Source: an optimization exercise on an open RTL-to-GDS flow (aim: small area, a short achievable clock period and few clock cycles per item). Production flows keep margins and buffers that such runs may drop.
RTL that was checked went through simulation tests only; none was proved equivalent to the original.
The series may have gaps, and a smaller design here may also do less where the tests do not look.
For runs 5 and 6, only the layout was checked, not whether the RTL still works.

==> design/flow/config.mk <==
export PLATFORM = sky130hd
export DESIGN_NAME = systolic_array_top
export DESIGN_NICKNAME = systolic_array_top
export VERILOG_FILES = /design/flow/design.v
export SDC_FILE = /design/flow/constraint.sdc
export NUM_CORES = 4
export LEC_CHECK = 0
export CAP_MARGIN = 20
export CORE_MARGIN = 2
export CORE_UTILIZATION = 40
export SLEW_MARGIN = 20
==> design/flow/constraint.sdc <==
create_clock -name core_clock -period 10.0 [get_ports {clk}]
set_input_delay 2.0000 -clock core_clock [delete_from_list [all_inputs] [get_ports {clk}]]
set_output_delay 2.0000 -clock core_clock [all_outputs]
set_load 0.01 [all_outputs]
==> design/flow/design.v <==
module PE (
    input  logic [8:0]  one,
    input  logic [7:0]  two,
    input  logic [7:0]  neg,
    input  logic [15:0] b,
    input  logic        first_s,    
    input  logic        first_c,    
    input  logic [31:0] s_q,
    input  logic [31:0] c_q,
    output logic [31:0] s_out,
    output logic [31:0] c_out
);
    localparam logic [31:0] START = 32'h00020000;
    logic [31:0] s_in, c_in;
    assign s_in = first_s ? START : s_q;
    assign c_in = first_c ? 32'd0 : c_q;
    logic y1, y2, y3, y4, y5, y6, y7, y8, y9, y10, y11, y12, y13, y14, y15, y16, y17, nn18, y19, y20, y21, y22, y23, y24, y25, y26, y27, y28, y29, y30, y31, y32, y33, y34, y35, nn36, y37, y38, y39, y40, y41, y42, y43, y44, y45, y46, y47, y48, y49, y50, y51, y52, y53, nn54, y55, y56, y57, y58, y59, y60, y61, y62, y63, y64, y65, y66, y67, y68, y69, y70, y71, nn72, y73, y74, y75, y76, y77, y78, y79, y80, y81, y82, y83, y84, y85, y86, y87, y88, y89, nn90, y91, y92, y93, y94, y95, y96, y97, y98, y99, y100, y101, y102, y103, y104, y105, y106, y107, nn108, y109, y110, y111, y112, y113, y114, y115, y116, y117, y118, y119, y120, y121, y122, y123, y124, y125, nn126, y127, y128, y129, y130, y131, y132, y133, y134, y135, y136, y137, y138, y139, y140, y141, y142, y143, nn144, y145, y146, y147, y148, y149, y150, y151, y152, y153, y154, y155, y156, y157, y158, y159, y160, hs161, hc162, hs163, hc164, fs165, fc166, hs167, hc168, fs169, fc170, hs171, hc172, fs173, fc174, fs175, fc176, fs177, fc178, fs179, fc180, fs181, fc182, hs183, hc184, fs185, fc186, hs187, hc188, fs189, fc190, hs191, hc192, hs193, hc194, hs195, hc196, fs197, fc198, hs199, hc200, fs201, fc202, hs203, hc204, fs205, fc206, fs207, fc208, hs209, hc210, fs211, fc212, fs213, fc214, hs215, hc216, fs217, fc218, fs219, fc220, fs221, fc222, fs223, fc224, fs225, fc226, fs227, fc228, fs229, fc230, fs231, fc232, fs233, fc234, fs235, fc236, fs237, fc238, fs239, fc240, fs241, fc242, fs243, fc244, fs245, fc246, fs247, fc248, fs249, fc250, fs251, fc252, fs253, fc254, fs255, fc256, fs257, fc258, fs259, fc260, fs261, fc262, fs263, fc264, fs265, fc266, fs267, fc268, fs269, fc270, fs271, fc272, fs273, fc274, fs275, fc276, fs277, fc278, fs279, fc280, fs281, fc282, fs283, fc284, fs285, fc286, hs287, hc288, fs289, fc290, fs291, fc292, fs293, fc294, hs295, hc296, fs297, fc298, hs299, hc300, hs301, hc302, hs303, hc304, fs305, fc306, hs307, hc308, fs309, fc310, hs311, hc312, fs313, fc314, fs315, fc316, fs317, fc318, fs319, fc320, fs321, fc322, fs323, fc324, fs325, fc326, fs327, fc328, fs329, fc330, fs331, fc332, fs333, fc334, fs335, fc336, fs337, fc338, fs339, fc340, fs341, fc342, fs343, fc344, fs345, fc346, fs347, fc348, fs349, fc350, fs351, fc352, fs353, fc354, fs355, fc356, fs357, fc358, fs359, fc360, fs361, fc362, fs363, fc364, fs365, fc366, fs367, fc368, fs369, fc370, fs371, fc372, fs373, fc374, fs375, fc376, fs377, fc378, fs379, fc380, fs381, fc382, fs383, fc384, fs385, fc386, fs387, fc388, fs389, fc390, fs391, fc392, fs393, fc394, fs395, fc396, fs397, fc398, fs399, fc400, fs401, fc402, fs403, fc404, fs405, fc406, hs407, hc408, fs409, fc410, hs411, hc412, hs413, hc414, hs415, hc416, fs417, fc418, fx419, fs420, fc421, fx422, fs423, fc424, fx425, fs426, fc427, fx428, fs429, fc430, fx431, fs432, fc433, fx434, fs435, fc436, fx437, fs438, fc439, fx440, fs441, fc442, fx443, fs444, fc445, fx446, fs447, fc448, fx449, fs450, fc451, fx452, fs453, fc454, fx455, fs456, fc457, fx458, fs459, fc460, fx461, fs462, fc463, fx464, fs465, fc466, fx467, fs468, fc469, fx470, fs471, fc472, fx473, fs474, fc475, fx476, fs477, fc478, fx479, fs480, fc481, fx482, fs483, fc484, fx485, fs486, fc487, fx488, fs489, fc490, fx491, fs492, fc493, fx494, fs495, fc496, fx497, fs498, fc499, fx500, fs501, fc502, fx503, fs504, fc505, fx506, hs507, hc508, fs509, fc510, fx511, fs512, fc513, fx514, fs515, fc516, fx517, fs518, fc519, fx520, fs521, fc522, fx523, fs524, fc525, fx526, fs527, fc528, fx529, fs530, fc531, fx532, fs533, fc534, fx535, fs536, fc537, fx538, fs539, fc540, fx541, fs542, fc543, fx544, fs545, fc546, fx547, fs548, fc549, fx550, fs551, fc552, fx553, fs554, fc555, fx556, fs557, fc558, fx559, fs560, fc561, fx562, fs563, fc564, fx565, fs566, fc567, fx568, fs569, fc570, fx571, fs572, fc573, fx574, fs575, fc576, fx577, fs578, fc579, fx580, fs581, fc582, fx583, fs584, fc585, fx586, fs587, fc588, fx589, fs590, fc591, fx592, fs593, fc594, fx595, fs596, fc597, fx598, fs599, fc600, fx601;
    assign y1 = (one[0] & b[0]) ^ neg[0];
    assign y2 = ((one[0] & b[1]) | (two[0] & b[0])) ^ neg[0];
    assign y3 = ((one[0] & b[2]) | (two[0] & b[1])) ^ neg[0];
    assign y4 = ((one[0] & b[3]) | (two[0] & b[2])) ^ neg[0];
    assign y5 = ((one[0] & b[4]) | (two[0] & b[3])) ^ neg[0];
    assign y6 = ((one[0] & b[5]) | (two[0] & b[4])) ^ neg[0];
    assign y7 = ((one[0] & b[6]) | (two[0] & b[5])) ^ neg[0];
    assign y8 = ((one[0] & b[7]) | (two[0] & b[6])) ^ neg[0];
    assign y9 = ((one[0] & b[8]) | (two[0] & b[7])) ^ neg[0];
    assign y10 = ((one[0] & b[9]) | (two[0] & b[8])) ^ neg[0];
    assign y11 = ((one[0] & b[10]) | (two[0] & b[9])) ^ neg[0];
    assign y12 = ((one[0] & b[11]) | (two[0] & b[10])) ^ neg[0];
    assign y13 = ((one[0] & b[12]) | (two[0] & b[11])) ^ neg[0];
    assign y14 = ((one[0] & b[13]) | (two[0] & b[12])) ^ neg[0];
    assign y15 = ((one[0] & b[14]) | (two[0] & b[13])) ^ neg[0];
    assign y16 = ((one[0] & b[15]) | (two[0] & b[14])) ^ neg[0];
    assign y17 = (two[0] & b[15]) ^ neg[0];
    assign nn18 = ~neg[0];
    assign y19 = (one[1] & b[0]) ^ neg[1];
    assign y20 = ((one[1] & b[1]) | (two[1] & b[0])) ^ neg[1];
    assign y21 = ((one[1] & b[2]) | (two[1] & b[1])) ^ neg[1];
    assign y22 = ((one[1] & b[3]) | (two[1] & b[2])) ^ neg[1];
    assign y23 = ((one[1] & b[4]) | (two[1] & b[3])) ^ neg[1];
    assign y24 = ((one[1] & b[5]) | (two[1] & b[4])) ^ neg[1];
    assign y25 = ((one[1] & b[6]) | (two[1] & b[5])) ^ neg[1];
    assign y26 = ((one[1] & b[7]) | (two[1] & b[6])) ^ neg[1];
    assign y27 = ((one[1] & b[8]) | (two[1] & b[7])) ^ neg[1];
    assign y28 = ((one[1] & b[9]) | (two[1] & b[8])) ^ neg[1];
    assign y29 = ((one[1] & b[10]) | (two[1] & b[9])) ^ neg[1];
    assign y30 = ((one[1] & b[11]) | (two[1] & b[10])) ^ neg[1];
    assign y31 = ((one[1] & b[12]) | (two[1] & b[11])) ^ neg[1];
    assign y32 = ((one[1] & b[13]) | (two[1] & b[12])) ^ neg[1];
    assign y33 = ((one[1] & b[14]) | (two[1] & b[13])) ^ neg[1];
    assign y34 = ((one[1] & b[15]) | (two[1] & b[14])) ^ neg[1];
    assign y35 = (two[1] & b[15]) ^ neg[1];
    assign nn36 = ~neg[1];
    assign y37 = (one[2] & b[0]) ^ neg[2];
    assign y38 = ((one[2] & b[1]) | (two[2] & b[0])) ^ neg[2];
    assign y39 = ((one[2] & b[2]) | (two[2] & b[1])) ^ neg[2];
    assign y40 = ((one[2] & b[3]) | (two[2] & b[2])) ^ neg[2];
    assign y41 = ((one[2] & b[4]) | (two[2] & b[3])) ^ neg[2];
    assign y42 = ((one[2] & b[5]) | (two[2] & b[4])) ^ neg[2];
    assign y43 = ((one[2] & b[6]) | (two[2] & b[5])) ^ neg[2];
    assign y44 = ((one[2] & b[7]) | (two[2] & b[6])) ^ neg[2];
    assign y45 = ((one[2] & b[8]) | (two[2] & b[7])) ^ neg[2];
    assign y46 = ((one[2] & b[9]) | (two[2] & b[8])) ^ neg[2];
    assign y47 = ((one[2] & b[10]) | (two[2] & b[9])) ^ neg[2];
    assign y48 = ((one[2] & b[11]) | (two[2] & b[10])) ^ neg[2];
    assign y49 = ((one[2] & b[12]) | (two[2] & b[11])) ^ neg[2];
    assign y50 = ((one[2] & b[13]) | (two[2] & b[12])) ^ neg[2];
    assign y51 = ((one[2] & b[14]) | (two[2] & b[13])) ^ neg[2];
    assign y52 = ((one[2] & b[15]) | (two[2] & b[14])) ^ neg[2];
    assign y53 = (two[2] & b[15]) ^ neg[2];
    assign nn54 = ~neg[2];
    assign y55 = (one[3] & b[0]) ^ neg[3];
    assign y56 = ((one[3] & b[1]) | (two[3] & b[0])) ^ neg[3];
    assign y57 = ((one[3] & b[2]) | (two[3] & b[1])) ^ neg[3];
    assign y58 = ((one[3] & b[3]) | (two[3] & b[2])) ^ neg[3];
    assign y59 = ((one[3] & b[4]) | (two[3] & b[3])) ^ neg[3];
    assign y60 = ((one[3] & b[5]) | (two[3] & b[4])) ^ neg[3];
    assign y61 = ((one[3] & b[6]) | (two[3] & b[5])) ^ neg[3];
    assign y62 = ((one[3] & b[7]) | (two[3] & b[6])) ^ neg[3];
    assign y63 = ((one[3] & b[8]) | (two[3] & b[7])) ^ neg[3];
    assign y64 = ((one[3] & b[9]) | (two[3] & b[8])) ^ neg[3];
    assign y65 = ((one[3] & b[10]) | (two[3] & b[9])) ^ neg[3];
    assign y66 = ((one[3] & b[11]) | (two[3] & b[10])) ^ neg[3];
    assign y67 = ((one[3] & b[12]) | (two[3] & b[11])) ^ neg[3];
    assign y68 = ((one[3] & b[13]) | (two[3] & b[12])) ^ neg[3];
    assign y69 = ((one[3] & b[14]) | (two[3] & b[13])) ^ neg[3];
    assign y70 = ((one[3] & b[15]) | (two[3] & b[14])) ^ neg[3];
    assign y71 = (two[3] & b[15]) ^ neg[3];
    assign nn72 = ~neg[3];
    assign y73 = (one[4] & b[0]) ^ neg[4];
    assign y74 = ((one[4] & b[1]) | (two[4] & b[0])) ^ neg[4];
    assign y75 = ((one[4] & b[2]) | (two[4] & b[1])) ^ neg[4];
    assign y76 = ((one[4] & b[3]) | (two[4] & b[2])) ^ neg[4];
    assign y77 = ((one[4] & b[4]) | (two[4] & b[3])) ^ neg[4];
    assign y78 = ((one[4] & b[5]) | (two[4] & b[4])) ^ neg[4];
    assign y79 = ((one[4] & b[6]) | (two[4] & b[5])) ^ neg[4];
    assign y80 = ((one[4] & b[7]) | (two[4] & b[6])) ^ neg[4];
    assign y81 = ((one[4] & b[8]) | (two[4] & b[7])) ^ neg[4];
    assign y82 = ((one[4] & b[9]) | (two[4] & b[8])) ^ neg[4];
    assign y83 = ((one[4] & b[10]) | (two[4] & b[9])) ^ neg[4];
    assign y84 = ((one[4] & b[11]) | (two[4] & b[10])) ^ neg[4];
    assign y85 = ((one[4] & b[12]) | (two[4] & b[11])) ^ neg[4];
    assign y86 = ((one[4] & b[13]) | (two[4] & b[12])) ^ neg[4];
    assign y87 = ((one[4] & b[14]) | (two[4] & b[13])) ^ neg[4];
    assign y88 = ((one[4] & b[15]) | (two[4] & b[14])) ^ neg[4];
    assign y89 = (two[4] & b[15]) ^ neg[4];
    assign nn90 = ~neg[4];
    assign y91 = (one[5] & b[0]) ^ neg[5];
    assign y92 = ((one[5] & b[1]) | (two[5] & b[0])) ^ neg[5];
    assign y93 = ((one[5] & b[2]) | (two[5] & b[1])) ^ neg[5];
    assign y94 = ((one[5] & b[3]) | (two[5] & b[2])) ^ neg[5];
    assign y95 = ((one[5] & b[4]) | (two[5] & b[3])) ^ neg[5];
    assign y96 = ((one[5] & b[5]) | (two[5] & b[4])) ^ neg[5];
    assign y97 = ((one[5] & b[6]) | (two[5] & b[5])) ^ neg[5];
    assign y98 = ((one[5] & b[7]) | (two[5] & b[6])) ^ neg[5];
    assign y99 = ((one[5] & b[8]) | (two[5] & b[7])) ^ neg[5];
    assign y100 = ((one[5] & b[9]) | (two[5] & b[8])) ^ neg[5];
    assign y101 = ((one[5] & b[10]) | (two[5] & b[9])) ^ neg[5];
    assign y102 = ((one[5] & b[11]) | (two[5] & b[10])) ^ neg[5];
    assign y103 = ((one[5] & b[12]) | (two[5] & b[11])) ^ neg[5];
    assign y104 = ((one[5] & b[13]) | (two[5] & b[12])) ^ neg[5];
    assign y105 = ((one[5] & b[14]) | (two[5] & b[13])) ^ neg[5];
    assign y106 = ((one[5] & b[15]) | (two[5] & b[14])) ^ neg[5];
    assign y107 = (two[5] & b[15]) ^ neg[5];
    assign nn108 = ~neg[5];
    assign y109 = (one[6] & b[0]) ^ neg[6];
    assign y110 = ((one[6] & b[1]) | (two[6] & b[0])) ^ neg[6];
    assign y111 = ((one[6] & b[2]) | (two[6] & b[1])) ^ neg[6];
    assign y112 = ((one[6] & b[3]) | (two[6] & b[2])) ^ neg[6];
    assign y113 = ((one[6] & b[4]) | (two[6] & b[3])) ^ neg[6];
    assign y114 = ((one[6] & b[5]) | (two[6] & b[4])) ^ neg[6];
    assign y115 = ((one[6] & b[6]) | (two[6] & b[5])) ^ neg[6];
    assign y116 = ((one[6] & b[7]) | (two[6] & b[6])) ^ neg[6];
    assign y117 = ((one[6] & b[8]) | (two[6] & b[7])) ^ neg[6];
    assign y118 = ((one[6] & b[9]) | (two[6] & b[8])) ^ neg[6];
    assign y119 = ((one[6] & b[10]) | (two[6] & b[9])) ^ neg[6];
    assign y120 = ((one[6] & b[11]) | (two[6] & b[10])) ^ neg[6];
    assign y121 = ((one[6] & b[12]) | (two[6] & b[11])) ^ neg[6];
    assign y122 = ((one[6] & b[13]) | (two[6] & b[12])) ^ neg[6];
    assign y123 = ((one[6] & b[14]) | (two[6] & b[13])) ^ neg[6];
    assign y124 = ((one[6] & b[15]) | (two[6] & b[14])) ^ neg[6];
    assign y125 = (two[6] & b[15]) ^ neg[6];
    assign nn126 = ~neg[6];
    assign y127 = (one[7] & b[0]) ^ neg[7];
    assign y128 = ((one[7] & b[1]) | (two[7] & b[0])) ^ neg[7];
    assign y129 = ((one[7] & b[2]) | (two[7] & b[1])) ^ neg[7];
    assign y130 = ((one[7] & b[3]) | (two[7] & b[2])) ^ neg[7];
    assign y131 = ((one[7] & b[4]) | (two[7] & b[3])) ^ neg[7];
    assign y132 = ((one[7] & b[5]) | (two[7] & b[4])) ^ neg[7];
    assign y133 = ((one[7] & b[6]) | (two[7] & b[5])) ^ neg[7];
    assign y134 = ((one[7] & b[7]) | (two[7] & b[6])) ^ neg[7];
    assign y135 = ((one[7] & b[8]) | (two[7] & b[7])) ^ neg[7];
    assign y136 = ((one[7] & b[9]) | (two[7] & b[8])) ^ neg[7];
    assign y137 = ((one[7] & b[10]) | (two[7] & b[9])) ^ neg[7];
    assign y138 = ((one[7] & b[11]) | (two[7] & b[10])) ^ neg[7];
    assign y139 = ((one[7] & b[12]) | (two[7] & b[11])) ^ neg[7];
    assign y140 = ((one[7] & b[13]) | (two[7] & b[12])) ^ neg[7];
    assign y141 = ((one[7] & b[14]) | (two[7] & b[13])) ^ neg[7];
    assign y142 = ((one[7] & b[15]) | (two[7] & b[14])) ^ neg[7];
    assign y143 = (two[7] & b[15]) ^ neg[7];
    assign nn144 = ~neg[7];
    assign y145 = one[8] & b[0];
    assign y146 = one[8] & b[1];
    assign y147 = one[8] & b[2];
    assign y148 = one[8] & b[3];
    assign y149 = one[8] & b[4];
    assign y150 = one[8] & b[5];
    assign y151 = one[8] & b[6];
    assign y152 = one[8] & b[7];
    assign y153 = one[8] & b[8];
    assign y154 = one[8] & b[9];
    assign y155 = one[8] & b[10];
    assign y156 = one[8] & b[11];
    assign y157 = one[8] & b[12];
    assign y158 = one[8] & b[13];
    assign y159 = one[8] & b[14];
    assign y160 = one[8] & b[15];
    assign hs161 = neg[6] ^ y13;
    assign hc162 = neg[6] & y13;
    assign hs163 = y14 ^ y30;
    assign hc164 = y14 & y30;
    assign fs165 = neg[7] ^ y15 ^ y31;
    assign fc166 = (neg[7] & y15) | (neg[7] & y31) | (y15 & y31);
    assign hs167 = y47 ^ y63;
    assign hc168 = y47 & y63;
    assign fs169 = y16 ^ y32 ^ y48;
    assign fc170 = (y16 & y32) | (y16 & y48) | (y32 & y48);
    assign hs171 = y64 ^ y80;
    assign hc172 = y64 & y80;
    assign fs173 = y17 ^ y33 ^ y49;
    assign fc174 = (y17 & y33) | (y17 & y49) | (y33 & y49);
    assign fs175 = y65 ^ y81 ^ y97;
    assign fc176 = (y65 & y81) | (y65 & y97) | (y81 & y97);
    assign fs177 = nn18 ^ y34 ^ y50;
    assign fc178 = (nn18 & y34) | (nn18 & y50) | (y34 & y50);
    assign fs179 = y66 ^ y82 ^ y98;
    assign fc180 = (y66 & y82) | (y66 & y98) | (y82 & y98);
    assign fs181 = y35 ^ y51 ^ y67;
    assign fc182 = (y35 & y51) | (y35 & y67) | (y51 & y67);
    assign hs183 = y83 ^ y99;
    assign hc184 = y83 & y99;
    assign fs185 = nn36 ^ y52 ^ y68;
    assign fc186 = (nn36 & y52) | (nn36 & y68) | (y52 & y68);
    assign hs187 = y84 ^ y100;
    assign hc188 = y84 & y100;
    assign fs189 = y53 ^ y69 ^ y85;
    assign fc190 = (y53 & y69) | (y53 & y85) | (y69 & y85);
    assign hs191 = nn54 ^ y70;
    assign hc192 = nn54 & y70;
    assign hs193 = neg[3] ^ y7;
    assign hc194 = neg[3] & y7;
    assign hs195 = y8 ^ y24;
    assign hc196 = y8 & y24;
    assign fs197 = neg[4] ^ y9 ^ y25;
    assign fc198 = (neg[4] & y9) | (neg[4] & y25) | (y9 & y25);
    assign hs199 = y41 ^ y57;
    assign hc200 = y41 & y57;
    assign fs201 = y10 ^ y26 ^ y42;
    assign fc202 = (y10 & y26) | (y10 & y42) | (y26 & y42);
    assign hs203 = y58 ^ y74;
    assign hc204 = y58 & y74;
    assign fs205 = neg[5] ^ y11 ^ y27;
    assign fc206 = (neg[5] & y11) | (neg[5] & y27) | (y11 & y27);
    assign fs207 = y43 ^ y59 ^ y75;
    assign fc208 = (y43 & y59) | (y43 & y75) | (y59 & y75);
    assign hs209 = y91 ^ s_in[10];
    assign hc210 = y91 & s_in[10];
    assign fs211 = y12 ^ y28 ^ y44;
    assign fc212 = (y12 & y28) | (y12 & y44) | (y28 & y44);
    assign fs213 = y60 ^ y76 ^ y92;
    assign fc214 = (y60 & y76) | (y60 & y92) | (y76 & y92);
    assign hs215 = s_in[11] ^ c_in[11];
    assign hc216 = s_in[11] & c_in[11];
    assign fs217 = y29 ^ y45 ^ y61;
    assign fc218 = (y29 & y45) | (y29 & y61) | (y45 & y61);
    assign fs219 = y77 ^ y93 ^ y109;
    assign fc220 = (y77 & y93) | (y77 & y109) | (y93 & y109);
    assign fs221 = hs161 ^ s_in[12] ^ c_in[12];
    assign fc222 = (hs161 & s_in[12]) | (hs161 & c_in[12]) | (s_in[12] & c_in[12]);
    assign fs223 = y46 ^ y62 ^ y78;
    assign fc224 = (y46 & y62) | (y46 & y78) | (y62 & y78);
    assign fs225 = y94 ^ y110 ^ hc162;
    assign fc226 = (y94 & y110) | (y94 & hc162) | (y110 & hc162);
    assign fs227 = hs163 ^ s_in[13] ^ c_in[13];
    assign fc228 = (hs163 & s_in[13]) | (hs163 & c_in[13]) | (s_in[13] & c_in[13]);
    assign fs229 = y79 ^ y95 ^ y111;
    assign fc230 = (y79 & y95) | (y79 & y111) | (y95 & y111);
    assign fs231 = y127 ^ hc164 ^ hs167;
    assign fc232 = (y127 & hc164) | (y127 & hs167) | (hc164 & hs167);
    assign fs233 = fs165 ^ s_in[14] ^ c_in[14];
    assign fc234 = (fs165 & s_in[14]) | (fs165 & c_in[14]) | (s_in[14] & c_in[14]);
    assign fs235 = y96 ^ y112 ^ y128;
    assign fc236 = (y96 & y112) | (y96 & y128) | (y112 & y128);
    assign fs237 = hc168 ^ hs171 ^ fc166;
    assign fc238 = (hc168 & hs171) | (hc168 & fc166) | (hs171 & fc166);
    assign fs239 = fs169 ^ s_in[15] ^ c_in[15];
    assign fc240 = (fs169 & s_in[15]) | (fs169 & c_in[15]) | (s_in[15] & c_in[15]);
    assign fs241 = y113 ^ y129 ^ y145;
    assign fc242 = (y113 & y129) | (y113 & y145) | (y129 & y145);
    assign fs243 = hc172 ^ fc170 ^ fs173;
    assign fc244 = (hc172 & fc170) | (hc172 & fs173) | (fc170 & fs173);
    assign fs245 = fs175 ^ s_in[16] ^ c_in[16];
    assign fc246 = (fs175 & s_in[16]) | (fs175 & c_in[16]) | (s_in[16] & c_in[16]);
    assign fs247 = y114 ^ y130 ^ y146;
    assign fc248 = (y114 & y130) | (y114 & y146) | (y130 & y146);
    assign fs249 = fc174 ^ fc176 ^ fs177;
    assign fc250 = (fc174 & fc176) | (fc174 & fs177) | (fc176 & fs177);
    assign fs251 = fs179 ^ s_in[17] ^ c_in[17];
    assign fc252 = (fs179 & s_in[17]) | (fs179 & c_in[17]) | (s_in[17] & c_in[17]);
    assign fs253 = y115 ^ y131 ^ y147;
    assign fc254 = (y115 & y131) | (y115 & y147) | (y131 & y147);
    assign fs255 = hs183 ^ fc178 ^ fc180;
    assign fc256 = (hs183 & fc178) | (hs183 & fc180) | (fc178 & fc180);
    assign fs257 = fs181 ^ s_in[18] ^ c_in[18];
    assign fc258 = (fs181 & s_in[18]) | (fs181 & c_in[18]) | (s_in[18] & c_in[18]);
    assign fs259 = y116 ^ y132 ^ y148;
    assign fc260 = (y116 & y132) | (y116 & y148) | (y132 & y148);
    assign fs261 = hc184 ^ hs187 ^ fc182;
    assign fc262 = (hc184 & hs187) | (hc184 & fc182) | (hs187 & fc182);
    assign fs263 = fs185 ^ s_in[19] ^ c_in[19];
    assign fc264 = (fs185 & s_in[19]) | (fs185 & c_in[19]) | (s_in[19] & c_in[19]);
    assign fs265 = y101 ^ y117 ^ y133;
    assign fc266 = (y101 & y117) | (y101 & y133) | (y117 & y133);
    assign fs267 = y149 ^ hc188 ^ fc186;
    assign fc268 = (y149 & hc188) | (y149 & fc186) | (hc188 & fc186);
    assign fs269 = fs189 ^ s_in[20] ^ c_in[20];
    assign fc270 = (fs189 & s_in[20]) | (fs189 & c_in[20]) | (s_in[20] & c_in[20]);
    assign fs271 = y86 ^ y102 ^ y118;
    assign fc272 = (y86 & y102) | (y86 & y118) | (y102 & y118);
    assign fs273 = y134 ^ y150 ^ hs191;
    assign fc274 = (y134 & y150) | (y134 & hs191) | (y150 & hs191);
    assign fs275 = fc190 ^ s_in[21] ^ c_in[21];
    assign fc276 = (fc190 & s_in[21]) | (fc190 & c_in[21]) | (s_in[21] & c_in[21]);
    assign fs277 = y71 ^ y87 ^ y103;
    assign fc278 = (y71 & y87) | (y71 & y103) | (y87 & y103);
    assign fs279 = y119 ^ y135 ^ y151;
    assign fc280 = (y119 & y135) | (y119 & y151) | (y135 & y151);
    assign fs281 = hc192 ^ s_in[22] ^ c_in[22];
    assign fc282 = (hc192 & s_in[22]) | (hc192 & c_in[22]) | (s_in[22] & c_in[22]);
    assign fs283 = nn72 ^ y88 ^ y104;
    assign fc284 = (nn72 & y88) | (nn72 & y104) | (y88 & y104);
    assign fs285 = y120 ^ y136 ^ y152;
    assign fc286 = (y120 & y136) | (y120 & y152) | (y136 & y152);
    assign hs287 = s_in[23] ^ c_in[23];
    assign hc288 = s_in[23] & c_in[23];
    assign fs289 = y89 ^ y105 ^ y121;
    assign fc290 = (y89 & y105) | (y89 & y121) | (y105 & y121);
    assign fs291 = y137 ^ y153 ^ s_in[24];
    assign fc292 = (y137 & y153) | (y137 & s_in[24]) | (y153 & s_in[24]);
    assign fs293 = nn90 ^ y106 ^ y122;
    assign fc294 = (nn90 & y106) | (nn90 & y122) | (y106 & y122);
    assign hs295 = y138 ^ y154;
    assign hc296 = y138 & y154;
    assign fs297 = y107 ^ y123 ^ y139;
    assign fc298 = (y107 & y123) | (y107 & y139) | (y123 & y139);
    assign hs299 = nn108 ^ y124;
    assign hc300 = nn108 & y124;
    assign hs301 = neg[1] ^ y3;
    assign hc302 = neg[1] & y3;
    assign hs303 = y4 ^ y20;
    assign hc304 = y4 & y20;
    assign fs305 = neg[2] ^ y5 ^ y21;
    assign fc306 = (neg[2] & y5) | (neg[2] & y21) | (y5 & y21);
    assign hs307 = y37 ^ s_in[4];
    assign hc308 = y37 & s_in[4];
    assign fs309 = y6 ^ y22 ^ y38;
    assign fc310 = (y6 & y22) | (y6 & y38) | (y22 & y38);
    assign hs311 = s_in[5] ^ c_in[5];
    assign hc312 = s_in[5] & c_in[5];
    assign fs313 = y23 ^ y39 ^ y55;
    assign fc314 = (y23 & y39) | (y23 & y55) | (y39 & y55);
    assign fs315 = hs193 ^ s_in[6] ^ c_in[6];
    assign fc316 = (hs193 & s_in[6]) | (hs193 & c_in[6]) | (s_in[6] & c_in[6]);
    assign fs317 = y40 ^ y56 ^ hc194;
    assign fc318 = (y40 & y56) | (y40 & hc194) | (y56 & hc194);
    assign fs319 = hs195 ^ s_in[7] ^ c_in[7];
    assign fc320 = (hs195 & s_in[7]) | (hs195 & c_in[7]) | (s_in[7] & c_in[7]);
    assign fs321 = y73 ^ hc196 ^ hs199;
    assign fc322 = (y73 & hc196) | (y73 & hs199) | (hc196 & hs199);
    assign fs323 = fs197 ^ s_in[8] ^ c_in[8];
    assign fc324 = (fs197 & s_in[8]) | (fs197 & c_in[8]) | (s_in[8] & c_in[8]);
    assign fs325 = hc200 ^ hs203 ^ fc198;
    assign fc326 = (hc200 & hs203) | (hc200 & fc198) | (hs203 & fc198);
    assign fs327 = fs201 ^ s_in[9] ^ c_in[9];
    assign fc328 = (fs201 & s_in[9]) | (fs201 & c_in[9]) | (s_in[9] & c_in[9]);
    assign fs329 = hc204 ^ fc202 ^ fs205;
    assign fc330 = (hc204 & fc202) | (hc204 & fs205) | (fc202 & fs205);
    assign fs331 = fs207 ^ c_in[10] ^ hs209;
    assign fc332 = (fs207 & c_in[10]) | (fs207 & hs209) | (c_in[10] & hs209);
    assign fs333 = fc206 ^ fc208 ^ fs211;
    assign fc334 = (fc206 & fc208) | (fc206 & fs211) | (fc208 & fs211);
    assign fs335 = fs213 ^ hc210 ^ hs215;
    assign fc336 = (fs213 & hc210) | (fs213 & hs215) | (hc210 & hs215);
    assign fs337 = fc212 ^ fc214 ^ fs217;
    assign fc338 = (fc212 & fc214) | (fc212 & fs217) | (fc214 & fs217);
    assign fs339 = fs219 ^ hc216 ^ fs221;
    assign fc340 = (fs219 & hc216) | (fs219 & fs221) | (hc216 & fs221);
    assign fs341 = fc218 ^ fc220 ^ fs223;
    assign fc342 = (fc218 & fc220) | (fc218 & fs223) | (fc220 & fs223);
    assign fs343 = fs225 ^ fc222 ^ fs227;
    assign fc344 = (fs225 & fc222) | (fs225 & fs227) | (fc222 & fs227);
    assign fs345 = fc224 ^ fs229 ^ fc226;
    assign fc346 = (fc224 & fs229) | (fc224 & fc226) | (fs229 & fc226);
    assign fs347 = fs231 ^ fc228 ^ fs233;
    assign fc348 = (fs231 & fc228) | (fs231 & fs233) | (fc228 & fs233);
    assign fs349 = fc230 ^ fs235 ^ fc232;
    assign fc350 = (fc230 & fs235) | (fc230 & fc232) | (fs235 & fc232);
    assign fs351 = fs237 ^ fc234 ^ fs239;
    assign fc352 = (fs237 & fc234) | (fs237 & fs239) | (fc234 & fs239);
    assign fs353 = fc236 ^ fs241 ^ fc238;
    assign fc354 = (fc236 & fs241) | (fc236 & fc238) | (fs241 & fc238);
    assign fs355 = fs243 ^ fc240 ^ fs245;
    assign fc356 = (fs243 & fc240) | (fs243 & fs245) | (fc240 & fs245);
    assign fs357 = fc242 ^ fs247 ^ fc244;
    assign fc358 = (fc242 & fs247) | (fc242 & fc244) | (fs247 & fc244);
    assign fs359 = fs249 ^ fc246 ^ fs251;
    assign fc360 = (fs249 & fc246) | (fs249 & fs251) | (fc246 & fs251);
    assign fs361 = fc248 ^ fs253 ^ fs255;
    assign fc362 = (fc248 & fs253) | (fc248 & fs255) | (fs253 & fs255);
    assign fs363 = fc250 ^ fc252 ^ fs257;
    assign fc364 = (fc250 & fc252) | (fc250 & fs257) | (fc252 & fs257);
    assign fs365 = fc254 ^ fs259 ^ fc256;
    assign fc366 = (fc254 & fs259) | (fc254 & fc256) | (fs259 & fc256);
    assign fs367 = fs261 ^ fc258 ^ fs263;
    assign fc368 = (fs261 & fc258) | (fs261 & fs263) | (fc258 & fs263);
    assign fs369 = fc260 ^ fs265 ^ fc262;
    assign fc370 = (fc260 & fs265) | (fc260 & fc262) | (fs265 & fc262);
    assign fs371 = fs267 ^ fc264 ^ fs269;
    assign fc372 = (fs267 & fc264) | (fs267 & fs269) | (fc264 & fs269);
    assign fs373 = fc266 ^ fs271 ^ fs273;
    assign fc374 = (fc266 & fs271) | (fc266 & fs273) | (fs271 & fs273);
    assign fs375 = fc268 ^ fc270 ^ fs275;
    assign fc376 = (fc268 & fc270) | (fc268 & fs275) | (fc270 & fs275);
    assign fs377 = fc272 ^ fs277 ^ fs279;
    assign fc378 = (fc272 & fs277) | (fc272 & fs279) | (fs277 & fs279);
    assign fs379 = fc274 ^ fc276 ^ fs281;
    assign fc380 = (fc274 & fc276) | (fc274 & fs281) | (fc276 & fs281);
    assign fs381 = fc278 ^ fc280 ^ fs283;
    assign fc382 = (fc278 & fc280) | (fc278 & fs283) | (fc280 & fs283);
    assign fs383 = fs285 ^ hs287 ^ fc282;
    assign fc384 = (fs285 & hs287) | (fs285 & fc282) | (hs287 & fc282);
    assign fs385 = fc284 ^ fc286 ^ fs289;
    assign fc386 = (fc284 & fc286) | (fc284 & fs289) | (fc286 & fs289);
    assign fs387 = c_in[24] ^ hc288 ^ fs291;
    assign fc388 = (c_in[24] & hc288) | (c_in[24] & fs291) | (hc288 & fs291);
    assign fs389 = hs295 ^ fc290 ^ fs293;
    assign fc390 = (hs295 & fc290) | (hs295 & fs293) | (fc290 & fs293);
    assign fs391 = s_in[25] ^ c_in[25] ^ fc292;
    assign fc392 = (s_in[25] & c_in[25]) | (s_in[25] & fc292) | (c_in[25] & fc292);
    assign fs393 = y155 ^ hc296 ^ fc294;
    assign fc394 = (y155 & hc296) | (y155 & fc294) | (hc296 & fc294);
    assign fs395 = fs297 ^ s_in[26] ^ c_in[26];
    assign fc396 = (fs297 & s_in[26]) | (fs297 & c_in[26]) | (s_in[26] & c_in[26]);
    assign fs397 = y140 ^ y156 ^ hs299;
    assign fc398 = (y140 & y156) | (y140 & hs299) | (y156 & hs299);
    assign fs399 = fc298 ^ s_in[27] ^ c_in[27];
    assign fc400 = (fc298 & s_in[27]) | (fc298 & c_in[27]) | (s_in[27] & c_in[27]);
    assign fs401 = y125 ^ y141 ^ y157;
    assign fc402 = (y125 & y141) | (y125 & y157) | (y141 & y157);
    assign fs403 = hc300 ^ s_in[28] ^ c_in[28];
    assign fc404 = (hc300 & s_in[28]) | (hc300 & c_in[28]) | (s_in[28] & c_in[28]);
    assign fs405 = nn126 ^ y142 ^ y158;
    assign fc406 = (nn126 & y142) | (nn126 & y158) | (y142 & y158);
    assign hs407 = s_in[29] ^ c_in[29];
    assign hc408 = s_in[29] & c_in[29];
    assign fs409 = y143 ^ y159 ^ s_in[30];
    assign fc410 = (y143 & y159) | (y143 & s_in[30]) | (y159 & s_in[30]);
    assign hs411 = nn144 ^ y160;
    assign hc412 = nn144 & y160;
    assign hs413 = neg[0] ^ y1;
    assign hc414 = neg[0] & y1;
    assign hs415 = y2 ^ s_in[1];
    assign hc416 = y2 & s_in[1];
    assign fx419 = y19 ^ hs301;
    assign fs417 = fx419 ^ s_in[2];
    assign fc418 = fx419 ? s_in[2] : y19;
    assign fx422 = hc302 ^ hs303;
    assign fs420 = fx422 ^ s_in[3];
    assign fc421 = fx422 ? s_in[3] : hc302;
    assign fx425 = hc304 ^ fs305;
    assign fs423 = fx425 ^ c_in[4];
    assign fc424 = fx425 ? c_in[4] : hc304;
    assign fx428 = fc306 ^ fs309;
    assign fs426 = fx428 ^ hc308;
    assign fc427 = fx428 ? hc308 : fc306;
    assign fx431 = fc310 ^ fs313;
    assign fs429 = fx431 ^ hc312;
    assign fc430 = fx431 ? hc312 : fc310;
    assign fx434 = fc314 ^ fs317;
    assign fs432 = fx434 ^ fc316;
    assign fc433 = fx434 ? fc316 : fc314;
    assign fx437 = fc318 ^ fs321;
    assign fs435 = fx437 ^ fc320;
    assign fc436 = fx437 ? fc320 : fc318;
    assign fx440 = fc322 ^ fs325;
    assign fs438 = fx440 ^ fc324;
    assign fc439 = fx440 ? fc324 : fc322;
    assign fx443 = fc326 ^ fs329;
    assign fs441 = fx443 ^ fc328;
    assign fc442 = fx443 ? fc328 : fc326;
    assign fx446 = fc330 ^ fs333;
    assign fs444 = fx446 ^ fc332;
    assign fc445 = fx446 ? fc332 : fc330;
    assign fx449 = fc334 ^ fs337;
    assign fs447 = fx449 ^ fc336;
    assign fc448 = fx449 ? fc336 : fc334;
    assign fx452 = fc338 ^ fs341;
    assign fs450 = fx452 ^ fc340;
    assign fc451 = fx452 ? fc340 : fc338;
    assign fx455 = fc342 ^ fs345;
    assign fs453 = fx455 ^ fc344;
    assign fc454 = fx455 ? fc344 : fc342;
    assign fx458 = fc346 ^ fs349;
    assign fs456 = fx458 ^ fc348;
    assign fc457 = fx458 ? fc348 : fc346;
    assign fx461 = fc350 ^ fs353;
    assign fs459 = fx461 ^ fc352;
    assign fc460 = fx461 ? fc352 : fc350;
    assign fx464 = fc354 ^ fs357;
    assign fs462 = fx464 ^ fc356;
    assign fc463 = fx464 ? fc356 : fc354;
    assign fx467 = fc358 ^ fs361;
    assign fs465 = fx467 ^ fc360;
    assign fc466 = fx467 ? fc360 : fc358;
    assign fx470 = fs365 ^ fc362;
    assign fs468 = fx470 ^ fc364;
    assign fc469 = fx470 ? fc364 : fs365;
    assign fx473 = fc366 ^ fs369;
    assign fs471 = fx473 ^ fc368;
    assign fc472 = fx473 ? fc368 : fc366;
    assign fx476 = fc370 ^ fs373;
    assign fs474 = fx476 ^ fc372;
    assign fc475 = fx476 ? fc372 : fc370;
    assign fx479 = fs377 ^ fc374;
    assign fs477 = fx479 ^ fc376;
    assign fc478 = fx479 ? fc376 : fs377;
    assign fx482 = fc378 ^ fs381;
    assign fs480 = fx482 ^ fs383;
    assign fc481 = fx482 ? fs383 : fc378;
    assign fx485 = fc382 ^ fs385;
    assign fs483 = fx485 ^ fc384;
    assign fc484 = fx485 ? fc384 : fc382;
    assign fx488 = fc386 ^ fs389;
    assign fs486 = fx488 ^ fs391;
    assign fc487 = fx488 ? fs391 : fc386;
    assign fx491 = fs393 ^ fc390;
    assign fs489 = fx491 ^ fs395;
    assign fc490 = fx491 ? fs395 : fs393;
    assign fx494 = fs397 ^ fc394;
    assign fs492 = fx494 ^ fc396;
    assign fc493 = fx494 ? fc396 : fs397;
    assign fx497 = fs401 ^ fc398;
    assign fs495 = fx497 ^ fc400;
    assign fc496 = fx497 ? fc400 : fs401;
    assign fx500 = fc402 ^ fs405;
    assign fs498 = fx500 ^ hs407;
    assign fc499 = fx500 ? hs407 : fc402;
    assign fx503 = fc406 ^ c_in[30];
    assign fs501 = fx503 ^ hc408;
    assign fc502 = fx503 ? hc408 : fc406;
    assign fx506 = hs411 ^ s_in[31];
    assign fs504 = fx506 ^ c_in[31];
    assign fc505 = fx506 ? c_in[31] : hs411;
    assign hs507 = hs413 ^ s_in[0];
    assign hc508 = hs413 & s_in[0];
    assign fx511 = hc414 ^ c_in[1];
    assign fs509 = fx511 ^ hs415;
    assign fc510 = fx511 ? hs415 : hc414;
    assign fx514 = c_in[2] ^ hc416;
    assign fs512 = fx514 ^ fs417;
    assign fc513 = fx514 ? fs417 : c_in[2];
    assign fx517 = c_in[3] ^ fc418;
    assign fs515 = fx517 ^ fs420;
    assign fc516 = fx517 ? fs420 : c_in[3];
    assign fx520 = hs307 ^ fc421;
    assign fs518 = fx520 ^ fs423;
    assign fc519 = fx520 ? fs423 : hs307;
    assign fx523 = hs311 ^ fc424;
    assign fs521 = fx523 ^ fs426;
    assign fc522 = fx523 ? fs426 : hs311;
    assign fx526 = fs315 ^ fc427;
    assign fs524 = fx526 ^ fs429;
    assign fc525 = fx526 ? fs429 : fs315;
    assign fx529 = fs319 ^ fc430;
    assign fs527 = fx529 ^ fs432;
    assign fc528 = fx529 ? fs432 : fs319;
    assign fx532 = fs323 ^ fc433;
    assign fs530 = fx532 ^ fs435;
    assign fc531 = fx532 ? fs435 : fs323;
    assign fx535 = fs327 ^ fc436;
    assign fs533 = fx535 ^ fs438;
    assign fc534 = fx535 ? fs438 : fs327;
    assign fx538 = fs331 ^ fc439;
    assign fs536 = fx538 ^ fs441;
    assign fc537 = fx538 ? fs441 : fs331;
    assign fx541 = fs335 ^ fc442;
    assign fs539 = fx541 ^ fs444;
    assign fc540 = fx541 ? fs444 : fs335;
    assign fx544 = fs339 ^ fc445;
    assign fs542 = fx544 ^ fs447;
    assign fc543 = fx544 ? fs447 : fs339;
    assign fx547 = fs343 ^ fc448;
    assign fs545 = fx547 ^ fs450;
    assign fc546 = fx547 ? fs450 : fs343;
    assign fx550 = fs347 ^ fc451;
    assign fs548 = fx550 ^ fs453;
    assign fc549 = fx550 ? fs453 : fs347;
    assign fx553 = fs351 ^ fc454;
    assign fs551 = fx553 ^ fs456;
    assign fc552 = fx553 ? fs456 : fs351;
    assign fx556 = fs355 ^ fc457;
    assign fs554 = fx556 ^ fs459;
    assign fc555 = fx556 ? fs459 : fs355;
    assign fx559 = fs359 ^ fc460;
    assign fs557 = fx559 ^ fs462;
    assign fc558 = fx559 ? fs462 : fs359;
    assign fx562 = fs363 ^ fc463;
    assign fs560 = fx562 ^ fs465;
    assign fc561 = fx562 ? fs465 : fs363;
    assign fx565 = fs367 ^ fc466;
    assign fs563 = fx565 ^ fs468;
    assign fc564 = fx565 ? fs468 : fs367;
    assign fx568 = fs371 ^ fc469;
    assign fs566 = fx568 ^ fs471;
    assign fc567 = fx568 ? fs471 : fs371;
    assign fx571 = fs375 ^ fc472;
    assign fs569 = fx571 ^ fs474;
    assign fc570 = fx571 ? fs474 : fs375;
    assign fx574 = fs379 ^ fc475;
    assign fs572 = fx574 ^ fs477;
    assign fc573 = fx574 ? fs477 : fs379;
    assign fx577 = fc380 ^ fc478;
    assign fs575 = fx577 ^ fs480;
    assign fc576 = fx577 ? fs480 : fc380;
    assign fx580 = fs387 ^ fs483;
    assign fs578 = fx580 ^ fc481;
    assign fc579 = fx580 ? fc481 : fs387;
    assign fx583 = fc388 ^ fc484;
    assign fs581 = fx583 ^ fs486;
    assign fc582 = fx583 ? fs486 : fc388;
    assign fx586 = fc392 ^ fs489;
    assign fs584 = fx586 ^ fc487;
    assign fc585 = fx586 ? fc487 : fc392;
    assign fx589 = fs399 ^ fs492;
    assign fs587 = fx589 ^ fc490;
    assign fc588 = fx589 ? fc490 : fs399;
    assign fx592 = fs403 ^ fc493;
    assign fs590 = fx592 ^ fs495;
    assign fc591 = fx592 ? fs495 : fs403;
    assign fx595 = fc404 ^ fs498;
    assign fs593 = fx595 ^ fc496;
    assign fc594 = fx595 ? fc496 : fc404;
    assign fx598 = fs409 ^ fs501;
    assign fs596 = fx598 ^ fc499;
    assign fc597 = fx598 ? fc499 : fs409;
    assign fx601 = fc410 ^ fs504;
    assign fs599 = fx601 ^ fc502;
    assign fc600 = fx601 ? fc502 : fc410;
    assign s_out = {fs599, fs596, fs593, fs590, fs587, fs584, fs581, fs578, fs575, fs572, fs569, fs566, fs563, fs560, fs557, fs554, fs551, fs548, fs545, fs542, fs539, fs536, fs533, fs530, fs527, fs524, fs521, fs518, fs515, fs512, fs509, hs507};
    assign c_out = {fc597, fc594, fc591, fc588, fc585, fc582, fc579, fc576, fc573, fc570, fc567, fc564, fc561, fc558, fc555, fc552, fc549, fc546, fc543, fc540, fc537, fc534, fc531, fc528, fc525, fc522, fc519, fc516, fc513, fc510, hc508, c_in[0]};
endmodule
module systolic_array (
    input  logic        clk,
    input  logic [1:0]  first,     
    input  logic [8:0]  one,
    input  logic [7:0]  two,
    input  logic [7:0]  neg,
    input  logic [47:0] b,
    output logic [95:0] sum
);
    logic [2:0][31:0] s_q, c_q, s_d, c_d;
    logic [95:0]      sum_d;
    genvar j;
    generate
        for (j = 0; j < 3; j++) begin : g_add
            adder32 add (.a(s_q[j]), .b(c_q[j]), .y(sum_d[32*j +: 32]));
        end
    endgenerate
    PE pe0 (
        .one(one), .two(two), .neg(neg), .b(b[15:0]),
        .first_s(first[0]), .first_c(first[0]),
        .s_q(s_q[0]), .c_q(c_q[0]), .s_out(s_d[0]), .c_out(c_d[0])
    );
    PE pe1 (
        .one(one), .two(two), .neg(neg), .b(b[31:16]),
        .first_s(first[1]), .first_c(first[1]),
        .s_q(s_q[1]), .c_q(c_q[1]), .s_out(s_d[1]), .c_out(c_d[1])
    );
    PE pe2 (
        .one(one), .two(two), .neg(neg), .b(b[47:32]),
        .first_s(first[0]), .first_c(first[1]),
        .s_q(s_q[2]), .c_q(c_q[2]), .s_out(s_d[2]), .c_out(c_d[2])
    );
    always_ff @(posedge clk) begin
        s_q <= s_d;
        c_q <= c_d;
        sum <= sum_d;
    end
endmodule
module adder32 (
    input  logic [31:0] a,
    input  logic [31:0] b,
    output logic [31:0] y
);
    logic [31:0] g0, p0;
    assign g0 = a & b;
    assign p0 = a ^ b;
    logic g1, p1;
    assign g1 = g0[1] | (p0[1] & g0[0]);
    assign p1 = p0[1] & p0[0];
    logic g2, p2;
    assign g2 = g0[3] | (p0[3] & g0[2]);
    assign p2 = p0[3] & p0[2];
    logic g3, p3;
    assign g3 = g0[5] | (p0[5] & g0[4]);
    assign p3 = p0[5] & p0[4];
    logic g4, p4;
    assign g4 = g0[7] | (p0[7] & g0[6]);
    assign p4 = p0[7] & p0[6];
    logic g5, p5;
    assign g5 = g0[9] | (p0[9] & g0[8]);
    assign p5 = p0[9] & p0[8];
    logic g6, p6;
    assign g6 = g0[11] | (p0[11] & g0[10]);
    assign p6 = p0[11] & p0[10];
    logic g7, p7;
    assign g7 = g0[13] | (p0[13] & g0[12]);
    assign p7 = p0[13] & p0[12];
    logic g8, p8;
    assign g8 = g0[15] | (p0[15] & g0[14]);
    assign p8 = p0[15] & p0[14];
    logic g9, p9;
    assign g9 = g0[17] | (p0[17] & g0[16]);
    assign p9 = p0[17] & p0[16];
    logic g10, p10;
    assign g10 = g0[19] | (p0[19] & g0[18]);
    assign p10 = p0[19] & p0[18];
    logic g11, p11;
    assign g11 = g0[21] | (p0[21] & g0[20]);
    assign p11 = p0[21] & p0[20];
    logic g12, p12;
    assign g12 = g0[23] | (p0[23] & g0[22]);
    assign p12 = p0[23] & p0[22];
    logic g13, p13;
    assign g13 = g0[25] | (p0[25] & g0[24]);
    assign p13 = p0[25] & p0[24];
    logic g14, p14;
    assign g14 = g0[27] | (p0[27] & g0[26]);
    assign p14 = p0[27] & p0[26];
    logic g15, p15;
    assign g15 = g0[29] | (p0[29] & g0[28]);
    assign p15 = p0[29] & p0[28];
    logic g16, p16;
    assign g16 = g0[31] | (p0[31] & g0[30]);
    assign p16 = p0[31] & p0[30];
    logic g17, p17;
    assign g17 = g2 | (p2 & g1);
    assign p17 = p2 & p1;
    logic g18, p18;
    assign g18 = g4 | (p4 & g3);
    assign p18 = p4 & p3;
    logic g19, p19;
    assign g19 = g6 | (p6 & g5);
    assign p19 = p6 & p5;
    logic g20, p20;
    assign g20 = g8 | (p8 & g7);
    assign p20 = p8 & p7;
    logic g21, p21;
    assign g21 = g10 | (p10 & g9);
    assign p21 = p10 & p9;
    logic g22, p22;
    assign g22 = g12 | (p12 & g11);
    assign p22 = p12 & p11;
    logic g23, p23;
    assign g23 = g14 | (p14 & g13);
    assign p23 = p14 & p13;
    logic g24, p24;
    assign g24 = g16 | (p16 & g15);
    assign p24 = p16 & p15;
    logic g25, p25;
    assign g25 = g18 | (p18 & g17);
    assign p25 = p18 & p17;
    logic g26, p26;
    assign g26 = g20 | (p20 & g19);
    assign p26 = p20 & p19;
    logic g27, p27;
    assign g27 = g22 | (p22 & g21);
    assign p27 = p22 & p21;
    logic g28, p28;
    assign g28 = g24 | (p24 & g23);
    assign p28 = p24 & p23;
    logic g29, p29;
    assign g29 = g26 | (p26 & g25);
    assign p29 = p26 & p25;
    logic g30, p30;
    assign g30 = g28 | (p28 & g27);
    assign p30 = p28 & p27;
    logic g31, p31;
    assign g31 = g30 | (p30 & g29);
    assign p31 = p30 & p29;
    logic g32, p32;
    assign g32 = g27 | (p27 & g29);
    assign p32 = p27 & p29;
    logic g33, p33;
    assign g33 = g19 | (p19 & g25);
    assign p33 = p19 & p25;
    logic g34, p34;
    assign g34 = g21 | (p21 & g29);
    assign p34 = p21 & p29;
    logic g35, p35;
    assign g35 = g23 | (p23 & g32);
    assign p35 = p23 & p32;
    logic g36, p36;
    assign g36 = g3 | (p3 & g17);
    assign p36 = p3 & p17;
    logic g37, p37;
    assign g37 = g5 | (p5 & g25);
    assign p37 = p5 & p25;
    logic g38, p38;
    assign g38 = g7 | (p7 & g33);
    assign p38 = p7 & p33;
    logic g39, p39;
    assign g39 = g9 | (p9 & g29);
    assign p39 = p9 & p29;
    logic g40, p40;
    assign g40 = g11 | (p11 & g34);
    assign p40 = p11 & p34;
    logic g41, p41;
    assign g41 = g13 | (p13 & g32);
    assign p41 = p13 & p32;
    logic g42, p42;
    assign g42 = g15 | (p15 & g35);
    assign p42 = p15 & p35;
    logic g43, p43;
    assign g43 = g0[2] | (p0[2] & g1);
    assign p43 = p0[2] & p1;
    logic g44, p44;
    assign g44 = g0[4] | (p0[4] & g17);
    assign p44 = p0[4] & p17;
    logic g45, p45;
    assign g45 = g0[6] | (p0[6] & g36);
    assign p45 = p0[6] & p36;
    logic g46, p46;
    assign g46 = g0[8] | (p0[8] & g25);
    assign p46 = p0[8] & p25;
    logic g47, p47;
    assign g47 = g0[10] | (p0[10] & g37);
    assign p47 = p0[10] & p37;
    logic g48, p48;
    assign g48 = g0[12] | (p0[12] & g33);
    assign p48 = p0[12] & p33;
    logic g49, p49;
    assign g49 = g0[14] | (p0[14] & g38);
    assign p49 = p0[14] & p38;
    logic g50, p50;
    assign g50 = g0[16] | (p0[16] & g29);
    assign p50 = p0[16] & p29;
    logic g51, p51;
    assign g51 = g0[18] | (p0[18] & g39);
    assign p51 = p0[18] & p39;
    logic g52, p52;
    assign g52 = g0[20] | (p0[20] & g34);
    assign p52 = p0[20] & p34;
    logic g53, p53;
    assign g53 = g0[22] | (p0[22] & g40);
    assign p53 = p0[22] & p40;
    logic g54, p54;
    assign g54 = g0[24] | (p0[24] & g32);
    assign p54 = p0[24] & p32;
    logic g55, p55;
    assign g55 = g0[26] | (p0[26] & g41);
    assign p55 = p0[26] & p41;
    logic g56, p56;
    assign g56 = g0[28] | (p0[28] & g35);
    assign p56 = p0[28] & p35;
    logic g57, p57;
    assign g57 = g0[30] | (p0[30] & g42);
    assign p57 = p0[30] & p42;
    assign y[0] = p0[0];
    assign y[1] = p0[1] ^ g0[0];
    assign y[2] = p0[2] ^ g1;
    assign y[3] = p0[3] ^ g43;
    assign y[4] = p0[4] ^ g17;
    assign y[5] = p0[5] ^ g44;
    assign y[6] = p0[6] ^ g36;
    assign y[7] = p0[7] ^ g45;
    assign y[8] = p0[8] ^ g25;
    assign y[9] = p0[9] ^ g46;
    assign y[10] = p0[10] ^ g37;
    assign y[11] = p0[11] ^ g47;
    assign y[12] = p0[12] ^ g33;
    assign y[13] = p0[13] ^ g48;
    assign y[14] = p0[14] ^ g38;
    assign y[15] = p0[15] ^ g49;
    assign y[16] = p0[16] ^ g29;
    assign y[17] = p0[17] ^ g50;
    assign y[18] = p0[18] ^ g39;
    assign y[19] = p0[19] ^ g51;
    assign y[20] = p0[20] ^ g34;
    assign y[21] = p0[21] ^ g52;
    assign y[22] = p0[22] ^ g40;
    assign y[23] = p0[23] ^ g53;
    assign y[24] = p0[24] ^ g32;
    assign y[25] = p0[25] ^ g54;
    assign y[26] = p0[26] ^ g41;
    assign y[27] = p0[27] ^ g55;
    assign y[28] = p0[28] ^ g35;
    assign y[29] = p0[29] ^ g56;
    assign y[30] = p0[30] ^ g42;
    assign y[31] = p0[31] ^ g57;
endmodule
module systolic_array_top #(
    parameter DATAWIDTH = 16,
    parameter N_SIZE = 3
) (
    input  logic clk,
    input  logic rst_n,
    input  logic valid_in,
    input  logic [N_SIZE*DATAWIDTH-1:0] matrix_a_in,    
    input  logic [N_SIZE*DATAWIDTH-1:0] matrix_b_in,    
    output logic valid_out,
    output logic [N_SIZE*DATAWIDTH*2-1:0] matrix_c_out
);
    logic [3:0] cnt;
    logic       first_c, first_k;
    logic [2:0] k;
    logic       rot;
    always_ff @(posedge clk) begin
        rot     <= cnt >= 4'd2 && cnt <= 4'd9;
        first_c <= (cnt == 4'd0 && valid_in) || cnt == 4'd3 || cnt == 4'd6;
        k       <= cnt == 4'd0 ? 3'b001 : {k[1:0], k[2]};
    end
    assign first_k = k[0];
    always_ff @(posedge clk, negedge rst_n) begin
        if (!rst_n) begin
            cnt       <= 4'd0;
            valid_out <= 1'b0;
        end else begin
            if (cnt == 4'd0) begin
                if (valid_in) cnt <= 4'd1;
            end else if (cnt != 4'd11) begin
                cnt <= cnt + 4'd1;
            end
            valid_out <= cnt == 4'd4 || cnt == 4'd7 || cnt == 4'd10;
        end
    end
    logic [15:0]      a_next;
    logic [16:0]      a_pad;
    logic [2:0][15:0] a1, a2;
    logic [2:0][47:0] b;
    logic [8:0]       one;
    logic [7:0]       two, neg;
    assign a_next = rot ? a1[2] : matrix_a_in[15:0];
    assign a_pad  = {a_next, 1'b0};
    always_ff @(posedge clk) begin
        for (int i = 0; i < 8; i++) begin
            one[i] <= a_pad[2*i+1] ^ a_pad[2*i];
            two[i] <= (a_pad[2*i+2] & ~a_pad[2*i+1] & ~a_pad[2*i])
                    | (~a_pad[2*i+2] & a_pad[2*i+1] & a_pad[2*i]);
            neg[i] <= a_pad[2*i+2];
        end
        one[8] <= a_next[15];
        a1[0] <= rot ? a2[2] : matrix_a_in[31:16];
        a1[1] <= a1[0];
        a1[2] <= a1[1];
        a2[0] <= matrix_a_in[47:32];
        a2[1] <= a2[0];
        a2[2] <= a2[1];
        b[0]  <= rot ? b[2] : matrix_b_in;
        b[1]  <= b[0];
        b[2]  <= b[1];
    end
    systolic_array u_array (
        .clk  (clk),
        .first({first_k, first_c}),
        .one  (one),
        .two  (two),
        .neg  (neg),
        .b    (b[0]),
        .sum  (matrix_c_out)
    );
endmodule
==> design/flow/flow/run.sh <==
#!/bin/bash
# The standard layout, with timing repair aiming at a 3.5 ns period (setup
# margin 6.5 ns on the 10 ns clock) instead of the 10 ns period itself, and
# the port buffers made with buf_2 cells.
set -euo pipefail
bash standard.sh finish SETUP_SLACK_MARGIN=6.5 "BUFFER_PORTS_ARGS=-buffer_cell sky130_fd_sc_hd__buf_2" > flow.log 2>&1
==> design/flow/standard.sh <==
#!/bin/bash
# synth_recipe.tcl (not shown) runs the flow's synth.tcl, then flattens the netlist and writes it again
# the make line also repeats each setting of config.mk as NAME=value (left out here)
make -C /OpenROAD-flow-scripts/flow DESIGN_CONFIG=/design/flow/config.mk WORK_HOME=/design/flow/orfs CLKGATE_MAP_FILE= SYNTH_SCRIPT=/design/flow/synth_recipe.tcl "${@:-finish}"
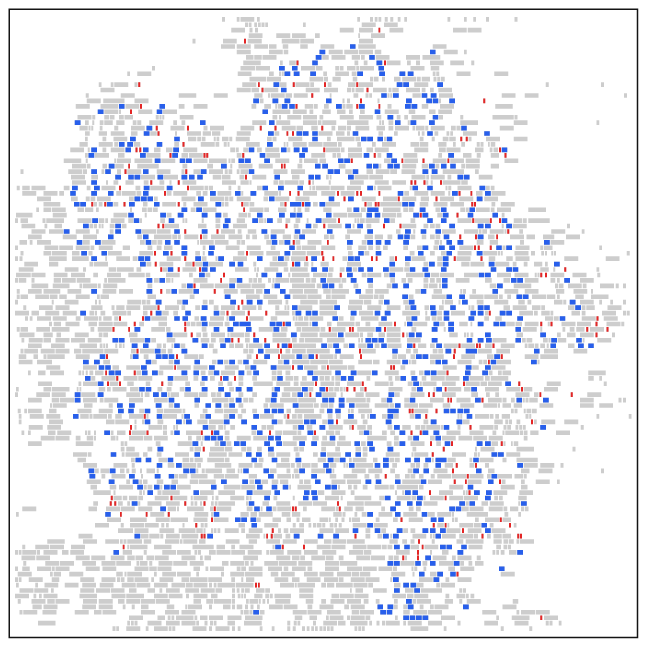
(run_1/gate_families.png)
Drawn at 2 px/µm.
Blue is XOR/XNOR gates, cells 826, most used xnor2_1. Red is inverters, cells 302, most used inv_1.
Final Non-Filler Cells: 5158
most common cell after layout, fill and taps aside: xnor2_1

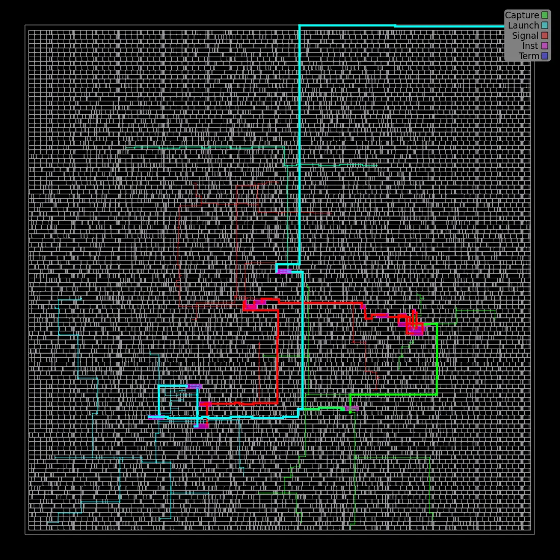
(run_1/final_worst_path.png)
setup ws final: 6.538 ns
utilization after layout: 0.4630
Setup Total Neg Slack: 0 ns
Tmin final: 3.462 ns

==> flow_metrics.env, run 1 <==
export IMPL_gr_total_overflow=0
export IMPL_gp_congestion=0.8131
export IMPL_cp_max_fo=10
export IMPL_numCtsBuffers=61
export IMPL_wire_per_inst_um=20.96
export IMPL_dpl_hpwl_mm=68.44
export IMPL_grt_max_degree=72
export IMPL_first_global_vias=27859
export IMPL_period_share=0.3462
export IMPL_fin_area_mm2=0.04393
export IMPL_fin_skew_ns=0.05500
export IMPL_cts_clk_slew_worst_paths_ns=0.06
export IMPL_num_rows=113
export IMPL_synth_top_area_cell="dfxtp_1"
export IMPL_crit_reg2reg_launch="neg[2]"
export IMPL_vias=26996
export IMPL_cts_root_buf="clkbuf_16"
export IMPL_crit_family="adder cells"
export IMPL_cts_path_max_buffers=3
export IMPL_dieArea_mm2=0.09820
export IMPL_avgSynthCellArea_um2=10.27
export IMPL_finalHoldViolCount=0
export IMPL_critPathLaunchType="register"
export IMPL_rsz0062_at_grt="yes"
export IMPL_cp_startpoint="neg[2]"
export IMPL_slew_headroom=0.3718
export IMPL_drv_slew=0
export IMPL_ant_nets=0
export IMPL_syn_area_mm2=0.03829
export IMPL_slowest_stage="fa_1"
export IMPL_synth_cell_types=55
export IMPL_placed_area_mm2=0.04031
export IMPL_grt_pass1_wl_mm=160.2
export IMPL_synthAdderAreaFrac=0.2699
export IMPL_synth_main_ff_cell="dfxtp_1"
export IMPL_yosysWarnings=2
export IMPL_status="finished clean"
export IMPL_syn_nets=4347
export IMPL_crit_type="reg -> reg"
export IMPL_path_buf_inv=5
export IMPL_cp_arrival_ns=4.12
export IMPL_synth_top_family_by_area="adder cells"
export IMPL_io_buffers=195
export IMPL_htreeDepth=2
export IMPL_hp_class="reg -> reg"
export IMPL_grt_antenna_before_repair=1
export IMPL_synth_xor_area_frac=0.1890
export IMPL_slowest_delay_ns=0.52
export IMPL_initial_core_util=0.4036
export IMPL_num_io_pins=196
export IMPL_final_cell_mix="xnor2_1 (634), dfxtp_1 (511), a22oi_1 (357), fa_1 (356), inv_1 (299)"
Testbench counts for the RTL of run 1, summed over its fixed seeds: cycles 3,840, items 320.
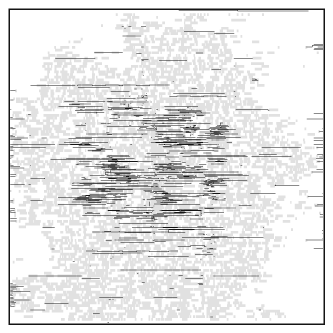
(run_1/met3.png)
Drawn at 1 px/µm.
The wires run mostly horizontal. The layer holds 8.7% of the routed length. The layer carries 9370 µm of wire. The longest straight run is 116 µm. 304 nets have wire on it.

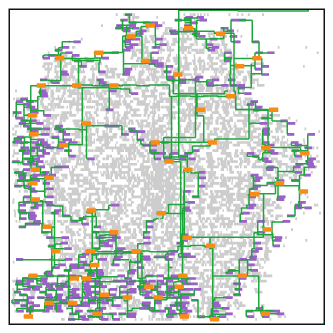
(run_1/clock_map.png)
Drawn at 1 px/µm.
Orange is cells driving clock nets, count 61. Purple is flip-flops, count 559. Green is clock wires, length 8090 µm.
There are 62 routed clock nets.

[run 1: cells by family (layout without fill, tap and decap cells)]
family                     after synthesis  count (layout)
AOI/OAI and AO/OA                      590             590
muxes                                   81              81
buffers and inverters                  560             724
DFF                                    559             559
adders and majority gates              635             635
xor gates and xnor gates               826             826
and+or+nand+nor                        478             478
[run 1: final cells by class]
cell class	count	area [µm²]
Fill cell	8875	50940
Multi-Input combinational cell	2610	25020
Sequential cell	559	11340
Timing Repair Buffer	309	2658
Clock buffer	74	1615
Tap cell	1265	1583
Inverter	302	1136
Clock inverter	39	579.3
[run 1: repair_timing]
| action | 4_1_cts | 5_1_grt |
|---|---|---|
| resized for setup | 70 | 64 |
| gates cloned | 3 | 22 |
| pin swaps | 0 | 2 |
| setup buffers | 2 | 33 |
| endpoints found under the setup margin | 92 | 84 |
[run 1: per-stage QoR]
stage	instances	worst slack [ns]
2_1_floorplan	3729	6.502
6_report	5158	6.538
3_5_place_dp	4985	6.068
4_1_cts	5103	6.460
5_1_grt	5158	6.459
3_3_place_gp	4985	6.097
[run 1: path summary, 6_finish.rpt]
path	endpoint	slack, ns	cells past startpoint
worst max-delay path	u_array.c_q[82]	6.54	11
worst min-delay path	b[103]	0.30	0
worst max register to register	u_array.c_q[82]	6.54	11
worst min register to register	b[103]	0.30	0
max in group asynchronous	cnt[1]	8.74	1
min in group asynchronous	cnt[2]	1.11	1
[run 1: Yosys cell counts, types with 84 or more instances]
cell type	count
nand2_1	142
nor2_1	84
ha_1	162
nor2b_1	85
nand2b_1	92
maj3_1	116
xor2_1	186
inv_1	299
dfxtp_1	554
a22oi_1	360
xnor2_1	640
fa_1	357
clkbuf_1	194
[run 1: sequential cells by signal, indices dropped and copies added (netlist names)]
| signal | cells |
|---|---|
| a1 | 48 |
| two | 8 |
| u_array.s_q | 96 |
| cnt | 4 |
| rot | 1 |
| a2 | 48 |
| one | 9 |
| u_array.sum | 96 |
| u_array.c_q | 93 |
| first_c | 1 |
| valid_out | 1 |
| k | 3 |
| neg | 7 |
| b | 144 |
[run 1: metal layers]
layer  GRT usage  vias up  share of wire
met5           0        -        0.00012
met4     0.07025        2          0.037
met1      0.2773    13189           0.43
li1            -    12385              -
met3     0.04163      274          0.087
met2      0.3385     1146           0.45
--- run 2 (diff from run 1) ---
==> design/flow/flow/run.sh (replaced) <==
#!/bin/bash
# The standard layout, with timing repair aiming at a 3.2 ns period (setup
# margin 6.8 ns on the 10 ns clock) instead of the 10 ns period itself, the
# port buffers made with buf_2 cells and the clock tree with clkbuf_8 cells.
set -euo pipefail
bash standard.sh finish SETUP_SLACK_MARGIN=6.8 "BUFFER_PORTS_ARGS=-buffer_cell sky130_fd_sc_hd__buf_2" CTS_BUF_LIST=sky130_fd_sc_hd__clkbuf_8 > flow.log 2>&1
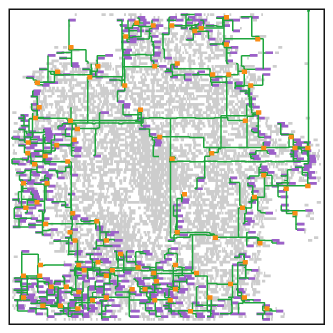
(run_2/clock_map.png)
Drawn at 1 px/µm.
Purple is flip-flops, count 559. Orange is cells driving clock nets, count 96. Green is clock wires, length 8350 µm.
Position of the flops: widely spread.
worst skew pair latency: 0.81 ns
Worst Skew: 0.03917 ns

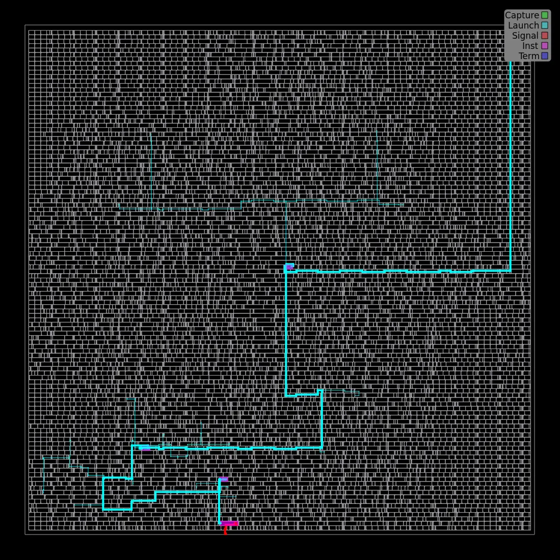
(run_2/final_worst_path.png)
Final Non-Filler Cells: 5259
Tmin final: 3.290 ns
setup ws final: 6.710 ns
utilization after layout: 0.4882

==> flow_metrics.env, run 2 <==
export IMPL_min_path_cells=0
export IMPL_fin_tns_setup_ns=0
export IMPL_io_buffers=195
export IMPL_grt_antenna_before_repair=5
export IMPL_num_rows=113
export IMPL_final_cell_mix="xnor2_1 (585), dfxtp_1 (437), inv_1 (317), fa_1 (309), a22oi_1 (297)"
export IMPL_grt_pass1_wl_mm=169.3
export IMPL_cp_arrival_ns=1.29
export IMPL_synth_main_ff_cell="dfxtp_1"
export IMPL_top_register="b"
export IMPL_dpl_hpwl_mm=67.19
export IMPL_yosysWarnings=2
export IMPL_cts_path_max_buffers=3
export IMPL_slew_headroom=0.4545
export IMPL_cp_num_cells=1
export IMPL_num_io_pins=196
export IMPL_synth_cell_types=55
export IMPL_top_regs="b: 144 flops, u_array.s_q: 96 flops, u_array.sum: 96 flops"
export IMPL_gr_total_overflow=0
export IMPL_cts_root_buf="clkbuf_8"
export IMPL_first_global_vias=28186
export IMPL_path_buf_inv=1
export IMPL_slowest_stage="dfrtp_1"
export IMPL_dieArea_mm2=0.09820
export IMPL_slowest_delay_ns=0.35
export IMPL_status="finished clean"
export IMPL_finalHoldViolCount=0
export IMPL_initial_core_util=0.4036
export IMPL_synth_top_cells_by_count="xnor2_1 (640), dfxtp_1 (554), a22oi_1 (360)"
export IMPL_syn_area_mm2=0.03829
export IMPL_yosysMostFrequentCell="xnor2_1"
export IMPL_drv_slew=0
export IMPL_largest_reg_flops=144
export IMPL_grt_max_degree=72
export IMPL_crit_family="flip-flops"
export IMPL_cts_clk_slew_worst_paths_ns=0.06
export IMPL_period_share=0.3290
export IMPL_avgSynthCellArea_um2=10.27
export IMPL_ant_nets=0
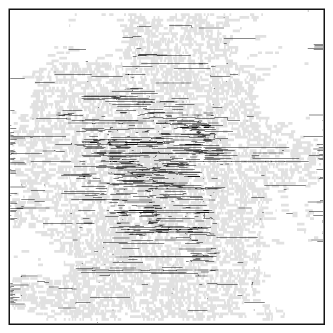
(run_2/met3.png)
Drawn at 1 px/µm.
The layer holds 8.8% of the routed length. The wires run mostly horizontal. The layer carries 10000 µm of wire. The longest straight run is 105 µm. 337 nets have wire on it.
final wirelength: 113.6 mm
M3 GR Usage: 0.05053
Vias: 27749

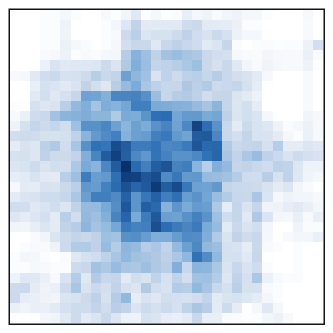
(run_2/wire_density.png)
Drawn at 1 px/µm. 31 x 31 tiles, from white (low) to dark blue (high), scaled to the fullest tile. Values are wire area over tile area, all layers added.
The fullest tile reaches 0.78. 16% of the tiles are over half the peak. The emptiest ninth of the die: north-east. The densest ninth of the die: center. The mean over all tiles is 0.20. 15% of the tiles are nearly empty.
Avg WL per Cell: 21.61 µm
global-route usage over all layers: 0.2252

==> run 2: worst paths after layout <==
path	to	start	slack [ns]
min	a1[23]	a1[7]	0.32
max in group asynchronous	cnt[2]	rst_n	8.85
min in group asynchronous	cnt[0]	rst_n	1.00
min reg2reg	a1[23]	a1[7]	0.32
max	valid_out	valid_out	6.71
max reg2reg	u_array.c_q[50]	two[1]	6.77
==> run 2: final cells by class <==
cell class / instances / area, µm² / area share
clock buffer: 115 / 1583 / 0.03417
multi-input combinational: 2610 / 26030 / 0.5620
tap: 1265 / 1583 / 0.03417
sequential: 559 / 11450 / 0.2473
timing repair buffer: 348 / 3914 / 0.08450
inverter: 302 / 1156 / 0.02496
clock inverter: 54 / 574.3 / 0.01240
antenna: 5 / 12.51 / 0.0002701
timing repair inverter: 1 / 8.758 / 0.0001891
==> run 2: timing repair <==
action                                  in CTS  in global routing
hold buffers                                 0                  0
resized for setup                          293                254
setup buffers                               34                 27
cloned                                      28                 11
pin swaps                                   36                142
endpoints found under the setup margin     223                188
==> run 2: through the flow <==
step           std cells  setup WS [ns]  instance area (µm²)  hold slack (ns)
6_report            5259          6.710                46320           0.3207
5_1_grt             5255          6.627                46310           0.3251
4_1_cts             5216          6.644                44670           0.3121
3_5_place_dp        4985          6.067                40340           0.3121
3_3_place_gp        4985          6.058                40340           0.3096
2_1_floorplan       3729          6.743                38650           0.3096
==> run 2: kinds of logic after synthesis <==
kind of cell / share of synthesized area
compound gates: 0.1067
xor+xnor: 0.1890
fa+ha+maj: 0.2699
buf+inv: 0.05543
flops: 0.2930
mux: 0.02337
simple gates: 0.06265
==> run 2: per-layer routing <==
metal  vias up  routed length [µm]  GRT usage
li1      12557                   -          -
met5         -                  13          0
met2      1243               50280     0.3480
met1     13632               47250     0.2986
met4         2                6056     0.1086
met3       315               10030    0.05053
--- run 3 (diff from run 2) ---
==> design/flow/flow/run.sh (replaced) <==
#!/bin/bash
# The standard layout, with timing repair aiming at a 3.2 ns period (setup
# margin 6.8 ns on the 10 ns clock) instead of the 10 ns period itself, the
# port buffers made with buf_2 cells, and larger clock-sink clusters.
set -euo pipefail
bash standard.sh finish SETUP_SLACK_MARGIN=6.8 "BUFFER_PORTS_ARGS=-buffer_cell sky130_fd_sc_hd__buf_2" CTS_CLUSTER_SIZE=24 CTS_CLUSTER_DIAMETER=80 > flow.log 2>&1
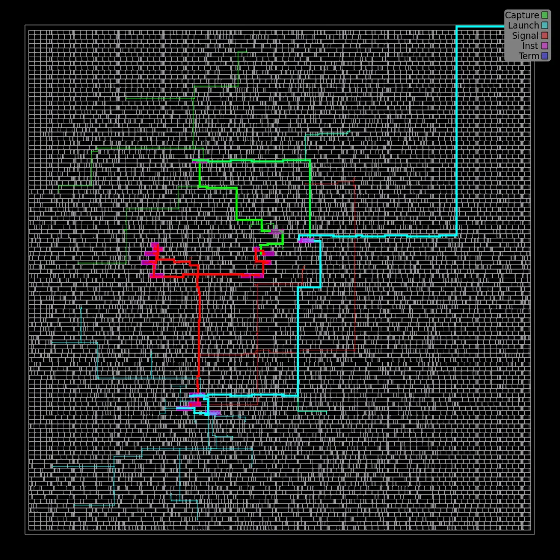
(run_3/final_worst_path.png)
utilization after layout: 0.4757
Tmin final: 3.248 ns
Final Non-Filler Cells: 5161

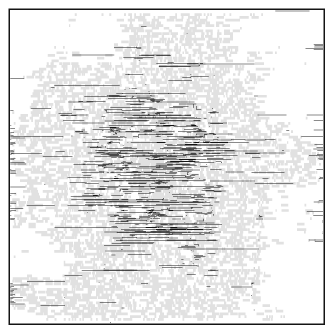
(run_3/met3.png)
Drawn at 1 px/µm.
The layer holds 8.7% of the routed length. The wires run mostly horizontal. 321 nets have wire on it.

==> flow_metrics.env, run 3 <==
export IMPL_status="finished clean"
export IMPL_period_share=0.3248
export IMPL_cts_path_max_buffers=3
export IMPL_dp_slack_ns=6.067
export IMPL_initial_core_util=0.4036
export IMPL_grtUsageTotal=0.2201
export IMPL_largest_reg_flops=144
export IMPL_layout_commonest_cell="xnor2_1"
export IMPL_synth_top_area_cell="dfxtp_1"
export IMPL_crit_reg2reg_launch="one[1]"
export IMPL_hp_class="reg -> reg"
export IMPL_cp_max_fo=6
export IMPL_top_regs="b: 144 flops, u_array.s_q: 96 flops, u_array.sum: 96 flops"
export IMPL_grt_max_degree=72
export IMPL_hold_slack_ns=0.3208
export IMPL_cp_startpoint="one[1]"
export IMPL_avgSynthCellArea_um2=10.27
export IMPL_multi_input_area_mm2=0.02591
export IMPL_cts_clk_slew_worst_paths_ns=0.09
export IMPL_grt_antenna_before_repair=4
export IMPL_cts_root_buf="clkbuf_16"
export IMPL_vias=27309
export IMPL_wire_per_inst_um=21.77
export IMPL_htreeDepth=2
export IMPL_grt_met2_usage=0.3438
export IMPL_yosysWarnings=2
export IMPL_grtUsageMet1=0.2974
export IMPL_final_cell_mix="xnor2_1 (595), dfxtp_1 (502), fa_1 (312), a22oi_1 (305), inv_1 (296)"
export IMPL_crit_type="reg -> reg"
export IMPL_ant_nets=0
export IMPL_gp_congestion=0.7952
export IMPL_cp_arrival_ns=3.76
export IMPL_busiest_layer="met2"
export IMPL_dpl_hpwl_mm=67.19
export IMPL_totalWireLength_mm=112.3
export IMPL_numCtsBuffers=43
export IMPL_top_register="b"
export IMPL_synth_main_ff_cell="dfxtp_1"
export IMPL_finalHoldViolCount=0
export IMPL_syn_area_mm2=0.03829
export IMPL_syn_nets=4347
export IMPL_grt_pass1_wl_mm=166.5
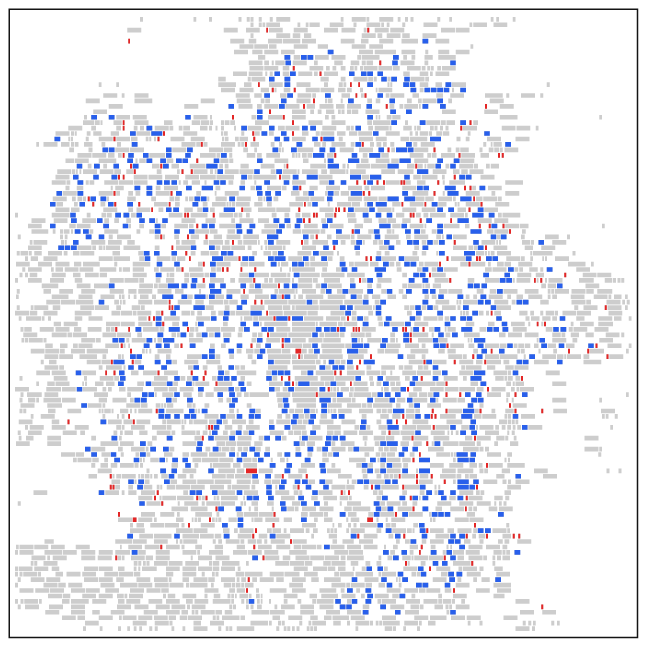
(run_3/gate_families.png)
Drawn at 2 px/µm.
Blue is XOR/XNOR gates, cells 826, most used xnor2_1. Red is inverters, cells 303, most used inv_1.
multi-input combinational area share: 0.5741

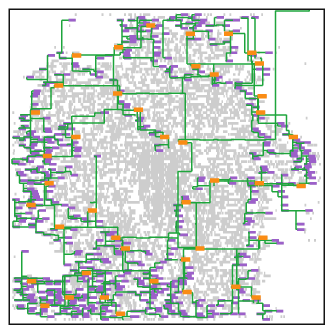
(run_3/clock_map.png)
Drawn at 1 px/µm.
Purple is flip-flops, count 559. Orange is cells driving clock nets, count 43. Green is clock wires, length 7340 µm.
There are 44 routed clock nets.
Worst Skew: 0.04502 ns
worst skew pair latency: 0.65 ns

## run 3: worst max-delay path, cell delays in order (launching register included)
cell     delay, ns
dfxtp_4       0.41
buf_12        0.17
a22oi_2       0.23
xnor2_2       0.11
fa_1          0.51
inv_1         0.05
fa_1          0.49
inv_2         0.04
fa_2          0.41
xor2_2        0.18
xnor2_2       0.17
xnor2_1       0.24
xnor2_1       0.10
## run 3: worst paths after layout
kind	end	slack, ns	cells past startpoint
setup / recovery	u_array.s_q[15]	6.75	12
hold / removal	a2[42]	0.32	0
setup reg to reg	u_array.s_q[15]	6.75	12
hold reg to reg	a2[42]	0.32	0
max in group asynchronous	valid_out	8.70	1
min in group asynchronous	cnt[1]	1.15	1
## run 3: cell families after synthesis
| kind of cell | share of synthesized area |
|---|---|
| mux | 0.02337 |
| simple gates | 0.06265 |
| flops | 0.2930 |
| buf+inv | 0.05543 |
| compound gates | 0.1067 |
| fa+ha+maj | 0.2699 |
| xor+xnor | 0.1890 |
## run 3: timing repair
action                                  4_1_cts  5_1_grt
endpoints found under the setup margin      123       95
setup buffers                                19       38
gates cloned                                 27       13
pin swaps                                    42      131
gates resized for setup                     192      194
## run 3: metal layers
| metal | vias to the layer above | wire length (µm) | share of wire |
|---|---|---|---|
| met5 | - | 13 | 0.00012 |
| met4 | 2 | 5345 | 0.048 |
| met3 | 292 | 9788 | 0.087 |
| met2 | 1170 | 49700 | 0.44 |
| met1 | 13452 | 47490 | 0.42 |
| li1 | 12393 | - | - |
## run 3: area by class of cell
| type | instances | area share |
|---|---|---|
| diodes | 2 | 0.0001109 |
| inverters | 302 | 0.02556 |
| clock inverters | 30 | 0.01101 |
| flip-flops and latches | 559 | 0.2520 |
| multi-input cells | 2610 | 0.5741 |
| repair inverters | 1 | 0.0001941 |
| well taps | 1265 | 0.03507 |
| clock buffers | 47 | 0.02509 |
| repair buffers | 345 | 0.07685 |
## run 3: through the flow
stage / cell area (µm²)
CTS: 43610
global placement: 40340
global route: 45130
finish: 45130
detailed placement: 40340
floorplan: 38650
--- run 4 (diff from run 3) ---
==> design/flow/flow/run.sh (replaced) <==
#!/bin/bash
# The standard layout, with timing repair aiming at a 3.2 ns period (setup
# margin 6.8 ns on the 10 ns clock) instead of the 10 ns period itself, and
# the port buffers made with buf_2 cells.
set -euo pipefail
bash standard.sh finish SETUP_SLACK_MARGIN=6.8 "BUFFER_PORTS_ARGS=-buffer_cell sky130_fd_sc_hd__buf_2" > flow.log 2>&1
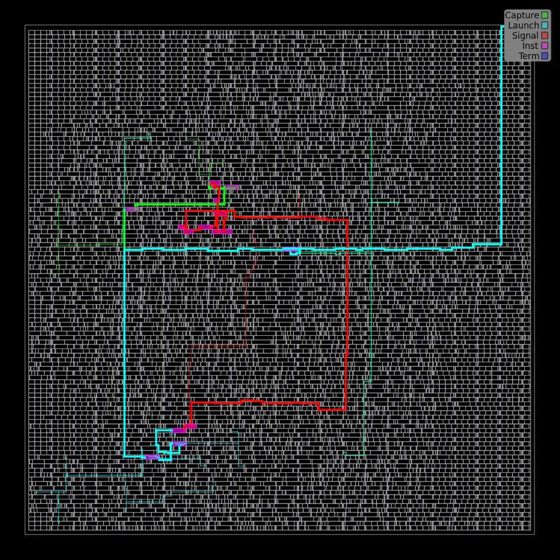
(run_4/final_worst_path.png)
Final Non-Filler Cells: 5211
utilization after layout: 0.4867
setup ws final: 6.752 ns
Tmin final: 3.248 ns

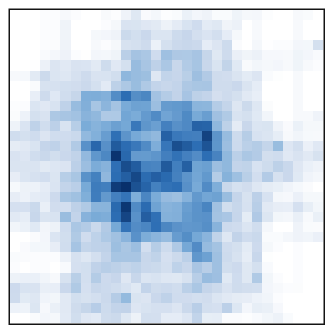
(run_4/wire_density.png)
Drawn at 1 px/µm. 31 x 31 tiles, from white (low) to dark blue (high), scaled to the fullest tile. Values are wire area over tile area, all layers added.
The densest ninth of the die: center. The fullest tile reaches 0.79. 15% of the tiles are nearly empty.
Avg WL per Cell: 21.40 µm
Vias: 27418
final wirelength: 111.5 mm
global-route usage over all layers: 0.2265

==> flow_metrics.env, run 4 <==
export IMPL_synth_top_family_by_area="adder cells"
export IMPL_num_rows=113
export IMPL_cp_endpoint="u_array.c_q[20]"
export IMPL_cts_clk_slew_worst_paths_ns=0.06
export IMPL_grt_max_degree=72
export IMPL_synthMuxAreaShare=0.02337
export IMPL_first_global_vias=28070
export IMPL_layout_commonest_cell="xnor2_1"
export IMPL_crit_reg2reg_launch="one[4]"
export IMPL_cp_cell_sequence="buf_12 -> a22oi_2 -> xnor2_2 -> fa_1 -> inv_1 -> fa_1 -> fa_2 -> maj3_2 -> maj3_1 -> inv_1"
export IMPL_r2r_cells=10
export IMPL_synth_top_cells_by_count="xnor2_1 (640), dfxtp_1 (554), a22oi_1 (360)"
export IMPL_reg2reg_slack_ns=6.75
export IMPL_initial_core_util=0.4036
export IMPL_clock_latency_ns=0.68
export IMPL_dpl_cell_count=4985
export IMPL_synth_top_area_cell="dfxtp_1"
export IMPL_top_register="b"
export IMPL_synthSimpleGateAreaFrac=0.06265
export IMPL_syn_area_mm2=0.03829
export IMPL_cp_startpoint="one[4]"
export IMPL_status="finished clean"
export IMPL_path_buf_inv=3
export IMPL_cts_path_max_buffers=3
export IMPL_drv_slew=0
export IMPL_period_share=0.3248
export IMPL_numCtsBuffers=66
export IMPL_synth_xor_area_frac=0.1890
export IMPL_grt_pass1_wl_mm=169.8
export IMPL_r2r_end="u_array.c_q[20]"
export IMPL_io_buffers=195
export IMPL_cts_root_buf="clkbuf_16"
export IMPL_crit_type="reg -> reg"
export IMPL_avgSynthCellArea_um2=10.27
export IMPL_critPathLaunchType="register"
export IMPL_crit_family="adder cells"
export IMPL_synth_cell_types=55
export IMPL_cp_arrival_ns=3.84
export IMPL_largest_reg_flops=144
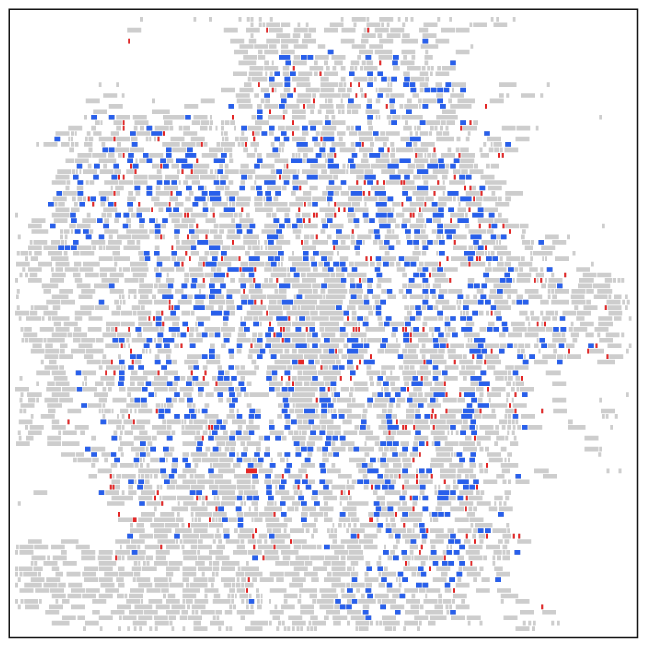
(run_4/gate_families.png)
Drawn at 2 px/µm.
Blue is XOR/XNOR gates, cells 826, most used xnor2_1. Red is inverters, cells 303, most used inv_1.
multi-input combinational area share: 0.5668

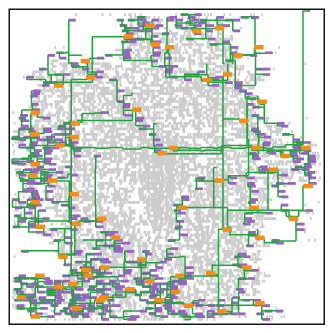
(run_4/clock_map.png)
Drawn at 1 px/µm.
Orange is cells driving clock nets, count 66. Green is clock wires, length 8020 µm. Purple is flip-flops, count 559.
There are 67 routed clock nets. Position of the flops: widely spread.
Worst Skew: 0.05079 ns

-- run 4: cell counts after synthesis --
No cell type changed its count.
-- run 4: per-stage QoR --
step                  util  area, µm²  worst slack [ns]  hold slack, ns
floorplan                -      38650             6.743          0.3096
global placement    0.4253      40340             6.058          0.3096
detailed placement  0.4253      40340             6.067          0.3121
CTS                 0.4718      44760             6.719          0.3217
global route        0.4867      46170             6.668          0.3248
finish              0.4867      46180             6.752          0.3234
-- run 4: what timing repair did --
action	in CTS	in global routing
cloned	30	2
gates resized for setup	215	223
setup buffers	35	36
hold endpoints to repair	0	0
pin swaps	55	161
endpoints found under the setup margin	128	95
-- run 4: cell type report --
cell class              count  area, µm²  area share
multi-input cells        2610      26180      0.5668
flip-flops and latches    559      11370      0.2462
repair buffers            351       3418     0.07403
clock buffers              83       1868     0.04045
well taps                1265       1583     0.03428
inverters                 302       1151     0.02493
clock inverters            37      594.3     0.01287
repair inverters            1      8.758   0.0001897
diodes                      3      7.507   0.0001626
-- run 4: cell families (layout without fill, tap and decap cells) --
kind of cell / after synthesis / count (layout)
xor+xnor: 826 / 826
fa+ha+maj: 635 / 635
compound gates: 590 / 590
buf+inv: 560 / 774
flops: 559 / 559
simple gates: 478 / 478
mux: 81 / 81
other cells: 0 / 3
-- run 4: worst min-delay path by stage --
stage                 from     end  cells past startpoint  slack, ns
CTS                 a2[22]  a2[38]                      0       0.32
global placement     b[91]  b[139]                      0       0.31
global route        a2[22]  a2[38]                      0       0.32
floorplan            a1[0]  a1[16]                      0       0.31
finish              a2[24]  a2[40]                      0       0.32
detailed placement  a1[12]  a1[28]                      0       0.31
-- run 4: worst register-to-register path: stages (launching register included) --
cell and delay [ns]:
dfxtp_4 0.40, buf_12 0.17, a22oi_2 0.25, xnor2_2 0.11, fa_1 0.53, inv_1 0.05, fa_1 0.48, fa_2 0.42
maj3_2 0.33, maj3_1 0.36, inv_1 0.06
-- run 4: routing by layer --
metal / share of wire / GRT usage
met5: 0.00012 / 0
met4: 0.050 / 0.1090
met3: 0.084 / 0.05614
met2: 0.45 / 0.3511
met1: 0.42 / 0.2962
==> run 5: a larger rewrite; changed files in full <==
==> design/flow/design.v <==
module PE (
    input  logic [8:0]  one,
    input  logic [7:0]  two,
    input  logic [7:0]  neg,
    input  logic [15:0] b,
    input  logic        first_s,    
    input  logic        first_c,    
    input  logic [31:0] s_q,
    input  logic [31:0] c_q,
    output logic [31:0] s_out,
    output logic [31:0] c_out
);
    localparam logic [31:0] START = 32'h00020000;
    logic [31:0] s_in, c_in;
    assign s_in = first_s ? START : s_q;
    assign c_in = first_c ? 32'd0 : c_q;
    logic y1, y2, y3, y4, y5, y6, y7, y8, y9, y10, y11, y12, y13, y14, y15, y16, y17, nn18, y19, y20, y21, y22, y23, y24, y25, y26, y27, y28, y29, y30, y31, y32, y33, y34, y35, nn36, y37, y38, y39, y40, y41, y42, y43, y44, y45, y46, y47, y48, y49, y50, y51, y52, y53, nn54, y55, y56, y57, y58, y59, y60, y61, y62, y63, y64, y65, y66, y67, y68, y69, y70, y71, nn72, y73, y74, y75, y76, y77, y78, y79, y80, y81, y82, y83, y84, y85, y86, y87, y88, y89, nn90, y91, y92, y93, y94, y95, y96, y97, y98, y99, y100, y101, y102, y103, y104, y105, y106, y107, nn108, y109, y110, y111, y112, y113, y114, y115, y116, y117, y118, y119, y120, y121, y122, y123, y124, y125, nn126, y127, y128, y129, y130, y131, y132, y133, y134, y135, y136, y137, y138, y139, y140, y141, y142, y143, nn144, y145, y146, y147, y148, y149, y150, y151, y152, y153, y154, y155, y156, y157, y158, y159, y160, hs161, hc162, hs163, hc164, fs165, fc166, hs167, hc168, fs169, fc170, hs171, hc172, fs173, fc174, fs175, fc176, fs177, fc178, fs179, fc180, fs181, fc182, hs183, hc184, fs185, fc186, hs187, hc188, fs189, fc190, hs191, hc192, hs193, hc194, hs195, hc196, fs197, fc198, hs199, hc200, fs201, fc202, hs203, hc204, fs205, fc206, fs207, fc208, hs209, hc210, fs211, fc212, fs213, fc214, hs215, hc216, fs217, fc218, fs219, fc220, fs221, fc222, fs223, fc224, fs225, fc226, fs227, fc228, fs229, fc230, fs231, fc232, fs233, fc234, fs235, fc236, fs237, fc238, fs239, fc240, fs241, fc242, fs243, fc244, fs245, fc246, fs247, fc248, fs249, fc250, fs251, fc252, fs253, fc254, fs255, fc256, fs257, fc258, fs259, fc260, fs261, fc262, fs263, fc264, fs265, fc266, fs267, fc268, fs269, fc270, fs271, fc272, fs273, fc274, fs275, fc276, fs277, fc278, fs279, fc280, fs281, fc282, fs283, fc284, fs285, fc286, hs287, hc288, fs289, fc290, fs291, fc292, fs293, fc294, hs295, hc296, fs297, fc298, hs299, hc300, hs301, hc302, hs303, hc304, fs305, fc306, fx307, hs308, hc309, fs310, fc311, fx312, hs313, hc314, fs315, fc316, fx317, fs318, fc319, fx320, fs321, fc322, fx323, fs324, fc325, fx326, fs327, fc328, fx329, fs330, fc331, fx332, fs333, fc334, fx335, fs336, fc337, fx338, fs339, fc340, fx341, fs342, fc343, fx344, fs345, fc346, fx347, fs348, fc349, fx350, fs351, fc352, fx353, fs354, fc355, fx356, fs357, fc358, fx359, fs360, fc361, fx362, fs363, fc364, fx365, fs366, fc367, fx368, fs369, fc370, fx371, fs372, fc373, fx374, fs375, fc376, fx377, fs378, fc379, fx380, fs381, fc382, fx383, fs384, fc385, fx386, fs387, fc388, fx389, fs390, fc391, fx392, fs393, fc394, fx395, fs396, fc397, fx398, fs399, fc400, fx401, fs402, fc403, fx404, fs405, fc406, fx407, fs408, fc409, fx410, fs411, fc412, fx413, fs414, fc415, fx416, fs417, fc418, fx419, fs420, fc421, fx422, fs423, fc424, fx425, fs426, fc427, fx428, fs429, fc430, fx431, fs432, fc433, fx434, fs435, fc436, fx437, fs438, fc439, fx440, fs441, fc442, fx443, fs444, fc445, fx446, fs447, fc448, fx449, fs450, fc451, fx452, fs453, fc454, fx455, hs456, hc457, fs458, fc459, fx460, hs461, hc462, hs463, hc464, hs465, hc466, fs467, fc468, fx469, fs470, fc471, fx472, fs473, fc474, fx475, fs476, fc477, fx478, fs479, fc480, fx481, fs482, fc483, fx484, fs485, fc486, fx487, fs488, fc489, fx490, fs491, fc492, fx493, fs494, fc495, fx496, fs497, fc498, fx499, fs500, fc501, fx502, fs503, fc504, fx505, fs506, fc507, fx508, fs509, fc510, fx511, fs512, fc513, fx514, fs515, fc516, fx517, fs518, fc519, fx520, fs521, fc522, fx523, fs524, fc525, fx526, fs527, fc528, fx529, fs530, fc531, fx532, fs533, fc534, fx535, fs536, fc537, fx538, fs539, fc540, fx541, fs542, fc543, fx544, fs545, fc546, fx547, fs548, fc549, fx550, fs551, fc552, fx553, fs554, fc555, fx556, hs557, hc558, fs559, fc560, fx561, fs562, fc563, fx564, fs565, fc566, fx567, fs568, fc569, fx570, fs571, fc572, fx573, fs574, fc575, fx576, fs577, fc578, fx579, fs580, fc581, fx582, fs583, fc584, fx585, fs586, fc587, fx588, fs589, fc590, fx591, fs592, fc593, fx594, fs595, fc596, fx597, fs598, fc599, fx600, fs601, fc602, fx603, fs604, fc605, fx606, fs607, fc608, fx609, fs610, fc611, fx612, fs613, fc614, fx615, fs616, fc617, fx618, fs619, fc620, fx621, fs622, fc623, fx624, fs625, fc626, fx627, fs628, fc629, fx630, fs631, fc632, fx633, fs634, fc635, fx636, fs637, fc638, fx639, fs640, fc641, fx642, fs643, fc644, fx645, fs646, fc647, fx648, fs649, fc650, fx651;
    assign y1 = (one[0] & b[0]) ^ neg[0];
    assign y2 = ((one[0] & b[1]) | (two[0] & b[0])) ^ neg[0];
    assign y3 = ((one[0] & b[2]) | (two[0] & b[1])) ^ neg[0];
    assign y4 = ((one[0] & b[3]) | (two[0] & b[2])) ^ neg[0];
    assign y5 = ((one[0] & b[4]) | (two[0] & b[3])) ^ neg[0];
    assign y6 = ((one[0] & b[5]) | (two[0] & b[4])) ^ neg[0];
    assign y7 = ((one[0] & b[6]) | (two[0] & b[5])) ^ neg[0];
    assign y8 = ((one[0] & b[7]) | (two[0] & b[6])) ^ neg[0];
    assign y9 = ((one[0] & b[8]) | (two[0] & b[7])) ^ neg[0];
    assign y10 = ((one[0] & b[9]) | (two[0] & b[8])) ^ neg[0];
    assign y11 = ((one[0] & b[10]) | (two[0] & b[9])) ^ neg[0];
    assign y12 = ((one[0] & b[11]) | (two[0] & b[10])) ^ neg[0];
    assign y13 = ((one[0] & b[12]) | (two[0] & b[11])) ^ neg[0];
    assign y14 = ((one[0] & b[13]) | (two[0] & b[12])) ^ neg[0];
    assign y15 = ((one[0] & b[14]) | (two[0] & b[13])) ^ neg[0];
    assign y16 = ((one[0] & b[15]) | (two[0] & b[14])) ^ neg[0];
    assign y17 = (two[0] & b[15]) ^ neg[0];
    assign nn18 = ~neg[0];
    assign y19 = (one[1] & b[0]) ^ neg[1];
    assign y20 = ((one[1] & b[1]) | (two[1] & b[0])) ^ neg[1];
    assign y21 = ((one[1] & b[2]) | (two[1] & b[1])) ^ neg[1];
    assign y22 = ((one[1] & b[3]) | (two[1] & b[2])) ^ neg[1];
    assign y23 = ((one[1] & b[4]) | (two[1] & b[3])) ^ neg[1];
    assign y24 = ((one[1] & b[5]) | (two[1] & b[4])) ^ neg[1];
    assign y25 = ((one[1] & b[6]) | (two[1] & b[5])) ^ neg[1];
    assign y26 = ((one[1] & b[7]) | (two[1] & b[6])) ^ neg[1];
    assign y27 = ((one[1] & b[8]) | (two[1] & b[7])) ^ neg[1];
    assign y28 = ((one[1] & b[9]) | (two[1] & b[8])) ^ neg[1];
    assign y29 = ((one[1] & b[10]) | (two[1] & b[9])) ^ neg[1];
    assign y30 = ((one[1] & b[11]) | (two[1] & b[10])) ^ neg[1];
    assign y31 = ((one[1] & b[12]) | (two[1] & b[11])) ^ neg[1];
    assign y32 = ((one[1] & b[13]) | (two[1] & b[12])) ^ neg[1];
    assign y33 = ((one[1] & b[14]) | (two[1] & b[13])) ^ neg[1];
    assign y34 = ((one[1] & b[15]) | (two[1] & b[14])) ^ neg[1];
    assign y35 = (two[1] & b[15]) ^ neg[1];
    assign nn36 = ~neg[1];
    assign y37 = (one[2] & b[0]) ^ neg[2];
    assign y38 = ((one[2] & b[1]) | (two[2] & b[0])) ^ neg[2];
    assign y39 = ((one[2] & b[2]) | (two[2] & b[1])) ^ neg[2];
    assign y40 = ((one[2] & b[3]) | (two[2] & b[2])) ^ neg[2];
    assign y41 = ((one[2] & b[4]) | (two[2] & b[3])) ^ neg[2];
    assign y42 = ((one[2] & b[5]) | (two[2] & b[4])) ^ neg[2];
    assign y43 = ((one[2] & b[6]) | (two[2] & b[5])) ^ neg[2];
    assign y44 = ((one[2] & b[7]) | (two[2] & b[6])) ^ neg[2];
    assign y45 = ((one[2] & b[8]) | (two[2] & b[7])) ^ neg[2];
    assign y46 = ((one[2] & b[9]) | (two[2] & b[8])) ^ neg[2];
    assign y47 = ((one[2] & b[10]) | (two[2] & b[9])) ^ neg[2];
    assign y48 = ((one[2] & b[11]) | (two[2] & b[10])) ^ neg[2];
    assign y49 = ((one[2] & b[12]) | (two[2] & b[11])) ^ neg[2];
    assign y50 = ((one[2] & b[13]) | (two[2] & b[12])) ^ neg[2];
    assign y51 = ((one[2] & b[14]) | (two[2] & b[13])) ^ neg[2];
    assign y52 = ((one[2] & b[15]) | (two[2] & b[14])) ^ neg[2];
    assign y53 = (two[2] & b[15]) ^ neg[2];
    assign nn54 = ~neg[2];
    assign y55 = (one[3] & b[0]) ^ neg[3];
    assign y56 = ((one[3] & b[1]) | (two[3] & b[0])) ^ neg[3];
    assign y57 = ((one[3] & b[2]) | (two[3] & b[1])) ^ neg[3];
    assign y58 = ((one[3] & b[3]) | (two[3] & b[2])) ^ neg[3];
    assign y59 = ((one[3] & b[4]) | (two[3] & b[3])) ^ neg[3];
    assign y60 = ((one[3] & b[5]) | (two[3] & b[4])) ^ neg[3];
    assign y61 = ((one[3] & b[6]) | (two[3] & b[5])) ^ neg[3];
    assign y62 = ((one[3] & b[7]) | (two[3] & b[6])) ^ neg[3];
    assign y63 = ((one[3] & b[8]) | (two[3] & b[7])) ^ neg[3];
    assign y64 = ((one[3] & b[9]) | (two[3] & b[8])) ^ neg[3];
    assign y65 = ((one[3] & b[10]) | (two[3] & b[9])) ^ neg[3];
    assign y66 = ((one[3] & b[11]) | (two[3] & b[10])) ^ neg[3];
    assign y67 = ((one[3] & b[12]) | (two[3] & b[11])) ^ neg[3];
    assign y68 = ((one[3] & b[13]) | (two[3] & b[12])) ^ neg[3];
    assign y69 = ((one[3] & b[14]) | (two[3] & b[13])) ^ neg[3];
    assign y70 = ((one[3] & b[15]) | (two[3] & b[14])) ^ neg[3];
    assign y71 = (two[3] & b[15]) ^ neg[3];
    assign nn72 = ~neg[3];
    assign y73 = (one[4] & b[0]) ^ neg[4];
    assign y74 = ((one[4] & b[1]) | (two[4] & b[0])) ^ neg[4];
    assign y75 = ((one[4] & b[2]) | (two[4] & b[1])) ^ neg[4];
    assign y76 = ((one[4] & b[3]) | (two[4] & b[2])) ^ neg[4];
    assign y77 = ((one[4] & b[4]) | (two[4] & b[3])) ^ neg[4];
    assign y78 = ((one[4] & b[5]) | (two[4] & b[4])) ^ neg[4];
    assign y79 = ((one[4] & b[6]) | (two[4] & b[5])) ^ neg[4];
    assign y80 = ((one[4] & b[7]) | (two[4] & b[6])) ^ neg[4];
    assign y81 = ((one[4] & b[8]) | (two[4] & b[7])) ^ neg[4];
    assign y82 = ((one[4] & b[9]) | (two[4] & b[8])) ^ neg[4];
    assign y83 = ((one[4] & b[10]) | (two[4] & b[9])) ^ neg[4];
    assign y84 = ((one[4] & b[11]) | (two[4] & b[10])) ^ neg[4];
    assign y85 = ((one[4] & b[12]) | (two[4] & b[11])) ^ neg[4];
    assign y86 = ((one[4] & b[13]) | (two[4] & b[12])) ^ neg[4];
    assign y87 = ((one[4] & b[14]) | (two[4] & b[13])) ^ neg[4];
    assign y88 = ((one[4] & b[15]) | (two[4] & b[14])) ^ neg[4];
    assign y89 = (two[4] & b[15]) ^ neg[4];
    assign nn90 = ~neg[4];
    assign y91 = (one[5] & b[0]) ^ neg[5];
    assign y92 = ((one[5] & b[1]) | (two[5] & b[0])) ^ neg[5];
    assign y93 = ((one[5] & b[2]) | (two[5] & b[1])) ^ neg[5];
    assign y94 = ((one[5] & b[3]) | (two[5] & b[2])) ^ neg[5];
    assign y95 = ((one[5] & b[4]) | (two[5] & b[3])) ^ neg[5];
    assign y96 = ((one[5] & b[5]) | (two[5] & b[4])) ^ neg[5];
    assign y97 = ((one[5] & b[6]) | (two[5] & b[5])) ^ neg[5];
    assign y98 = ((one[5] & b[7]) | (two[5] & b[6])) ^ neg[5];
    assign y99 = ((one[5] & b[8]) | (two[5] & b[7])) ^ neg[5];
    assign y100 = ((one[5] & b[9]) | (two[5] & b[8])) ^ neg[5];
    assign y101 = ((one[5] & b[10]) | (two[5] & b[9])) ^ neg[5];
    assign y102 = ((one[5] & b[11]) | (two[5] & b[10])) ^ neg[5];
    assign y103 = ((one[5] & b[12]) | (two[5] & b[11])) ^ neg[5];
    assign y104 = ((one[5] & b[13]) | (two[5] & b[12])) ^ neg[5];
    assign y105 = ((one[5] & b[14]) | (two[5] & b[13])) ^ neg[5];
    assign y106 = ((one[5] & b[15]) | (two[5] & b[14])) ^ neg[5];
    assign y107 = (two[5] & b[15]) ^ neg[5];
    assign nn108 = ~neg[5];
    assign y109 = (one[6] & b[0]) ^ neg[6];
    assign y110 = ((one[6] & b[1]) | (two[6] & b[0])) ^ neg[6];
    assign y111 = ((one[6] & b[2]) | (two[6] & b[1])) ^ neg[6];
    assign y112 = ((one[6] & b[3]) | (two[6] & b[2])) ^ neg[6];
    assign y113 = ((one[6] & b[4]) | (two[6] & b[3])) ^ neg[6];
    assign y114 = ((one[6] & b[5]) | (two[6] & b[4])) ^ neg[6];
    assign y115 = ((one[6] & b[6]) | (two[6] & b[5])) ^ neg[6];
    assign y116 = ((one[6] & b[7]) | (two[6] & b[6])) ^ neg[6];
    assign y117 = ((one[6] & b[8]) | (two[6] & b[7])) ^ neg[6];
    assign y118 = ((one[6] & b[9]) | (two[6] & b[8])) ^ neg[6];
    assign y119 = ((one[6] & b[10]) | (two[6] & b[9])) ^ neg[6];
    assign y120 = ((one[6] & b[11]) | (two[6] & b[10])) ^ neg[6];
    assign y121 = ((one[6] & b[12]) | (two[6] & b[11])) ^ neg[6];
    assign y122 = ((one[6] & b[13]) | (two[6] & b[12])) ^ neg[6];
    assign y123 = ((one[6] & b[14]) | (two[6] & b[13])) ^ neg[6];
    assign y124 = ((one[6] & b[15]) | (two[6] & b[14])) ^ neg[6];
    assign y125 = (two[6] & b[15]) ^ neg[6];
    assign nn126 = ~neg[6];
    assign y127 = (one[7] & b[0]) ^ neg[7];
    assign y128 = ((one[7] & b[1]) | (two[7] & b[0])) ^ neg[7];
    assign y129 = ((one[7] & b[2]) | (two[7] & b[1])) ^ neg[7];
    assign y130 = ((one[7] & b[3]) | (two[7] & b[2])) ^ neg[7];
    assign y131 = ((one[7] & b[4]) | (two[7] & b[3])) ^ neg[7];
    assign y132 = ((one[7] & b[5]) | (two[7] & b[4])) ^ neg[7];
    assign y133 = ((one[7] & b[6]) | (two[7] & b[5])) ^ neg[7];
    assign y134 = ((one[7] & b[7]) | (two[7] & b[6])) ^ neg[7];
    assign y135 = ((one[7] & b[8]) | (two[7] & b[7])) ^ neg[7];
    assign y136 = ((one[7] & b[9]) | (two[7] & b[8])) ^ neg[7];
    assign y137 = ((one[7] & b[10]) | (two[7] & b[9])) ^ neg[7];
    assign y138 = ((one[7] & b[11]) | (two[7] & b[10])) ^ neg[7];
    assign y139 = ((one[7] & b[12]) | (two[7] & b[11])) ^ neg[7];
    assign y140 = ((one[7] & b[13]) | (two[7] & b[12])) ^ neg[7];
    assign y141 = ((one[7] & b[14]) | (two[7] & b[13])) ^ neg[7];
    assign y142 = ((one[7] & b[15]) | (two[7] & b[14])) ^ neg[7];
    assign y143 = (two[7] & b[15]) ^ neg[7];
    assign nn144 = ~neg[7];
    assign y145 = one[8] & b[0];
    assign y146 = one[8] & b[1];
    assign y147 = one[8] & b[2];
    assign y148 = one[8] & b[3];
    assign y149 = one[8] & b[4];
    assign y150 = one[8] & b[5];
    assign y151 = one[8] & b[6];
    assign y152 = one[8] & b[7];
    assign y153 = one[8] & b[8];
    assign y154 = one[8] & b[9];
    assign y155 = one[8] & b[10];
    assign y156 = one[8] & b[11];
    assign y157 = one[8] & b[12];
    assign y158 = one[8] & b[13];
    assign y159 = one[8] & b[14];
    assign y160 = one[8] & b[15];
    assign hs161 = neg[6] ^ y13;
    assign hc162 = neg[6] & y13;
    assign hs163 = y14 ^ y30;
    assign hc164 = y14 & y30;
    assign fs165 = neg[7] ^ y15 ^ y31;
    assign fc166 = (neg[7] & y15) | (neg[7] & y31) | (y15 & y31);
    assign hs167 = y47 ^ y63;
    assign hc168 = y47 & y63;
    assign fs169 = y16 ^ y32 ^ y48;
    assign fc170 = (y16 & y32) | (y16 & y48) | (y32 & y48);
    assign hs171 = y64 ^ y80;
    assign hc172 = y64 & y80;
    assign fs173 = y17 ^ y33 ^ y49;
    assign fc174 = (y17 & y33) | (y17 & y49) | (y33 & y49);
    assign fs175 = y65 ^ y81 ^ y97;
    assign fc176 = (y65 & y81) | (y65 & y97) | (y81 & y97);
    assign fs177 = nn18 ^ y34 ^ y50;
    assign fc178 = (nn18 & y34) | (nn18 & y50) | (y34 & y50);
    assign fs179 = y66 ^ y82 ^ y98;
    assign fc180 = (y66 & y82) | (y66 & y98) | (y82 & y98);
    assign fs181 = y35 ^ y51 ^ y67;
    assign fc182 = (y35 & y51) | (y35 & y67) | (y51 & y67);
    assign hs183 = y83 ^ y99;
    assign hc184 = y83 & y99;
    assign fs185 = nn36 ^ y52 ^ y68;
    assign fc186 = (nn36 & y52) | (nn36 & y68) | (y52 & y68);
    assign hs187 = y84 ^ y100;
    assign hc188 = y84 & y100;
    assign fs189 = y53 ^ y69 ^ y85;
    assign fc190 = (y53 & y69) | (y53 & y85) | (y69 & y85);
    assign hs191 = nn54 ^ y70;
    assign hc192 = nn54 & y70;
    assign hs193 = neg[3] ^ y7;
    assign hc194 = neg[3] & y7;
    assign hs195 = y8 ^ y24;
    assign hc196 = y8 & y24;
    assign fs197 = neg[4] ^ y9 ^ y25;
    assign fc198 = (neg[4] & y9) | (neg[4] & y25) | (y9 & y25);
    assign hs199 = y41 ^ y57;
    assign hc200 = y41 & y57;
    assign fs201 = y10 ^ y26 ^ y42;
    assign fc202 = (y10 & y26) | (y10 & y42) | (y26 & y42);
    assign hs203 = y58 ^ y74;
    assign hc204 = y58 & y74;
    assign fs205 = neg[5] ^ y11 ^ y27;
    assign fc206 = (neg[5] & y11) | (neg[5] & y27) | (y11 & y27);
    assign fs207 = y43 ^ y59 ^ y75;
    assign fc208 = (y43 & y59) | (y43 & y75) | (y59 & y75);
    assign hs209 = y91 ^ s_in[10];
    assign hc210 = y91 & s_in[10];
    assign fs211 = y12 ^ y28 ^ y44;
    assign fc212 = (y12 & y28) | (y12 & y44) | (y28 & y44);
    assign fs213 = y60 ^ y76 ^ y92;
    assign fc214 = (y60 & y76) | (y60 & y92) | (y76 & y92);
    assign hs215 = s_in[11] ^ c_in[11];
    assign hc216 = s_in[11] & c_in[11];
    assign fs217 = y29 ^ y45 ^ y61;
    assign fc218 = (y29 & y45) | (y29 & y61) | (y45 & y61);
    assign fs219 = y77 ^ y93 ^ y109;
    assign fc220 = (y77 & y93) | (y77 & y109) | (y93 & y109);
    assign fs221 = hs161 ^ s_in[12] ^ c_in[12];
    assign fc222 = (hs161 & s_in[12]) | (hs161 & c_in[12]) | (s_in[12] & c_in[12]);
    assign fs223 = y46 ^ y62 ^ y78;
    assign fc224 = (y46 & y62) | (y46 & y78) | (y62 & y78);
    assign fs225 = y94 ^ y110 ^ hc162;
    assign fc226 = (y94 & y110) | (y94 & hc162) | (y110 & hc162);
    assign fs227 = hs163 ^ s_in[13] ^ c_in[13];
    assign fc228 = (hs163 & s_in[13]) | (hs163 & c_in[13]) | (s_in[13] & c_in[13]);
    assign fs229 = y79 ^ y95 ^ y111;
    assign fc230 = (y79 & y95) | (y79 & y111) | (y95 & y111);
    assign fs231 = y127 ^ hc164 ^ hs167;
    assign fc232 = (y127 & hc164) | (y127 & hs167) | (hc164 & hs167);
    assign fs233 = fs165 ^ s_in[14] ^ c_in[14];
    assign fc234 = (fs165 & s_in[14]) | (fs165 & c_in[14]) | (s_in[14] & c_in[14]);
    assign fs235 = y96 ^ y112 ^ y128;
    assign fc236 = (y96 & y112) | (y96 & y128) | (y112 & y128);
    assign fs237 = hc168 ^ hs171 ^ fc166;
    assign fc238 = (hc168 & hs171) | (hc168 & fc166) | (hs171 & fc166);
    assign fs239 = fs169 ^ s_in[15] ^ c_in[15];
    assign fc240 = (fs169 & s_in[15]) | (fs169 & c_in[15]) | (s_in[15] & c_in[15]);
    assign fs241 = y113 ^ y129 ^ y145;
    assign fc242 = (y113 & y129) | (y113 & y145) | (y129 & y145);
    assign fs243 = hc172 ^ fc170 ^ fs173;
    assign fc244 = (hc172 & fc170) | (hc172 & fs173) | (fc170 & fs173);
    assign fs245 = fs175 ^ s_in[16] ^ c_in[16];
    assign fc246 = (fs175 & s_in[16]) | (fs175 & c_in[16]) | (s_in[16] & c_in[16]);
    assign fs247 = y114 ^ y130 ^ y146;
    assign fc248 = (y114 & y130) | (y114 & y146) | (y130 & y146);
    assign fs249 = fc174 ^ fc176 ^ fs177;
    assign fc250 = (fc174 & fc176) | (fc174 & fs177) | (fc176 & fs177);
    assign fs251 = fs179 ^ s_in[17] ^ c_in[17];
    assign fc252 = (fs179 & s_in[17]) | (fs179 & c_in[17]) | (s_in[17] & c_in[17]);
    assign fs253 = y115 ^ y131 ^ y147;
    assign fc254 = (y115 & y131) | (y115 & y147) | (y131 & y147);
    assign fs255 = hs183 ^ fc178 ^ fc180;
    assign fc256 = (hs183 & fc178) | (hs183 & fc180) | (fc178 & fc180);
    assign fs257 = fs181 ^ s_in[18] ^ c_in[18];
    assign fc258 = (fs181 & s_in[18]) | (fs181 & c_in[18]) | (s_in[18] & c_in[18]);
    assign fs259 = y116 ^ y132 ^ y148;
    assign fc260 = (y116 & y132) | (y116 & y148) | (y132 & y148);
    assign fs261 = hc184 ^ hs187 ^ fc182;
    assign fc262 = (hc184 & hs187) | (hc184 & fc182) | (hs187 & fc182);
    assign fs263 = fs185 ^ s_in[19] ^ c_in[19];
    assign fc264 = (fs185 & s_in[19]) | (fs185 & c_in[19]) | (s_in[19] & c_in[19]);
    assign fs265 = y101 ^ y117 ^ y133;
    assign fc266 = (y101 & y117) | (y101 & y133) | (y117 & y133);
    assign fs267 = y149 ^ hc188 ^ fc186;
    assign fc268 = (y149 & hc188) | (y149 & fc186) | (hc188 & fc186);
    assign fs269 = fs189 ^ s_in[20] ^ c_in[20];
    assign fc270 = (fs189 & s_in[20]) | (fs189 & c_in[20]) | (s_in[20] & c_in[20]);
    assign fs271 = y86 ^ y102 ^ y118;
    assign fc272 = (y86 & y102) | (y86 & y118) | (y102 & y118);
    assign fs273 = y134 ^ y150 ^ hs191;
    assign fc274 = (y134 & y150) | (y134 & hs191) | (y150 & hs191);
    assign fs275 = fc190 ^ s_in[21] ^ c_in[21];
    assign fc276 = (fc190 & s_in[21]) | (fc190 & c_in[21]) | (s_in[21] & c_in[21]);
    assign fs277 = y71 ^ y87 ^ y103;
    assign fc278 = (y71 & y87) | (y71 & y103) | (y87 & y103);
    assign fs279 = y119 ^ y135 ^ y151;
    assign fc280 = (y119 & y135) | (y119 & y151) | (y135 & y151);
    assign fs281 = hc192 ^ s_in[22] ^ c_in[22];
    assign fc282 = (hc192 & s_in[22]) | (hc192 & c_in[22]) | (s_in[22] & c_in[22]);
    assign fs283 = nn72 ^ y88 ^ y104;
    assign fc284 = (nn72 & y88) | (nn72 & y104) | (y88 & y104);
    assign fs285 = y120 ^ y136 ^ y152;
    assign fc286 = (y120 & y136) | (y120 & y152) | (y136 & y152);
    assign hs287 = s_in[23] ^ c_in[23];
    assign hc288 = s_in[23] & c_in[23];
    assign fs289 = y89 ^ y105 ^ y121;
    assign fc290 = (y89 & y105) | (y89 & y121) | (y105 & y121);
    assign fs291 = y137 ^ y153 ^ s_in[24];
    assign fc292 = (y137 & y153) | (y137 & s_in[24]) | (y153 & s_in[24]);
    assign fs293 = nn90 ^ y106 ^ y122;
    assign fc294 = (nn90 & y106) | (nn90 & y122) | (y106 & y122);
    assign hs295 = y138 ^ y154;
    assign hc296 = y138 & y154;
    assign fs297 = y107 ^ y123 ^ y139;
    assign fc298 = (y107 & y123) | (y107 & y139) | (y123 & y139);
    assign hs299 = nn108 ^ y124;
    assign hc300 = nn108 & y124;
    assign hs301 = neg[1] ^ y3;
    assign hc302 = neg[1] & y3;
    assign hs303 = y4 ^ y20;
    assign hc304 = y4 & y20;
    assign fx307 = neg[2] ^ y5;
    assign fs305 = fx307 ^ y21;
    assign fc306 = fx307 ? y21 : neg[2];
    assign hs308 = y37 ^ s_in[4];
    assign hc309 = y37 & s_in[4];
    assign fx312 = y6 ^ y22;
    assign fs310 = fx312 ^ y38;
    assign fc311 = fx312 ? y38 : y6;
    assign hs313 = s_in[5] ^ c_in[5];
    assign hc314 = s_in[5] & c_in[5];
    assign fx317 = y23 ^ y39;
    assign fs315 = fx317 ^ y55;
    assign fc316 = fx317 ? y55 : y23;
    assign fx320 = hs193 ^ s_in[6];
    assign fs318 = fx320 ^ c_in[6];
    assign fc319 = fx320 ? c_in[6] : hs193;
    assign fx323 = y40 ^ y56;
    assign fs321 = fx323 ^ hc194;
    assign fc322 = fx323 ? hc194 : y40;
    assign fx326 = hs195 ^ s_in[7];
    assign fs324 = fx326 ^ c_in[7];
    assign fc325 = fx326 ? c_in[7] : hs195;
    assign fx329 = y73 ^ hc196;
    assign fs327 = fx329 ^ hs199;
    assign fc328 = fx329 ? hs199 : y73;
    assign fx332 = fs197 ^ s_in[8];
    assign fs330 = fx332 ^ c_in[8];
    assign fc331 = fx332 ? c_in[8] : fs197;
    assign fx335 = hc200 ^ hs203;
    assign fs333 = fx335 ^ fc198;
    assign fc334 = fx335 ? fc198 : hc200;
    assign fx338 = fs201 ^ s_in[9];
    assign fs336 = fx338 ^ c_in[9];
    assign fc337 = fx338 ? c_in[9] : fs201;
    assign fx341 = hc204 ^ fc202;
    assign fs339 = fx341 ^ fs205;
    assign fc340 = fx341 ? fs205 : hc204;
    assign fx344 = fs207 ^ c_in[10];
    assign fs342 = fx344 ^ hs209;
    assign fc343 = fx344 ? hs209 : fs207;
    assign fx347 = fc206 ^ fc208;
    assign fs345 = fx347 ^ fs211;
    assign fc346 = fx347 ? fs211 : fc206;
    assign fx350 = fs213 ^ hc210;
    assign fs348 = fx350 ^ hs215;
    assign fc349 = fx350 ? hs215 : fs213;
    assign fx353 = fc212 ^ fc214;
    assign fs351 = fx353 ^ fs217;
    assign fc352 = fx353 ? fs217 : fc212;
    assign fx356 = fs219 ^ hc216;
    assign fs354 = fx356 ^ fs221;
    assign fc355 = fx356 ? fs221 : fs219;
    assign fx359 = fc218 ^ fc220;
    assign fs357 = fx359 ^ fs223;
    assign fc358 = fx359 ? fs223 : fc218;
    assign fx362 = fs225 ^ fc222;
    assign fs360 = fx362 ^ fs227;
    assign fc361 = fx362 ? fs227 : fs225;
    assign fx365 = fc224 ^ fs229;
    assign fs363 = fx365 ^ fc226;
    assign fc364 = fx365 ? fc226 : fc224;
    assign fx368 = fs231 ^ fc228;
    assign fs366 = fx368 ^ fs233;
    assign fc367 = fx368 ? fs233 : fs231;
    assign fx371 = fc230 ^ fs235;
    assign fs369 = fx371 ^ fc232;
    assign fc370 = fx371 ? fc232 : fc230;
    assign fx374 = fs237 ^ fc234;
    assign fs372 = fx374 ^ fs239;
    assign fc373 = fx374 ? fs239 : fs237;
    assign fx377 = fc236 ^ fs241;
    assign fs375 = fx377 ^ fc238;
    assign fc376 = fx377 ? fc238 : fc236;
    assign fx380 = fs243 ^ fc240;
    assign fs378 = fx380 ^ fs245;
    assign fc379 = fx380 ? fs245 : fs243;
    assign fx383 = fc242 ^ fs247;
    assign fs381 = fx383 ^ fc244;
    assign fc382 = fx383 ? fc244 : fc242;
    assign fx386 = fs249 ^ fc246;
    assign fs384 = fx386 ^ fs251;
    assign fc385 = fx386 ? fs251 : fs249;
    assign fx389 = fc248 ^ fs253;
    assign fs387 = fx389 ^ fs255;
    assign fc388 = fx389 ? fs255 : fc248;
    assign fx392 = fc250 ^ fc252;
    assign fs390 = fx392 ^ fs257;
    assign fc391 = fx392 ? fs257 : fc250;
    assign fx395 = fc254 ^ fs259;
    assign fs393 = fx395 ^ fc256;
    assign fc394 = fx395 ? fc256 : fc254;
    assign fx398 = fs261 ^ fc258;
    assign fs396 = fx398 ^ fs263;
    assign fc397 = fx398 ? fs263 : fs261;
    assign fx401 = fc260 ^ fs265;
    assign fs399 = fx401 ^ fc262;
    assign fc400 = fx401 ? fc262 : fc260;
    assign fx404 = fs267 ^ fc264;
    assign fs402 = fx404 ^ fs269;
    assign fc403 = fx404 ? fs269 : fs267;
    assign fx407 = fc266 ^ fs271;
    assign fs405 = fx407 ^ fs273;
    assign fc406 = fx407 ? fs273 : fc266;
    assign fx410 = fc268 ^ fc270;
    assign fs408 = fx410 ^ fs275;
    assign fc409 = fx410 ? fs275 : fc268;
    assign fx413 = fc272 ^ fs277;
    assign fs411 = fx413 ^ fs279;
    assign fc412 = fx413 ? fs279 : fc272;
    assign fx416 = fc274 ^ fc276;
    assign fs414 = fx416 ^ fs281;
    assign fc415 = fx416 ? fs281 : fc274;
    assign fx419 = fc278 ^ fc280;
    assign fs417 = fx419 ^ fs283;
    assign fc418 = fx419 ? fs283 : fc278;
    assign fx422 = fs285 ^ hs287;
    assign fs420 = fx422 ^ fc282;
    assign fc421 = fx422 ? fc282 : fs285;
    assign fx425 = fc284 ^ fc286;
    assign fs423 = fx425 ^ fs289;
    assign fc424 = fx425 ? fs289 : fc284;
    assign fx428 = c_in[24] ^ hc288;
    assign fs426 = fx428 ^ fs291;
    assign fc427 = fx428 ? fs291 : c_in[24];
    assign fx431 = hs295 ^ fc290;
    assign fs429 = fx431 ^ fs293;
    assign fc430 = fx431 ? fs293 : hs295;
    assign fx434 = s_in[25] ^ c_in[25];
    assign fs432 = fx434 ^ fc292;
    assign fc433 = fx434 ? fc292 : s_in[25];
    assign fx437 = y155 ^ hc296;
    assign fs435 = fx437 ^ fc294;
    assign fc436 = fx437 ? fc294 : y155;
    assign fx440 = fs297 ^ s_in[26];
    assign fs438 = fx440 ^ c_in[26];
    assign fc439 = fx440 ? c_in[26] : fs297;
    assign fx443 = y140 ^ y156;
    assign fs441 = fx443 ^ hs299;
    assign fc442 = fx443 ? hs299 : y140;
    assign fx446 = fc298 ^ s_in[27];
    assign fs444 = fx446 ^ c_in[27];
    assign fc445 = fx446 ? c_in[27] : fc298;
    assign fx449 = y125 ^ y141;
    assign fs447 = fx449 ^ y157;
    assign fc448 = fx449 ? y157 : y125;
    assign fx452 = hc300 ^ s_in[28];
    assign fs450 = fx452 ^ c_in[28];
    assign fc451 = fx452 ? c_in[28] : hc300;
    assign fx455 = nn126 ^ y142;
    assign fs453 = fx455 ^ y158;
    assign fc454 = fx455 ? y158 : nn126;
    assign hs456 = s_in[29] ^ c_in[29];
    assign hc457 = s_in[29] & c_in[29];
    assign fx460 = y143 ^ y159;
    assign fs458 = fx460 ^ s_in[30];
    assign fc459 = fx460 ? s_in[30] : y143;
    assign hs461 = nn144 ^ y160;
    assign hc462 = nn144 & y160;
    assign hs463 = neg[0] ^ y1;
    assign hc464 = neg[0] & y1;
    assign hs465 = y2 ^ s_in[1];
    assign hc466 = y2 & s_in[1];
    assign fx469 = y19 ^ hs301;
    assign fs467 = fx469 ^ s_in[2];
    assign fc468 = fx469 ? s_in[2] : y19;
    assign fx472 = hc302 ^ hs303;
    assign fs470 = fx472 ^ s_in[3];
    assign fc471 = fx472 ? s_in[3] : hc302;
    assign fx475 = hc304 ^ fs305;
    assign fs473 = fx475 ^ c_in[4];
    assign fc474 = fx475 ? c_in[4] : hc304;
    assign fx478 = fc306 ^ fs310;
    assign fs476 = fx478 ^ hc309;
    assign fc477 = fx478 ? hc309 : fc306;
    assign fx481 = fc311 ^ fs315;
    assign fs479 = fx481 ^ hc314;
    assign fc480 = fx481 ? hc314 : fc311;
    assign fx484 = fc316 ^ fs321;
    assign fs482 = fx484 ^ fc319;
    assign fc483 = fx484 ? fc319 : fc316;
    assign fx487 = fc322 ^ fs327;
    assign fs485 = fx487 ^ fc325;
    assign fc486 = fx487 ? fc325 : fc322;
    assign fx490 = fc328 ^ fs333;
    assign fs488 = fx490 ^ fc331;
    assign fc489 = fx490 ? fc331 : fc328;
    assign fx493 = fc334 ^ fs339;
    assign fs491 = fx493 ^ fc337;
    assign fc492 = fx493 ? fc337 : fc334;
    assign fx496 = fc340 ^ fs345;
    assign fs494 = fx496 ^ fc343;
    assign fc495 = fx496 ? fc343 : fc340;
    assign fx499 = fc346 ^ fs351;
    assign fs497 = fx499 ^ fc349;
    assign fc498 = fx499 ? fc349 : fc346;
    assign fx502 = fc352 ^ fs357;
    assign fs500 = fx502 ^ fc355;
    assign fc501 = fx502 ? fc355 : fc352;
    assign fx505 = fc358 ^ fs363;
    assign fs503 = fx505 ^ fc361;
    assign fc504 = fx505 ? fc361 : fc358;
    assign fx508 = fc364 ^ fs369;
    assign fs506 = fx508 ^ fc367;
    assign fc507 = fx508 ? fc367 : fc364;
    assign fx511 = fc370 ^ fs375;
    assign fs509 = fx511 ^ fc373;
    assign fc510 = fx511 ? fc373 : fc370;
    assign fx514 = fc376 ^ fs381;
    assign fs512 = fx514 ^ fc379;
    assign fc513 = fx514 ? fc379 : fc376;
    assign fx517 = fc382 ^ fs387;
    assign fs515 = fx517 ^ fc385;
    assign fc516 = fx517 ? fc385 : fc382;
    assign fx520 = fs393 ^ fc388;
    assign fs518 = fx520 ^ fc391;
    assign fc519 = fx520 ? fc391 : fs393;
    assign fx523 = fc394 ^ fs399;
    assign fs521 = fx523 ^ fc397;
    assign fc522 = fx523 ? fc397 : fc394;
    assign fx526 = fc400 ^ fs405;
    assign fs524 = fx526 ^ fc403;
    assign fc525 = fx526 ? fc403 : fc400;
    assign fx529 = fs411 ^ fc406;
    assign fs527 = fx529 ^ fc409;
    assign fc528 = fx529 ? fc409 : fs411;
    assign fx532 = fc412 ^ fs417;
    assign fs530 = fx532 ^ fs420;
    assign fc531 = fx532 ? fs420 : fc412;
    assign fx535 = fc418 ^ fs423;
    assign fs533 = fx535 ^ fc421;
    assign fc534 = fx535 ? fc421 : fc418;
    assign fx538 = fc424 ^ fs429;
    assign fs536 = fx538 ^ fs432;
    assign fc537 = fx538 ? fs432 : fc424;
    assign fx541 = fs435 ^ fc430;
    assign fs539 = fx541 ^ fs438;
    assign fc540 = fx541 ? fs438 : fs435;
    assign fx544 = fs441 ^ fc436;
    assign fs542 = fx544 ^ fc439;
    assign fc543 = fx544 ? fc439 : fs441;
    assign fx547 = fs447 ^ fc442;
    assign fs545 = fx547 ^ fc445;
    assign fc546 = fx547 ? fc445 : fs447;
    assign fx550 = fc448 ^ fs453;
    assign fs548 = fx550 ^ hs456;
    assign fc549 = fx550 ? hs456 : fc448;
    assign fx553 = fc454 ^ c_in[30];
    assign fs551 = fx553 ^ hc457;
    assign fc552 = fx553 ? hc457 : fc454;
    assign fx556 = hs461 ^ s_in[31];
    assign fs554 = fx556 ^ c_in[31];
    assign fc555 = fx556 ? c_in[31] : hs461;
    assign hs557 = hs463 ^ s_in[0];
    assign hc558 = hs463 & s_in[0];
    assign fx561 = hc464 ^ c_in[1];
    assign fs559 = fx561 ^ hs465;
    assign fc560 = fx561 ? hs465 : hc464;
    assign fx564 = c_in[2] ^ hc466;
    assign fs562 = fx564 ^ fs467;
    assign fc563 = fx564 ? fs467 : c_in[2];
    assign fx567 = c_in[3] ^ fc468;
    assign fs565 = fx567 ^ fs470;
    assign fc566 = fx567 ? fs470 : c_in[3];
    assign fx570 = hs308 ^ fc471;
    assign fs568 = fx570 ^ fs473;
    assign fc569 = fx570 ? fs473 : hs308;
    assign fx573 = hs313 ^ fc474;
    assign fs571 = fx573 ^ fs476;
    assign fc572 = fx573 ? fs476 : hs313;
    assign fx576 = fs318 ^ fc477;
    assign fs574 = fx576 ^ fs479;
    assign fc575 = fx576 ? fs479 : fs318;
    assign fx579 = fs324 ^ fc480;
    assign fs577 = fx579 ^ fs482;
    assign fc578 = fx579 ? fs482 : fs324;
    assign fx582 = fs330 ^ fc483;
    assign fs580 = fx582 ^ fs485;
    assign fc581 = fx582 ? fs485 : fs330;
    assign fx585 = fs336 ^ fc486;
    assign fs583 = fx585 ^ fs488;
    assign fc584 = fx585 ? fs488 : fs336;
    assign fx588 = fs342 ^ fc489;
    assign fs586 = fx588 ^ fs491;
    assign fc587 = fx588 ? fs491 : fs342;
    assign fx591 = fs348 ^ fc492;
    assign fs589 = fx591 ^ fs494;
    assign fc590 = fx591 ? fs494 : fs348;
    assign fx594 = fs354 ^ fc495;
    assign fs592 = fx594 ^ fs497;
    assign fc593 = fx594 ? fs497 : fs354;
    assign fx597 = fs360 ^ fc498;
    assign fs595 = fx597 ^ fs500;
    assign fc596 = fx597 ? fs500 : fs360;
    assign fx600 = fs366 ^ fc501;
    assign fs598 = fx600 ^ fs503;
    assign fc599 = fx600 ? fs503 : fs366;
    assign fx603 = fs372 ^ fc504;
    assign fs601 = fx603 ^ fs506;
    assign fc602 = fx603 ? fs506 : fs372;
    assign fx606 = fs378 ^ fc507;
    assign fs604 = fx606 ^ fs509;
    assign fc605 = fx606 ? fs509 : fs378;
    assign fx609 = fs384 ^ fc510;
    assign fs607 = fx609 ^ fs512;
    assign fc608 = fx609 ? fs512 : fs384;
    assign fx612 = fs390 ^ fc513;
    assign fs610 = fx612 ^ fs515;
    assign fc611 = fx612 ? fs515 : fs390;
    assign fx615 = fs396 ^ fc516;
    assign fs613 = fx615 ^ fs518;
    assign fc614 = fx615 ? fs518 : fs396;
    assign fx618 = fs402 ^ fc519;
    assign fs616 = fx618 ^ fs521;
    assign fc617 = fx618 ? fs521 : fs402;
    assign fx621 = fs408 ^ fc522;
    assign fs619 = fx621 ^ fs524;
    assign fc620 = fx621 ? fs524 : fs408;
    assign fx624 = fs414 ^ fc525;
    assign fs622 = fx624 ^ fs527;
    assign fc623 = fx624 ? fs527 : fs414;
    assign fx627 = fc415 ^ fc528;
    assign fs625 = fx627 ^ fs530;
    assign fc626 = fx627 ? fs530 : fc415;
    assign fx630 = fs426 ^ fs533;
    assign fs628 = fx630 ^ fc531;
    assign fc629 = fx630 ? fc531 : fs426;
    assign fx633 = fc427 ^ fc534;
    assign fs631 = fx633 ^ fs536;
    assign fc632 = fx633 ? fs536 : fc427;
    assign fx636 = fc433 ^ fs539;
    assign fs634 = fx636 ^ fc537;
    assign fc635 = fx636 ? fc537 : fc433;
    assign fx639 = fs444 ^ fs542;
    assign fs637 = fx639 ^ fc540;
    assign fc638 = fx639 ? fc540 : fs444;
    assign fx642 = fs450 ^ fc543;
    assign fs640 = fx642 ^ fs545;
    assign fc641 = fx642 ? fs545 : fs450;
    assign fx645 = fc451 ^ fs548;
    assign fs643 = fx645 ^ fc546;
    assign fc644 = fx645 ? fc546 : fc451;
    assign fx648 = fs458 ^ fs551;
    assign fs646 = fx648 ^ fc549;
    assign fc647 = fx648 ? fc549 : fs458;
    assign fx651 = fc459 ^ fs554;
    assign fs649 = fx651 ^ fc552;
    assign fc650 = fx651 ? fc552 : fc459;
    assign s_out = {fs649, fs646, fs643, fs640, fs637, fs634, fs631, fs628, fs625, fs622, fs619, fs616, fs613, fs610, fs607, fs604, fs601, fs598, fs595, fs592, fs589, fs586, fs583, fs580, fs577, fs574, fs571, fs568, fs565, fs562, fs559, hs557};
    assign c_out = {fc647, fc644, fc641, fc638, fc635, fc632, fc629, fc626, fc623, fc620, fc617, fc614, fc611, fc608, fc605, fc602, fc599, fc596, fc593, fc590, fc587, fc584, fc581, fc578, fc575, fc572, fc569, fc566, fc563, fc560, hc558, c_in[0]};
endmodule
module systolic_array (
    input  logic        clk,
    input  logic [1:0]  first,     
    input  logic [8:0]  one,
    input  logic [7:0]  two,
    input  logic [7:0]  neg,
    input  logic [47:0] b,
    output logic [95:0] sum
);
    logic [2:0][31:0] s_q, c_q, s_d, c_d;
    PE pe0 (
        .one(one), .two(two), .neg(neg), .b(b[15:0]),
        .first_s(first[0]), .first_c(first[0]),
        .s_q(s_q[0]), .c_q(c_q[0]), .s_out(s_d[0]), .c_out(c_d[0])
    );
    PE pe1 (
        .one(one), .two(two), .neg(neg), .b(b[31:16]),
        .first_s(first[1]), .first_c(first[1]),
        .s_q(s_q[1]), .c_q(c_q[1]), .s_out(s_d[1]), .c_out(c_d[1])
    );
    PE pe2 (
        .one(one), .two(two), .neg(neg), .b(b[47:32]),
        .first_s(first[0]), .first_c(first[1]),
        .s_q(s_q[2]), .c_q(c_q[2]), .s_out(s_d[2]), .c_out(c_d[2])
    );
    always_ff @(posedge clk) begin
        s_q <= s_d;
        c_q <= c_d;
        for (int j = 0; j < 3; j++) sum[32*j +: 32] <= s_q[j] + c_q[j];
    end
endmodule
module systolic_array_top #(
    parameter DATAWIDTH = 16,
    parameter N_SIZE = 3
) (
    input  logic clk,
    input  logic rst_n,
    input  logic valid_in,
    input  logic [N_SIZE*DATAWIDTH-1:0] matrix_a_in,    
    input  logic [N_SIZE*DATAWIDTH-1:0] matrix_b_in,    
    output logic valid_out,
    output logic [N_SIZE*DATAWIDTH*2-1:0] matrix_c_out
);
    logic [3:0] cnt;
    logic       first_c, first_k;
    logic [2:0] k;
    always_ff @(posedge clk) begin
        first_c <= (cnt == 4'd0 && valid_in) || cnt == 4'd3 || cnt == 4'd6;
        k       <= cnt == 4'd0 ? 3'b001 : {k[1:0], k[2]};
    end
    assign first_k = k[0];
    always_ff @(posedge clk, negedge rst_n) begin
        if (!rst_n) begin
            cnt       <= 4'd0;
            valid_out <= 1'b0;
        end else begin
            if (cnt == 4'd0) begin
                if (valid_in) cnt <= 4'd1;
            end else if (cnt != 4'd11) begin
                cnt <= cnt + 4'd1;
            end
            valid_out <= cnt == 4'd4 || cnt == 4'd7 || cnt == 4'd10;
        end
    end
    logic [15:0]      a_next;
    logic [16:0]      a_pad;
    logic [2:0][15:0] a1, a2;
    logic [2:0][47:0] b;
    logic [8:0]       one;
    logic [7:0]       two, neg;
    assign a_next = valid_in ? matrix_a_in[15:0] : a1[2];
    assign a_pad  = {a_next, 1'b0};
    always_ff @(posedge clk) begin
        for (int i = 0; i < 8; i++) begin
            one[i] <= a_pad[2*i+1] ^ a_pad[2*i];
            two[i] <= (a_pad[2*i+2] & ~a_pad[2*i+1] & ~a_pad[2*i])
                    | (~a_pad[2*i+2] & a_pad[2*i+1] & a_pad[2*i]);
            neg[i] <= a_pad[2*i+2];
        end
        one[8] <= a_next[15];
        a1[0] <= valid_in ? matrix_a_in[31:16] : a2[2];
        a1[1] <= a1[0];
        a1[2] <= a1[1];
        a2[0] <= matrix_a_in[47:32];
        a2[1] <= a2[0];
        a2[2] <= a2[1];
        b[0]  <= valid_in ? matrix_b_in : b[2];
        b[1]  <= b[0];
        b[2]  <= b[1];
    end
    systolic_array u_array (
        .clk  (clk),
        .first({first_k, first_c}),
        .one  (one),
        .two  (two),
        .neg  (neg),
        .b    (b[0]),
        .sum  (matrix_c_out)
    );
endmodule
==> design/flow/flow/run.sh <==
#!/bin/bash
# The standard layout, with timing repair aiming at a 3.5 ns period (setup
# margin 6.5 ns on the 10 ns clock) instead of the 10 ns period itself.
set -euo pipefail
bash standard.sh finish SETUP_SLACK_MARGIN=6.5 > flow.log 2>&1
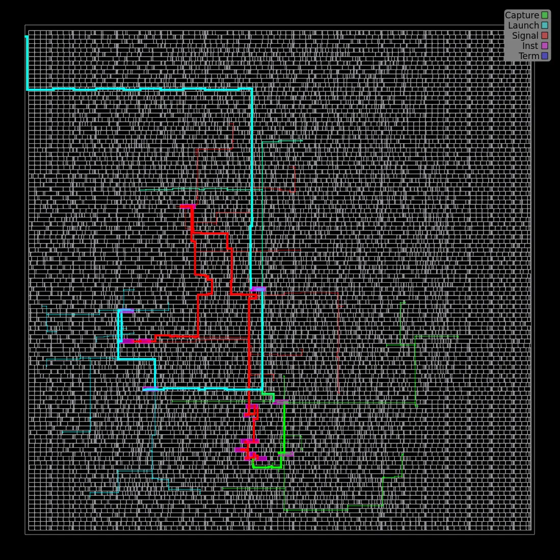
(run_5/final_worst_path.png)
utilization after layout: 0.4606
Tmin final: 3.399 ns
setup ws final: 6.601 ns
Final Non-Filler Cells: 5555

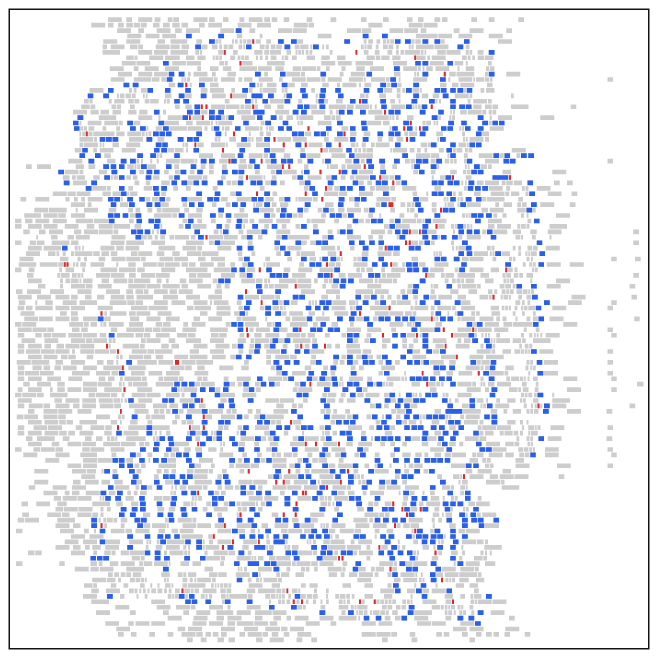
(run_5/gate_families.png)
Drawn at 2 px/µm.
Blue is XOR/XNOR gates, cells 1107, most used xnor2_1. Red is inverters, cells 146, most used inv_1.
multi-input combinational area share: 0.5937

==> flow_metrics.env, run 5 <==
export IMPL_status="finished clean"
export IMPL_drv_slew=0
export IMPL_fin_tns_setup_ns=0
export IMPL_vias=29717
export IMPL_crit_type="reg -> reg"
export IMPL_synth_top_area_cell="dfxtp_1"
export IMPL_grt_pass1_wl_mm=166.0
export IMPL_yosysMostFrequentCell="xnor2_1"
export IMPL_synth_top_cells_by_count="xnor2_1 (869), dfxtp_1 (553), a22oi_1 (359)"
export IMPL_crit_reg2reg_launch="neg[5]"
export IMPL_first_global_vias=29459
export IMPL_rsz0062_at_grt="no"
export IMPL_final_cell_mix="xnor2_1 (865), dfxtp_1 (511), a22oi_1 (358), xor2_1 (235), nand2_1 (219)"
export IMPL_grt_max_degree=66
export IMPL_wire_per_inst_um=19.50
export IMPL_cts_clk_slew_worst_paths_ns=0.06
export IMPL_synth_top_family_by_area="XOR/XNOR gates"
export IMPL_yosysWarnings=2
export IMPL_grtUsageTotal=0.2045
export IMPL_slowest_delay_ns=0.52
export IMPL_synth_cell_types=78
export IMPL_fin_skew_ns=0.03143
export IMPL_io_buffers=195
export IMPL_numCtsBuffers=60
export IMPL_num_rows=115
export IMPL_r2r_cells=11
export IMPL_synthSimpleGateAreaFrac=0.07849
export IMPL_dieArea_mm2=0.1018
export IMPL_cts_path_max_buffers=3
export IMPL_dpl_hpwl_mm=72.00
export IMPL_r2r_end="u_array.c_q[18]"
export IMPL_syn_nets=4591
export IMPL_synth_main_ff_cell="dfxtp_1"
export IMPL_synthMuxAreaShare=0.02333
export IMPL_totalWireLength_mm=108.3
export IMPL_num_io_pins=196
export IMPL_reg2reg_slack_ns=6.60
export IMPL_clock_latency_ns=0.67
export IMPL_synth_xor_area_frac=0.2450
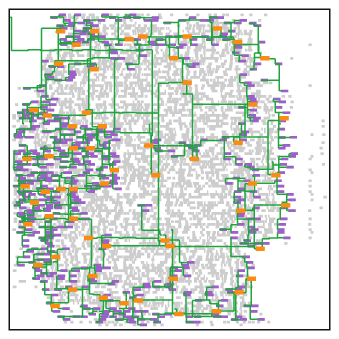
(run_5/clock_map.png)
Drawn at 1 px/µm.
Orange is cells driving clock nets, count 60. Green is clock wires, length 7880 µm. Purple is flip-flops, count 558.
Position of the flops: widely spread.

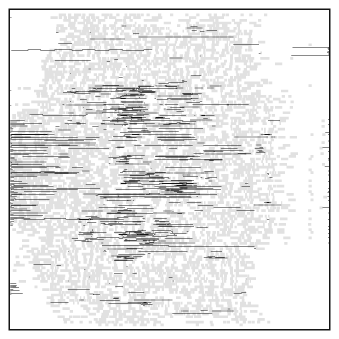
(run_5/met3.png)
Drawn at 1 px/µm.
The layer carries 9450 µm of wire. The wires run mostly horizontal. The longest straight run is 94.8 µm. The layer holds 8.7% of the routed length. 330 nets have wire on it.

## run 5: cell count changes in the layout (fill, tap and decap cells not counted), moves of 71 or more
| cell | before | now |
|---|---|---|
| xnor2_1 | 580 | 865 |
| buf_2 | 195 | 0 |
| inv_1 | 290 | 143 |
| fa_1 | 297 | 177 |
| maj3_1 | 94 | 197 |
| clkdlybuf4s50_1 | 0 | 97 |
| dlygate4sd2_1 | 0 | 97 |
| nand2_1 | 142 | 219 |
| a22oi_1 | 287 | 358 |
| a22oi_2 | 73 | 2 |
## run 5: worst max-delay path, delay by kind of cell, from the launching register on
kind	cells	cell delay (ns)
buffers and inverters	4	0.58
xor gates and xnor gates	3	0.48
DFF	1	0.40
adders and majority gates	4	1.81
## run 5: worst min-delay path by stage
stage           from      to  slack (ns)  depth (start not counted)
5_1_grt        b[71]  b[119]        0.33                          0
2_1_floorplan  a1[0]  a1[16]        0.31                          0
3_5_place_dp   b[93]  b[141]        0.31                          0
6_report       b[60]  b[108]        0.32                          0
4_1_cts        b[60]  b[108]        0.32                          0
3_3_place_gp   b[50]   b[98]        0.31                          0
## run 5: what timing repair did
| action | 4_1_cts | 5_1_grt |
|---|---|---|
| setup buffers | 8 | 21 |
| hold buffers | 0 | 0 |
| cloned | 0 | 7 |
| pin swaps | 0 | 2 |
| resized for setup | 157 | 64 |
| endpoints found under the setup margin | 178 | 63 |
## run 5: kinds of logic after synthesis
group                    Yosys count
adder cells (fa/ha/maj)          546
flip-flops                       558
multiplexers                      84
AO/OA/AOI/OAI                    792
XOR/XNOR                        1107
AND/OR/NAND/NOR                  646
buffers and inverters            418
## run 5: area by class of cell
| cell class | count | area (µm²) |
|---|---|---|
| multi-input combinational | 3175 | 26910 |
| clock buffer | 83 | 1750 |
| fill | 9481 | 53090 |
| inverter | 146 | 554.3 |
| timing repair buffer | 276 | 2849 |
| antenna | 1 | 2.502 |
| tap | 1287 | 1610 |
| sequential | 558 | 11310 |
| clock inverter | 29 | 339.1 |
## run 5: metrics by stage
stage          std cells  instance area, µm²    util  worst slack (ns)
2_1_floorplan       4151               39780       -             6.495
3_3_place_gp        5406               42550  0.4323             5.904
3_5_place_dp        5406               42550  0.4323             5.900
4_1_cts             5526               44790  0.4551             6.499
5_1_grt             5555               45330  0.4606             6.495
6_report            5555               45330  0.4606             6.601
## run 5: per-layer routing
metal  vias to the layer above  GRT usage  share of wire
li1                      14135          -              -
met1                     14270     0.2776           0.44
met2                      1056     0.3223           0.44
met3                       228    0.04947          0.087
met4                        28    0.05786          0.028
met5                         -          0         0.0015
## Run 6: files that changed since run 5, shown whole
==> design/flow/design.v <==
module PE (
    input  logic [8:0]  one,
    input  logic [7:0]  two,
    input  logic [7:0]  neg,
    input  logic [15:0] b,
    input  logic        first_s,    
    input  logic        first_c,    
    input  logic [31:0] s_q,
    input  logic [31:0] c_q,
    output logic [31:0] s_out,
    output logic [31:0] c_out
);
    localparam logic [31:0] START = 32'h00020000;
    logic [31:0] s_in, c_in;
    assign s_in = first_s ? START : s_q;
    assign c_in = first_c ? 32'd0 : c_q;
    logic y1, y2, y3, y4, y5, y6, y7, y8, y9, y10, y11, y12, y13, y14, y15, y16, y17, nn18, y19, y20, y21, y22, y23, y24, y25, y26, y27, y28, y29, y30, y31, y32, y33, y34, y35, nn36, y37, y38, y39, y40, y41, y42, y43, y44, y45, y46, y47, y48, y49, y50, y51, y52, y53, nn54, y55, y56, y57, y58, y59, y60, y61, y62, y63, y64, y65, y66, y67, y68, y69, y70, y71, nn72, y73, y74, y75, y76, y77, y78, y79, y80, y81, y82, y83, y84, y85, y86, y87, y88, y89, nn90, y91, y92, y93, y94, y95, y96, y97, y98, y99, y100, y101, y102, y103, y104, y105, y106, y107, nn108, y109, y110, y111, y112, y113, y114, y115, y116, y117, y118, y119, y120, y121, y122, y123, y124, y125, nn126, y127, y128, y129, y130, y131, y132, y133, y134, y135, y136, y137, y138, y139, y140, y141, y142, y143, nn144, y145, y146, y147, y148, y149, y150, y151, y152, y153, y154, y155, y156, y157, y158, y159, y160, hs161, hc162, hs163, hc164, cx165, cx166, cx167, cs168, cc169, co170, cx171, cx172, cx173, cs174, cc175, co176, cx177, cx178, cx179, cs180, cc181, co182, hs183, hc184, cx185, cx186, cx187, cs188, cc189, co190, hs191, hc192, cx193, cx194, cx195, cs196, cc197, co198, cx199, fs200, fc201, cx202, cx203, cx204, cs205, cc206, co207, cx208, fs209, fc210, cx211, cx212, cx213, cs214, cc215, co216, hs217, hc218, cx219, cx220, cx221, cs222, cc223, co224, hs225, hc226, cx227, cx228, cx229, cs230, cc231, co232, cx233, cx234, cx235, cs236, cc237, co238, cx239, fs240, fc241, hs242, hc243, hs244, hc245, hs246, hc247, cx248, cx249, cx250, cs251, cc252, co253, cx254, cx255, cx256, cs257, cc258, co259, cx260, cx261, cx262, cs263, cc264, co265, hs266, hc267, cx268, cx269, cx270, cs271, cc272, co273, hs274, hc275, cx276, cx277, cx278, cs279, cc280, co281, cx282, cx283, cx284, cs285, cc286, co287, cx288, cx289, cx290, cs291, cc292, co293, cx294, cx295, cx296, cs297, cc298, co299, cx300, cx301, cx302, cs303, cc304, co305, cx306, cx307, cx308, cs309, cc310, co311, cx312, cx313, cx314, cs315, cc316, co317, cx318, cx319, cx320, cs321, cc322, co323, cx324, cx325, cx326, cs327, cc328, co329, cx330, cx331, cx332, cs333, cc334, co335, cx336, cx337, cx338, cs339, cc340, co341, cx342, cx343, cx344, cs345, cc346, co347, cx348, cx349, cx350, cs351, cc352, co353, cx354, cx355, cx356, cs357, cc358, co359, cx360, cx361, cx362, cs363, cc364, co365, cx366, cx367, cx368, cs369, cc370, co371, cx372, cx373, cx374, cs375, cc376, co377, cx378, cx379, cx380, cs381, cc382, co383, cx384, cx385, cx386, cs387, cc388, co389, cx390, cx391, cx392, cs393, cc394, co395, cx396, cx397, cx398, cs399, cc400, co401, cx402, cx403, cx404, cs405, cc406, co407, cx408, cx409, cx410, cs411, cc412, co413, cx414, cx415, cx416, cs417, cc418, co419, cx420, cx421, cx422, cs423, cc424, co425, cx426, cx427, cx428, cs429, cc430, co431, cx432, cx433, cx434, cs435, cc436, co437, cx438, cx439, cx440, cs441, cc442, co443, cx444, cx445, cx446, cs447, cc448, co449, cx450, cx451, cx452, cs453, cc454, co455, cx456, cx457, cx458, cs459, cc460, co461, cx462, cx463, cx464, cs465, cc466, co467, cx468, cx469, cx470, cs471, cc472, co473, cx474, cx475, cx476, cs477, cc478, co479, cx480, cx481, cx482, cs483, cc484, co485, cx486, cx487, cx488, cs489, cc490, co491, cx492, cx493, cx494, cs495, cc496, co497, cx498, fs499, fc500, cx501, cx502, cx503, cs504, cc505, co506, hs507, hc508, cx509, cx510, cx511, cs512, cc513, co514, cx515, cx516, cx517, cs518, cc519, co520, cx521, fs522, fc523, hs524, hc525, cx526, fs527, fc528, cx529, fs530, fc531, cx532, cx533, cx534, cs535, cc536, co537, cx538, cx539, cx540, cs541, cc542, co543, cx544, cx545, cx546, cs547, cc548, co549, cx550, cx551, cx552, cs553, cc554, co555, cx556, cx557, cx558, cs559, cc560, co561, cx562, cx563, cx564, cs565, cc566, co567, cx568, cx569, cx570, cs571, cc572, co573, cx574, cx575, cx576, cs577, cc578, co579, cx580, cx581, cx582, cs583, cc584, co585, cx586, cx587, cx588, cs589, cc590, co591, cx592, cx593, cx594, cs595, cc596, co597, cx598, cx599, cx600, cs601, cc602, co603, cx604, cx605, cx606, cs607, cc608, co609, cx610, cx611, cx612, cs613, cc614, co615, cx616, cx617, cx618, cs619, cc620, co621, cx622, cx623, cx624, cs625, cc626, co627, cx628, cx629, cx630, cs631, cc632, co633, cx634, cx635, cx636, cs637, cc638, co639, cx640, cx641, cx642, cs643, cc644, co645, cx646, cx647, cx648, cs649, cc650, co651, cx652, cx653, cx654, cs655, cc656, co657, cx658, cx659, cx660, cs661, cc662, co663, cx664, cx665, cx666, cs667, cc668, co669, cx670, cx671, cx672, cs673, cc674, co675, cx676, cx677, cx678, cs679, cc680, co681, cx682, cx683, cx684, cs685, cc686, co687, cx688, cx689, cx690, cs691, cc692, co693, cx694, cx695, cx696, cs697, cc698, co699, cx700, cx701, cx702, cs703, cc704, co705, cx706, cx707, cx708, cs709, cc710, co711;
    assign y1 = (one[0] & b[0]) ^ neg[0];
    assign y2 = ((one[0] & b[1]) | (two[0] & b[0])) ^ neg[0];
    assign y3 = ((one[0] & b[2]) | (two[0] & b[1])) ^ neg[0];
    assign y4 = ((one[0] & b[3]) | (two[0] & b[2])) ^ neg[0];
    assign y5 = ((one[0] & b[4]) | (two[0] & b[3])) ^ neg[0];
    assign y6 = ((one[0] & b[5]) | (two[0] & b[4])) ^ neg[0];
    assign y7 = ((one[0] & b[6]) | (two[0] & b[5])) ^ neg[0];
    assign y8 = ((one[0] & b[7]) | (two[0] & b[6])) ^ neg[0];
    assign y9 = ((one[0] & b[8]) | (two[0] & b[7])) ^ neg[0];
    assign y10 = ((one[0] & b[9]) | (two[0] & b[8])) ^ neg[0];
    assign y11 = ((one[0] & b[10]) | (two[0] & b[9])) ^ neg[0];
    assign y12 = ((one[0] & b[11]) | (two[0] & b[10])) ^ neg[0];
    assign y13 = ((one[0] & b[12]) | (two[0] & b[11])) ^ neg[0];
    assign y14 = ((one[0] & b[13]) | (two[0] & b[12])) ^ neg[0];
    assign y15 = ((one[0] & b[14]) | (two[0] & b[13])) ^ neg[0];
    assign y16 = ((one[0] & b[15]) | (two[0] & b[14])) ^ neg[0];
    assign y17 = (two[0] & b[15]) ^ neg[0];
    assign nn18 = ~neg[0];
    assign y19 = (one[1] & b[0]) ^ neg[1];
    assign y20 = ((one[1] & b[1]) | (two[1] & b[0])) ^ neg[1];
    assign y21 = ((one[1] & b[2]) | (two[1] & b[1])) ^ neg[1];
    assign y22 = ((one[1] & b[3]) | (two[1] & b[2])) ^ neg[1];
    assign y23 = ((one[1] & b[4]) | (two[1] & b[3])) ^ neg[1];
    assign y24 = ((one[1] & b[5]) | (two[1] & b[4])) ^ neg[1];
    assign y25 = ((one[1] & b[6]) | (two[1] & b[5])) ^ neg[1];
    assign y26 = ((one[1] & b[7]) | (two[1] & b[6])) ^ neg[1];
    assign y27 = ((one[1] & b[8]) | (two[1] & b[7])) ^ neg[1];
    assign y28 = ((one[1] & b[9]) | (two[1] & b[8])) ^ neg[1];
    assign y29 = ((one[1] & b[10]) | (two[1] & b[9])) ^ neg[1];
    assign y30 = ((one[1] & b[11]) | (two[1] & b[10])) ^ neg[1];
    assign y31 = ((one[1] & b[12]) | (two[1] & b[11])) ^ neg[1];
    assign y32 = ((one[1] & b[13]) | (two[1] & b[12])) ^ neg[1];
    assign y33 = ((one[1] & b[14]) | (two[1] & b[13])) ^ neg[1];
    assign y34 = ((one[1] & b[15]) | (two[1] & b[14])) ^ neg[1];
    assign y35 = (two[1] & b[15]) ^ neg[1];
    assign nn36 = ~neg[1];
    assign y37 = (one[2] & b[0]) ^ neg[2];
    assign y38 = ((one[2] & b[1]) | (two[2] & b[0])) ^ neg[2];
    assign y39 = ((one[2] & b[2]) | (two[2] & b[1])) ^ neg[2];
    assign y40 = ((one[2] & b[3]) | (two[2] & b[2])) ^ neg[2];
    assign y41 = ((one[2] & b[4]) | (two[2] & b[3])) ^ neg[2];
    assign y42 = ((one[2] & b[5]) | (two[2] & b[4])) ^ neg[2];
    assign y43 = ((one[2] & b[6]) | (two[2] & b[5])) ^ neg[2];
    assign y44 = ((one[2] & b[7]) | (two[2] & b[6])) ^ neg[2];
    assign y45 = ((one[2] & b[8]) | (two[2] & b[7])) ^ neg[2];
    assign y46 = ((one[2] & b[9]) | (two[2] & b[8])) ^ neg[2];
    assign y47 = ((one[2] & b[10]) | (two[2] & b[9])) ^ neg[2];
    assign y48 = ((one[2] & b[11]) | (two[2] & b[10])) ^ neg[2];
    assign y49 = ((one[2] & b[12]) | (two[2] & b[11])) ^ neg[2];
    assign y50 = ((one[2] & b[13]) | (two[2] & b[12])) ^ neg[2];
    assign y51 = ((one[2] & b[14]) | (two[2] & b[13])) ^ neg[2];
    assign y52 = ((one[2] & b[15]) | (two[2] & b[14])) ^ neg[2];
    assign y53 = (two[2] & b[15]) ^ neg[2];
    assign nn54 = ~neg[2];
    assign y55 = (one[3] & b[0]) ^ neg[3];
    assign y56 = ((one[3] & b[1]) | (two[3] & b[0])) ^ neg[3];
    assign y57 = ((one[3] & b[2]) | (two[3] & b[1])) ^ neg[3];
    assign y58 = ((one[3] & b[3]) | (two[3] & b[2])) ^ neg[3];
    assign y59 = ((one[3] & b[4]) | (two[3] & b[3])) ^ neg[3];
    assign y60 = ((one[3] & b[5]) | (two[3] & b[4])) ^ neg[3];
    assign y61 = ((one[3] & b[6]) | (two[3] & b[5])) ^ neg[3];
    assign y62 = ((one[3] & b[7]) | (two[3] & b[6])) ^ neg[3];
    assign y63 = ((one[3] & b[8]) | (two[3] & b[7])) ^ neg[3];
    assign y64 = ((one[3] & b[9]) | (two[3] & b[8])) ^ neg[3];
    assign y65 = ((one[3] & b[10]) | (two[3] & b[9])) ^ neg[3];
    assign y66 = ((one[3] & b[11]) | (two[3] & b[10])) ^ neg[3];
    assign y67 = ((one[3] & b[12]) | (two[3] & b[11])) ^ neg[3];
    assign y68 = ((one[3] & b[13]) | (two[3] & b[12])) ^ neg[3];
    assign y69 = ((one[3] & b[14]) | (two[3] & b[13])) ^ neg[3];
    assign y70 = ((one[3] & b[15]) | (two[3] & b[14])) ^ neg[3];
    assign y71 = (two[3] & b[15]) ^ neg[3];
    assign nn72 = ~neg[3];
    assign y73 = (one[4] & b[0]) ^ neg[4];
    assign y74 = ((one[4] & b[1]) | (two[4] & b[0])) ^ neg[4];
    assign y75 = ((one[4] & b[2]) | (two[4] & b[1])) ^ neg[4];
    assign y76 = ((one[4] & b[3]) | (two[4] & b[2])) ^ neg[4];
    assign y77 = ((one[4] & b[4]) | (two[4] & b[3])) ^ neg[4];
    assign y78 = ((one[4] & b[5]) | (two[4] & b[4])) ^ neg[4];
    assign y79 = ((one[4] & b[6]) | (two[4] & b[5])) ^ neg[4];
    assign y80 = ((one[4] & b[7]) | (two[4] & b[6])) ^ neg[4];
    assign y81 = ((one[4] & b[8]) | (two[4] & b[7])) ^ neg[4];
    assign y82 = ((one[4] & b[9]) | (two[4] & b[8])) ^ neg[4];
    assign y83 = ((one[4] & b[10]) | (two[4] & b[9])) ^ neg[4];
    assign y84 = ((one[4] & b[11]) | (two[4] & b[10])) ^ neg[4];
    assign y85 = ((one[4] & b[12]) | (two[4] & b[11])) ^ neg[4];
    assign y86 = ((one[4] & b[13]) | (two[4] & b[12])) ^ neg[4];
    assign y87 = ((one[4] & b[14]) | (two[4] & b[13])) ^ neg[4];
    assign y88 = ((one[4] & b[15]) | (two[4] & b[14])) ^ neg[4];
    assign y89 = (two[4] & b[15]) ^ neg[4];
    assign nn90 = ~neg[4];
    assign y91 = (one[5] & b[0]) ^ neg[5];
    assign y92 = ((one[5] & b[1]) | (two[5] & b[0])) ^ neg[5];
    assign y93 = ((one[5] & b[2]) | (two[5] & b[1])) ^ neg[5];
    assign y94 = ((one[5] & b[3]) | (two[5] & b[2])) ^ neg[5];
    assign y95 = ((one[5] & b[4]) | (two[5] & b[3])) ^ neg[5];
    assign y96 = ((one[5] & b[5]) | (two[5] & b[4])) ^ neg[5];
    assign y97 = ((one[5] & b[6]) | (two[5] & b[5])) ^ neg[5];
    assign y98 = ((one[5] & b[7]) | (two[5] & b[6])) ^ neg[5];
    assign y99 = ((one[5] & b[8]) | (two[5] & b[7])) ^ neg[5];
    assign y100 = ((one[5] & b[9]) | (two[5] & b[8])) ^ neg[5];
    assign y101 = ((one[5] & b[10]) | (two[5] & b[9])) ^ neg[5];
    assign y102 = ((one[5] & b[11]) | (two[5] & b[10])) ^ neg[5];
    assign y103 = ((one[5] & b[12]) | (two[5] & b[11])) ^ neg[5];
    assign y104 = ((one[5] & b[13]) | (two[5] & b[12])) ^ neg[5];
    assign y105 = ((one[5] & b[14]) | (two[5] & b[13])) ^ neg[5];
    assign y106 = ((one[5] & b[15]) | (two[5] & b[14])) ^ neg[5];
    assign y107 = (two[5] & b[15]) ^ neg[5];
    assign nn108 = ~neg[5];
    assign y109 = (one[6] & b[0]) ^ neg[6];
    assign y110 = ((one[6] & b[1]) | (two[6] & b[0])) ^ neg[6];
    assign y111 = ((one[6] & b[2]) | (two[6] & b[1])) ^ neg[6];
    assign y112 = ((one[6] & b[3]) | (two[6] & b[2])) ^ neg[6];
    assign y113 = ((one[6] & b[4]) | (two[6] & b[3])) ^ neg[6];
    assign y114 = ((one[6] & b[5]) | (two[6] & b[4])) ^ neg[6];
    assign y115 = ((one[6] & b[6]) | (two[6] & b[5])) ^ neg[6];
    assign y116 = ((one[6] & b[7]) | (two[6] & b[6])) ^ neg[6];
    assign y117 = ((one[6] & b[8]) | (two[6] & b[7])) ^ neg[6];
    assign y118 = ((one[6] & b[9]) | (two[6] & b[8])) ^ neg[6];
    assign y119 = ((one[6] & b[10]) | (two[6] & b[9])) ^ neg[6];
    assign y120 = ((one[6] & b[11]) | (two[6] & b[10])) ^ neg[6];
    assign y121 = ((one[6] & b[12]) | (two[6] & b[11])) ^ neg[6];
    assign y122 = ((one[6] & b[13]) | (two[6] & b[12])) ^ neg[6];
    assign y123 = ((one[6] & b[14]) | (two[6] & b[13])) ^ neg[6];
    assign y124 = ((one[6] & b[15]) | (two[6] & b[14])) ^ neg[6];
    assign y125 = (two[6] & b[15]) ^ neg[6];
    assign nn126 = ~neg[6];
    assign y127 = (one[7] & b[0]) ^ neg[7];
    assign y128 = ((one[7] & b[1]) | (two[7] & b[0])) ^ neg[7];
    assign y129 = ((one[7] & b[2]) | (two[7] & b[1])) ^ neg[7];
    assign y130 = ((one[7] & b[3]) | (two[7] & b[2])) ^ neg[7];
    assign y131 = ((one[7] & b[4]) | (two[7] & b[3])) ^ neg[7];
    assign y132 = ((one[7] & b[5]) | (two[7] & b[4])) ^ neg[7];
    assign y133 = ((one[7] & b[6]) | (two[7] & b[5])) ^ neg[7];
    assign y134 = ((one[7] & b[7]) | (two[7] & b[6])) ^ neg[7];
    assign y135 = ((one[7] & b[8]) | (two[7] & b[7])) ^ neg[7];
    assign y136 = ((one[7] & b[9]) | (two[7] & b[8])) ^ neg[7];
    assign y137 = ((one[7] & b[10]) | (two[7] & b[9])) ^ neg[7];
    assign y138 = ((one[7] & b[11]) | (two[7] & b[10])) ^ neg[7];
    assign y139 = ((one[7] & b[12]) | (two[7] & b[11])) ^ neg[7];
    assign y140 = ((one[7] & b[13]) | (two[7] & b[12])) ^ neg[7];
    assign y141 = ((one[7] & b[14]) | (two[7] & b[13])) ^ neg[7];
    assign y142 = ((one[7] & b[15]) | (two[7] & b[14])) ^ neg[7];
    assign y143 = (two[7] & b[15]) ^ neg[7];
    assign nn144 = ~neg[7];
    assign y145 = one[8] & b[0];
    assign y146 = one[8] & b[1];
    assign y147 = one[8] & b[2];
    assign y148 = one[8] & b[3];
    assign y149 = one[8] & b[4];
    assign y150 = one[8] & b[5];
    assign y151 = one[8] & b[6];
    assign y152 = one[8] & b[7];
    assign y153 = one[8] & b[8];
    assign y154 = one[8] & b[9];
    assign y155 = one[8] & b[10];
    assign y156 = one[8] & b[11];
    assign y157 = one[8] & b[12];
    assign y158 = one[8] & b[13];
    assign y159 = one[8] & b[14];
    assign y160 = one[8] & b[15];
    assign hs161 = neg[5] ^ y11;
    assign hc162 = neg[5] & y11;
    assign hs163 = y12 ^ y28;
    assign hc164 = y12 & y28;
    assign cx165 = neg[6] ^ y13;
    assign cx166 = y29 ^ y45;
    assign cx167 = cx165 ^ cx166;
    assign co170 = cx165 ? y29 : neg[6];
    assign cs168 = cx167;
    assign cc169 = cx167 ? 1'b0 : y45;
    assign cx171 = y14 ^ y30;
    assign cx172 = y46 ^ y62;
    assign cx173 = cx171 ^ cx172;
    assign co176 = cx171 ? y46 : y14;
    assign cs174 = cx173;
    assign cc175 = cx173 ? 1'b0 : y62;
    assign cx177 = neg[7] ^ y15;
    assign cx178 = y31 ^ y47;
    assign cx179 = cx177 ^ cx178;
    assign co182 = cx177 ? y31 : neg[7];
    assign cs180 = cx179 ^ co176;
    assign cc181 = cx179 ? co176 : y47;
    assign hs183 = y63 ^ y79;
    assign hc184 = y63 & y79;
    assign cx185 = y16 ^ y32;
    assign cx186 = y48 ^ y64;
    assign cx187 = cx185 ^ cx186;
    assign co190 = cx185 ? y48 : y16;
    assign cs188 = cx187 ^ co182;
    assign cc189 = cx187 ? co182 : y64;
    assign hs191 = y80 ^ y96;
    assign hc192 = y80 & y96;
    assign cx193 = y17 ^ y33;
    assign cx194 = y49 ^ y65;
    assign cx195 = cx193 ^ cx194;
    assign co198 = cx193 ? y49 : y17;
    assign cs196 = cx195 ^ co190;
    assign cc197 = cx195 ? co190 : y65;
    assign cx199 = y81 ^ y97;
    assign fs200 = cx199 ^ y113;
    assign fc201 = cx199 ? y113 : y81;
    assign cx202 = nn18 ^ y34;
    assign cx203 = y50 ^ y66;
    assign cx204 = cx202 ^ cx203;
    assign co207 = cx202 ? y50 : nn18;
    assign cs205 = cx204 ^ co198;
    assign cc206 = cx204 ? co198 : y66;
    assign cx208 = y82 ^ y98;
    assign fs209 = cx208 ^ y114;
    assign fc210 = cx208 ? y114 : y82;
    assign cx211 = y35 ^ y51;
    assign cx212 = y67 ^ y83;
    assign cx213 = cx211 ^ cx212;
    assign co216 = cx211 ? y67 : y35;
    assign cs214 = cx213 ^ co207;
    assign cc215 = cx213 ? co207 : y83;
    assign hs217 = y99 ^ y115;
    assign hc218 = y99 & y115;
    assign cx219 = nn36 ^ y52;
    assign cx220 = y68 ^ y84;
    assign cx221 = cx219 ^ cx220;
    assign co224 = cx219 ? y68 : nn36;
    assign cs222 = cx221 ^ co216;
    assign cc223 = cx221 ? co216 : y84;
    assign hs225 = y100 ^ y116;
    assign hc226 = y100 & y116;
    assign cx227 = y53 ^ y69;
    assign cx228 = y85 ^ y101;
    assign cx229 = cx227 ^ cx228;
    assign co232 = cx227 ? y85 : y53;
    assign cs230 = cx229 ^ co224;
    assign cc231 = cx229 ? co224 : y101;
    assign cx233 = nn54 ^ y70;
    assign cx234 = y86 ^ y102;
    assign cx235 = cx233 ^ cx234;
    assign co238 = cx233 ? y86 : nn54;
    assign cs236 = cx235;
    assign cc237 = cx235 ? 1'b0 : y102;
    assign cx239 = y71 ^ y87;
    assign fs240 = cx239 ^ y103;
    assign fc241 = cx239 ? y103 : y71;
    assign hs242 = nn72 ^ y88;
    assign hc243 = nn72 & y88;
    assign hs244 = neg[1] ^ y3;
    assign hc245 = neg[1] & y3;
    assign hs246 = y4 ^ y20;
    assign hc247 = y4 & y20;
    assign cx248 = neg[2] ^ y5;
    assign cx249 = y21 ^ y37;
    assign cx250 = cx248 ^ cx249;
    assign co253 = cx248 ? y21 : neg[2];
    assign cs251 = cx250;
    assign cc252 = cx250 ? 1'b0 : y37;
    assign cx254 = y6 ^ y22;
    assign cx255 = y38 ^ co253;
    assign cx256 = cx254 ^ cx255;
    assign co259 = cx254 ? y38 : y6;
    assign cs257 = cx256;
    assign cc258 = cx256 ? 1'b0 : co253;
    assign cx260 = neg[3] ^ y7;
    assign cx261 = y23 ^ y39;
    assign cx262 = cx260 ^ cx261;
    assign co265 = cx260 ? y23 : neg[3];
    assign cs263 = cx262 ^ co259;
    assign cc264 = cx262 ? co259 : y39;
    assign hs266 = y55 ^ s_in[6];
    assign hc267 = y55 & s_in[6];
    assign cx268 = y8 ^ y24;
    assign cx269 = y40 ^ y56;
    assign cx270 = cx268 ^ cx269;
    assign co273 = cx268 ? y40 : y8;
    assign cs271 = cx270 ^ co265;
    assign cc272 = cx270 ? co265 : y56;
    assign hs274 = s_in[7] ^ c_in[7];
    assign hc275 = s_in[7] & c_in[7];
    assign cx276 = neg[4] ^ y9;
    assign cx277 = y25 ^ y41;
    assign cx278 = cx276 ^ cx277;
    assign co281 = cx276 ? y25 : neg[4];
    assign cs279 = cx278 ^ co273;
    assign cc280 = cx278 ? co273 : y41;
    assign cx282 = y57 ^ y73;
    assign cx283 = s_in[8] ^ c_in[8];
    assign cx284 = cx282 ^ cx283;
    assign co287 = cx282 ? s_in[8] : y57;
    assign cs285 = cx284;
    assign cc286 = cx284 ? 1'b0 : c_in[8];
    assign cx288 = y10 ^ y26;
    assign cx289 = y42 ^ y58;
    assign cx290 = cx288 ^ cx289;
    assign co293 = cx288 ? y42 : y10;
    assign cs291 = cx290 ^ co281;
    assign cc292 = cx290 ? co281 : y58;
    assign cx294 = y74 ^ s_in[9];
    assign cx295 = c_in[9] ^ co287;
    assign cx296 = cx294 ^ cx295;
    assign co299 = cx294 ? c_in[9] : y74;
    assign cs297 = cx296;
    assign cc298 = cx296 ? 1'b0 : co287;
    assign cx300 = y27 ^ y43;
    assign cx301 = y59 ^ y75;
    assign cx302 = cx300 ^ cx301;
    assign co305 = cx300 ? y59 : y27;
    assign cs303 = cx302 ^ co293;
    assign cc304 = cx302 ? co293 : y75;
    assign cx306 = y91 ^ hs161;
    assign cx307 = s_in[10] ^ c_in[10];
    assign cx308 = cx306 ^ cx307;
    assign co311 = cx306 ? s_in[10] : y91;
    assign cs309 = cx308 ^ co299;
    assign cc310 = cx308 ? co299 : c_in[10];
    assign cx312 = y44 ^ y60;
    assign cx313 = y76 ^ y92;
    assign cx314 = cx312 ^ cx313;
    assign co317 = cx312 ? y76 : y44;
    assign cs315 = cx314 ^ co305;
    assign cc316 = cx314 ? co305 : y92;
    assign cx318 = hc162 ^ hs163;
    assign cx319 = s_in[11] ^ c_in[11];
    assign cx320 = cx318 ^ cx319;
    assign co323 = cx318 ? s_in[11] : hc162;
    assign cs321 = cx320 ^ co311;
    assign cc322 = cx320 ? co311 : c_in[11];
    assign cx324 = y61 ^ y77;
    assign cx325 = y93 ^ y109;
    assign cx326 = cx324 ^ cx325;
    assign co329 = cx324 ? y93 : y61;
    assign cs327 = cx326 ^ co317;
    assign cc328 = cx326 ? co317 : y109;
    assign cx330 = hc164 ^ cs168;
    assign cx331 = s_in[12] ^ c_in[12];
    assign cx332 = cx330 ^ cx331;
    assign co335 = cx330 ? s_in[12] : hc164;
    assign cs333 = cx332 ^ co323;
    assign cc334 = cx332 ? co323 : c_in[12];
    assign cx336 = y78 ^ y94;
    assign cx337 = y110 ^ cs174;
    assign cx338 = cx336 ^ cx337;
    assign co341 = cx336 ? y110 : y78;
    assign cs339 = cx338 ^ co329;
    assign cc340 = cx338 ? co329 : cs174;
    assign cx342 = co170 ^ cc169;
    assign cx343 = s_in[13] ^ c_in[13];
    assign cx344 = cx342 ^ cx343;
    assign co347 = cx342 ? s_in[13] : co170;
    assign cs345 = cx344 ^ co335;
    assign cc346 = cx344 ? co335 : c_in[13];
    assign cx348 = y95 ^ y111;
    assign cx349 = y127 ^ hs183;
    assign cx350 = cx348 ^ cx349;
    assign co353 = cx348 ? y127 : y95;
    assign cs351 = cx350 ^ co341;
    assign cc352 = cx350 ? co341 : hs183;
    assign cx354 = cc175 ^ cs180;
    assign cx355 = s_in[14] ^ c_in[14];
    assign cx356 = cx354 ^ cx355;
    assign co359 = cx354 ? s_in[14] : cc175;
    assign cs357 = cx356 ^ co347;
    assign cc358 = cx356 ? co347 : c_in[14];
    assign cx360 = y112 ^ y128;
    assign cx361 = hc184 ^ hs191;
    assign cx362 = cx360 ^ cx361;
    assign co365 = cx360 ? hc184 : y112;
    assign cs363 = cx362 ^ co353;
    assign cc364 = cx362 ? co353 : hs191;
    assign cx366 = cs188 ^ s_in[15];
    assign cx367 = c_in[15] ^ cc181;
    assign cx368 = cx366 ^ cx367;
    assign co371 = cx366 ? c_in[15] : cs188;
    assign cs369 = cx368 ^ co359;
    assign cc370 = cx368 ? co359 : cc181;
    assign cx372 = y129 ^ y145;
    assign cx373 = hc192 ^ fs200;
    assign cx374 = cx372 ^ cx373;
    assign co377 = cx372 ? hc192 : y129;
    assign cs375 = cx374 ^ co365;
    assign cc376 = cx374 ? co365 : fs200;
    assign cx378 = cs196 ^ s_in[16];
    assign cx379 = c_in[16] ^ cc189;
    assign cx380 = cx378 ^ cx379;
    assign co383 = cx378 ? c_in[16] : cs196;
    assign cs381 = cx380 ^ co371;
    assign cc382 = cx380 ? co371 : cc189;
    assign cx384 = y130 ^ y146;
    assign cx385 = fs209 ^ fc201;
    assign cx386 = cx384 ^ cx385;
    assign co389 = cx384 ? fs209 : y130;
    assign cs387 = cx386 ^ co377;
    assign cc388 = cx386 ? co377 : fc201;
    assign cx390 = cs205 ^ s_in[17];
    assign cx391 = c_in[17] ^ cc197;
    assign cx392 = cx390 ^ cx391;
    assign co395 = cx390 ? c_in[17] : cs205;
    assign cs393 = cx392 ^ co383;
    assign cc394 = cx392 ? co383 : cc197;
    assign cx396 = y131 ^ y147;
    assign cx397 = hs217 ^ fc210;
    assign cx398 = cx396 ^ cx397;
    assign co401 = cx396 ? hs217 : y131;
    assign cs399 = cx398 ^ co389;
    assign cc400 = cx398 ? co389 : fc210;
    assign cx402 = cs214 ^ s_in[18];
    assign cx403 = c_in[18] ^ cc206;
    assign cx404 = cx402 ^ cx403;
    assign co407 = cx402 ? c_in[18] : cs214;
    assign cs405 = cx404 ^ co395;
    assign cc406 = cx404 ? co395 : cc206;
    assign cx408 = y132 ^ y148;
    assign cx409 = hc218 ^ hs225;
    assign cx410 = cx408 ^ cx409;
    assign co413 = cx408 ? hc218 : y132;
    assign cs411 = cx410 ^ co401;
    assign cc412 = cx410 ? co401 : hs225;
    assign cx414 = cs222 ^ s_in[19];
    assign cx415 = c_in[19] ^ cc215;
    assign cx416 = cx414 ^ cx415;
    assign co419 = cx414 ? c_in[19] : cs222;
    assign cs417 = cx416 ^ co407;
    assign cc418 = cx416 ? co407 : cc215;
    assign cx420 = y117 ^ y133;
    assign cx421 = y149 ^ hc226;
    assign cx422 = cx420 ^ cx421;
    assign co425 = cx420 ? y149 : y117;
    assign cs423 = cx422 ^ co413;
    assign cc424 = cx422 ? co413 : hc226;
    assign cx426 = cs230 ^ s_in[20];
    assign cx427 = c_in[20] ^ cc223;
    assign cx428 = cx426 ^ cx427;
    assign co431 = cx426 ? c_in[20] : cs230;
    assign cs429 = cx428 ^ co419;
    assign cc430 = cx428 ? co419 : cc223;
    assign cx432 = y118 ^ y134;
    assign cx433 = y150 ^ cs236;
    assign cx434 = cx432 ^ cx433;
    assign co437 = cx432 ? y150 : y118;
    assign cs435 = cx434 ^ co425;
    assign cc436 = cx434 ? co425 : cs236;
    assign cx438 = co232 ^ s_in[21];
    assign cx439 = c_in[21] ^ cc231;
    assign cx440 = cx438 ^ cx439;
    assign co443 = cx438 ? c_in[21] : co232;
    assign cs441 = cx440 ^ co431;
    assign cc442 = cx440 ? co431 : cc231;
    assign cx444 = y119 ^ y135;
    assign cx445 = y151 ^ fs240;
    assign cx446 = cx444 ^ cx445;
    assign co449 = cx444 ? y151 : y119;
    assign cs447 = cx446 ^ co437;
    assign cc448 = cx446 ? co437 : fs240;
    assign cx450 = co238 ^ cc237;
    assign cx451 = s_in[22] ^ c_in[22];
    assign cx452 = cx450 ^ cx451;
    assign co455 = cx450 ? s_in[22] : co238;
    assign cs453 = cx452 ^ co443;
    assign cc454 = cx452 ? co443 : c_in[22];
    assign cx456 = y104 ^ y120;
    assign cx457 = y136 ^ y152;
    assign cx458 = cx456 ^ cx457;
    assign co461 = cx456 ? y136 : y104;
    assign cs459 = cx458 ^ co449;
    assign cc460 = cx458 ? co449 : y152;
    assign cx462 = hs242 ^ fc241;
    assign cx463 = s_in[23] ^ c_in[23];
    assign cx464 = cx462 ^ cx463;
    assign co467 = cx462 ? s_in[23] : hs242;
    assign cs465 = cx464 ^ co455;
    assign cc466 = cx464 ? co455 : c_in[23];
    assign cx468 = y89 ^ y105;
    assign cx469 = y121 ^ y137;
    assign cx470 = cx468 ^ cx469;
    assign co473 = cx468 ? y121 : y89;
    assign cs471 = cx470 ^ co461;
    assign cc472 = cx470 ? co461 : y137;
    assign cx474 = y153 ^ hc243;
    assign cx475 = s_in[24] ^ c_in[24];
    assign cx476 = cx474 ^ cx475;
    assign co479 = cx474 ? s_in[24] : y153;
    assign cs477 = cx476 ^ co467;
    assign cc478 = cx476 ? co467 : c_in[24];
    assign cx480 = nn90 ^ y106;
    assign cx481 = y122 ^ y138;
    assign cx482 = cx480 ^ cx481;
    assign co485 = cx480 ? y122 : nn90;
    assign cs483 = cx482 ^ co473;
    assign cc484 = cx482 ? co473 : y138;
    assign cx486 = y154 ^ s_in[25];
    assign cx487 = c_in[25] ^ co479;
    assign cx488 = cx486 ^ cx487;
    assign co491 = cx486 ? c_in[25] : y154;
    assign cs489 = cx488;
    assign cc490 = cx488 ? 1'b0 : co479;
    assign cx492 = y107 ^ y123;
    assign cx493 = y139 ^ y155;
    assign cx494 = cx492 ^ cx493;
    assign co497 = cx492 ? y139 : y107;
    assign cs495 = cx494 ^ co485;
    assign cc496 = cx494 ? co485 : y155;
    assign cx498 = s_in[26] ^ c_in[26];
    assign fs499 = cx498 ^ co491;
    assign fc500 = cx498 ? co491 : s_in[26];
    assign cx501 = nn108 ^ y124;
    assign cx502 = y140 ^ y156;
    assign cx503 = cx501 ^ cx502;
    assign co506 = cx501 ? y140 : nn108;
    assign cs504 = cx503 ^ co497;
    assign cc505 = cx503 ? co497 : y156;
    assign hs507 = s_in[27] ^ c_in[27];
    assign hc508 = s_in[27] & c_in[27];
    assign cx509 = y125 ^ y141;
    assign cx510 = y157 ^ s_in[28];
    assign cx511 = cx509 ^ cx510;
    assign co514 = cx509 ? y157 : y125;
    assign cs512 = cx511 ^ co506;
    assign cc513 = cx511 ? co506 : s_in[28];
    assign cx515 = nn126 ^ y142;
    assign cx516 = y158 ^ co514;
    assign cx517 = cx515 ^ cx516;
    assign co520 = cx515 ? y158 : nn126;
    assign cs518 = cx517;
    assign cc519 = cx517 ? 1'b0 : co514;
    assign cx521 = y143 ^ y159;
    assign fs522 = cx521 ^ co520;
    assign fc523 = cx521 ? co520 : y143;
    assign hs524 = nn144 ^ y160;
    assign hc525 = nn144 & y160;
    assign cx526 = neg[0] ^ y1;
    assign fs527 = cx526 ^ s_in[0];
    assign fc528 = cx526 ? s_in[0] : neg[0];
    assign cx529 = y2 ^ s_in[1];
    assign fs530 = cx529 ^ c_in[1];
    assign fc531 = cx529 ? c_in[1] : y2;
    assign cx532 = y19 ^ hs244;
    assign cx533 = s_in[2] ^ c_in[2];
    assign cx534 = cx532 ^ cx533;
    assign co537 = cx532 ? s_in[2] : y19;
    assign cs535 = cx534;
    assign cc536 = cx534 ? 1'b0 : c_in[2];
    assign cx538 = hc245 ^ hs246;
    assign cx539 = s_in[3] ^ c_in[3];
    assign cx540 = cx538 ^ cx539;
    assign co543 = cx538 ? s_in[3] : hc245;
    assign cs541 = cx540 ^ co537;
    assign cc542 = cx540 ? co537 : c_in[3];
    assign cx544 = hc247 ^ cs251;
    assign cx545 = s_in[4] ^ c_in[4];
    assign cx546 = cx544 ^ cx545;
    assign co549 = cx544 ? s_in[4] : hc247;
    assign cs547 = cx546 ^ co543;
    assign cc548 = cx546 ? co543 : c_in[4];
    assign cx550 = cc252 ^ s_in[5];
    assign cx551 = c_in[5] ^ cs257;
    assign cx552 = cx550 ^ cx551;
    assign co555 = cx550 ? c_in[5] : cc252;
    assign cs553 = cx552 ^ co549;
    assign cc554 = cx552 ? co549 : cs257;
    assign cx556 = cs263 ^ c_in[6];
    assign cx557 = hs266 ^ cc258;
    assign cx558 = cx556 ^ cx557;
    assign co561 = cx556 ? hs266 : cs263;
    assign cs559 = cx558 ^ co555;
    assign cc560 = cx558 ? co555 : cc258;
    assign cx562 = cs271 ^ cc264;
    assign cx563 = hc267 ^ hs274;
    assign cx564 = cx562 ^ cx563;
    assign co567 = cx562 ? hc267 : cs271;
    assign cs565 = cx564 ^ co561;
    assign cc566 = cx564 ? co561 : hs274;
    assign cx568 = cs279 ^ cc272;
    assign cx569 = hc275 ^ cs285;
    assign cx570 = cx568 ^ cx569;
    assign co573 = cx568 ? hc275 : cs279;
    assign cs571 = cx570 ^ co567;
    assign cc572 = cx570 ? co567 : cs285;
    assign cx574 = cs291 ^ cc280;
    assign cx575 = cc286 ^ cs297;
    assign cx576 = cx574 ^ cx575;
    assign co579 = cx574 ? cc286 : cs291;
    assign cs577 = cx576 ^ co573;
    assign cc578 = cx576 ? co573 : cs297;
    assign cx580 = cs303 ^ cc292;
    assign cx581 = cs309 ^ cc298;
    assign cx582 = cx580 ^ cx581;
    assign co585 = cx580 ? cs309 : cs303;
    assign cs583 = cx582 ^ co579;
    assign cc584 = cx582 ? co579 : cc298;
    assign cx586 = cs315 ^ cc304;
    assign cx587 = cs321 ^ cc310;
    assign cx588 = cx586 ^ cx587;
    assign co591 = cx586 ? cs321 : cs315;
    assign cs589 = cx588 ^ co585;
    assign cc590 = cx588 ? co585 : cc310;
    assign cx592 = cs327 ^ cc316;
    assign cx593 = cs333 ^ cc322;
    assign cx594 = cx592 ^ cx593;
    assign co597 = cx592 ? cs333 : cs327;
    assign cs595 = cx594 ^ co591;
    assign cc596 = cx594 ? co591 : cc322;
    assign cx598 = cc328 ^ cs339;
    assign cx599 = cs345 ^ cc334;
    assign cx600 = cx598 ^ cx599;
    assign co603 = cx598 ? cs345 : cc328;
    assign cs601 = cx600 ^ co597;
    assign cc602 = cx600 ? co597 : cc334;
    assign cx604 = cs351 ^ cc340;
    assign cx605 = cs357 ^ cc346;
    assign cx606 = cx604 ^ cx605;
    assign co609 = cx604 ? cs357 : cs351;
    assign cs607 = cx606 ^ co603;
    assign cc608 = cx606 ? co603 : cc346;
    assign cx610 = cs363 ^ cc352;
    assign cx611 = cs369 ^ cc358;
    assign cx612 = cx610 ^ cx611;
    assign co615 = cx610 ? cs369 : cs363;
    assign cs613 = cx612 ^ co609;
    assign cc614 = cx612 ? co609 : cc358;
    assign cx616 = cc364 ^ cs375;
    assign cx617 = cs381 ^ cc370;
    assign cx618 = cx616 ^ cx617;
    assign co621 = cx616 ? cs381 : cc364;
    assign cs619 = cx618 ^ co615;
    assign cc620 = cx618 ? co615 : cc370;
    assign cx622 = cc376 ^ cs387;
    assign cx623 = cs393 ^ cc382;
    assign cx624 = cx622 ^ cx623;
    assign co627 = cx622 ? cs393 : cc376;
    assign cs625 = cx624 ^ co621;
    assign cc626 = cx624 ? co621 : cc382;
    assign cx628 = cs399 ^ cc388;
    assign cx629 = cs405 ^ cc394;
    assign cx630 = cx628 ^ cx629;
    assign co633 = cx628 ? cs405 : cs399;
    assign cs631 = cx630 ^ co627;
    assign cc632 = cx630 ? co627 : cc394;
    assign cx634 = cs411 ^ cc400;
    assign cx635 = cs417 ^ cc406;
    assign cx636 = cx634 ^ cx635;
    assign co639 = cx634 ? cs417 : cs411;
    assign cs637 = cx636 ^ co633;
    assign cc638 = cx636 ? co633 : cc406;
    assign cx640 = cs423 ^ cc412;
    assign cx641 = cs429 ^ cc418;
    assign cx642 = cx640 ^ cx641;
    assign co645 = cx640 ? cs429 : cs423;
    assign cs643 = cx642 ^ co639;
    assign cc644 = cx642 ? co639 : cc418;
    assign cx646 = cc424 ^ cs435;
    assign cx647 = cs441 ^ cc430;
    assign cx648 = cx646 ^ cx647;
    assign co651 = cx646 ? cs441 : cc424;
    assign cs649 = cx648 ^ co645;
    assign cc650 = cx648 ? co645 : cc430;
    assign cx652 = cs447 ^ cc436;
    assign cx653 = cs453 ^ cc442;
    assign cx654 = cx652 ^ cx653;
    assign co657 = cx652 ? cs453 : cs447;
    assign cs655 = cx654 ^ co651;
    assign cc656 = cx654 ? co651 : cc442;
    assign cx658 = cs459 ^ cc448;
    assign cx659 = cs465 ^ cc454;
    assign cx660 = cx658 ^ cx659;
    assign co663 = cx658 ? cs465 : cs459;
    assign cs661 = cx660 ^ co657;
    assign cc662 = cx660 ? co657 : cc454;
    assign cx664 = cs471 ^ cc460;
    assign cx665 = cs477 ^ cc466;
    assign cx666 = cx664 ^ cx665;
    assign co669 = cx664 ? cs477 : cs471;
    assign cs667 = cx666 ^ co663;
    assign cc668 = cx666 ? co663 : cc466;
    assign cx670 = cs483 ^ cc472;
    assign cx671 = cc478 ^ cs489;
    assign cx672 = cx670 ^ cx671;
    assign co675 = cx670 ? cc478 : cs483;
    assign cs673 = cx672 ^ co669;
    assign cc674 = cx672 ? co669 : cs489;
    assign cx676 = cs495 ^ cc484;
    assign cx677 = fs499 ^ cc490;
    assign cx678 = cx676 ^ cx677;
    assign co681 = cx676 ? fs499 : cs495;
    assign cs679 = cx678 ^ co675;
    assign cc680 = cx678 ? co675 : cc490;
    assign cx682 = cs504 ^ cc496;
    assign cx683 = hs507 ^ fc500;
    assign cx684 = cx682 ^ cx683;
    assign co687 = cx682 ? hs507 : cs504;
    assign cs685 = cx684 ^ co681;
    assign cc686 = cx684 ? co681 : fc500;
    assign cx688 = c_in[28] ^ cc505;
    assign cx689 = hc508 ^ cs512;
    assign cx690 = cx688 ^ cx689;
    assign co693 = cx688 ? hc508 : c_in[28];
    assign cs691 = cx690 ^ co687;
    assign cc692 = cx690 ? co687 : cs512;
    assign cx694 = s_in[29] ^ c_in[29];
    assign cx695 = cs518 ^ cc513;
    assign cx696 = cx694 ^ cx695;
    assign co699 = cx694 ? cs518 : s_in[29];
    assign cs697 = cx696 ^ co693;
    assign cc698 = cx696 ? co693 : cc513;
    assign cx700 = fs522 ^ s_in[30];
    assign cx701 = c_in[30] ^ cc519;
    assign cx702 = cx700 ^ cx701;
    assign co705 = cx700 ? c_in[30] : fs522;
    assign cs703 = cx702 ^ co699;
    assign cc704 = cx702 ? co699 : cc519;
    assign cx706 = hs524 ^ s_in[31];
    assign cx707 = c_in[31] ^ fc523;
    assign cx708 = cx706 ^ cx707;
    assign co711 = cx706 ? c_in[31] : hs524;
    assign cs709 = cx708 ^ co705;
    assign cc710 = cx708 ? co705 : fc523;
    assign s_out = {cc704, cc698, cc692, cc686, cc680, cc674, cc668, cc662, cc656, cc650, cc644, cc638, cc632, cc626, cc620, cc614, cc608, cc602, cc596, cc590, cc584, cc578, cc572, cc566, cc560, cc554, cc548, cc542, cc536, fc531, fc528, fs527};
    assign c_out = {cs709, cs703, cs697, cs691, cs685, cs679, cs673, cs667, cs661, cs655, cs649, cs643, cs637, cs631, cs625, cs619, cs613, cs607, cs601, cs595, cs589, cs583, cs577, cs571, cs565, cs559, cs553, cs547, cs541, cs535, fs530, c_in[0]};
endmodule
module systolic_array (
    input  logic        clk,
    input  logic [1:0]  first,     
    input  logic [8:0]  one,
    input  logic [7:0]  two,
    input  logic [7:0]  neg,
    input  logic [47:0] b,
    output logic [95:0] sum
);
    logic [2:0][31:0] s_q, c_q, s_d, c_d;
    logic [95:0]      sum_d;
    genvar j;
    generate
        for (j = 0; j < 3; j++) begin : g_add
            adder32 add (.a(s_q[j]), .b(c_q[j]), .y(sum_d[32*j +: 32]));
        end
    endgenerate
    PE pe0 (
        .one(one), .two(two), .neg(neg), .b(b[15:0]),
        .first_s(first[0]), .first_c(first[0]),
        .s_q(s_q[0]), .c_q(c_q[0]), .s_out(s_d[0]), .c_out(c_d[0])
    );
    PE pe1 (
        .one(one), .two(two), .neg(neg), .b(b[31:16]),
        .first_s(first[1]), .first_c(first[1]),
        .s_q(s_q[1]), .c_q(c_q[1]), .s_out(s_d[1]), .c_out(c_d[1])
    );
    PE pe2 (
        .one(one), .two(two), .neg(neg), .b(b[47:32]),
        .first_s(first[0]), .first_c(first[1]),
        .s_q(s_q[2]), .c_q(c_q[2]), .s_out(s_d[2]), .c_out(c_d[2])
    );
    always_ff @(posedge clk) begin
        s_q <= s_d;
        c_q <= c_d;
        sum <= sum_d;
    end
endmodule
module adder32 (
    input  logic [31:0] a,
    input  logic [31:0] b,
    output logic [31:0] y
);
    logic [31:0] g0, p0;
    assign g0 = a & b;
    assign p0 = a ^ b;
    logic g1, p1;
    assign g1 = g0[1] | (p0[1] & g0[0]);
    assign p1 = p0[1] & p0[0];
    logic g2, p2;
    assign g2 = g0[3] | (p0[3] & g0[2]);
    assign p2 = p0[3] & p0[2];
    logic g3, p3;
    assign g3 = g0[5] | (p0[5] & g0[4]);
    assign p3 = p0[5] & p0[4];
    logic g4, p4;
    assign g4 = g0[7] | (p0[7] & g0[6]);
    assign p4 = p0[7] & p0[6];
    logic g5, p5;
    assign g5 = g0[9] | (p0[9] & g0[8]);
    assign p5 = p0[9] & p0[8];
    logic g6, p6;
    assign g6 = g0[11] | (p0[11] & g0[10]);
    assign p6 = p0[11] & p0[10];
    logic g7, p7;
    assign g7 = g0[13] | (p0[13] & g0[12]);
    assign p7 = p0[13] & p0[12];
    logic g8, p8;
    assign g8 = g0[15] | (p0[15] & g0[14]);
    assign p8 = p0[15] & p0[14];
    logic g9, p9;
    assign g9 = g0[17] | (p0[17] & g0[16]);
    assign p9 = p0[17] & p0[16];
    logic g10, p10;
    assign g10 = g0[19] | (p0[19] & g0[18]);
    assign p10 = p0[19] & p0[18];
    logic g11, p11;
    assign g11 = g0[21] | (p0[21] & g0[20]);
    assign p11 = p0[21] & p0[20];
    logic g12, p12;
    assign g12 = g0[23] | (p0[23] & g0[22]);
    assign p12 = p0[23] & p0[22];
    logic g13, p13;
    assign g13 = g0[25] | (p0[25] & g0[24]);
    assign p13 = p0[25] & p0[24];
    logic g14, p14;
    assign g14 = g0[27] | (p0[27] & g0[26]);
    assign p14 = p0[27] & p0[26];
    logic g15, p15;
    assign g15 = g0[29] | (p0[29] & g0[28]);
    assign p15 = p0[29] & p0[28];
    logic g16, p16;
    assign g16 = g0[31] | (p0[31] & g0[30]);
    assign p16 = p0[31] & p0[30];
    logic g17, p17;
    assign g17 = g2 | (p2 & g1);
    assign p17 = p2 & p1;
    logic g18, p18;
    assign g18 = g4 | (p4 & g3);
    assign p18 = p4 & p3;
    logic g19, p19;
    assign g19 = g6 | (p6 & g5);
    assign p19 = p6 & p5;
    logic g20, p20;
    assign g20 = g8 | (p8 & g7);
    assign p20 = p8 & p7;
    logic g21, p21;
    assign g21 = g10 | (p10 & g9);
    assign p21 = p10 & p9;
    logic g22, p22;
    assign g22 = g12 | (p12 & g11);
    assign p22 = p12 & p11;
    logic g23, p23;
    assign g23 = g14 | (p14 & g13);
    assign p23 = p14 & p13;
    logic g24, p24;
    assign g24 = g16 | (p16 & g15);
    assign p24 = p16 & p15;
    logic g25, p25;
    assign g25 = g18 | (p18 & g17);
    assign p25 = p18 & p17;
    logic g26, p26;
    assign g26 = g20 | (p20 & g19);
    assign p26 = p20 & p19;
    logic g27, p27;
    assign g27 = g22 | (p22 & g21);
    assign p27 = p22 & p21;
    logic g28, p28;
    assign g28 = g24 | (p24 & g23);
    assign p28 = p24 & p23;
    logic g29, p29;
    assign g29 = g26 | (p26 & g25);
    assign p29 = p26 & p25;
    logic g30, p30;
    assign g30 = g28 | (p28 & g27);
    assign p30 = p28 & p27;
    logic g31, p31;
    assign g31 = g30 | (p30 & g29);
    assign p31 = p30 & p29;
    logic g32, p32;
    assign g32 = g27 | (p27 & g29);
    assign p32 = p27 & p29;
    logic g33, p33;
    assign g33 = g19 | (p19 & g25);
    assign p33 = p19 & p25;
    logic g34, p34;
    assign g34 = g21 | (p21 & g29);
    assign p34 = p21 & p29;
    logic g35, p35;
    assign g35 = g23 | (p23 & g32);
    assign p35 = p23 & p32;
    logic g36, p36;
    assign g36 = g3 | (p3 & g17);
    assign p36 = p3 & p17;
    logic g37, p37;
    assign g37 = g5 | (p5 & g25);
    assign p37 = p5 & p25;
    logic g38, p38;
    assign g38 = g7 | (p7 & g33);
    assign p38 = p7 & p33;
    logic g39, p39;
    assign g39 = g9 | (p9 & g29);
    assign p39 = p9 & p29;
    logic g40, p40;
    assign g40 = g11 | (p11 & g34);
    assign p40 = p11 & p34;
    logic g41, p41;
    assign g41 = g13 | (p13 & g32);
    assign p41 = p13 & p32;
    logic g42, p42;
    assign g42 = g15 | (p15 & g35);
    assign p42 = p15 & p35;
    logic g43, p43;
    assign g43 = g0[2] | (p0[2] & g1);
    assign p43 = p0[2] & p1;
    logic g44, p44;
    assign g44 = g0[4] | (p0[4] & g17);
    assign p44 = p0[4] & p17;
    logic g45, p45;
    assign g45 = g0[6] | (p0[6] & g36);
    assign p45 = p0[6] & p36;
    logic g46, p46;
    assign g46 = g0[8] | (p0[8] & g25);
    assign p46 = p0[8] & p25;
    logic g47, p47;
    assign g47 = g0[10] | (p0[10] & g37);
    assign p47 = p0[10] & p37;
    logic g48, p48;
    assign g48 = g0[12] | (p0[12] & g33);
    assign p48 = p0[12] & p33;
    logic g49, p49;
    assign g49 = g0[14] | (p0[14] & g38);
    assign p49 = p0[14] & p38;
    logic g50, p50;
    assign g50 = g0[16] | (p0[16] & g29);
    assign p50 = p0[16] & p29;
    logic g51, p51;
    assign g51 = g0[18] | (p0[18] & g39);
    assign p51 = p0[18] & p39;
    logic g52, p52;
    assign g52 = g0[20] | (p0[20] & g34);
    assign p52 = p0[20] & p34;
    logic g53, p53;
    assign g53 = g0[22] | (p0[22] & g40);
    assign p53 = p0[22] & p40;
    logic g54, p54;
    assign g54 = g0[24] | (p0[24] & g32);
    assign p54 = p0[24] & p32;
    logic g55, p55;
    assign g55 = g0[26] | (p0[26] & g41);
    assign p55 = p0[26] & p41;
    logic g56, p56;
    assign g56 = g0[28] | (p0[28] & g35);
    assign p56 = p0[28] & p35;
    logic g57, p57;
    assign g57 = g0[30] | (p0[30] & g42);
    assign p57 = p0[30] & p42;
    assign y[0] = p0[0];
    assign y[1] = p0[1] ^ g0[0];
    assign y[2] = p0[2] ^ g1;
    assign y[3] = p0[3] ^ g43;
    assign y[4] = p0[4] ^ g17;
    assign y[5] = p0[5] ^ g44;
    assign y[6] = p0[6] ^ g36;
    assign y[7] = p0[7] ^ g45;
    assign y[8] = p0[8] ^ g25;
    assign y[9] = p0[9] ^ g46;
    assign y[10] = p0[10] ^ g37;
    assign y[11] = p0[11] ^ g47;
    assign y[12] = p0[12] ^ g33;
    assign y[13] = p0[13] ^ g48;
    assign y[14] = p0[14] ^ g38;
    assign y[15] = p0[15] ^ g49;
    assign y[16] = p0[16] ^ g29;
    assign y[17] = p0[17] ^ g50;
    assign y[18] = p0[18] ^ g39;
    assign y[19] = p0[19] ^ g51;
    assign y[20] = p0[20] ^ g34;
    assign y[21] = p0[21] ^ g52;
    assign y[22] = p0[22] ^ g40;
    assign y[23] = p0[23] ^ g53;
    assign y[24] = p0[24] ^ g32;
    assign y[25] = p0[25] ^ g54;
    assign y[26] = p0[26] ^ g41;
    assign y[27] = p0[27] ^ g55;
    assign y[28] = p0[28] ^ g35;
    assign y[29] = p0[29] ^ g56;
    assign y[30] = p0[30] ^ g42;
    assign y[31] = p0[31] ^ g57;
endmodule
module systolic_array_top #(
    parameter DATAWIDTH = 16,
    parameter N_SIZE = 3
) (
    input  logic clk,
    input  logic rst_n,
    input  logic valid_in,
    input  logic [N_SIZE*DATAWIDTH-1:0] matrix_a_in,    
    input  logic [N_SIZE*DATAWIDTH-1:0] matrix_b_in,    
    output logic valid_out,
    output logic [N_SIZE*DATAWIDTH*2-1:0] matrix_c_out
);
    logic [3:0] cnt;
    logic       first_c, first_k;
    logic [2:0] k;
    always_ff @(posedge clk) begin
        first_c <= (cnt == 4'd0 && valid_in) || cnt == 4'd3 || cnt == 4'd6;
        k       <= cnt == 4'd0 ? 3'b001 : {k[1:0], k[2]};
    end
    assign first_k = k[0];
    always_ff @(posedge clk, negedge rst_n) begin
        if (!rst_n) begin
            cnt       <= 4'd0;
            valid_out <= 1'b0;
        end else begin
            if (cnt == 4'd0) begin
                if (valid_in) cnt <= 4'd1;
            end else if (cnt != 4'd11) begin
                cnt <= cnt + 4'd1;
            end
            valid_out <= cnt == 4'd4 || cnt == 4'd7 || cnt == 4'd10;
        end
    end
    logic [15:0]      a_next;
    logic [16:0]      a_pad;
    logic [2:0][15:0] a1, a2;
    logic [2:0][47:0] b;
    logic [8:0]       one;
    logic [7:0]       two, neg;
    assign a_next = valid_in ? matrix_a_in[15:0] : a1[2];
    assign a_pad  = {a_next, 1'b0};
    always_ff @(posedge clk) begin
        for (int i = 0; i < 8; i++) begin
            one[i] <= a_pad[2*i+1] ^ a_pad[2*i];
            two[i] <= (a_pad[2*i+2] & ~a_pad[2*i+1] & ~a_pad[2*i])
                    | (~a_pad[2*i+2] & a_pad[2*i+1] & a_pad[2*i]);
            neg[i] <= a_pad[2*i+2];
        end
        one[8] <= a_next[15];
        a1[0] <= valid_in ? matrix_a_in[31:16] : a2[2];
        a1[1] <= a1[0];
        a1[2] <= a1[1];
        a2[0] <= matrix_a_in[47:32];
        a2[1] <= a2[0];
        a2[2] <= a2[1];
        b[0]  <= valid_in ? matrix_b_in : b[2];
        b[1]  <= b[0];
        b[2]  <= b[1];
    end
    systolic_array u_array (
        .clk  (clk),
        .first({first_k, first_c}),
        .one  (one),
        .two  (two),
        .neg  (neg),
        .b    (b[0]),
        .sum  (matrix_c_out)
    );
endmodule
==> design/flow/flow/run.sh <==
#!/bin/bash
# The standard layout, with timing repair aiming at a 3.5 ns period (setup
# margin 6.5 ns on the 10 ns clock) instead of the 10 ns period itself, and
# the port buffers made with buf_2 cells.
set -euo pipefail
bash standard.sh finish SETUP_SLACK_MARGIN=6.5 "BUFFER_PORTS_ARGS=-buffer_cell sky130_fd_sc_hd__buf_2" > flow.log 2>&1
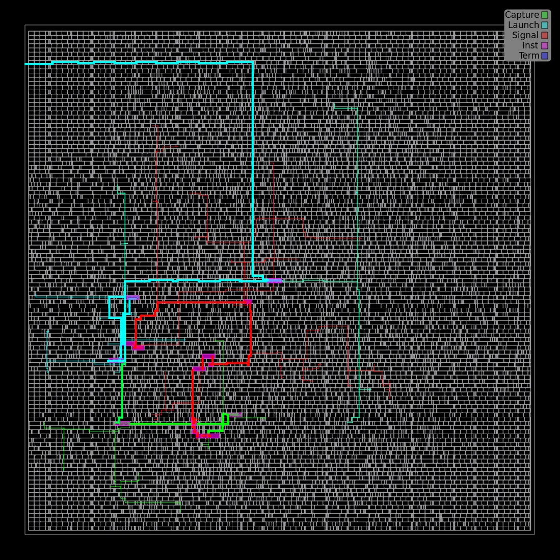
(run_6/final_worst_path.png)
utilization after layout: 0.4541
Final Non-Filler Cells: 6151
Tmin final: 3.450 ns
setup ws final: 6.550 ns

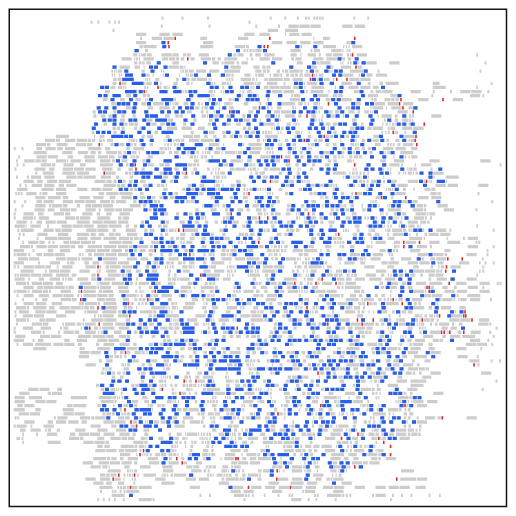
(run_6/gate_families.png)
Drawn at 1.5 px/µm.
Blue is XOR/XNOR gates, cells 1386, most used xnor2_1. Red is inverters, cells 139, most used inv_1, where widely spread.
multi-input combinational area share: 0.6201

==> flow_metrics.env, run 6 <==
export IMPL_top_regs="b: 144 flops, u_array.s_q: 96 flops, u_array.sum: 96 flops"
export IMPL_final_cell_mix="xnor2_1 (1047), dfxtp_1 (505), a22oi_1 (357), nand2_1 (289), nor2_1 (264)"
export IMPL_synth_top_cells_by_count="xnor2_1 (1059), dfxtp_1 (553), a22oi_1 (358)"
export IMPL_synth_xor_area_frac=0.3056
export IMPL_cp_arrival_ns=3.96
export IMPL_io_buffers=195
export IMPL_status="finished clean"
export IMPL_drv_slew=0
export IMPL_synthSimpleGateAreaFrac=0.08372
export IMPL_r2r_cells=11
export IMPL_min_path_cells=0
export IMPL_htreeDepth=3
export IMPL_gr_total_overflow=0
export IMPL_synthMuxAreaShare=0.02953
export IMPL_gp_congestion=0.8478
export IMPL_synthAdderAreaFrac=0.1266
export IMPL_yosysWarnings=2
export IMPL_syn_nets=4900
export IMPL_placed_area_mm2=0.04436
export IMPL_dpl_hpwl_mm=82.43
export IMPL_synth_main_ff_cell="dfxtp_1"
export IMPL_synth_compound_area_share=0.1446
export IMPL_initial_core_util=0.4043
export IMPL_reg2reg_slack_ns=6.55
export IMPL_ant_nets=0
export IMPL_synth_top_area_cell="dfxtp_1"
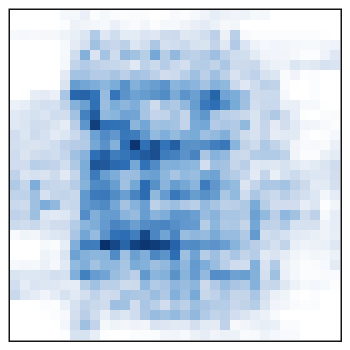
(run_6/wire_density.png)
Drawn at 1 px/µm. 33 x 33 tiles, from white (low) to dark blue (high), scaled to the fullest tile. Values are wire area over tile area, all layers added.
The densest ninth of the die: center. 14% of the tiles are nearly empty. The emptiest ninth of the die: north-east. 16% of the tiles are over half the peak.

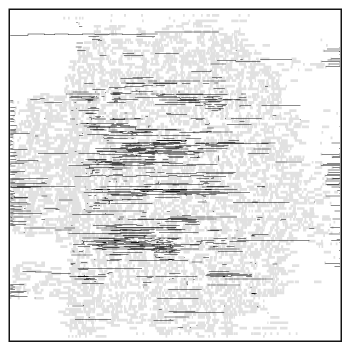
(run_6/met3.png)
Drawn at 1 px/µm.
The layer carries 10900 µm of wire. The layer holds 8.7% of the routed length.
M3 GR Usage: 0.04354
final wirelength: 125.2 mm
Vias: 33534

[run 6: changes by cell type in the layout (fill, tap and decap cells not counted), sizes merged, moves of 41 or more]
cell / change
fa: -132
xnor2: +221
nor2b: -41
maj3: +83
nor2: +124
nand2: +70
buf: +198
dlygate4sd2: -97
clkdlybuf4s50: -97
[run 6: metrics by stage]
| step | std cells | util | hold slack (ns) | worst slack (ns) |
|---|---|---|---|---|
| 2_1_floorplan | 4630 | - | 0.3096 | 6.414 |
| 3_3_place_gp | 5999 | 0.4208 | 0.3096 | 5.823 |
| 3_5_place_dp | 5999 | 0.4208 | 0.3121 | 5.797 |
| 4_1_cts | 6132 | 0.4483 | 0.3183 | 6.490 |
| 5_1_grt | 6150 | 0.4541 | 0.3240 | 6.405 |
| 6_report | 6151 | 0.4541 | 0.3159 | 6.550 |
[run 6: worst paths after layout]
check                             from               to
max in group asynchronous        rst_n           cnt[3]
worst max-delay path            neg[3]  u_array.s_q[85]
worst min-delay path             b[84]           b[132]
min in group asynchronous        rst_n        valid_out
worst max register to register  neg[3]  u_array.s_q[85]
worst min register to register   b[84]           b[132]
[run 6: critical path: stages, from the launching register on]
cell and delay, ns:
dfxtp_4 0.43, buf_12 0.22, buf_8 0.33, xnor2_1 0.21, xnor3_1 0.40, xnor3_1 0.41
xnor2_1 0.21, and2_1 0.17, nor2_1 0.05, xor2_1 0.16, maj3_1 0.39, maj3_1 0.33
[run 6: repair_timing]
action                                  in CTS  in global routing
pin swaps                                    1                  8
cloned                                       0                  7
endpoints found under the setup margin     101                 69
buffers inserted                             9                 11
resized for setup                           82                 78
[run 6: final cells by class]
cell class,count,area [µm²],share of cell area
Clock buffer,100,2122,0.04432
Clock inverter,24,322.8,0.006743
Inverter,139,521.8,0.01090
Sequential cell,558,11310,0.2362
Antenna cell,1,2.502,0.00005227
Timing Repair Buffer,282,2173,0.04540
Multi-Input combinational cell,3656,29690,0.6201
Tap cell,1391,1740,0.03635
[run 6: routing by layer]
| layer | up-vias | share of wire | global-route usage |
|---|---|---|---|
| li1 | 15942 | - | - |
| met1 | 15984 | 0.46 | 0.3152 |
| met2 | 1351 | 0.42 | 0.3373 |
| met3 | 247 | 0.087 | 0.04354 |
| met4 | 10 | 0.032 | 0.07250 |
| met5 | - | 0.00050 | 0 |
[run 6: logic make-up after synthesis]
kind of cell | count (synthesis)
buffers and inverters | 416
adders and majority gates | 459
DFF | 558
xor gates and xnor gates | 1386
and+or+nand+nor | 798
AOI/OAI and AO/OA | 897
muxes | 116
--- run 7: outline of the changes from run 6 ---
design/flow/design.v: 1050 -> 1037 lines; modules unchanged: 2
  PE: edited, 731 -> 716 lines
  systolic_array_top: edited, 69 -> 71 lines
==> module systolic_array_top as of run 7 <==
module systolic_array_top #(
    parameter DATAWIDTH = 16,
    parameter N_SIZE = 3
) (
    input  logic clk,
    input  logic rst_n,
    input  logic valid_in,
    input  logic [N_SIZE*DATAWIDTH-1:0] matrix_a_in,    
    input  logic [N_SIZE*DATAWIDTH-1:0] matrix_b_in,    
    output logic valid_out,
    output logic [N_SIZE*DATAWIDTH*2-1:0] matrix_c_out
);
    logic [3:0] cnt;
    logic       first_c, first_k;
    logic [2:0] k;
    logic       rot;
    always_ff @(posedge clk) begin
        rot     <= cnt >= 4'd2 && cnt <= 4'd9;
        first_c <= (cnt == 4'd0 && valid_in) || cnt == 4'd3 || cnt == 4'd6;
        k       <= cnt == 4'd0 ? 3'b001 : {k[1:0], k[2]};
    end
    assign first_k = k[0];
    always_ff @(posedge clk, negedge rst_n) begin
        if (!rst_n) begin
            cnt       <= 4'd0;
            valid_out <= 1'b0;
        end else begin
            if (cnt == 4'd0) begin
                if (valid_in) cnt <= 4'd1;
            end else if (cnt != 4'd11) begin
                cnt <= cnt + 4'd1;
            end
            valid_out <= cnt == 4'd4 || cnt == 4'd7 || cnt == 4'd10;
        end
    end
    logic [15:0]      a_next;
    logic [16:0]      a_pad;
    logic [2:0][15:0] a1, a2;
    logic [2:0][47:0] b;
    logic [8:0]       one;
    logic [7:0]       two, neg;
    assign a_next = rot ? a1[2] : matrix_a_in[15:0];
    assign a_pad  = {a_next, 1'b0};
    always_ff @(posedge clk) begin
        for (int i = 0; i < 8; i++) begin
            one[i] <= a_pad[2*i+1] ^ a_pad[2*i];
            two[i] <= (a_pad[2*i+2] & ~a_pad[2*i+1] & ~a_pad[2*i])
                    | (~a_pad[2*i+2] & a_pad[2*i+1] & a_pad[2*i]);
            neg[i] <= a_pad[2*i+2];
        end
        one[8] <= a_next[15];
        a1[0] <= rot ? a2[2] : matrix_a_in[31:16];
        a1[1] <= a1[0];
        a1[2] <= a1[1];
        a2[0] <= matrix_a_in[47:32];
        a2[1] <= a2[0];
        a2[2] <= a2[1];
        b[0]  <= rot ? b[2] : matrix_b_in;
        b[1]  <= b[0];
        b[2]  <= b[1];
    end
    systolic_array u_array (
        .clk  (clk),
        .first({first_k, first_c}),
        .one  (one),
        .two  (two),
        .neg  (neg),
        .b    (b[0]),
        .sum  (matrix_c_out)
    );
endmodule
==> design/flow/flow/run.sh (replaced) <==
#!/bin/bash
# The standard layout, with timing repair aiming at a 3.2 ns period (setup
# margin 6.8 ns on the 10 ns clock) instead of the 10 ns period itself, and
# the port buffers made with buf_2 cells.
set -euo pipefail
bash standard.sh finish SETUP_SLACK_MARGIN=6.8 "BUFFER_PORTS_ARGS=-buffer_cell sky130_fd_sc_hd__buf_2" > flow.log 2>&1
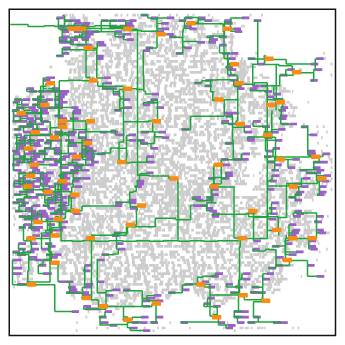
(run_7/clock_map.png)
Drawn at 1 px/µm.
Purple is flip-flops, count 559. Orange is cells driving clock nets, count 68. Green is clock wires, length 8590 µm.
There are 69 routed clock nets. Position of the flops: widely spread.

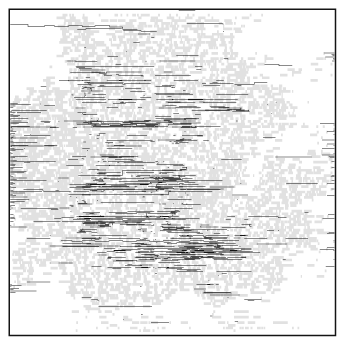
(run_7/met3.png)
Drawn at 1 px/µm.
370 nets have wire on it. The layer holds 8.8% of the routed length. The longest straight run is 100 µm.
final wirelength: 123.9 mm
M3 GR Usage: 0.04043
Vias: 30563

==> flow_metrics.env, run 7 <==
export IMPL_status="finished clean"
export IMPL_finalHoldViolCount=0
export IMPL_top_regs="b: 144 flops, u_array.s_q: 96 flops, u_array.sum: 96 flops"
export IMPL_synth_top_cells_by_count="xnor2_1 (1053), dfxtp_1 (554), a22oi_1 (312)"
export IMPL_top_register="b"
export IMPL_cp_cell_sequence="buf_6"
export IMPL_wire_per_inst_um=21.82
export IMPL_grt_pass1_wl_mm=176.6
export IMPL_gr_total_overflow=0
export IMPL_avgSynthCellArea_um2=9.913
export IMPL_final_cell_mix="xnor2_1 (1046), dfxtp_1 (490), a22oi_1 (303), buf_2 (192), maj3_1 (191)"
export IMPL_layout_commonest_cell="xnor2_1"
export IMPL_cts_root_buf="clkbuf_16"
export IMPL_slowest_delay_ns=0.36
export IMPL_first_global_vias=29414
export IMPL_clock_latency_ns=0.67
export IMPL_crit_family="flip-flops"
export IMPL_cts_clk_slew_worst_paths_ns=0.07
export IMPL_fin_skew_ns=0.04152
export IMPL_wl_met2_mm=52.12
export IMPL_placed_area_mm2=0.04284
export IMPL_num_io_pins=196
export IMPL_htreeDepth=3
export IMPL_wl_met1_mm=55.00
export IMPL_drv_slew=0
export IMPL_crit_type="reg -> out"
export IMPL_rsz0062_at_grt="yes"
export IMPL_cp_max_fo=1
export IMPL_top_layer="met5"
export IMPL_yosysWarnings=2
export IMPL_fin_tns_setup_ns=0
export IMPL_syn_nets=4486
export IMPL_grt_antenna_before_repair=11
export IMPL_slowest_stage="dfxtp_2"
export IMPL_ant_nets=0
export IMPL_syn_area_mm2=0.04117
export IMPL_dpl_hpwl_mm=77.08
export IMPL_synth_top_area_cell="dfxtp_1"
export IMPL_dp_slack_ns=5.884
export IMPL_io_buffers=195
export IMPL_num_rows=117
export IMPL_holdBufCountCts=0
export IMPL_cp_arrival_ns=1.17
export IMPL_critPathLaunchType="register"
export IMPL_numCtsBuffers=68
export IMPL_grtUsageTotal=0.2144
export IMPL_fin_area_mm2=0.04704
export IMPL_initial_core_util=0.4040
export IMPL_slew_headroom=0.3049
export IMPL_yosysMostFrequentCell="xnor2_1"
Testbench counts for the RTL of run 7, summed over its fixed seeds: cycles 3,840, items 320.
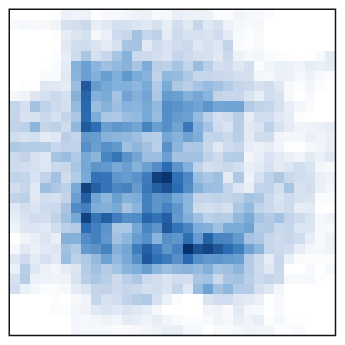
(run_7/wire_density.png)
Drawn at 1 px/µm. 32 x 32 tiles, from white (low) to dark blue (high), scaled to the fullest tile. Values are wire area over tile area, all layers added.
The mean over all tiles is 0.20. The fullest tile reaches 0.78. The densest ninth of the die: center. 15% of the tiles are nearly empty.

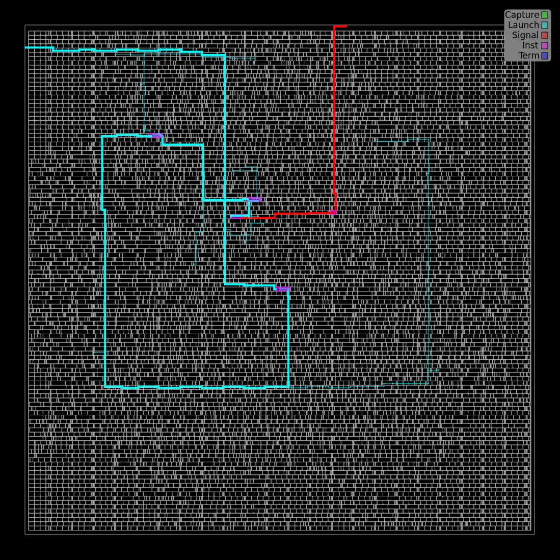
(run_7/final_worst_path.png)
Tmin final: 3.168 ns
utilization after layout: 0.4616
setup ws final: 6.832 ns
Final Non-Filler Cells: 5681

[run 7: cells by family after synthesis]
kind of cell,after synthesis,share of synthesized area
compound gates,689,0.1200
xor+xnor,1314,0.3058
simple gates,551,0.06209
buf+inv,389,0.04799
flops,559,0.2724
fa+ha+maj,565,0.1686
mux,86,0.02298
[run 7: repair_timing]
item,CTS,global route
gates resized for setup,126,94
pin swaps,6,19
setup buffers,12,14
setup endpoints to repair,142,95
gates cloned,9,19
[run 7: routing by layer]
metal,track usage,vias up
met1,0.2990,14688
met4,0.08545,12
met2,0.3252,1286
li1,-,14266
met5,0,-
met3,0.04043,311
[run 7: path summary, 6_finish.rpt]
check                                 from  slack [ns]  cells after the start               end
hold / removal                       b[75]        0.32                      0            b[123]
setup / recovery           u_array.sum[95]        6.83                      1  matrix_c_out[95]
setup reg to reg                     b[25]        6.84                     10   u_array.c_q[53]
max in group asynchronous            rst_n        8.72                      1            cnt[2]
min in group asynchronous            rst_n        1.15                      1            cnt[3]
hold reg to reg                      b[75]        0.32                      0            b[123]
[run 7: area by class of cell]
cell class / count / area [µm²]
Clock buffer: 86 / 1901
Timing Repair Buffer: 300 / 2755
Multi-Input combinational cell: 3205 / 28270
Sequential cell: 559 / 11410
Inverter: 127 / 505.5
Fill cell: 9619 / 54850
Tap cell: 1368 / 1712
Clock inverter: 32 / 471.7
Antenna cell: 4 / 10.01
[run 7: per-stage QoR]
stage / instances / hold slack (ns) / util
3_3_place_gp: 5505 / 0.3097 / 0.4205
2_1_floorplan: 4153 / 0.3096 / -
4_1_cts: 5644 / 0.3128 / 0.4520
6_report: 5681 / 0.3173 / 0.4616
3_5_place_dp: 5505 / 0.3121 / 0.4205
5_1_grt: 5680 / 0.3284 / 0.4616
--- run 8 (diff from run 7) ---
==> design/flow/flow/run.sh (replaced) <==
#!/bin/bash
# The standard layout, with timing repair aiming at a 3.2 ns period (setup
# margin 6.8 ns on the 10 ns clock) instead of the 10 ns period itself, the
# port buffers made with buf_2 cells, and repair_design aiming at the
# library's own slew and capacitance limits (no extra margin).
set -euo pipefail
bash standard.sh finish SETUP_SLACK_MARGIN=6.8 "BUFFER_PORTS_ARGS=-buffer_cell sky130_fd_sc_hd__buf_2" CAP_MARGIN=0 SLEW_MARGIN=0 > flow.log 2>&1
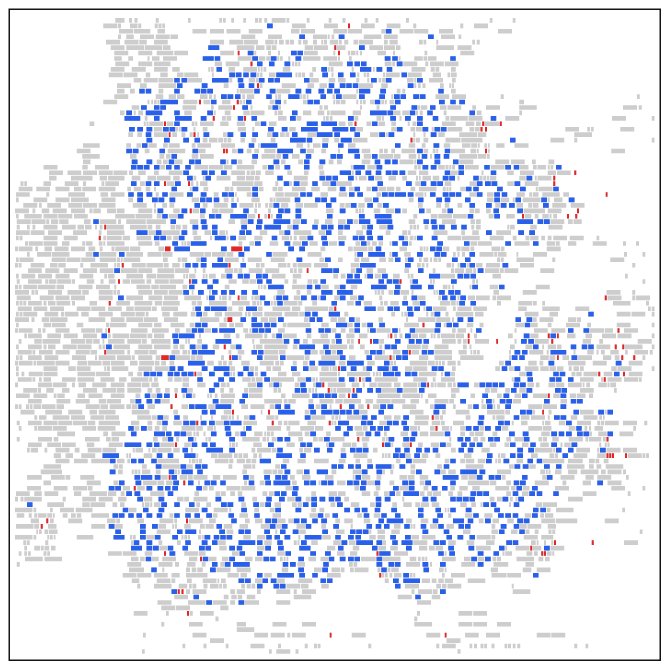
(run_8/gate_families.png)
Drawn at 2 px/µm.
Blue is XOR/XNOR gates, cells 1314, most used xnor2_1. Red is inverters, cells 127, most used inv_1, where widely spread.
multi-input combinational area share: 0.6011

==> flow_metrics.env, run 8 <==
export IMPL_status="finished clean"
export IMPL_grtUsageTotal=0.2144
export IMPL_synth_cell_types=62
export IMPL_drv_slew=0
export IMPL_cp_max_fo=1
export IMPL_clock_latency_ns=0.67
export IMPL_grt_max_degree=65
export IMPL_totalWireLength_mm=123.9
export IMPL_dpl_cell_count=5505
export IMPL_grt_antenna_before_repair=11
export IMPL_first_global_vias=29414
export IMPL_dieArea_mm2=0.1055
export IMPL_min_path_cells=0
export IMPL_synth_top_cells_by_count="xnor2_1 (1053), dfxtp_1 (554), a22oi_1 (312)"
export IMPL_num_rows=117
export IMPL_period_share=0.3168
export IMPL_fin_crit_ns=3.168
export IMPL_syn_nets=4486
export IMPL_fin_tns_setup_ns=0
export IMPL_final_cell_mix="xnor2_1 (1046), dfxtp_1 (490), a22oi_1 (303), buf_2 (192), maj3_1 (191)"
export IMPL_fill_cells=9619
export IMPL_synth_top_area_cell="dfxtp_1"
export IMPL_instances_no_fill=5681
export IMPL_htreeDepth=3
export IMPL_avgSynthCellArea_um2=9.913
export IMPL_io_buffers=195
export IMPL_wire_per_inst_um=21.82
export IMPL_vias=30563
export IMPL_path_buf_inv=1
export IMPL_r2r_cells=10
export IMPL_layout_commonest_cell="xnor2_1"
export IMPL_gp_congestion=0.8458
export IMPL_cts_path_max_buffers=3
export IMPL_min_to="b[123]"
export IMPL_worstHoldStart="b[75]"
export IMPL_worst_slack_ns=6.832
export IMPL_num_io_pins=196
export IMPL_top_register="b"
export IMPL_synth_main_ff_cell="dfxtp_1"
export IMPL_dpl_hpwl_mm=77.08
export IMPL_r2r_end="u_array.c_q[53]"
run 8: cell counts in the layout (fill, tap and decap cells not counted):
No cell type changed its count.
run 8: layer usage:
| metal | vias up | part of all wire | wire, µm | track usage |
|---|---|---|---|---|
| met2 | 1286 | 0.42 | 52120 | 0.3252 |
| met3 | 311 | 0.088 | 10950 | 0.04043 |
| met1 | 14688 | 0.44 | 55000 | 0.2990 |
| met5 | - | 0.00061 | 76 | 0 |
| met4 | 12 | 0.047 | 5782 | 0.08545 |
| li1 | 14266 | - | - | - |
run 8: stage by stage:
step	area, µm²	hold slack, ns
after detailed placement	42840	0.3121
after global routing	47030	0.3284
after global placement	42840	0.3097
after floorplan	41410	0.3096
after CTS	46050	0.3128
final	47040	0.3173
run 8: worst max path at each step:
stage	startpoint	end	slack [ns]	depth (start not counted)
5_1_grt	two[1]	u_array.c_q[50]	6.78	11
3_5_place_dp	neg[5]	u_array.c_q[51]	5.88	10
3_3_place_gp	neg[5]	u_array.c_q[51]	5.97	10
2_1_floorplan	two[2]	u_array.c_q[21]	6.79	14
6_report	u_array.sum[95]	matrix_c_out[95]	6.83	1
4_1_cts	valid_out	valid_out	6.78	1
run 8: logic make-up after synthesis:
logic type / Yosys count / synth area share
XOR/XNOR: 1314 / 0.3058
AO/OA/AOI/OAI: 689 / 0.1200
flip-flops: 559 / 0.2724
adder cells (fa/ha/maj): 565 / 0.1686
AND/OR/NAND/NOR: 551 / 0.06209
buffers and inverters: 389 / 0.04799
multiplexers: 86 / 0.02298
run 8: cell type report:
cell class | count | area share
flip-flops and latches | 559 | 0.2425
diodes | 4 | 0.0002128
multi-input cells | 3205 | 0.6011
inverters | 127 | 0.01075
clock buffers | 86 | 0.04041
clock inverters | 32 | 0.01003
well taps | 1368 | 0.03639
repair buffers | 300 | 0.05857
run 8: what timing repair did:
item	4_1_cts	5_1_grt
pin swaps	6	19
cloned	9	19
resized for setup	126	94
setup buffers	12	14
endpoints found under the setup margin	142	95
hold buffers	0	0
--- run 9 (diff from run 8) ---
==> design/flow/flow/run.sh (replaced) <==
#!/bin/bash
# The standard layout, with timing repair aiming at a 3.2 ns period (setup
# margin 6.8 ns on the 10 ns clock) instead of the 10 ns period itself, the
# port buffers made with buf_2 cells, and Yosys's area-oriented ABC script.
set -euo pipefail
bash standard.sh finish SETUP_SLACK_MARGIN=6.8 "BUFFER_PORTS_ARGS=-buffer_cell sky130_fd_sc_hd__buf_2" ABC_AREA=1 > flow.log 2>&1
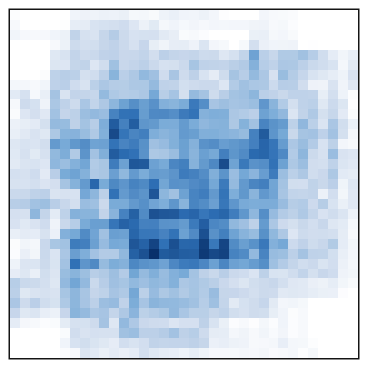
(run_9/wire_density.png)
Drawn at 1 px/µm. 35 x 35 tiles, from white (low) to dark blue (high), scaled to the fullest tile. Values are wire area over tile area, all layers added.
The mean over all tiles is 0.24. 9.7% of the tiles are nearly empty. 20% of the tiles are over half the peak. The densest ninth of the die: center.

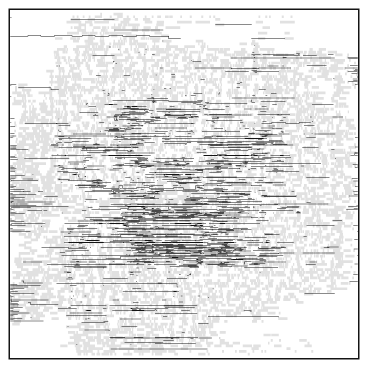
(run_9/met3.png)
Drawn at 1 px/µm.
The layer carries 17100 µm of wire. The wires run mostly horizontal. 596 nets have wire on it. The longest straight run is 141 µm. The layer holds 9.9% of the routed length.
M3 GR Usage: 0.05489
Vias: 50780

==> flow_metrics.env, run 9 <==
export IMPL_status="finished clean"
export IMPL_holdBufCountCts=0
export IMPL_io_buffers=195
export IMPL_num_rows=126
export IMPL_critPathLaunchType="register"
export IMPL_yosysMostFrequentCell="nand2_1"
export IMPL_grt_antenna_before_repair=10
export IMPL_htreeDepth=3
export IMPL_hp_class="reg -> reg"
export IMPL_cts_path_max_buffers=3
export IMPL_top_regs="b: 144 flops, u_array.s_q: 96 flops, u_array.sum: 96 flops"
export IMPL_top_layer="met5"
export IMPL_wl_met1_mm=71.80
export IMPL_yosysWarnings=2
export IMPL_drtPass1Iterations=6
export IMPL_num_io_pins=196
export IMPL_totalWireLength_mm=172.1
export IMPL_avgSynthCellArea_um2=6.108
export IMPL_cp_max_fo=8
export IMPL_r2r_end="u_array.s_q[18]"
export IMPL_top_register="b"
export IMPL_dr_wl_met3_mm=17.10
export IMPL_syn_nets=8088
export IMPL_finalHoldViolCount=0
export IMPL_wire_per_inst_um=17.95
export IMPL_worstHoldStart="a1[21]"
export IMPL_dieArea_mm2=0.1212
export IMPL_fill_cells=12050
export IMPL_slew_headroom=0.4505
export IMPL_r2r_cells=18
export IMPL_ant_nets=0
export IMPL_wl_met2_mm=74.07
export IMPL_grtUsageTotal=0.2700
export IMPL_period_share=0.3253
export IMPL_clock_latency_ns=0.69
export IMPL_largest_reg_flops=144
export IMPL_dpl_hpwl_mm=117.6
export IMPL_gp_congestion=0.9335
export IMPL_min_to="a1[37]"
export IMPL_cp_arrival_ns=3.83
export IMPL_numCtsBuffers=70
export IMPL_crit_type="reg -> reg"
export IMPL_fin_skew_ns=0.04218
export IMPL_fin_tns_setup_ns=0
export IMPL_synth_top_area_cell="nand2_1"
export IMPL_synth_cell_types=50
export IMPL_initial_core_util=0.4022
export IMPL_grt_max_degree=63
export IMPL_crit_reg2reg_launch="b[11]"
export IMPL_first_global_vias=45739
export IMPL_layout_commonest_cell="nand2_1"
export IMPL_cts_clk_slew_worst_paths_ns=0.06
export IMPL_drv_slew=0
export IMPL_syn_area_mm2=0.04737
export IMPL_gr_total_overflow=0
export IMPL_synth_top_cells_by_count="nand2_1 (3362), nand3_1 (951), inv_1 (747)"
export IMPL_final_cell_mix="nand2_1 (3332), nand3_1 (942), inv_1 (716), dfxtp_1 (516), xor2_1 (313)"
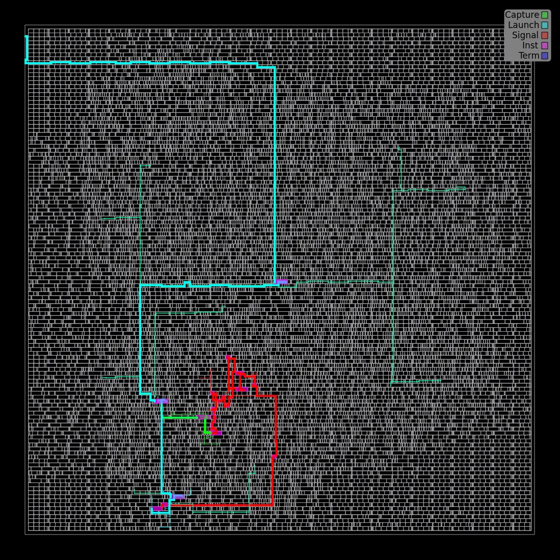
(run_9/final_worst_path.png)
utilization after layout: 0.4670
Tmin final: 3.253 ns
setup ws final: 6.747 ns
Final Non-Filler Cells: 9584

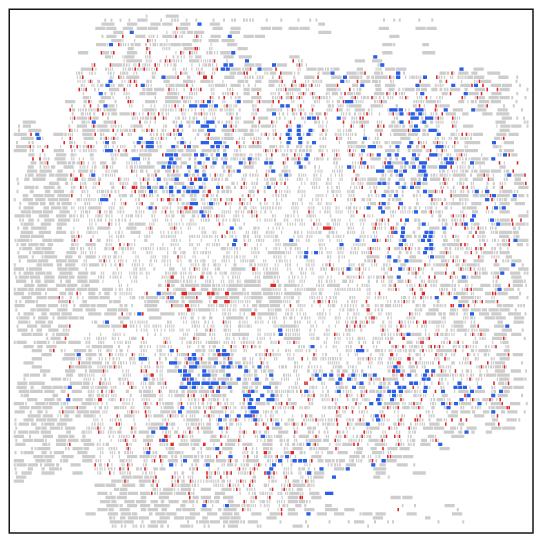
(run_9/gate_families.png)
Drawn at 1.5 px/µm.
Red is inverters, cells 773, most used inv_1, where widely spread. Blue is XOR/XNOR gates, cells 425, most used xor2_1.

run 9: cell count changes after synthesis, sizes merged, moves of 109 or more:
cell    delta
a22oi    -360
xor2     +179
o22ai    +175
maj3     -331
nor2     +112
xnor2   -1010
inv      +638
a21boi   +109
nand3    +943
nand2   +3185
run 9: worst max path at each step:
stage	to	slack, ns	from
2_1_floorplan	u_array.c_q[19]	6.81	neg[3]
3_3_place_gp	u_array.c_q[51]	5.72	one[0]
3_5_place_dp	u_array.c_q[83]	5.56	one[0]
4_1_cts	u_array.c_q[83]	6.76	neg[1]
5_1_grt	u_array.s_q[18]	6.68	b[11]
6_report	u_array.s_q[18]	6.75	b[11]
run 9: worst max-delay path: stages (launching register included):
cell and delay [ns]:
dfxtp_1 0.33, buf_8 0.13, clkinvlp_4 0.26, buf_4 0.24
o22ai_1 0.13, xor2_1 0.12, fa_2 0.39, xor2_1 0.32
o21ai_1 0.11, inv_1 0.08, nor2_1 0.06, or2_2 0.31
or2_2 0.27, nand2_1 0.10, inv_1 0.05, nand2_1 0.09
nand2_1 0.06, nand2_1 0.05, nand2_1 0.04
run 9: per-layer routing:
layer	GRT usage	vias to the layer above
met1	0.3491	22906
met3	0.05489	512
met4	0.1309	10
met2	0.4282	2166
met5	0	-
li1	-	25186
run 9: stage by stage:
| stage | cells | instance area [µm²] | setup slack (ns) |
|---|---|---|---|
| global placement | 9307 | 49360 | 5.723 |
| finish | 9584 | 55000 | 6.747 |
| global route | 9581 | 54990 | 6.677 |
| detailed placement | 9308 | 49390 | 5.556 |
| floorplan | 7755 | 47380 | 6.807 |
| CTS | 9483 | 52970 | 6.757 |
run 9: kinds of logic (layout without fill, tap and decap cells):
kind of cell               after synthesis  in the layout  share of synthesized area
and+or+nand+nor                       4708           4708                     0.4059
buffers and inverters                 1031           1320                    0.09346
AOI/OAI and AO/OA                      726            726                    0.09467
DFF                                    559            559                     0.2368
xor gates and xnor gates               425            425                    0.07906
adders and majority gates              234            234                    0.07322
muxes                                   72             72                    0.01693
other                                    0              4                          0
run 9: final cells by class:
type | instances | area [µm²] | share of cell area
multi-input combinational | 6165 | 32570 | 0.5922
tap | 1536 | 1922 | 0.03494
clock inverter | 38 | 551.8 | 0.01003
clock buffer | 90 | 1947 | 0.03540
timing repair inverter | 1 | 5.005 | 0.00009099
sequential | 559 | 11330 | 0.2059
timing repair buffer | 419 | 3578 | 0.06506
inverter | 772 | 3089 | 0.05617
antenna | 4 | 10.01 | 0.0001820
run 9: what timing repair did:
item,in CTS,in global routing
pin swaps,4,64
endpoints found under the hold margin,0,0
setup buffers,39,90
endpoints found under the setup margin,189,108
resized for setup,146,297
cloned,8,7
--- run 10 (diff from run 9) ---
==> design/flow/flow/run.sh (replaced) <==
#!/bin/bash
# The standard layout, with timing repair aiming at a 3.2 ns period (setup
# margin 6.8 ns on the 10 ns clock) instead of the 10 ns period itself, the
# port buffers made with buf_2 cells, and larger clock-sink clusters.
set -euo pipefail
bash standard.sh finish SETUP_SLACK_MARGIN=6.8 "BUFFER_PORTS_ARGS=-buffer_cell sky130_fd_sc_hd__buf_2" CTS_CLUSTER_SIZE=20 CTS_CLUSTER_DIAMETER=100 > flow.log 2>&1
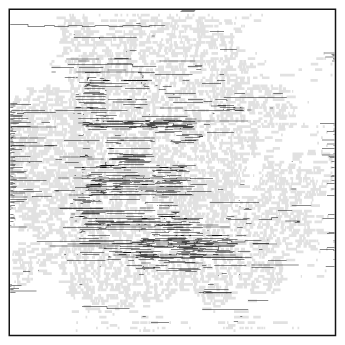
(run_10/met3.png)
Drawn at 1 px/µm.
365 nets have wire on it. The layer holds 9.1% of the routed length.
M3 GR Usage: 0.03890
Vias: 30443
final wirelength: 122.7 mm

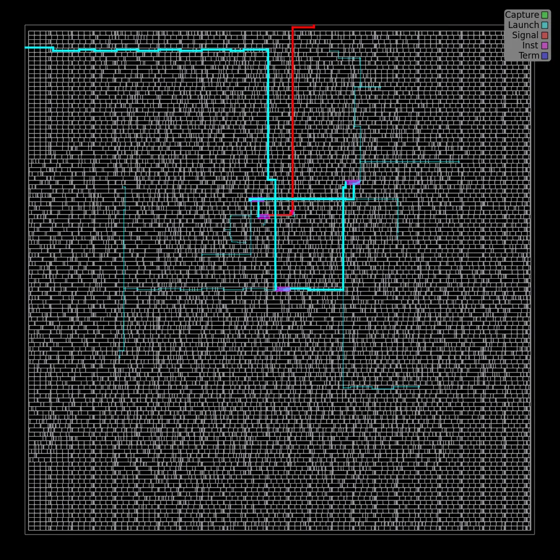
(run_10/final_worst_path.png)
Final Non-Filler Cells: 5642
utilization after layout: 0.4530
setup ws final: 6.836 ns
Tmin final: 3.164 ns

==> flow_metrics.env, run 10 <==
export IMPL_grt_pass1_wl_mm=176.0
export IMPL_synthSimpleGateAreaFrac=0.06209
export IMPL_status="finished clean"
export IMPL_min_path_cells=0
export IMPL_seq_area_mm2=0.01141
export IMPL_synthAdderAreaFrac=0.1686
export IMPL_r2r_cells=7
export IMPL_synth_cell_types=62
export IMPL_multi_input_area_mm2=0.02833
export IMPL_cp_max_fo=1
export IMPL_crit_type="reg -> out"
export IMPL_cp_arrival_ns=1.16
export IMPL_final_cell_mix="xnor2_1 (1043), dfxtp_1 (486), a22oi_1 (303), buf_2 (194), maj3_1 (191)"
export IMPL_rsz0062_at_grt="yes"
export IMPL_wl_met1_mm=54.52
export IMPL_synth_top_cells_by_count="xnor2_1 (1053), dfxtp_1 (554), a22oi_1 (312)"
export IMPL_numCtsBuffers=39
export IMPL_placed_area_mm2=0.04284
export IMPL_dr_wl_met3_mm=11.17
export IMPL_initial_core_util=0.4040
export IMPL_cts_root_buf="clkbuf_16"
export IMPL_top_layer="met5"
export IMPL_fin_tns_setup_ns=0
export IMPL_io_buffers=195
export IMPL_critPathLaunchType="register"
export IMPL_fill_cells=9669
export IMPL_crit_family="flip-flops"
export IMPL_drtPass1Iterations=5
export IMPL_largest_reg_flops=144
export IMPL_first_global_vias=29111
export IMPL_grt_max_degree=65
export IMPL_cts_clk_slew_worst_paths_ns=0.08
export IMPL_gr_total_overflow=0
export IMPL_synth_top_family_by_area="XOR/XNOR gates"
export IMPL_hp_class="reg -> reg"
export IMPL_fin_skew_ns=0.03234
export IMPL_cp_num_cells=1
export IMPL_yosysMostFrequentCell="xnor2_1"
export IMPL_finalHoldViolCount=0
export IMPL_slowest_delay_ns=0.33
export IMPL_htreeDepth=2
export IMPL_num_rows=117
export IMPL_path_buf_inv=1
export IMPL_dpl_hpwl_mm=77.08
export IMPL_fin_area_mm2=0.04615
export IMPL_cp_cell_sequence="buf_2"
export IMPL_syn_area_mm2=0.04117
export IMPL_syn_nets=4486
export IMPL_top_regs="b: 144 flops, u_array.s_q: 96 flops, u_array.sum: 96 flops"
export IMPL_layout_commonest_cell="xnor2_1"
export IMPL_drv_slew=0
export IMPL_synth_compound_area_share=0.1200
export IMPL_num_io_pins=196
export IMPL_slowest_stage="dfxtp_1"
export IMPL_wire_per_inst_um=21.75
export IMPL_wl_met2_mm=51.64
export IMPL_slew_headroom=0.3053
export IMPL_synth_main_ff_cell="dfxtp_1"
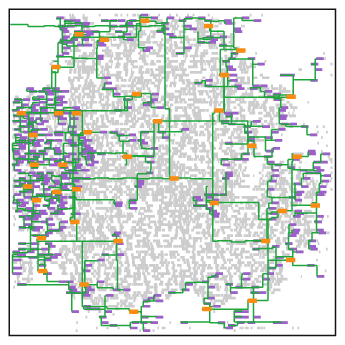
(run_10/clock_map.png)
Drawn at 1 px/µm.
Purple is flip-flops, count 559. Green is clock wires, length 7710 µm. Orange is cells driving clock nets, count 39.
There are 40 routed clock nets. Position of the flops: widely spread.

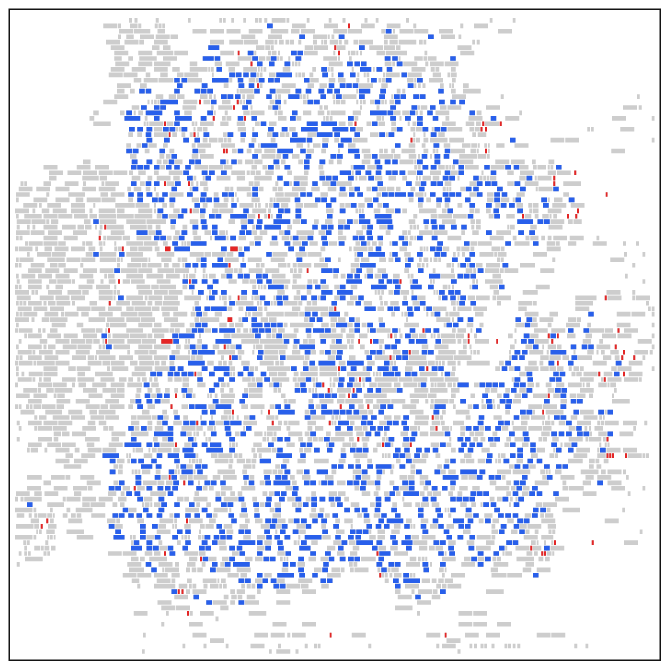
(run_10/gate_families.png)
Drawn at 2 px/µm.
Blue is XOR/XNOR gates, cells 1314, most used xnor2_1. Red is inverters, cells 127, most used inv_1, where widely spread.
multi-input combinational area share: 0.6138

[run 10: metal layers]
| metal | vias to the layer above | GRT usage |
|---|---|---|
| met1 | 14717 | 0.2989 |
| met3 | 263 | 0.03890 |
| met5 | - | 0 |
| met4 | 10 | 0.07880 |
| met2 | 1242 | 0.3251 |
| li1 | 14211 | - |
[run 10: final timing paths]
check | slack [ns] | start | end
setup reg to reg | 6.87 | b[1] | u_array.c_q[16]
min in group asynchronous | 1.16 | rst_n | valid_out
max in group asynchronous | 8.70 | rst_n | cnt[3]
hold / removal | 0.32 | b[84] | b[132]
setup / recovery | 6.84 | u_array.sum[93] | matrix_c_out[93]
hold reg to reg | 0.32 | b[84] | b[132]
[run 10: cells by family (layout without fill, tap and decap cells)]
kind of cell             after synthesis  after routing
multiplexers                          86             86
flip-flops                           559            559
XOR/XNOR                            1314           1314
buffers and inverters                389            506
other                                  0              4
adder cells (fa/ha/maj)              565            565
AND/OR/NAND/NOR                      551            551
AO/OA/AOI/OAI                        689            689
[run 10: final cells by class]
cell class | count | area share
Clock inverter | 21 | 0.006560
Multi-Input combinational cell | 3205 | 0.6138
Clock buffer | 43 | 0.02147
Sequential cell | 559 | 0.2473
Antenna cell | 4 | 0.0002169
Inverter | 127 | 0.01095
Timing Repair Buffer | 315 | 0.06265
Tap cell | 1368 | 0.03709
[run 10: repair_timing]
action | 4_1_cts | 5_1_grt
setup buffers | 13 | 28
setup endpoints to repair | 138 | 98
pin swaps | 7 | 21
hold buffers | 0 | 0
gates cloned | 11 | 17
resized for setup | 126 | 101
[run 10: stage by stage]
stage / hold WS (ns) / std cells
final: 0.3205 / 5642
after CTS: 0.3201 / 5593
after global placement: 0.3097 / 5505
after global routing: 0.3266 / 5641
after floorplan: 0.3096 / 4153
after detailed placement: 0.3121 / 5505
--- run 11 (diff from run 10) ---
==> design/flow/flow/run.sh (replaced) <==
#!/bin/bash
# The standard layout, with timing repair aiming at a 3.2 ns period (setup
# margin 6.8 ns on the 10 ns clock) instead of the 10 ns period itself, the
# port buffers made with buf_2 cells, and larger clock-sink clusters.
set -euo pipefail
bash standard.sh finish SETUP_SLACK_MARGIN=6.8 "BUFFER_PORTS_ARGS=-buffer_cell sky130_fd_sc_hd__buf_2" CTS_CLUSTER_SIZE=20 CTS_CLUSTER_DIAMETER=60 > flow.log 2>&1
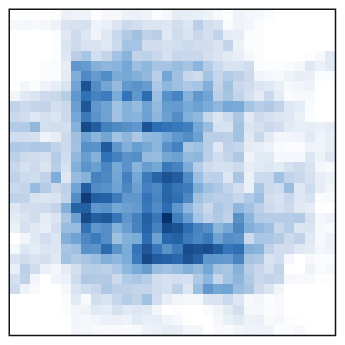
(run_11/wire_density.png)
Drawn at 1 px/µm. 32 x 32 tiles, from white (low) to dark blue (high), scaled to the fullest tile. Values are wire area over tile area, all layers added.
15% of the tiles are nearly empty. The densest ninth of the die: center. The mean over all tiles is 0.20. 20% of the tiles are over half the peak.

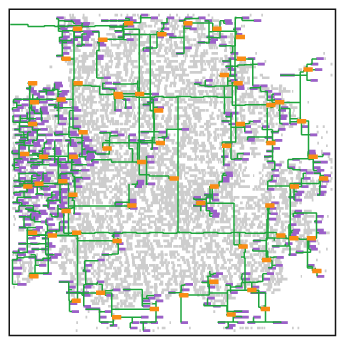
(run_11/clock_map.png)
Drawn at 1 px/µm.
Orange is cells driving clock nets, count 67. Green is clock wires, length 8080 µm. Purple is flip-flops, count 559.
There are 68 routed clock nets.

==> flow_metrics.env, run 11 <==
export IMPL_cp_max_fo=12
export IMPL_synth_top_cells_by_count="xnor2_1 (1053), dfxtp_1 (554), a22oi_1 (312)"
export IMPL_top_register="b"
export IMPL_final_cell_mix="xnor2_1 (1047), dfxtp_1 (489), a22oi_1 (304), buf_2 (193), maj3_1 (190)"
export IMPL_status="finished clean"
export IMPL_yosysWarnings=2
export IMPL_grtUsageTotal=0.2142
export IMPL_gp_congestion=0.8458
export IMPL_fin_tns_setup_ns=0
export IMPL_cts_root_buf="clkbuf_16"
export IMPL_totalWireLength_mm=123.7
export IMPL_finalHoldViolCount=0
export IMPL_synth_top_area_cell="dfxtp_1"
export IMPL_grt_pass1_wl_mm=176.5
export IMPL_wire_per_inst_um=21.72
export IMPL_htreeDepth=3
export IMPL_cts_clk_slew_worst_paths_ns=0.08
export IMPL_crit_path_frequent_cell="maj3_1"
export IMPL_dieArea_mm2=0.1055
export IMPL_dpl_hpwl_mm=77.08
export IMPL_num_io_pins=196
export IMPL_synth_cell_types=62
export IMPL_first_global_vias=29341
export IMPL_largest_reg_flops=144
export IMPL_ant_nets=0
export IMPL_cp_cell_sequence="buf_12 -> clkbuf_16 -> a22oi_1 -> xnor2_1 -> fa_1 -> o21ai_0 -> a21oi_1 -> maj3_1 -> maj3_2 -> maj3_1"
export IMPL_hold_slack_ns=0.3195
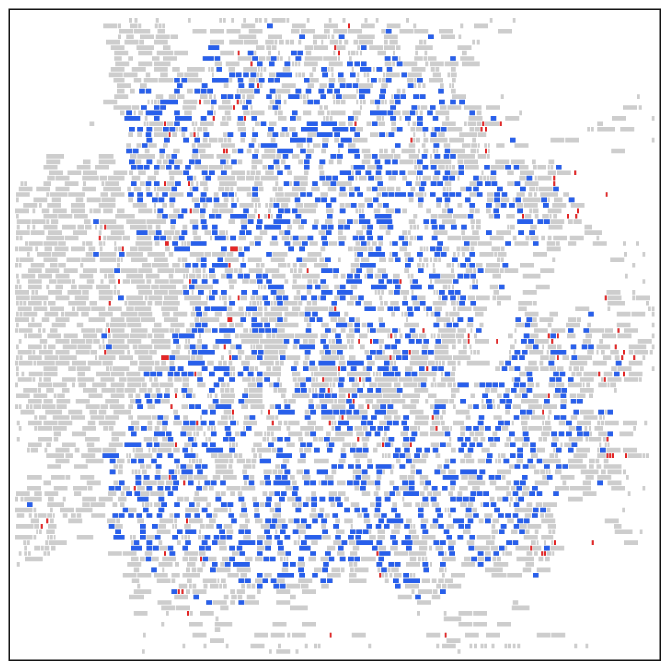
(run_11/gate_families.png)
Drawn at 2 px/µm.
Blue is XOR/XNOR gates, cells 1314, most used xnor2_1. Red is inverters, cells 127, most used inv_1, where widely spread.
Final Non-Filler Cells: 5695
multi-input combinational area share: 0.6006

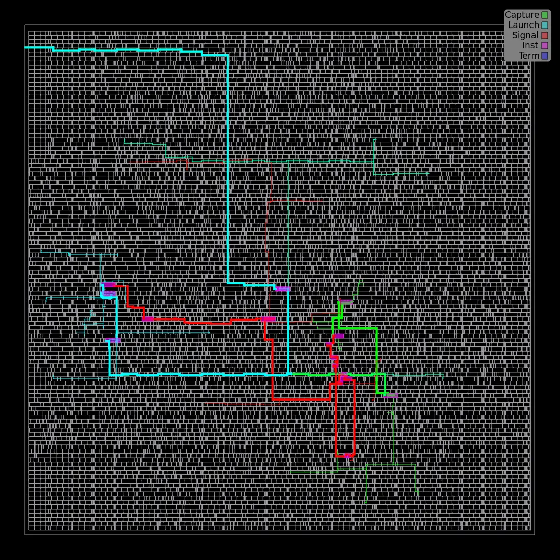
(run_11/final_worst_path.png)
Tmin final: 3.166 ns
utilization after layout: 0.4617
setup ws final: 6.834 ns

==> run 11: cell types whose count changed in the layout (fill, tap and decap cells not counted), sizes merged <==
cell	previous run	this run
clkinvlp	1	4
bufinv	4	2
clkinv	7	16
inv	136	153
buf	287	283
clkbuf	60	90
==> run 11: logic make-up after synthesis <==
group                      Yosys count  synth area share
AOI/OAI and AO/OA                  689            0.1200
xor gates and xnor gates          1314            0.3058
adders and majority gates          565            0.1686
buffers and inverters              389           0.04799
DFF                                559            0.2724
muxes                               86           0.02298
and+or+nand+nor                    551           0.06209
==> run 11: worst paths after layout <==
check	start	to	slack, ns	depth (start not counted)
hold / removal	a1[12]	a1[28]	0.32	0
min in group asynchronous	rst_n	valid_out	1.15	1
setup reg to reg	two[1]	u_array.c_q[50]	6.83	10
hold reg to reg	a1[12]	a1[28]	0.32	0
max in group asynchronous	rst_n	cnt[3]	8.72	1
setup / recovery	two[1]	u_array.c_q[50]	6.83	10
==> run 11: through the flow <==
stage / cell area, µm² / utilization / std cells / setup slack (ns)
finish: 47050 / 0.4617 / 5695 / 6.834
global route: 47040 / 0.4617 / 5694 / 6.754
CTS: 46020 / 0.4516 / 5651 / 6.788
detailed placement: 42840 / 0.4205 / 5505 / 5.884
global placement: 42840 / 0.4205 / 5505 / 5.974
floorplan: 41410 / - / 4153 / 6.786
==> run 11: timing repair <==
action                                  CTS  global route
endpoints found under the hold margin     0             0
gates cloned                             11            18
endpoints found under the setup margin  142            94
buffers inserted                         15            22
pin swaps                                 6            20
gates resized for setup                 126            92
==> run 11: layer usage <==
layer / up-vias / part of all wire / global-route usage
met4: 10 / 0.046 / 0.08353
li1: 14314 / - / -
met2: 1252 / 0.42 / 0.3242
met3: 285 / 0.090 / 0.04543
met1: 14679 / 0.44 / 0.2969
met5: - / 0.00045 / 0
==> run 11: final cells by class <==
| cell class | count | area [µm²] |
|---|---|---|
| antenna | 4 | 10.01 |
| inverter | 127 | 498.0 |
| fill | 9624 | 54840 |
| clock buffer | 72 | 1735 |
| tap | 1368 | 1712 |
| timing repair buffer | 312 | 2908 |
| sequential | 559 | 11410 |
| multi-input combinational | 3205 | 28260 |
| clock inverter | 48 | 515.5 |
--- run 12 (diff from run 11) ---
==> design/flow/flow/run.sh (replaced) <==
#!/bin/bash
# The standard layout, with timing repair aiming at a 3.2 ns period (setup
# margin 6.8 ns on the 10 ns clock) instead of the 10 ns period itself, the
# port buffers made with buf_2 cells, and larger clock-sink clusters.
set -euo pipefail
bash standard.sh finish SETUP_SLACK_MARGIN=6.8 "BUFFER_PORTS_ARGS=-buffer_cell sky130_fd_sc_hd__buf_2" CTS_CLUSTER_SIZE=24 CTS_CLUSTER_DIAMETER=80 > flow.log 2>&1
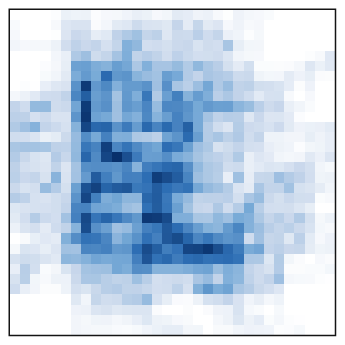
(run_12/wire_density.png)
Drawn at 1 px/µm. 32 x 32 tiles, from white (low) to dark blue (high), scaled to the fullest tile. Values are wire area over tile area, all layers added.
The emptiest ninth of the die: north-east. The densest ninth of the die: center. The fullest tile reaches 0.69.
Vias: 30386
global-route usage over all layers: 0.2147

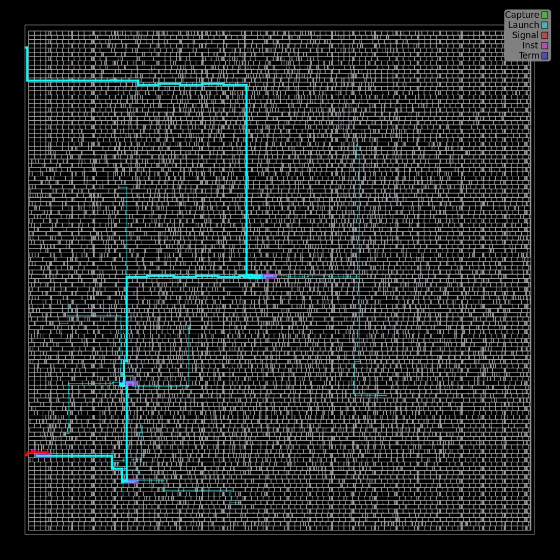
(run_12/final_worst_path.png)
Tmin final: 3.154 ns
utilization after layout: 0.4551
setup ws final: 6.846 ns

==> flow_metrics.env, run 12 <==
export IMPL_status="finished clean"
export IMPL_avgSynthCellArea_um2=9.913
export IMPL_dpl_cell_count=5505
export IMPL_grt_max_degree=65
export IMPL_finalHoldViolCount=0
export IMPL_dieArea_mm2=0.1055
export IMPL_dpl_hpwl_mm=77.08
export IMPL_holdBufCountCts=0
export IMPL_placed_area_mm2=0.04284
export IMPL_cts_root_buf="clkbuf_16"
export IMPL_wire_per_inst_um=21.83
export IMPL_final_cell_mix="xnor2_1 (1044), dfxtp_1 (488), a22oi_1 (303), buf_2 (194), maj3_1 (190)"
export IMPL_grt_pass1_wl_mm=176.9
export IMPL_synth_top_cells_by_count="xnor2_1 (1053), dfxtp_1 (554), a22oi_1 (312)"
export IMPL_rsz0062_at_grt="yes"
export IMPL_met3_usage=0.03872
export IMPL_syn_area_mm2=0.04117
export IMPL_numCtsBuffers=43
export IMPL_yosysWarnings=2
export IMPL_grt_antenna_before_repair=10
export IMPL_largest_reg_flops=144
export IMPL_fin_skew_ns=0.05194
export IMPL_drtPass1Iterations=7
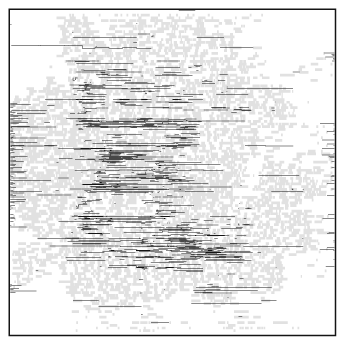
(run_12/met3.png)
Drawn at 1 px/µm.
The wires run mostly horizontal. The layer carries 11200 µm of wire. The layer holds 9.1% of the routed length. The longest straight run is 97.1 µm. 368 nets have wire on it.

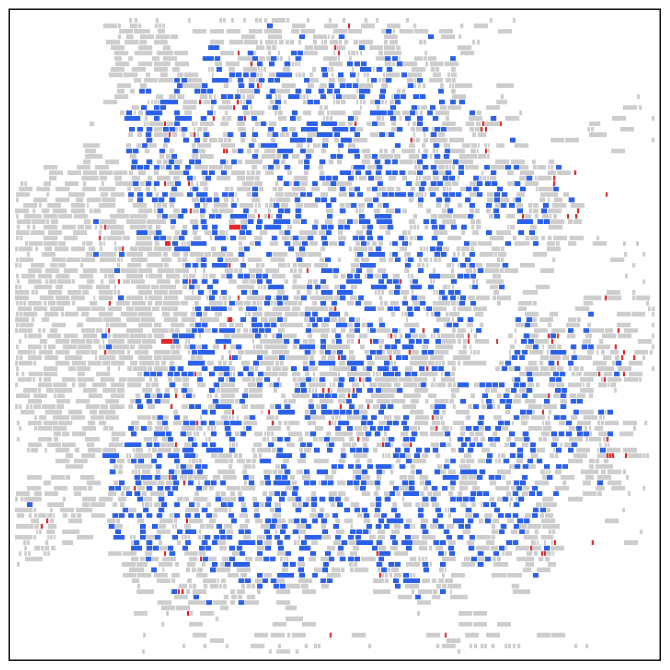
(run_12/gate_families.png)
Drawn at 2 px/µm.
Blue is XOR/XNOR gates, cells 1314, most used xnor2_1. Red is inverters, cells 127, most used inv_1, where widely spread.

## run 12: kinds of logic (layout without fill, tap and decap cells)
group	Yosys count	count (layout)	share of synthesized area
AOI/OAI and AO/OA	689	689	0.1200
xor gates and xnor gates	1314	1314	0.3058
adders and majority gates	565	565	0.1686
buffers and inverters	389	518	0.04799
DFF	559	559	0.2724
muxes	86	86	0.02298
other	0	4	0
and+or+nand+nor	551	551	0.06209
## run 12: cell type report
cell class / count / share of cell area
well taps: 1368 / 0.03691
clock inverters: 24 / 0.007528
flip-flops and latches: 559 / 0.2461
inverters: 127 / 0.01101
repair buffers: 316 / 0.06341
clock buffers: 51 / 0.02474
multi-input cells: 3205 / 0.6101
diodes: 4 / 0.0002158
## run 12: routing by layer
metal | vias up | wire length, µm
met3 | 273 | 11200
met4 | 10 | 5052
met2 | 1297 | 52080
met5 | - | 61
met1 | 14572 | 55020
li1 | 14234 | -
## run 12: path summary, 6_finish.rpt
kind	startpoint	to	slack, ns	depth (start not counted)
max	valid_out	valid_out	6.85	1
min	b[52]	b[100]	0.32	0
max reg2reg	two[3]	u_array.c_q[55]	6.85	10
min reg2reg	b[52]	b[100]	0.32	0
max in group asynchronous	rst_n	cnt[3]	8.71	1
min in group asynchronous	rst_n	valid_out	1.15	1
## run 12: repair_timing
action	in CTS	in global routing
gates cloned	13	15
gates resized for setup	132	93
setup endpoints to repair	144	91
pin swaps	7	21
buffers inserted	13	29
## run 12: per-stage QoR
step	util	setup slack (ns)	hold WS [ns]
detailed placement	0.4205	5.884	0.3121
finish	0.4551	6.846	0.3199
CTS	0.4450	6.785	0.3222
global route	0.4551	6.764	0.3223
floorplan	-	6.786	0.3096
global placement	0.4205	5.974	0.3097
## run 12: worst register-to-register path: cells and delay by family, from the launching register on
| family | cells | cell delay (ns) |
|---|---|---|
| flops | 1 | 0.43 |
| fa+ha+maj | 4 | 1.55 |
| buf+inv | 2 | 0.41 |
| xor+xnor | 1 | 0.17 |
| compound gates | 3 | 0.43 |
--- run 13 (diff from run 12) ---
==> design/flow/flow/run.sh (replaced) <==
#!/bin/bash
# The standard layout, with timing repair aiming at a 3.1 ns period (setup
# margin 6.9 ns on the 10 ns clock) instead of the 10 ns period itself, the
# port buffers made with buf_2 cells, and larger clock-sink clusters.
set -euo pipefail
bash standard.sh finish SETUP_SLACK_MARGIN=6.9 "BUFFER_PORTS_ARGS=-buffer_cell sky130_fd_sc_hd__buf_2" CTS_CLUSTER_SIZE=24 CTS_CLUSTER_DIAMETER=80 > flow.log 2>&1
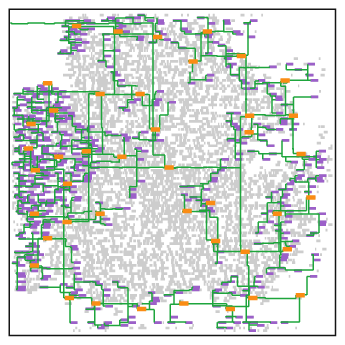
(run_13/clock_map.png)
Drawn at 1 px/µm.
Orange is cells driving clock nets, count 43. Green is clock wires, length 7700 µm. Purple is flip-flops, count 559.
There are 44 routed clock nets.
Worst Skew: 0.05451 ns
worst skew pair latency: 0.66 ns

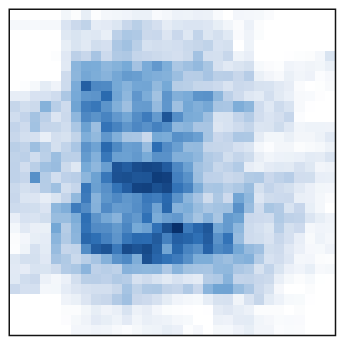
(run_13/wire_density.png)
Drawn at 1 px/µm. 32 x 32 tiles, from white (low) to dark blue (high), scaled to the fullest tile. Values are wire area over tile area, all layers added.
18% of the tiles are over half the peak. The densest ninth of the die: center. The mean over all tiles is 0.20. 14% of the tiles are nearly empty. The emptiest ninth of the die: north-east.

==> flow_metrics.env, run 13 <==
export IMPL_hp_class="reg -> reg"
export IMPL_placed_area_mm2=0.04286
export IMPL_ant_nets=0
export IMPL_cp_startpoint="valid_out"
export IMPL_cts_clk_slew_worst_paths_ns=0.10
export IMPL_seq_area_mm2=0.01147
export IMPL_avgSynthCellArea_um2=9.913
export IMPL_synth_main_ff_cell="dfxtp_1"
export IMPL_grt_antenna_before_repair=13
export IMPL_fin_tns_setup_ns=0
export IMPL_fill_cells=9709
export IMPL_crit_reg2reg_launch="neg[5]"
export IMPL_largest_reg_flops=144
export IMPL_multi_input_area_mm2=0.02866
export IMPL_status="finished clean"
export IMPL_vias=30461
export IMPL_cp_cell_sequence="buf_2"
export IMPL_grtUsageTotal=0.2257
export IMPL_syn_area_mm2=0.04117
export IMPL_worstHoldStart="b[79]"
export IMPL_dp_slack_ns=5.852
export IMPL_crit_type="reg -> out"
export IMPL_synth_top_cells_by_count="xnor2_1 (1053), dfxtp_1 (554), a22oi_1 (312)"
export IMPL_synth_cell_types=62
export IMPL_slowest_delay_ns=0.37
export IMPL_first_global_vias=29775
export IMPL_cp_max_fo=1
export IMPL_gr_total_overflow=0
export IMPL_yosysMostFrequentCell="xnor2_1"
export IMPL_num_io_pins=196
export IMPL_grt_max_degree=75
export IMPL_slowest_stage="dfrtp_1"
export IMPL_cp_arrival_ns=1.15
export IMPL_hold_slack_ns=0.3141
export IMPL_finalHoldViolCount=0
export IMPL_path_buf_inv=1
export IMPL_io_buffers=195
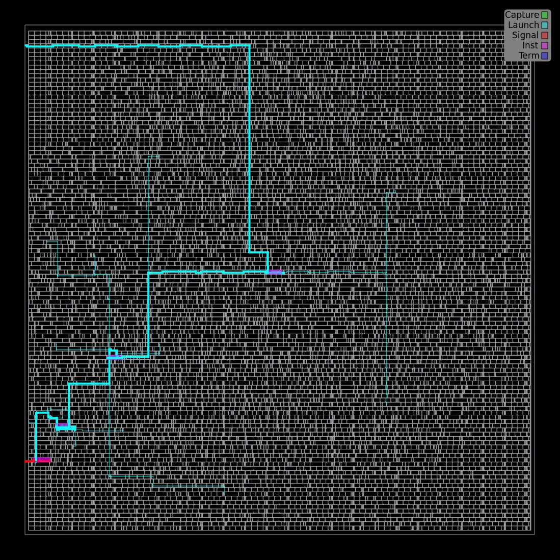
(run_13/final_worst_path.png)
setup ws final: 6.853 ns
Final Non-Filler Cells: 5650
Tmin final: 3.147 ns
utilization after layout: 0.4636

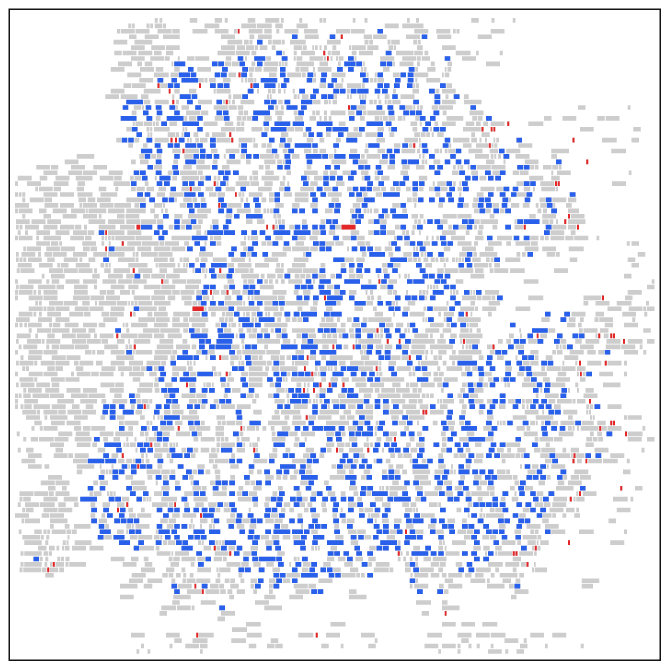
(run_13/gate_families.png)
Drawn at 2 px/µm.
Blue is XOR/XNOR gates, cells 1314, most used xnor2_1. Red is inverters, cells 127, most used inv_1, where widely spread.
multi-input combinational area share: 0.6068

[run 13: worst paths after layout]
kind                                    to  depth (start not counted)  slack [ns]
max in group asynchronous           cnt[0]                          1        8.73
min in group asynchronous           cnt[1]                          1        1.15
min reg2reg                         b[127]                          0        0.31
min                                 b[127]                          0        0.31
max reg2reg                u_array.c_q[51]                          9        6.91
max                              valid_out                          1        6.85
[run 13: what timing repair did]
item / CTS / global route
gates cloned: 25 / 4
endpoints found under the setup margin: 231 / 143
buffers inserted: 13 / 27
gates resized for setup: 229 / 171
hold buffers: 0 / 0
pin swaps: 11 / 62
[run 13: cell type report]
type	instances	area share
diodes	3	0.0001589
clock buffers	49	0.02437
clock inverters	26	0.007364
inverters	127	0.01075
multi-input cells	3205	0.6068
flip-flops and latches	559	0.2428
well taps	1368	0.03624
repair buffers	313	0.07149
[run 13: routing by layer]
| metal | global-route usage | wire (µm) |
|---|---|---|
| met5 | 0 | 113 |
| met4 | 0.08092 | 4951 |
| met3 | 0.05264 | 11560 |
| met2 | 0.3440 | 52030 |
| met1 | 0.3104 | 55480 |
[run 13: cells by family after synthesis]
logic type,synth area share
fa+ha+maj,0.1686
compound gates,0.1200
mux,0.02298
xor+xnor,0.3058
buf+inv,0.04799
flops,0.2724
simple gates,0.06209

==> notes/layouts.md <==
Pictures saved along the way, in no particular order.

Wiring heat map.
image #1
Drawn at 1 px/µm. 32 x 32 tiles, from white (low) to dark blue (high), scaled to the fullest tile. Values are wire area over tile area, all layers added.
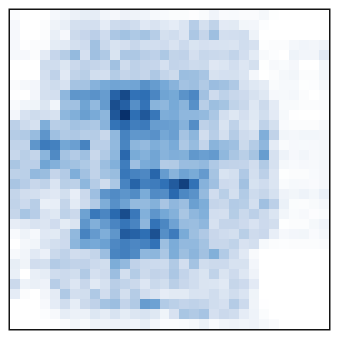
image #2
Drawn at 1 px/µm. 31 x 31 tiles, from white (low) to dark blue (high), scaled to the fullest tile. Values are wire area over tile area, all layers added.
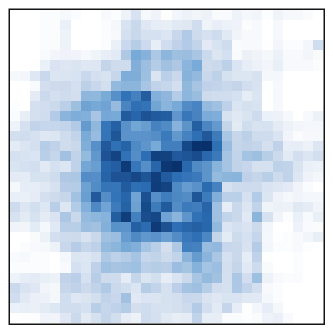
image #3
Drawn at 1 px/µm. 32 x 32 tiles, from white (low) to dark blue (high), scaled to the fullest tile. Values are wire area over tile area, all layers added.
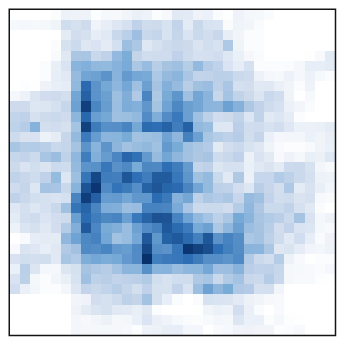
run 3 -> image #2
run 10 -> image #3
run 5 -> image #1


==> screenshots <==
Clock network drawn from the DEF.
Drawn at 1 px/µm.
shot_01.png
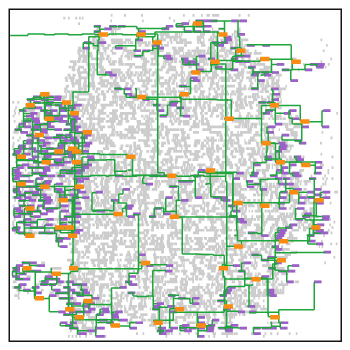
shot_02.png
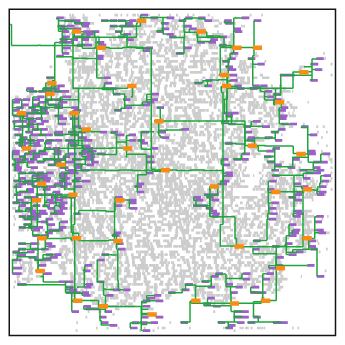
shot_03.png
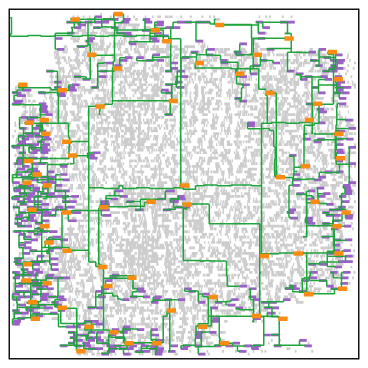
For run 9, see shot_03.png.
For run 6, see shot_01.png.
For run 12, see shot_02.png.

Key to shot_03.png:
Orange is cells driving clock nets, count 70. Green is clock wires, length 9090 µm. Purple is flip-flops, count 559.
Position of the flops: widely spread.

## separate check: timing with driven ports
In the flow no input, the clock included, has a driving cell. The finished layouts below were timed again as built, in two steps. Step 1, drivers: a clkbuf_16 drives clk and a buf_2 each remaining input, both assumed. Step 2 times the ports against the registers' clock, not the clock port: input delays grow and output delays shrink by t, the midpoint of the rising clock arrivals with the driver on. Three values: ideal, step 1, step 2; two values: the first two.
run	t (ns)	setup slack, ns	worst setup path after step 2	clock arrival spread, ns	cell pins on the clock port's net
run 1	0.749	6.538 / 6.538 / 6.538	register to register	0.055 / 0.056	1
run 2	0.855	6.710 / 6.642 / 6.767	register to register	0.041 / 0.041	1
run 3	0.689	6.752 / 6.752 / 6.752	register to register	0.047 / 0.047	1
run 4	0.720	6.752 / 6.752 / 6.752	register to register	0.055 / 0.054	1
run 5	0.728	6.601 / 6.601 / 6.088	input to register	0.033 / 0.033	1
run 6	0.700	6.550 / 6.550 / 6.029	input to register	0.049 / 0.049	1
run 7	0.725	6.832 / 6.755 / 6.842	register to register	0.042 / 0.042	1
run 8	0.725	6.832 / 6.755 / 6.842	register to register	0.042 / 0.042	1
run 9	0.746	6.747 / 6.747 / 6.617	input to register	0.046 / 0.045	1
run 10	0.706	6.836 / 6.763 / 6.870	register to register	0.033 / 0.033	1
run 11	0.720	6.834 / 6.764 / 6.834	register to register	0.051 / 0.051	1
run 12	0.714	6.846 / 6.775 / 6.853	register to register	0.054 / 0.054	1
run 13	0.706	6.853 / 6.782 / 6.909	register to register	0.058 / 0.059	1
After both steps every run listed still meets setup and hold. For run 6, which loses most, drivers alone change the setup slack by 0.000 ns; drivers and shift together by -0.521 ns.
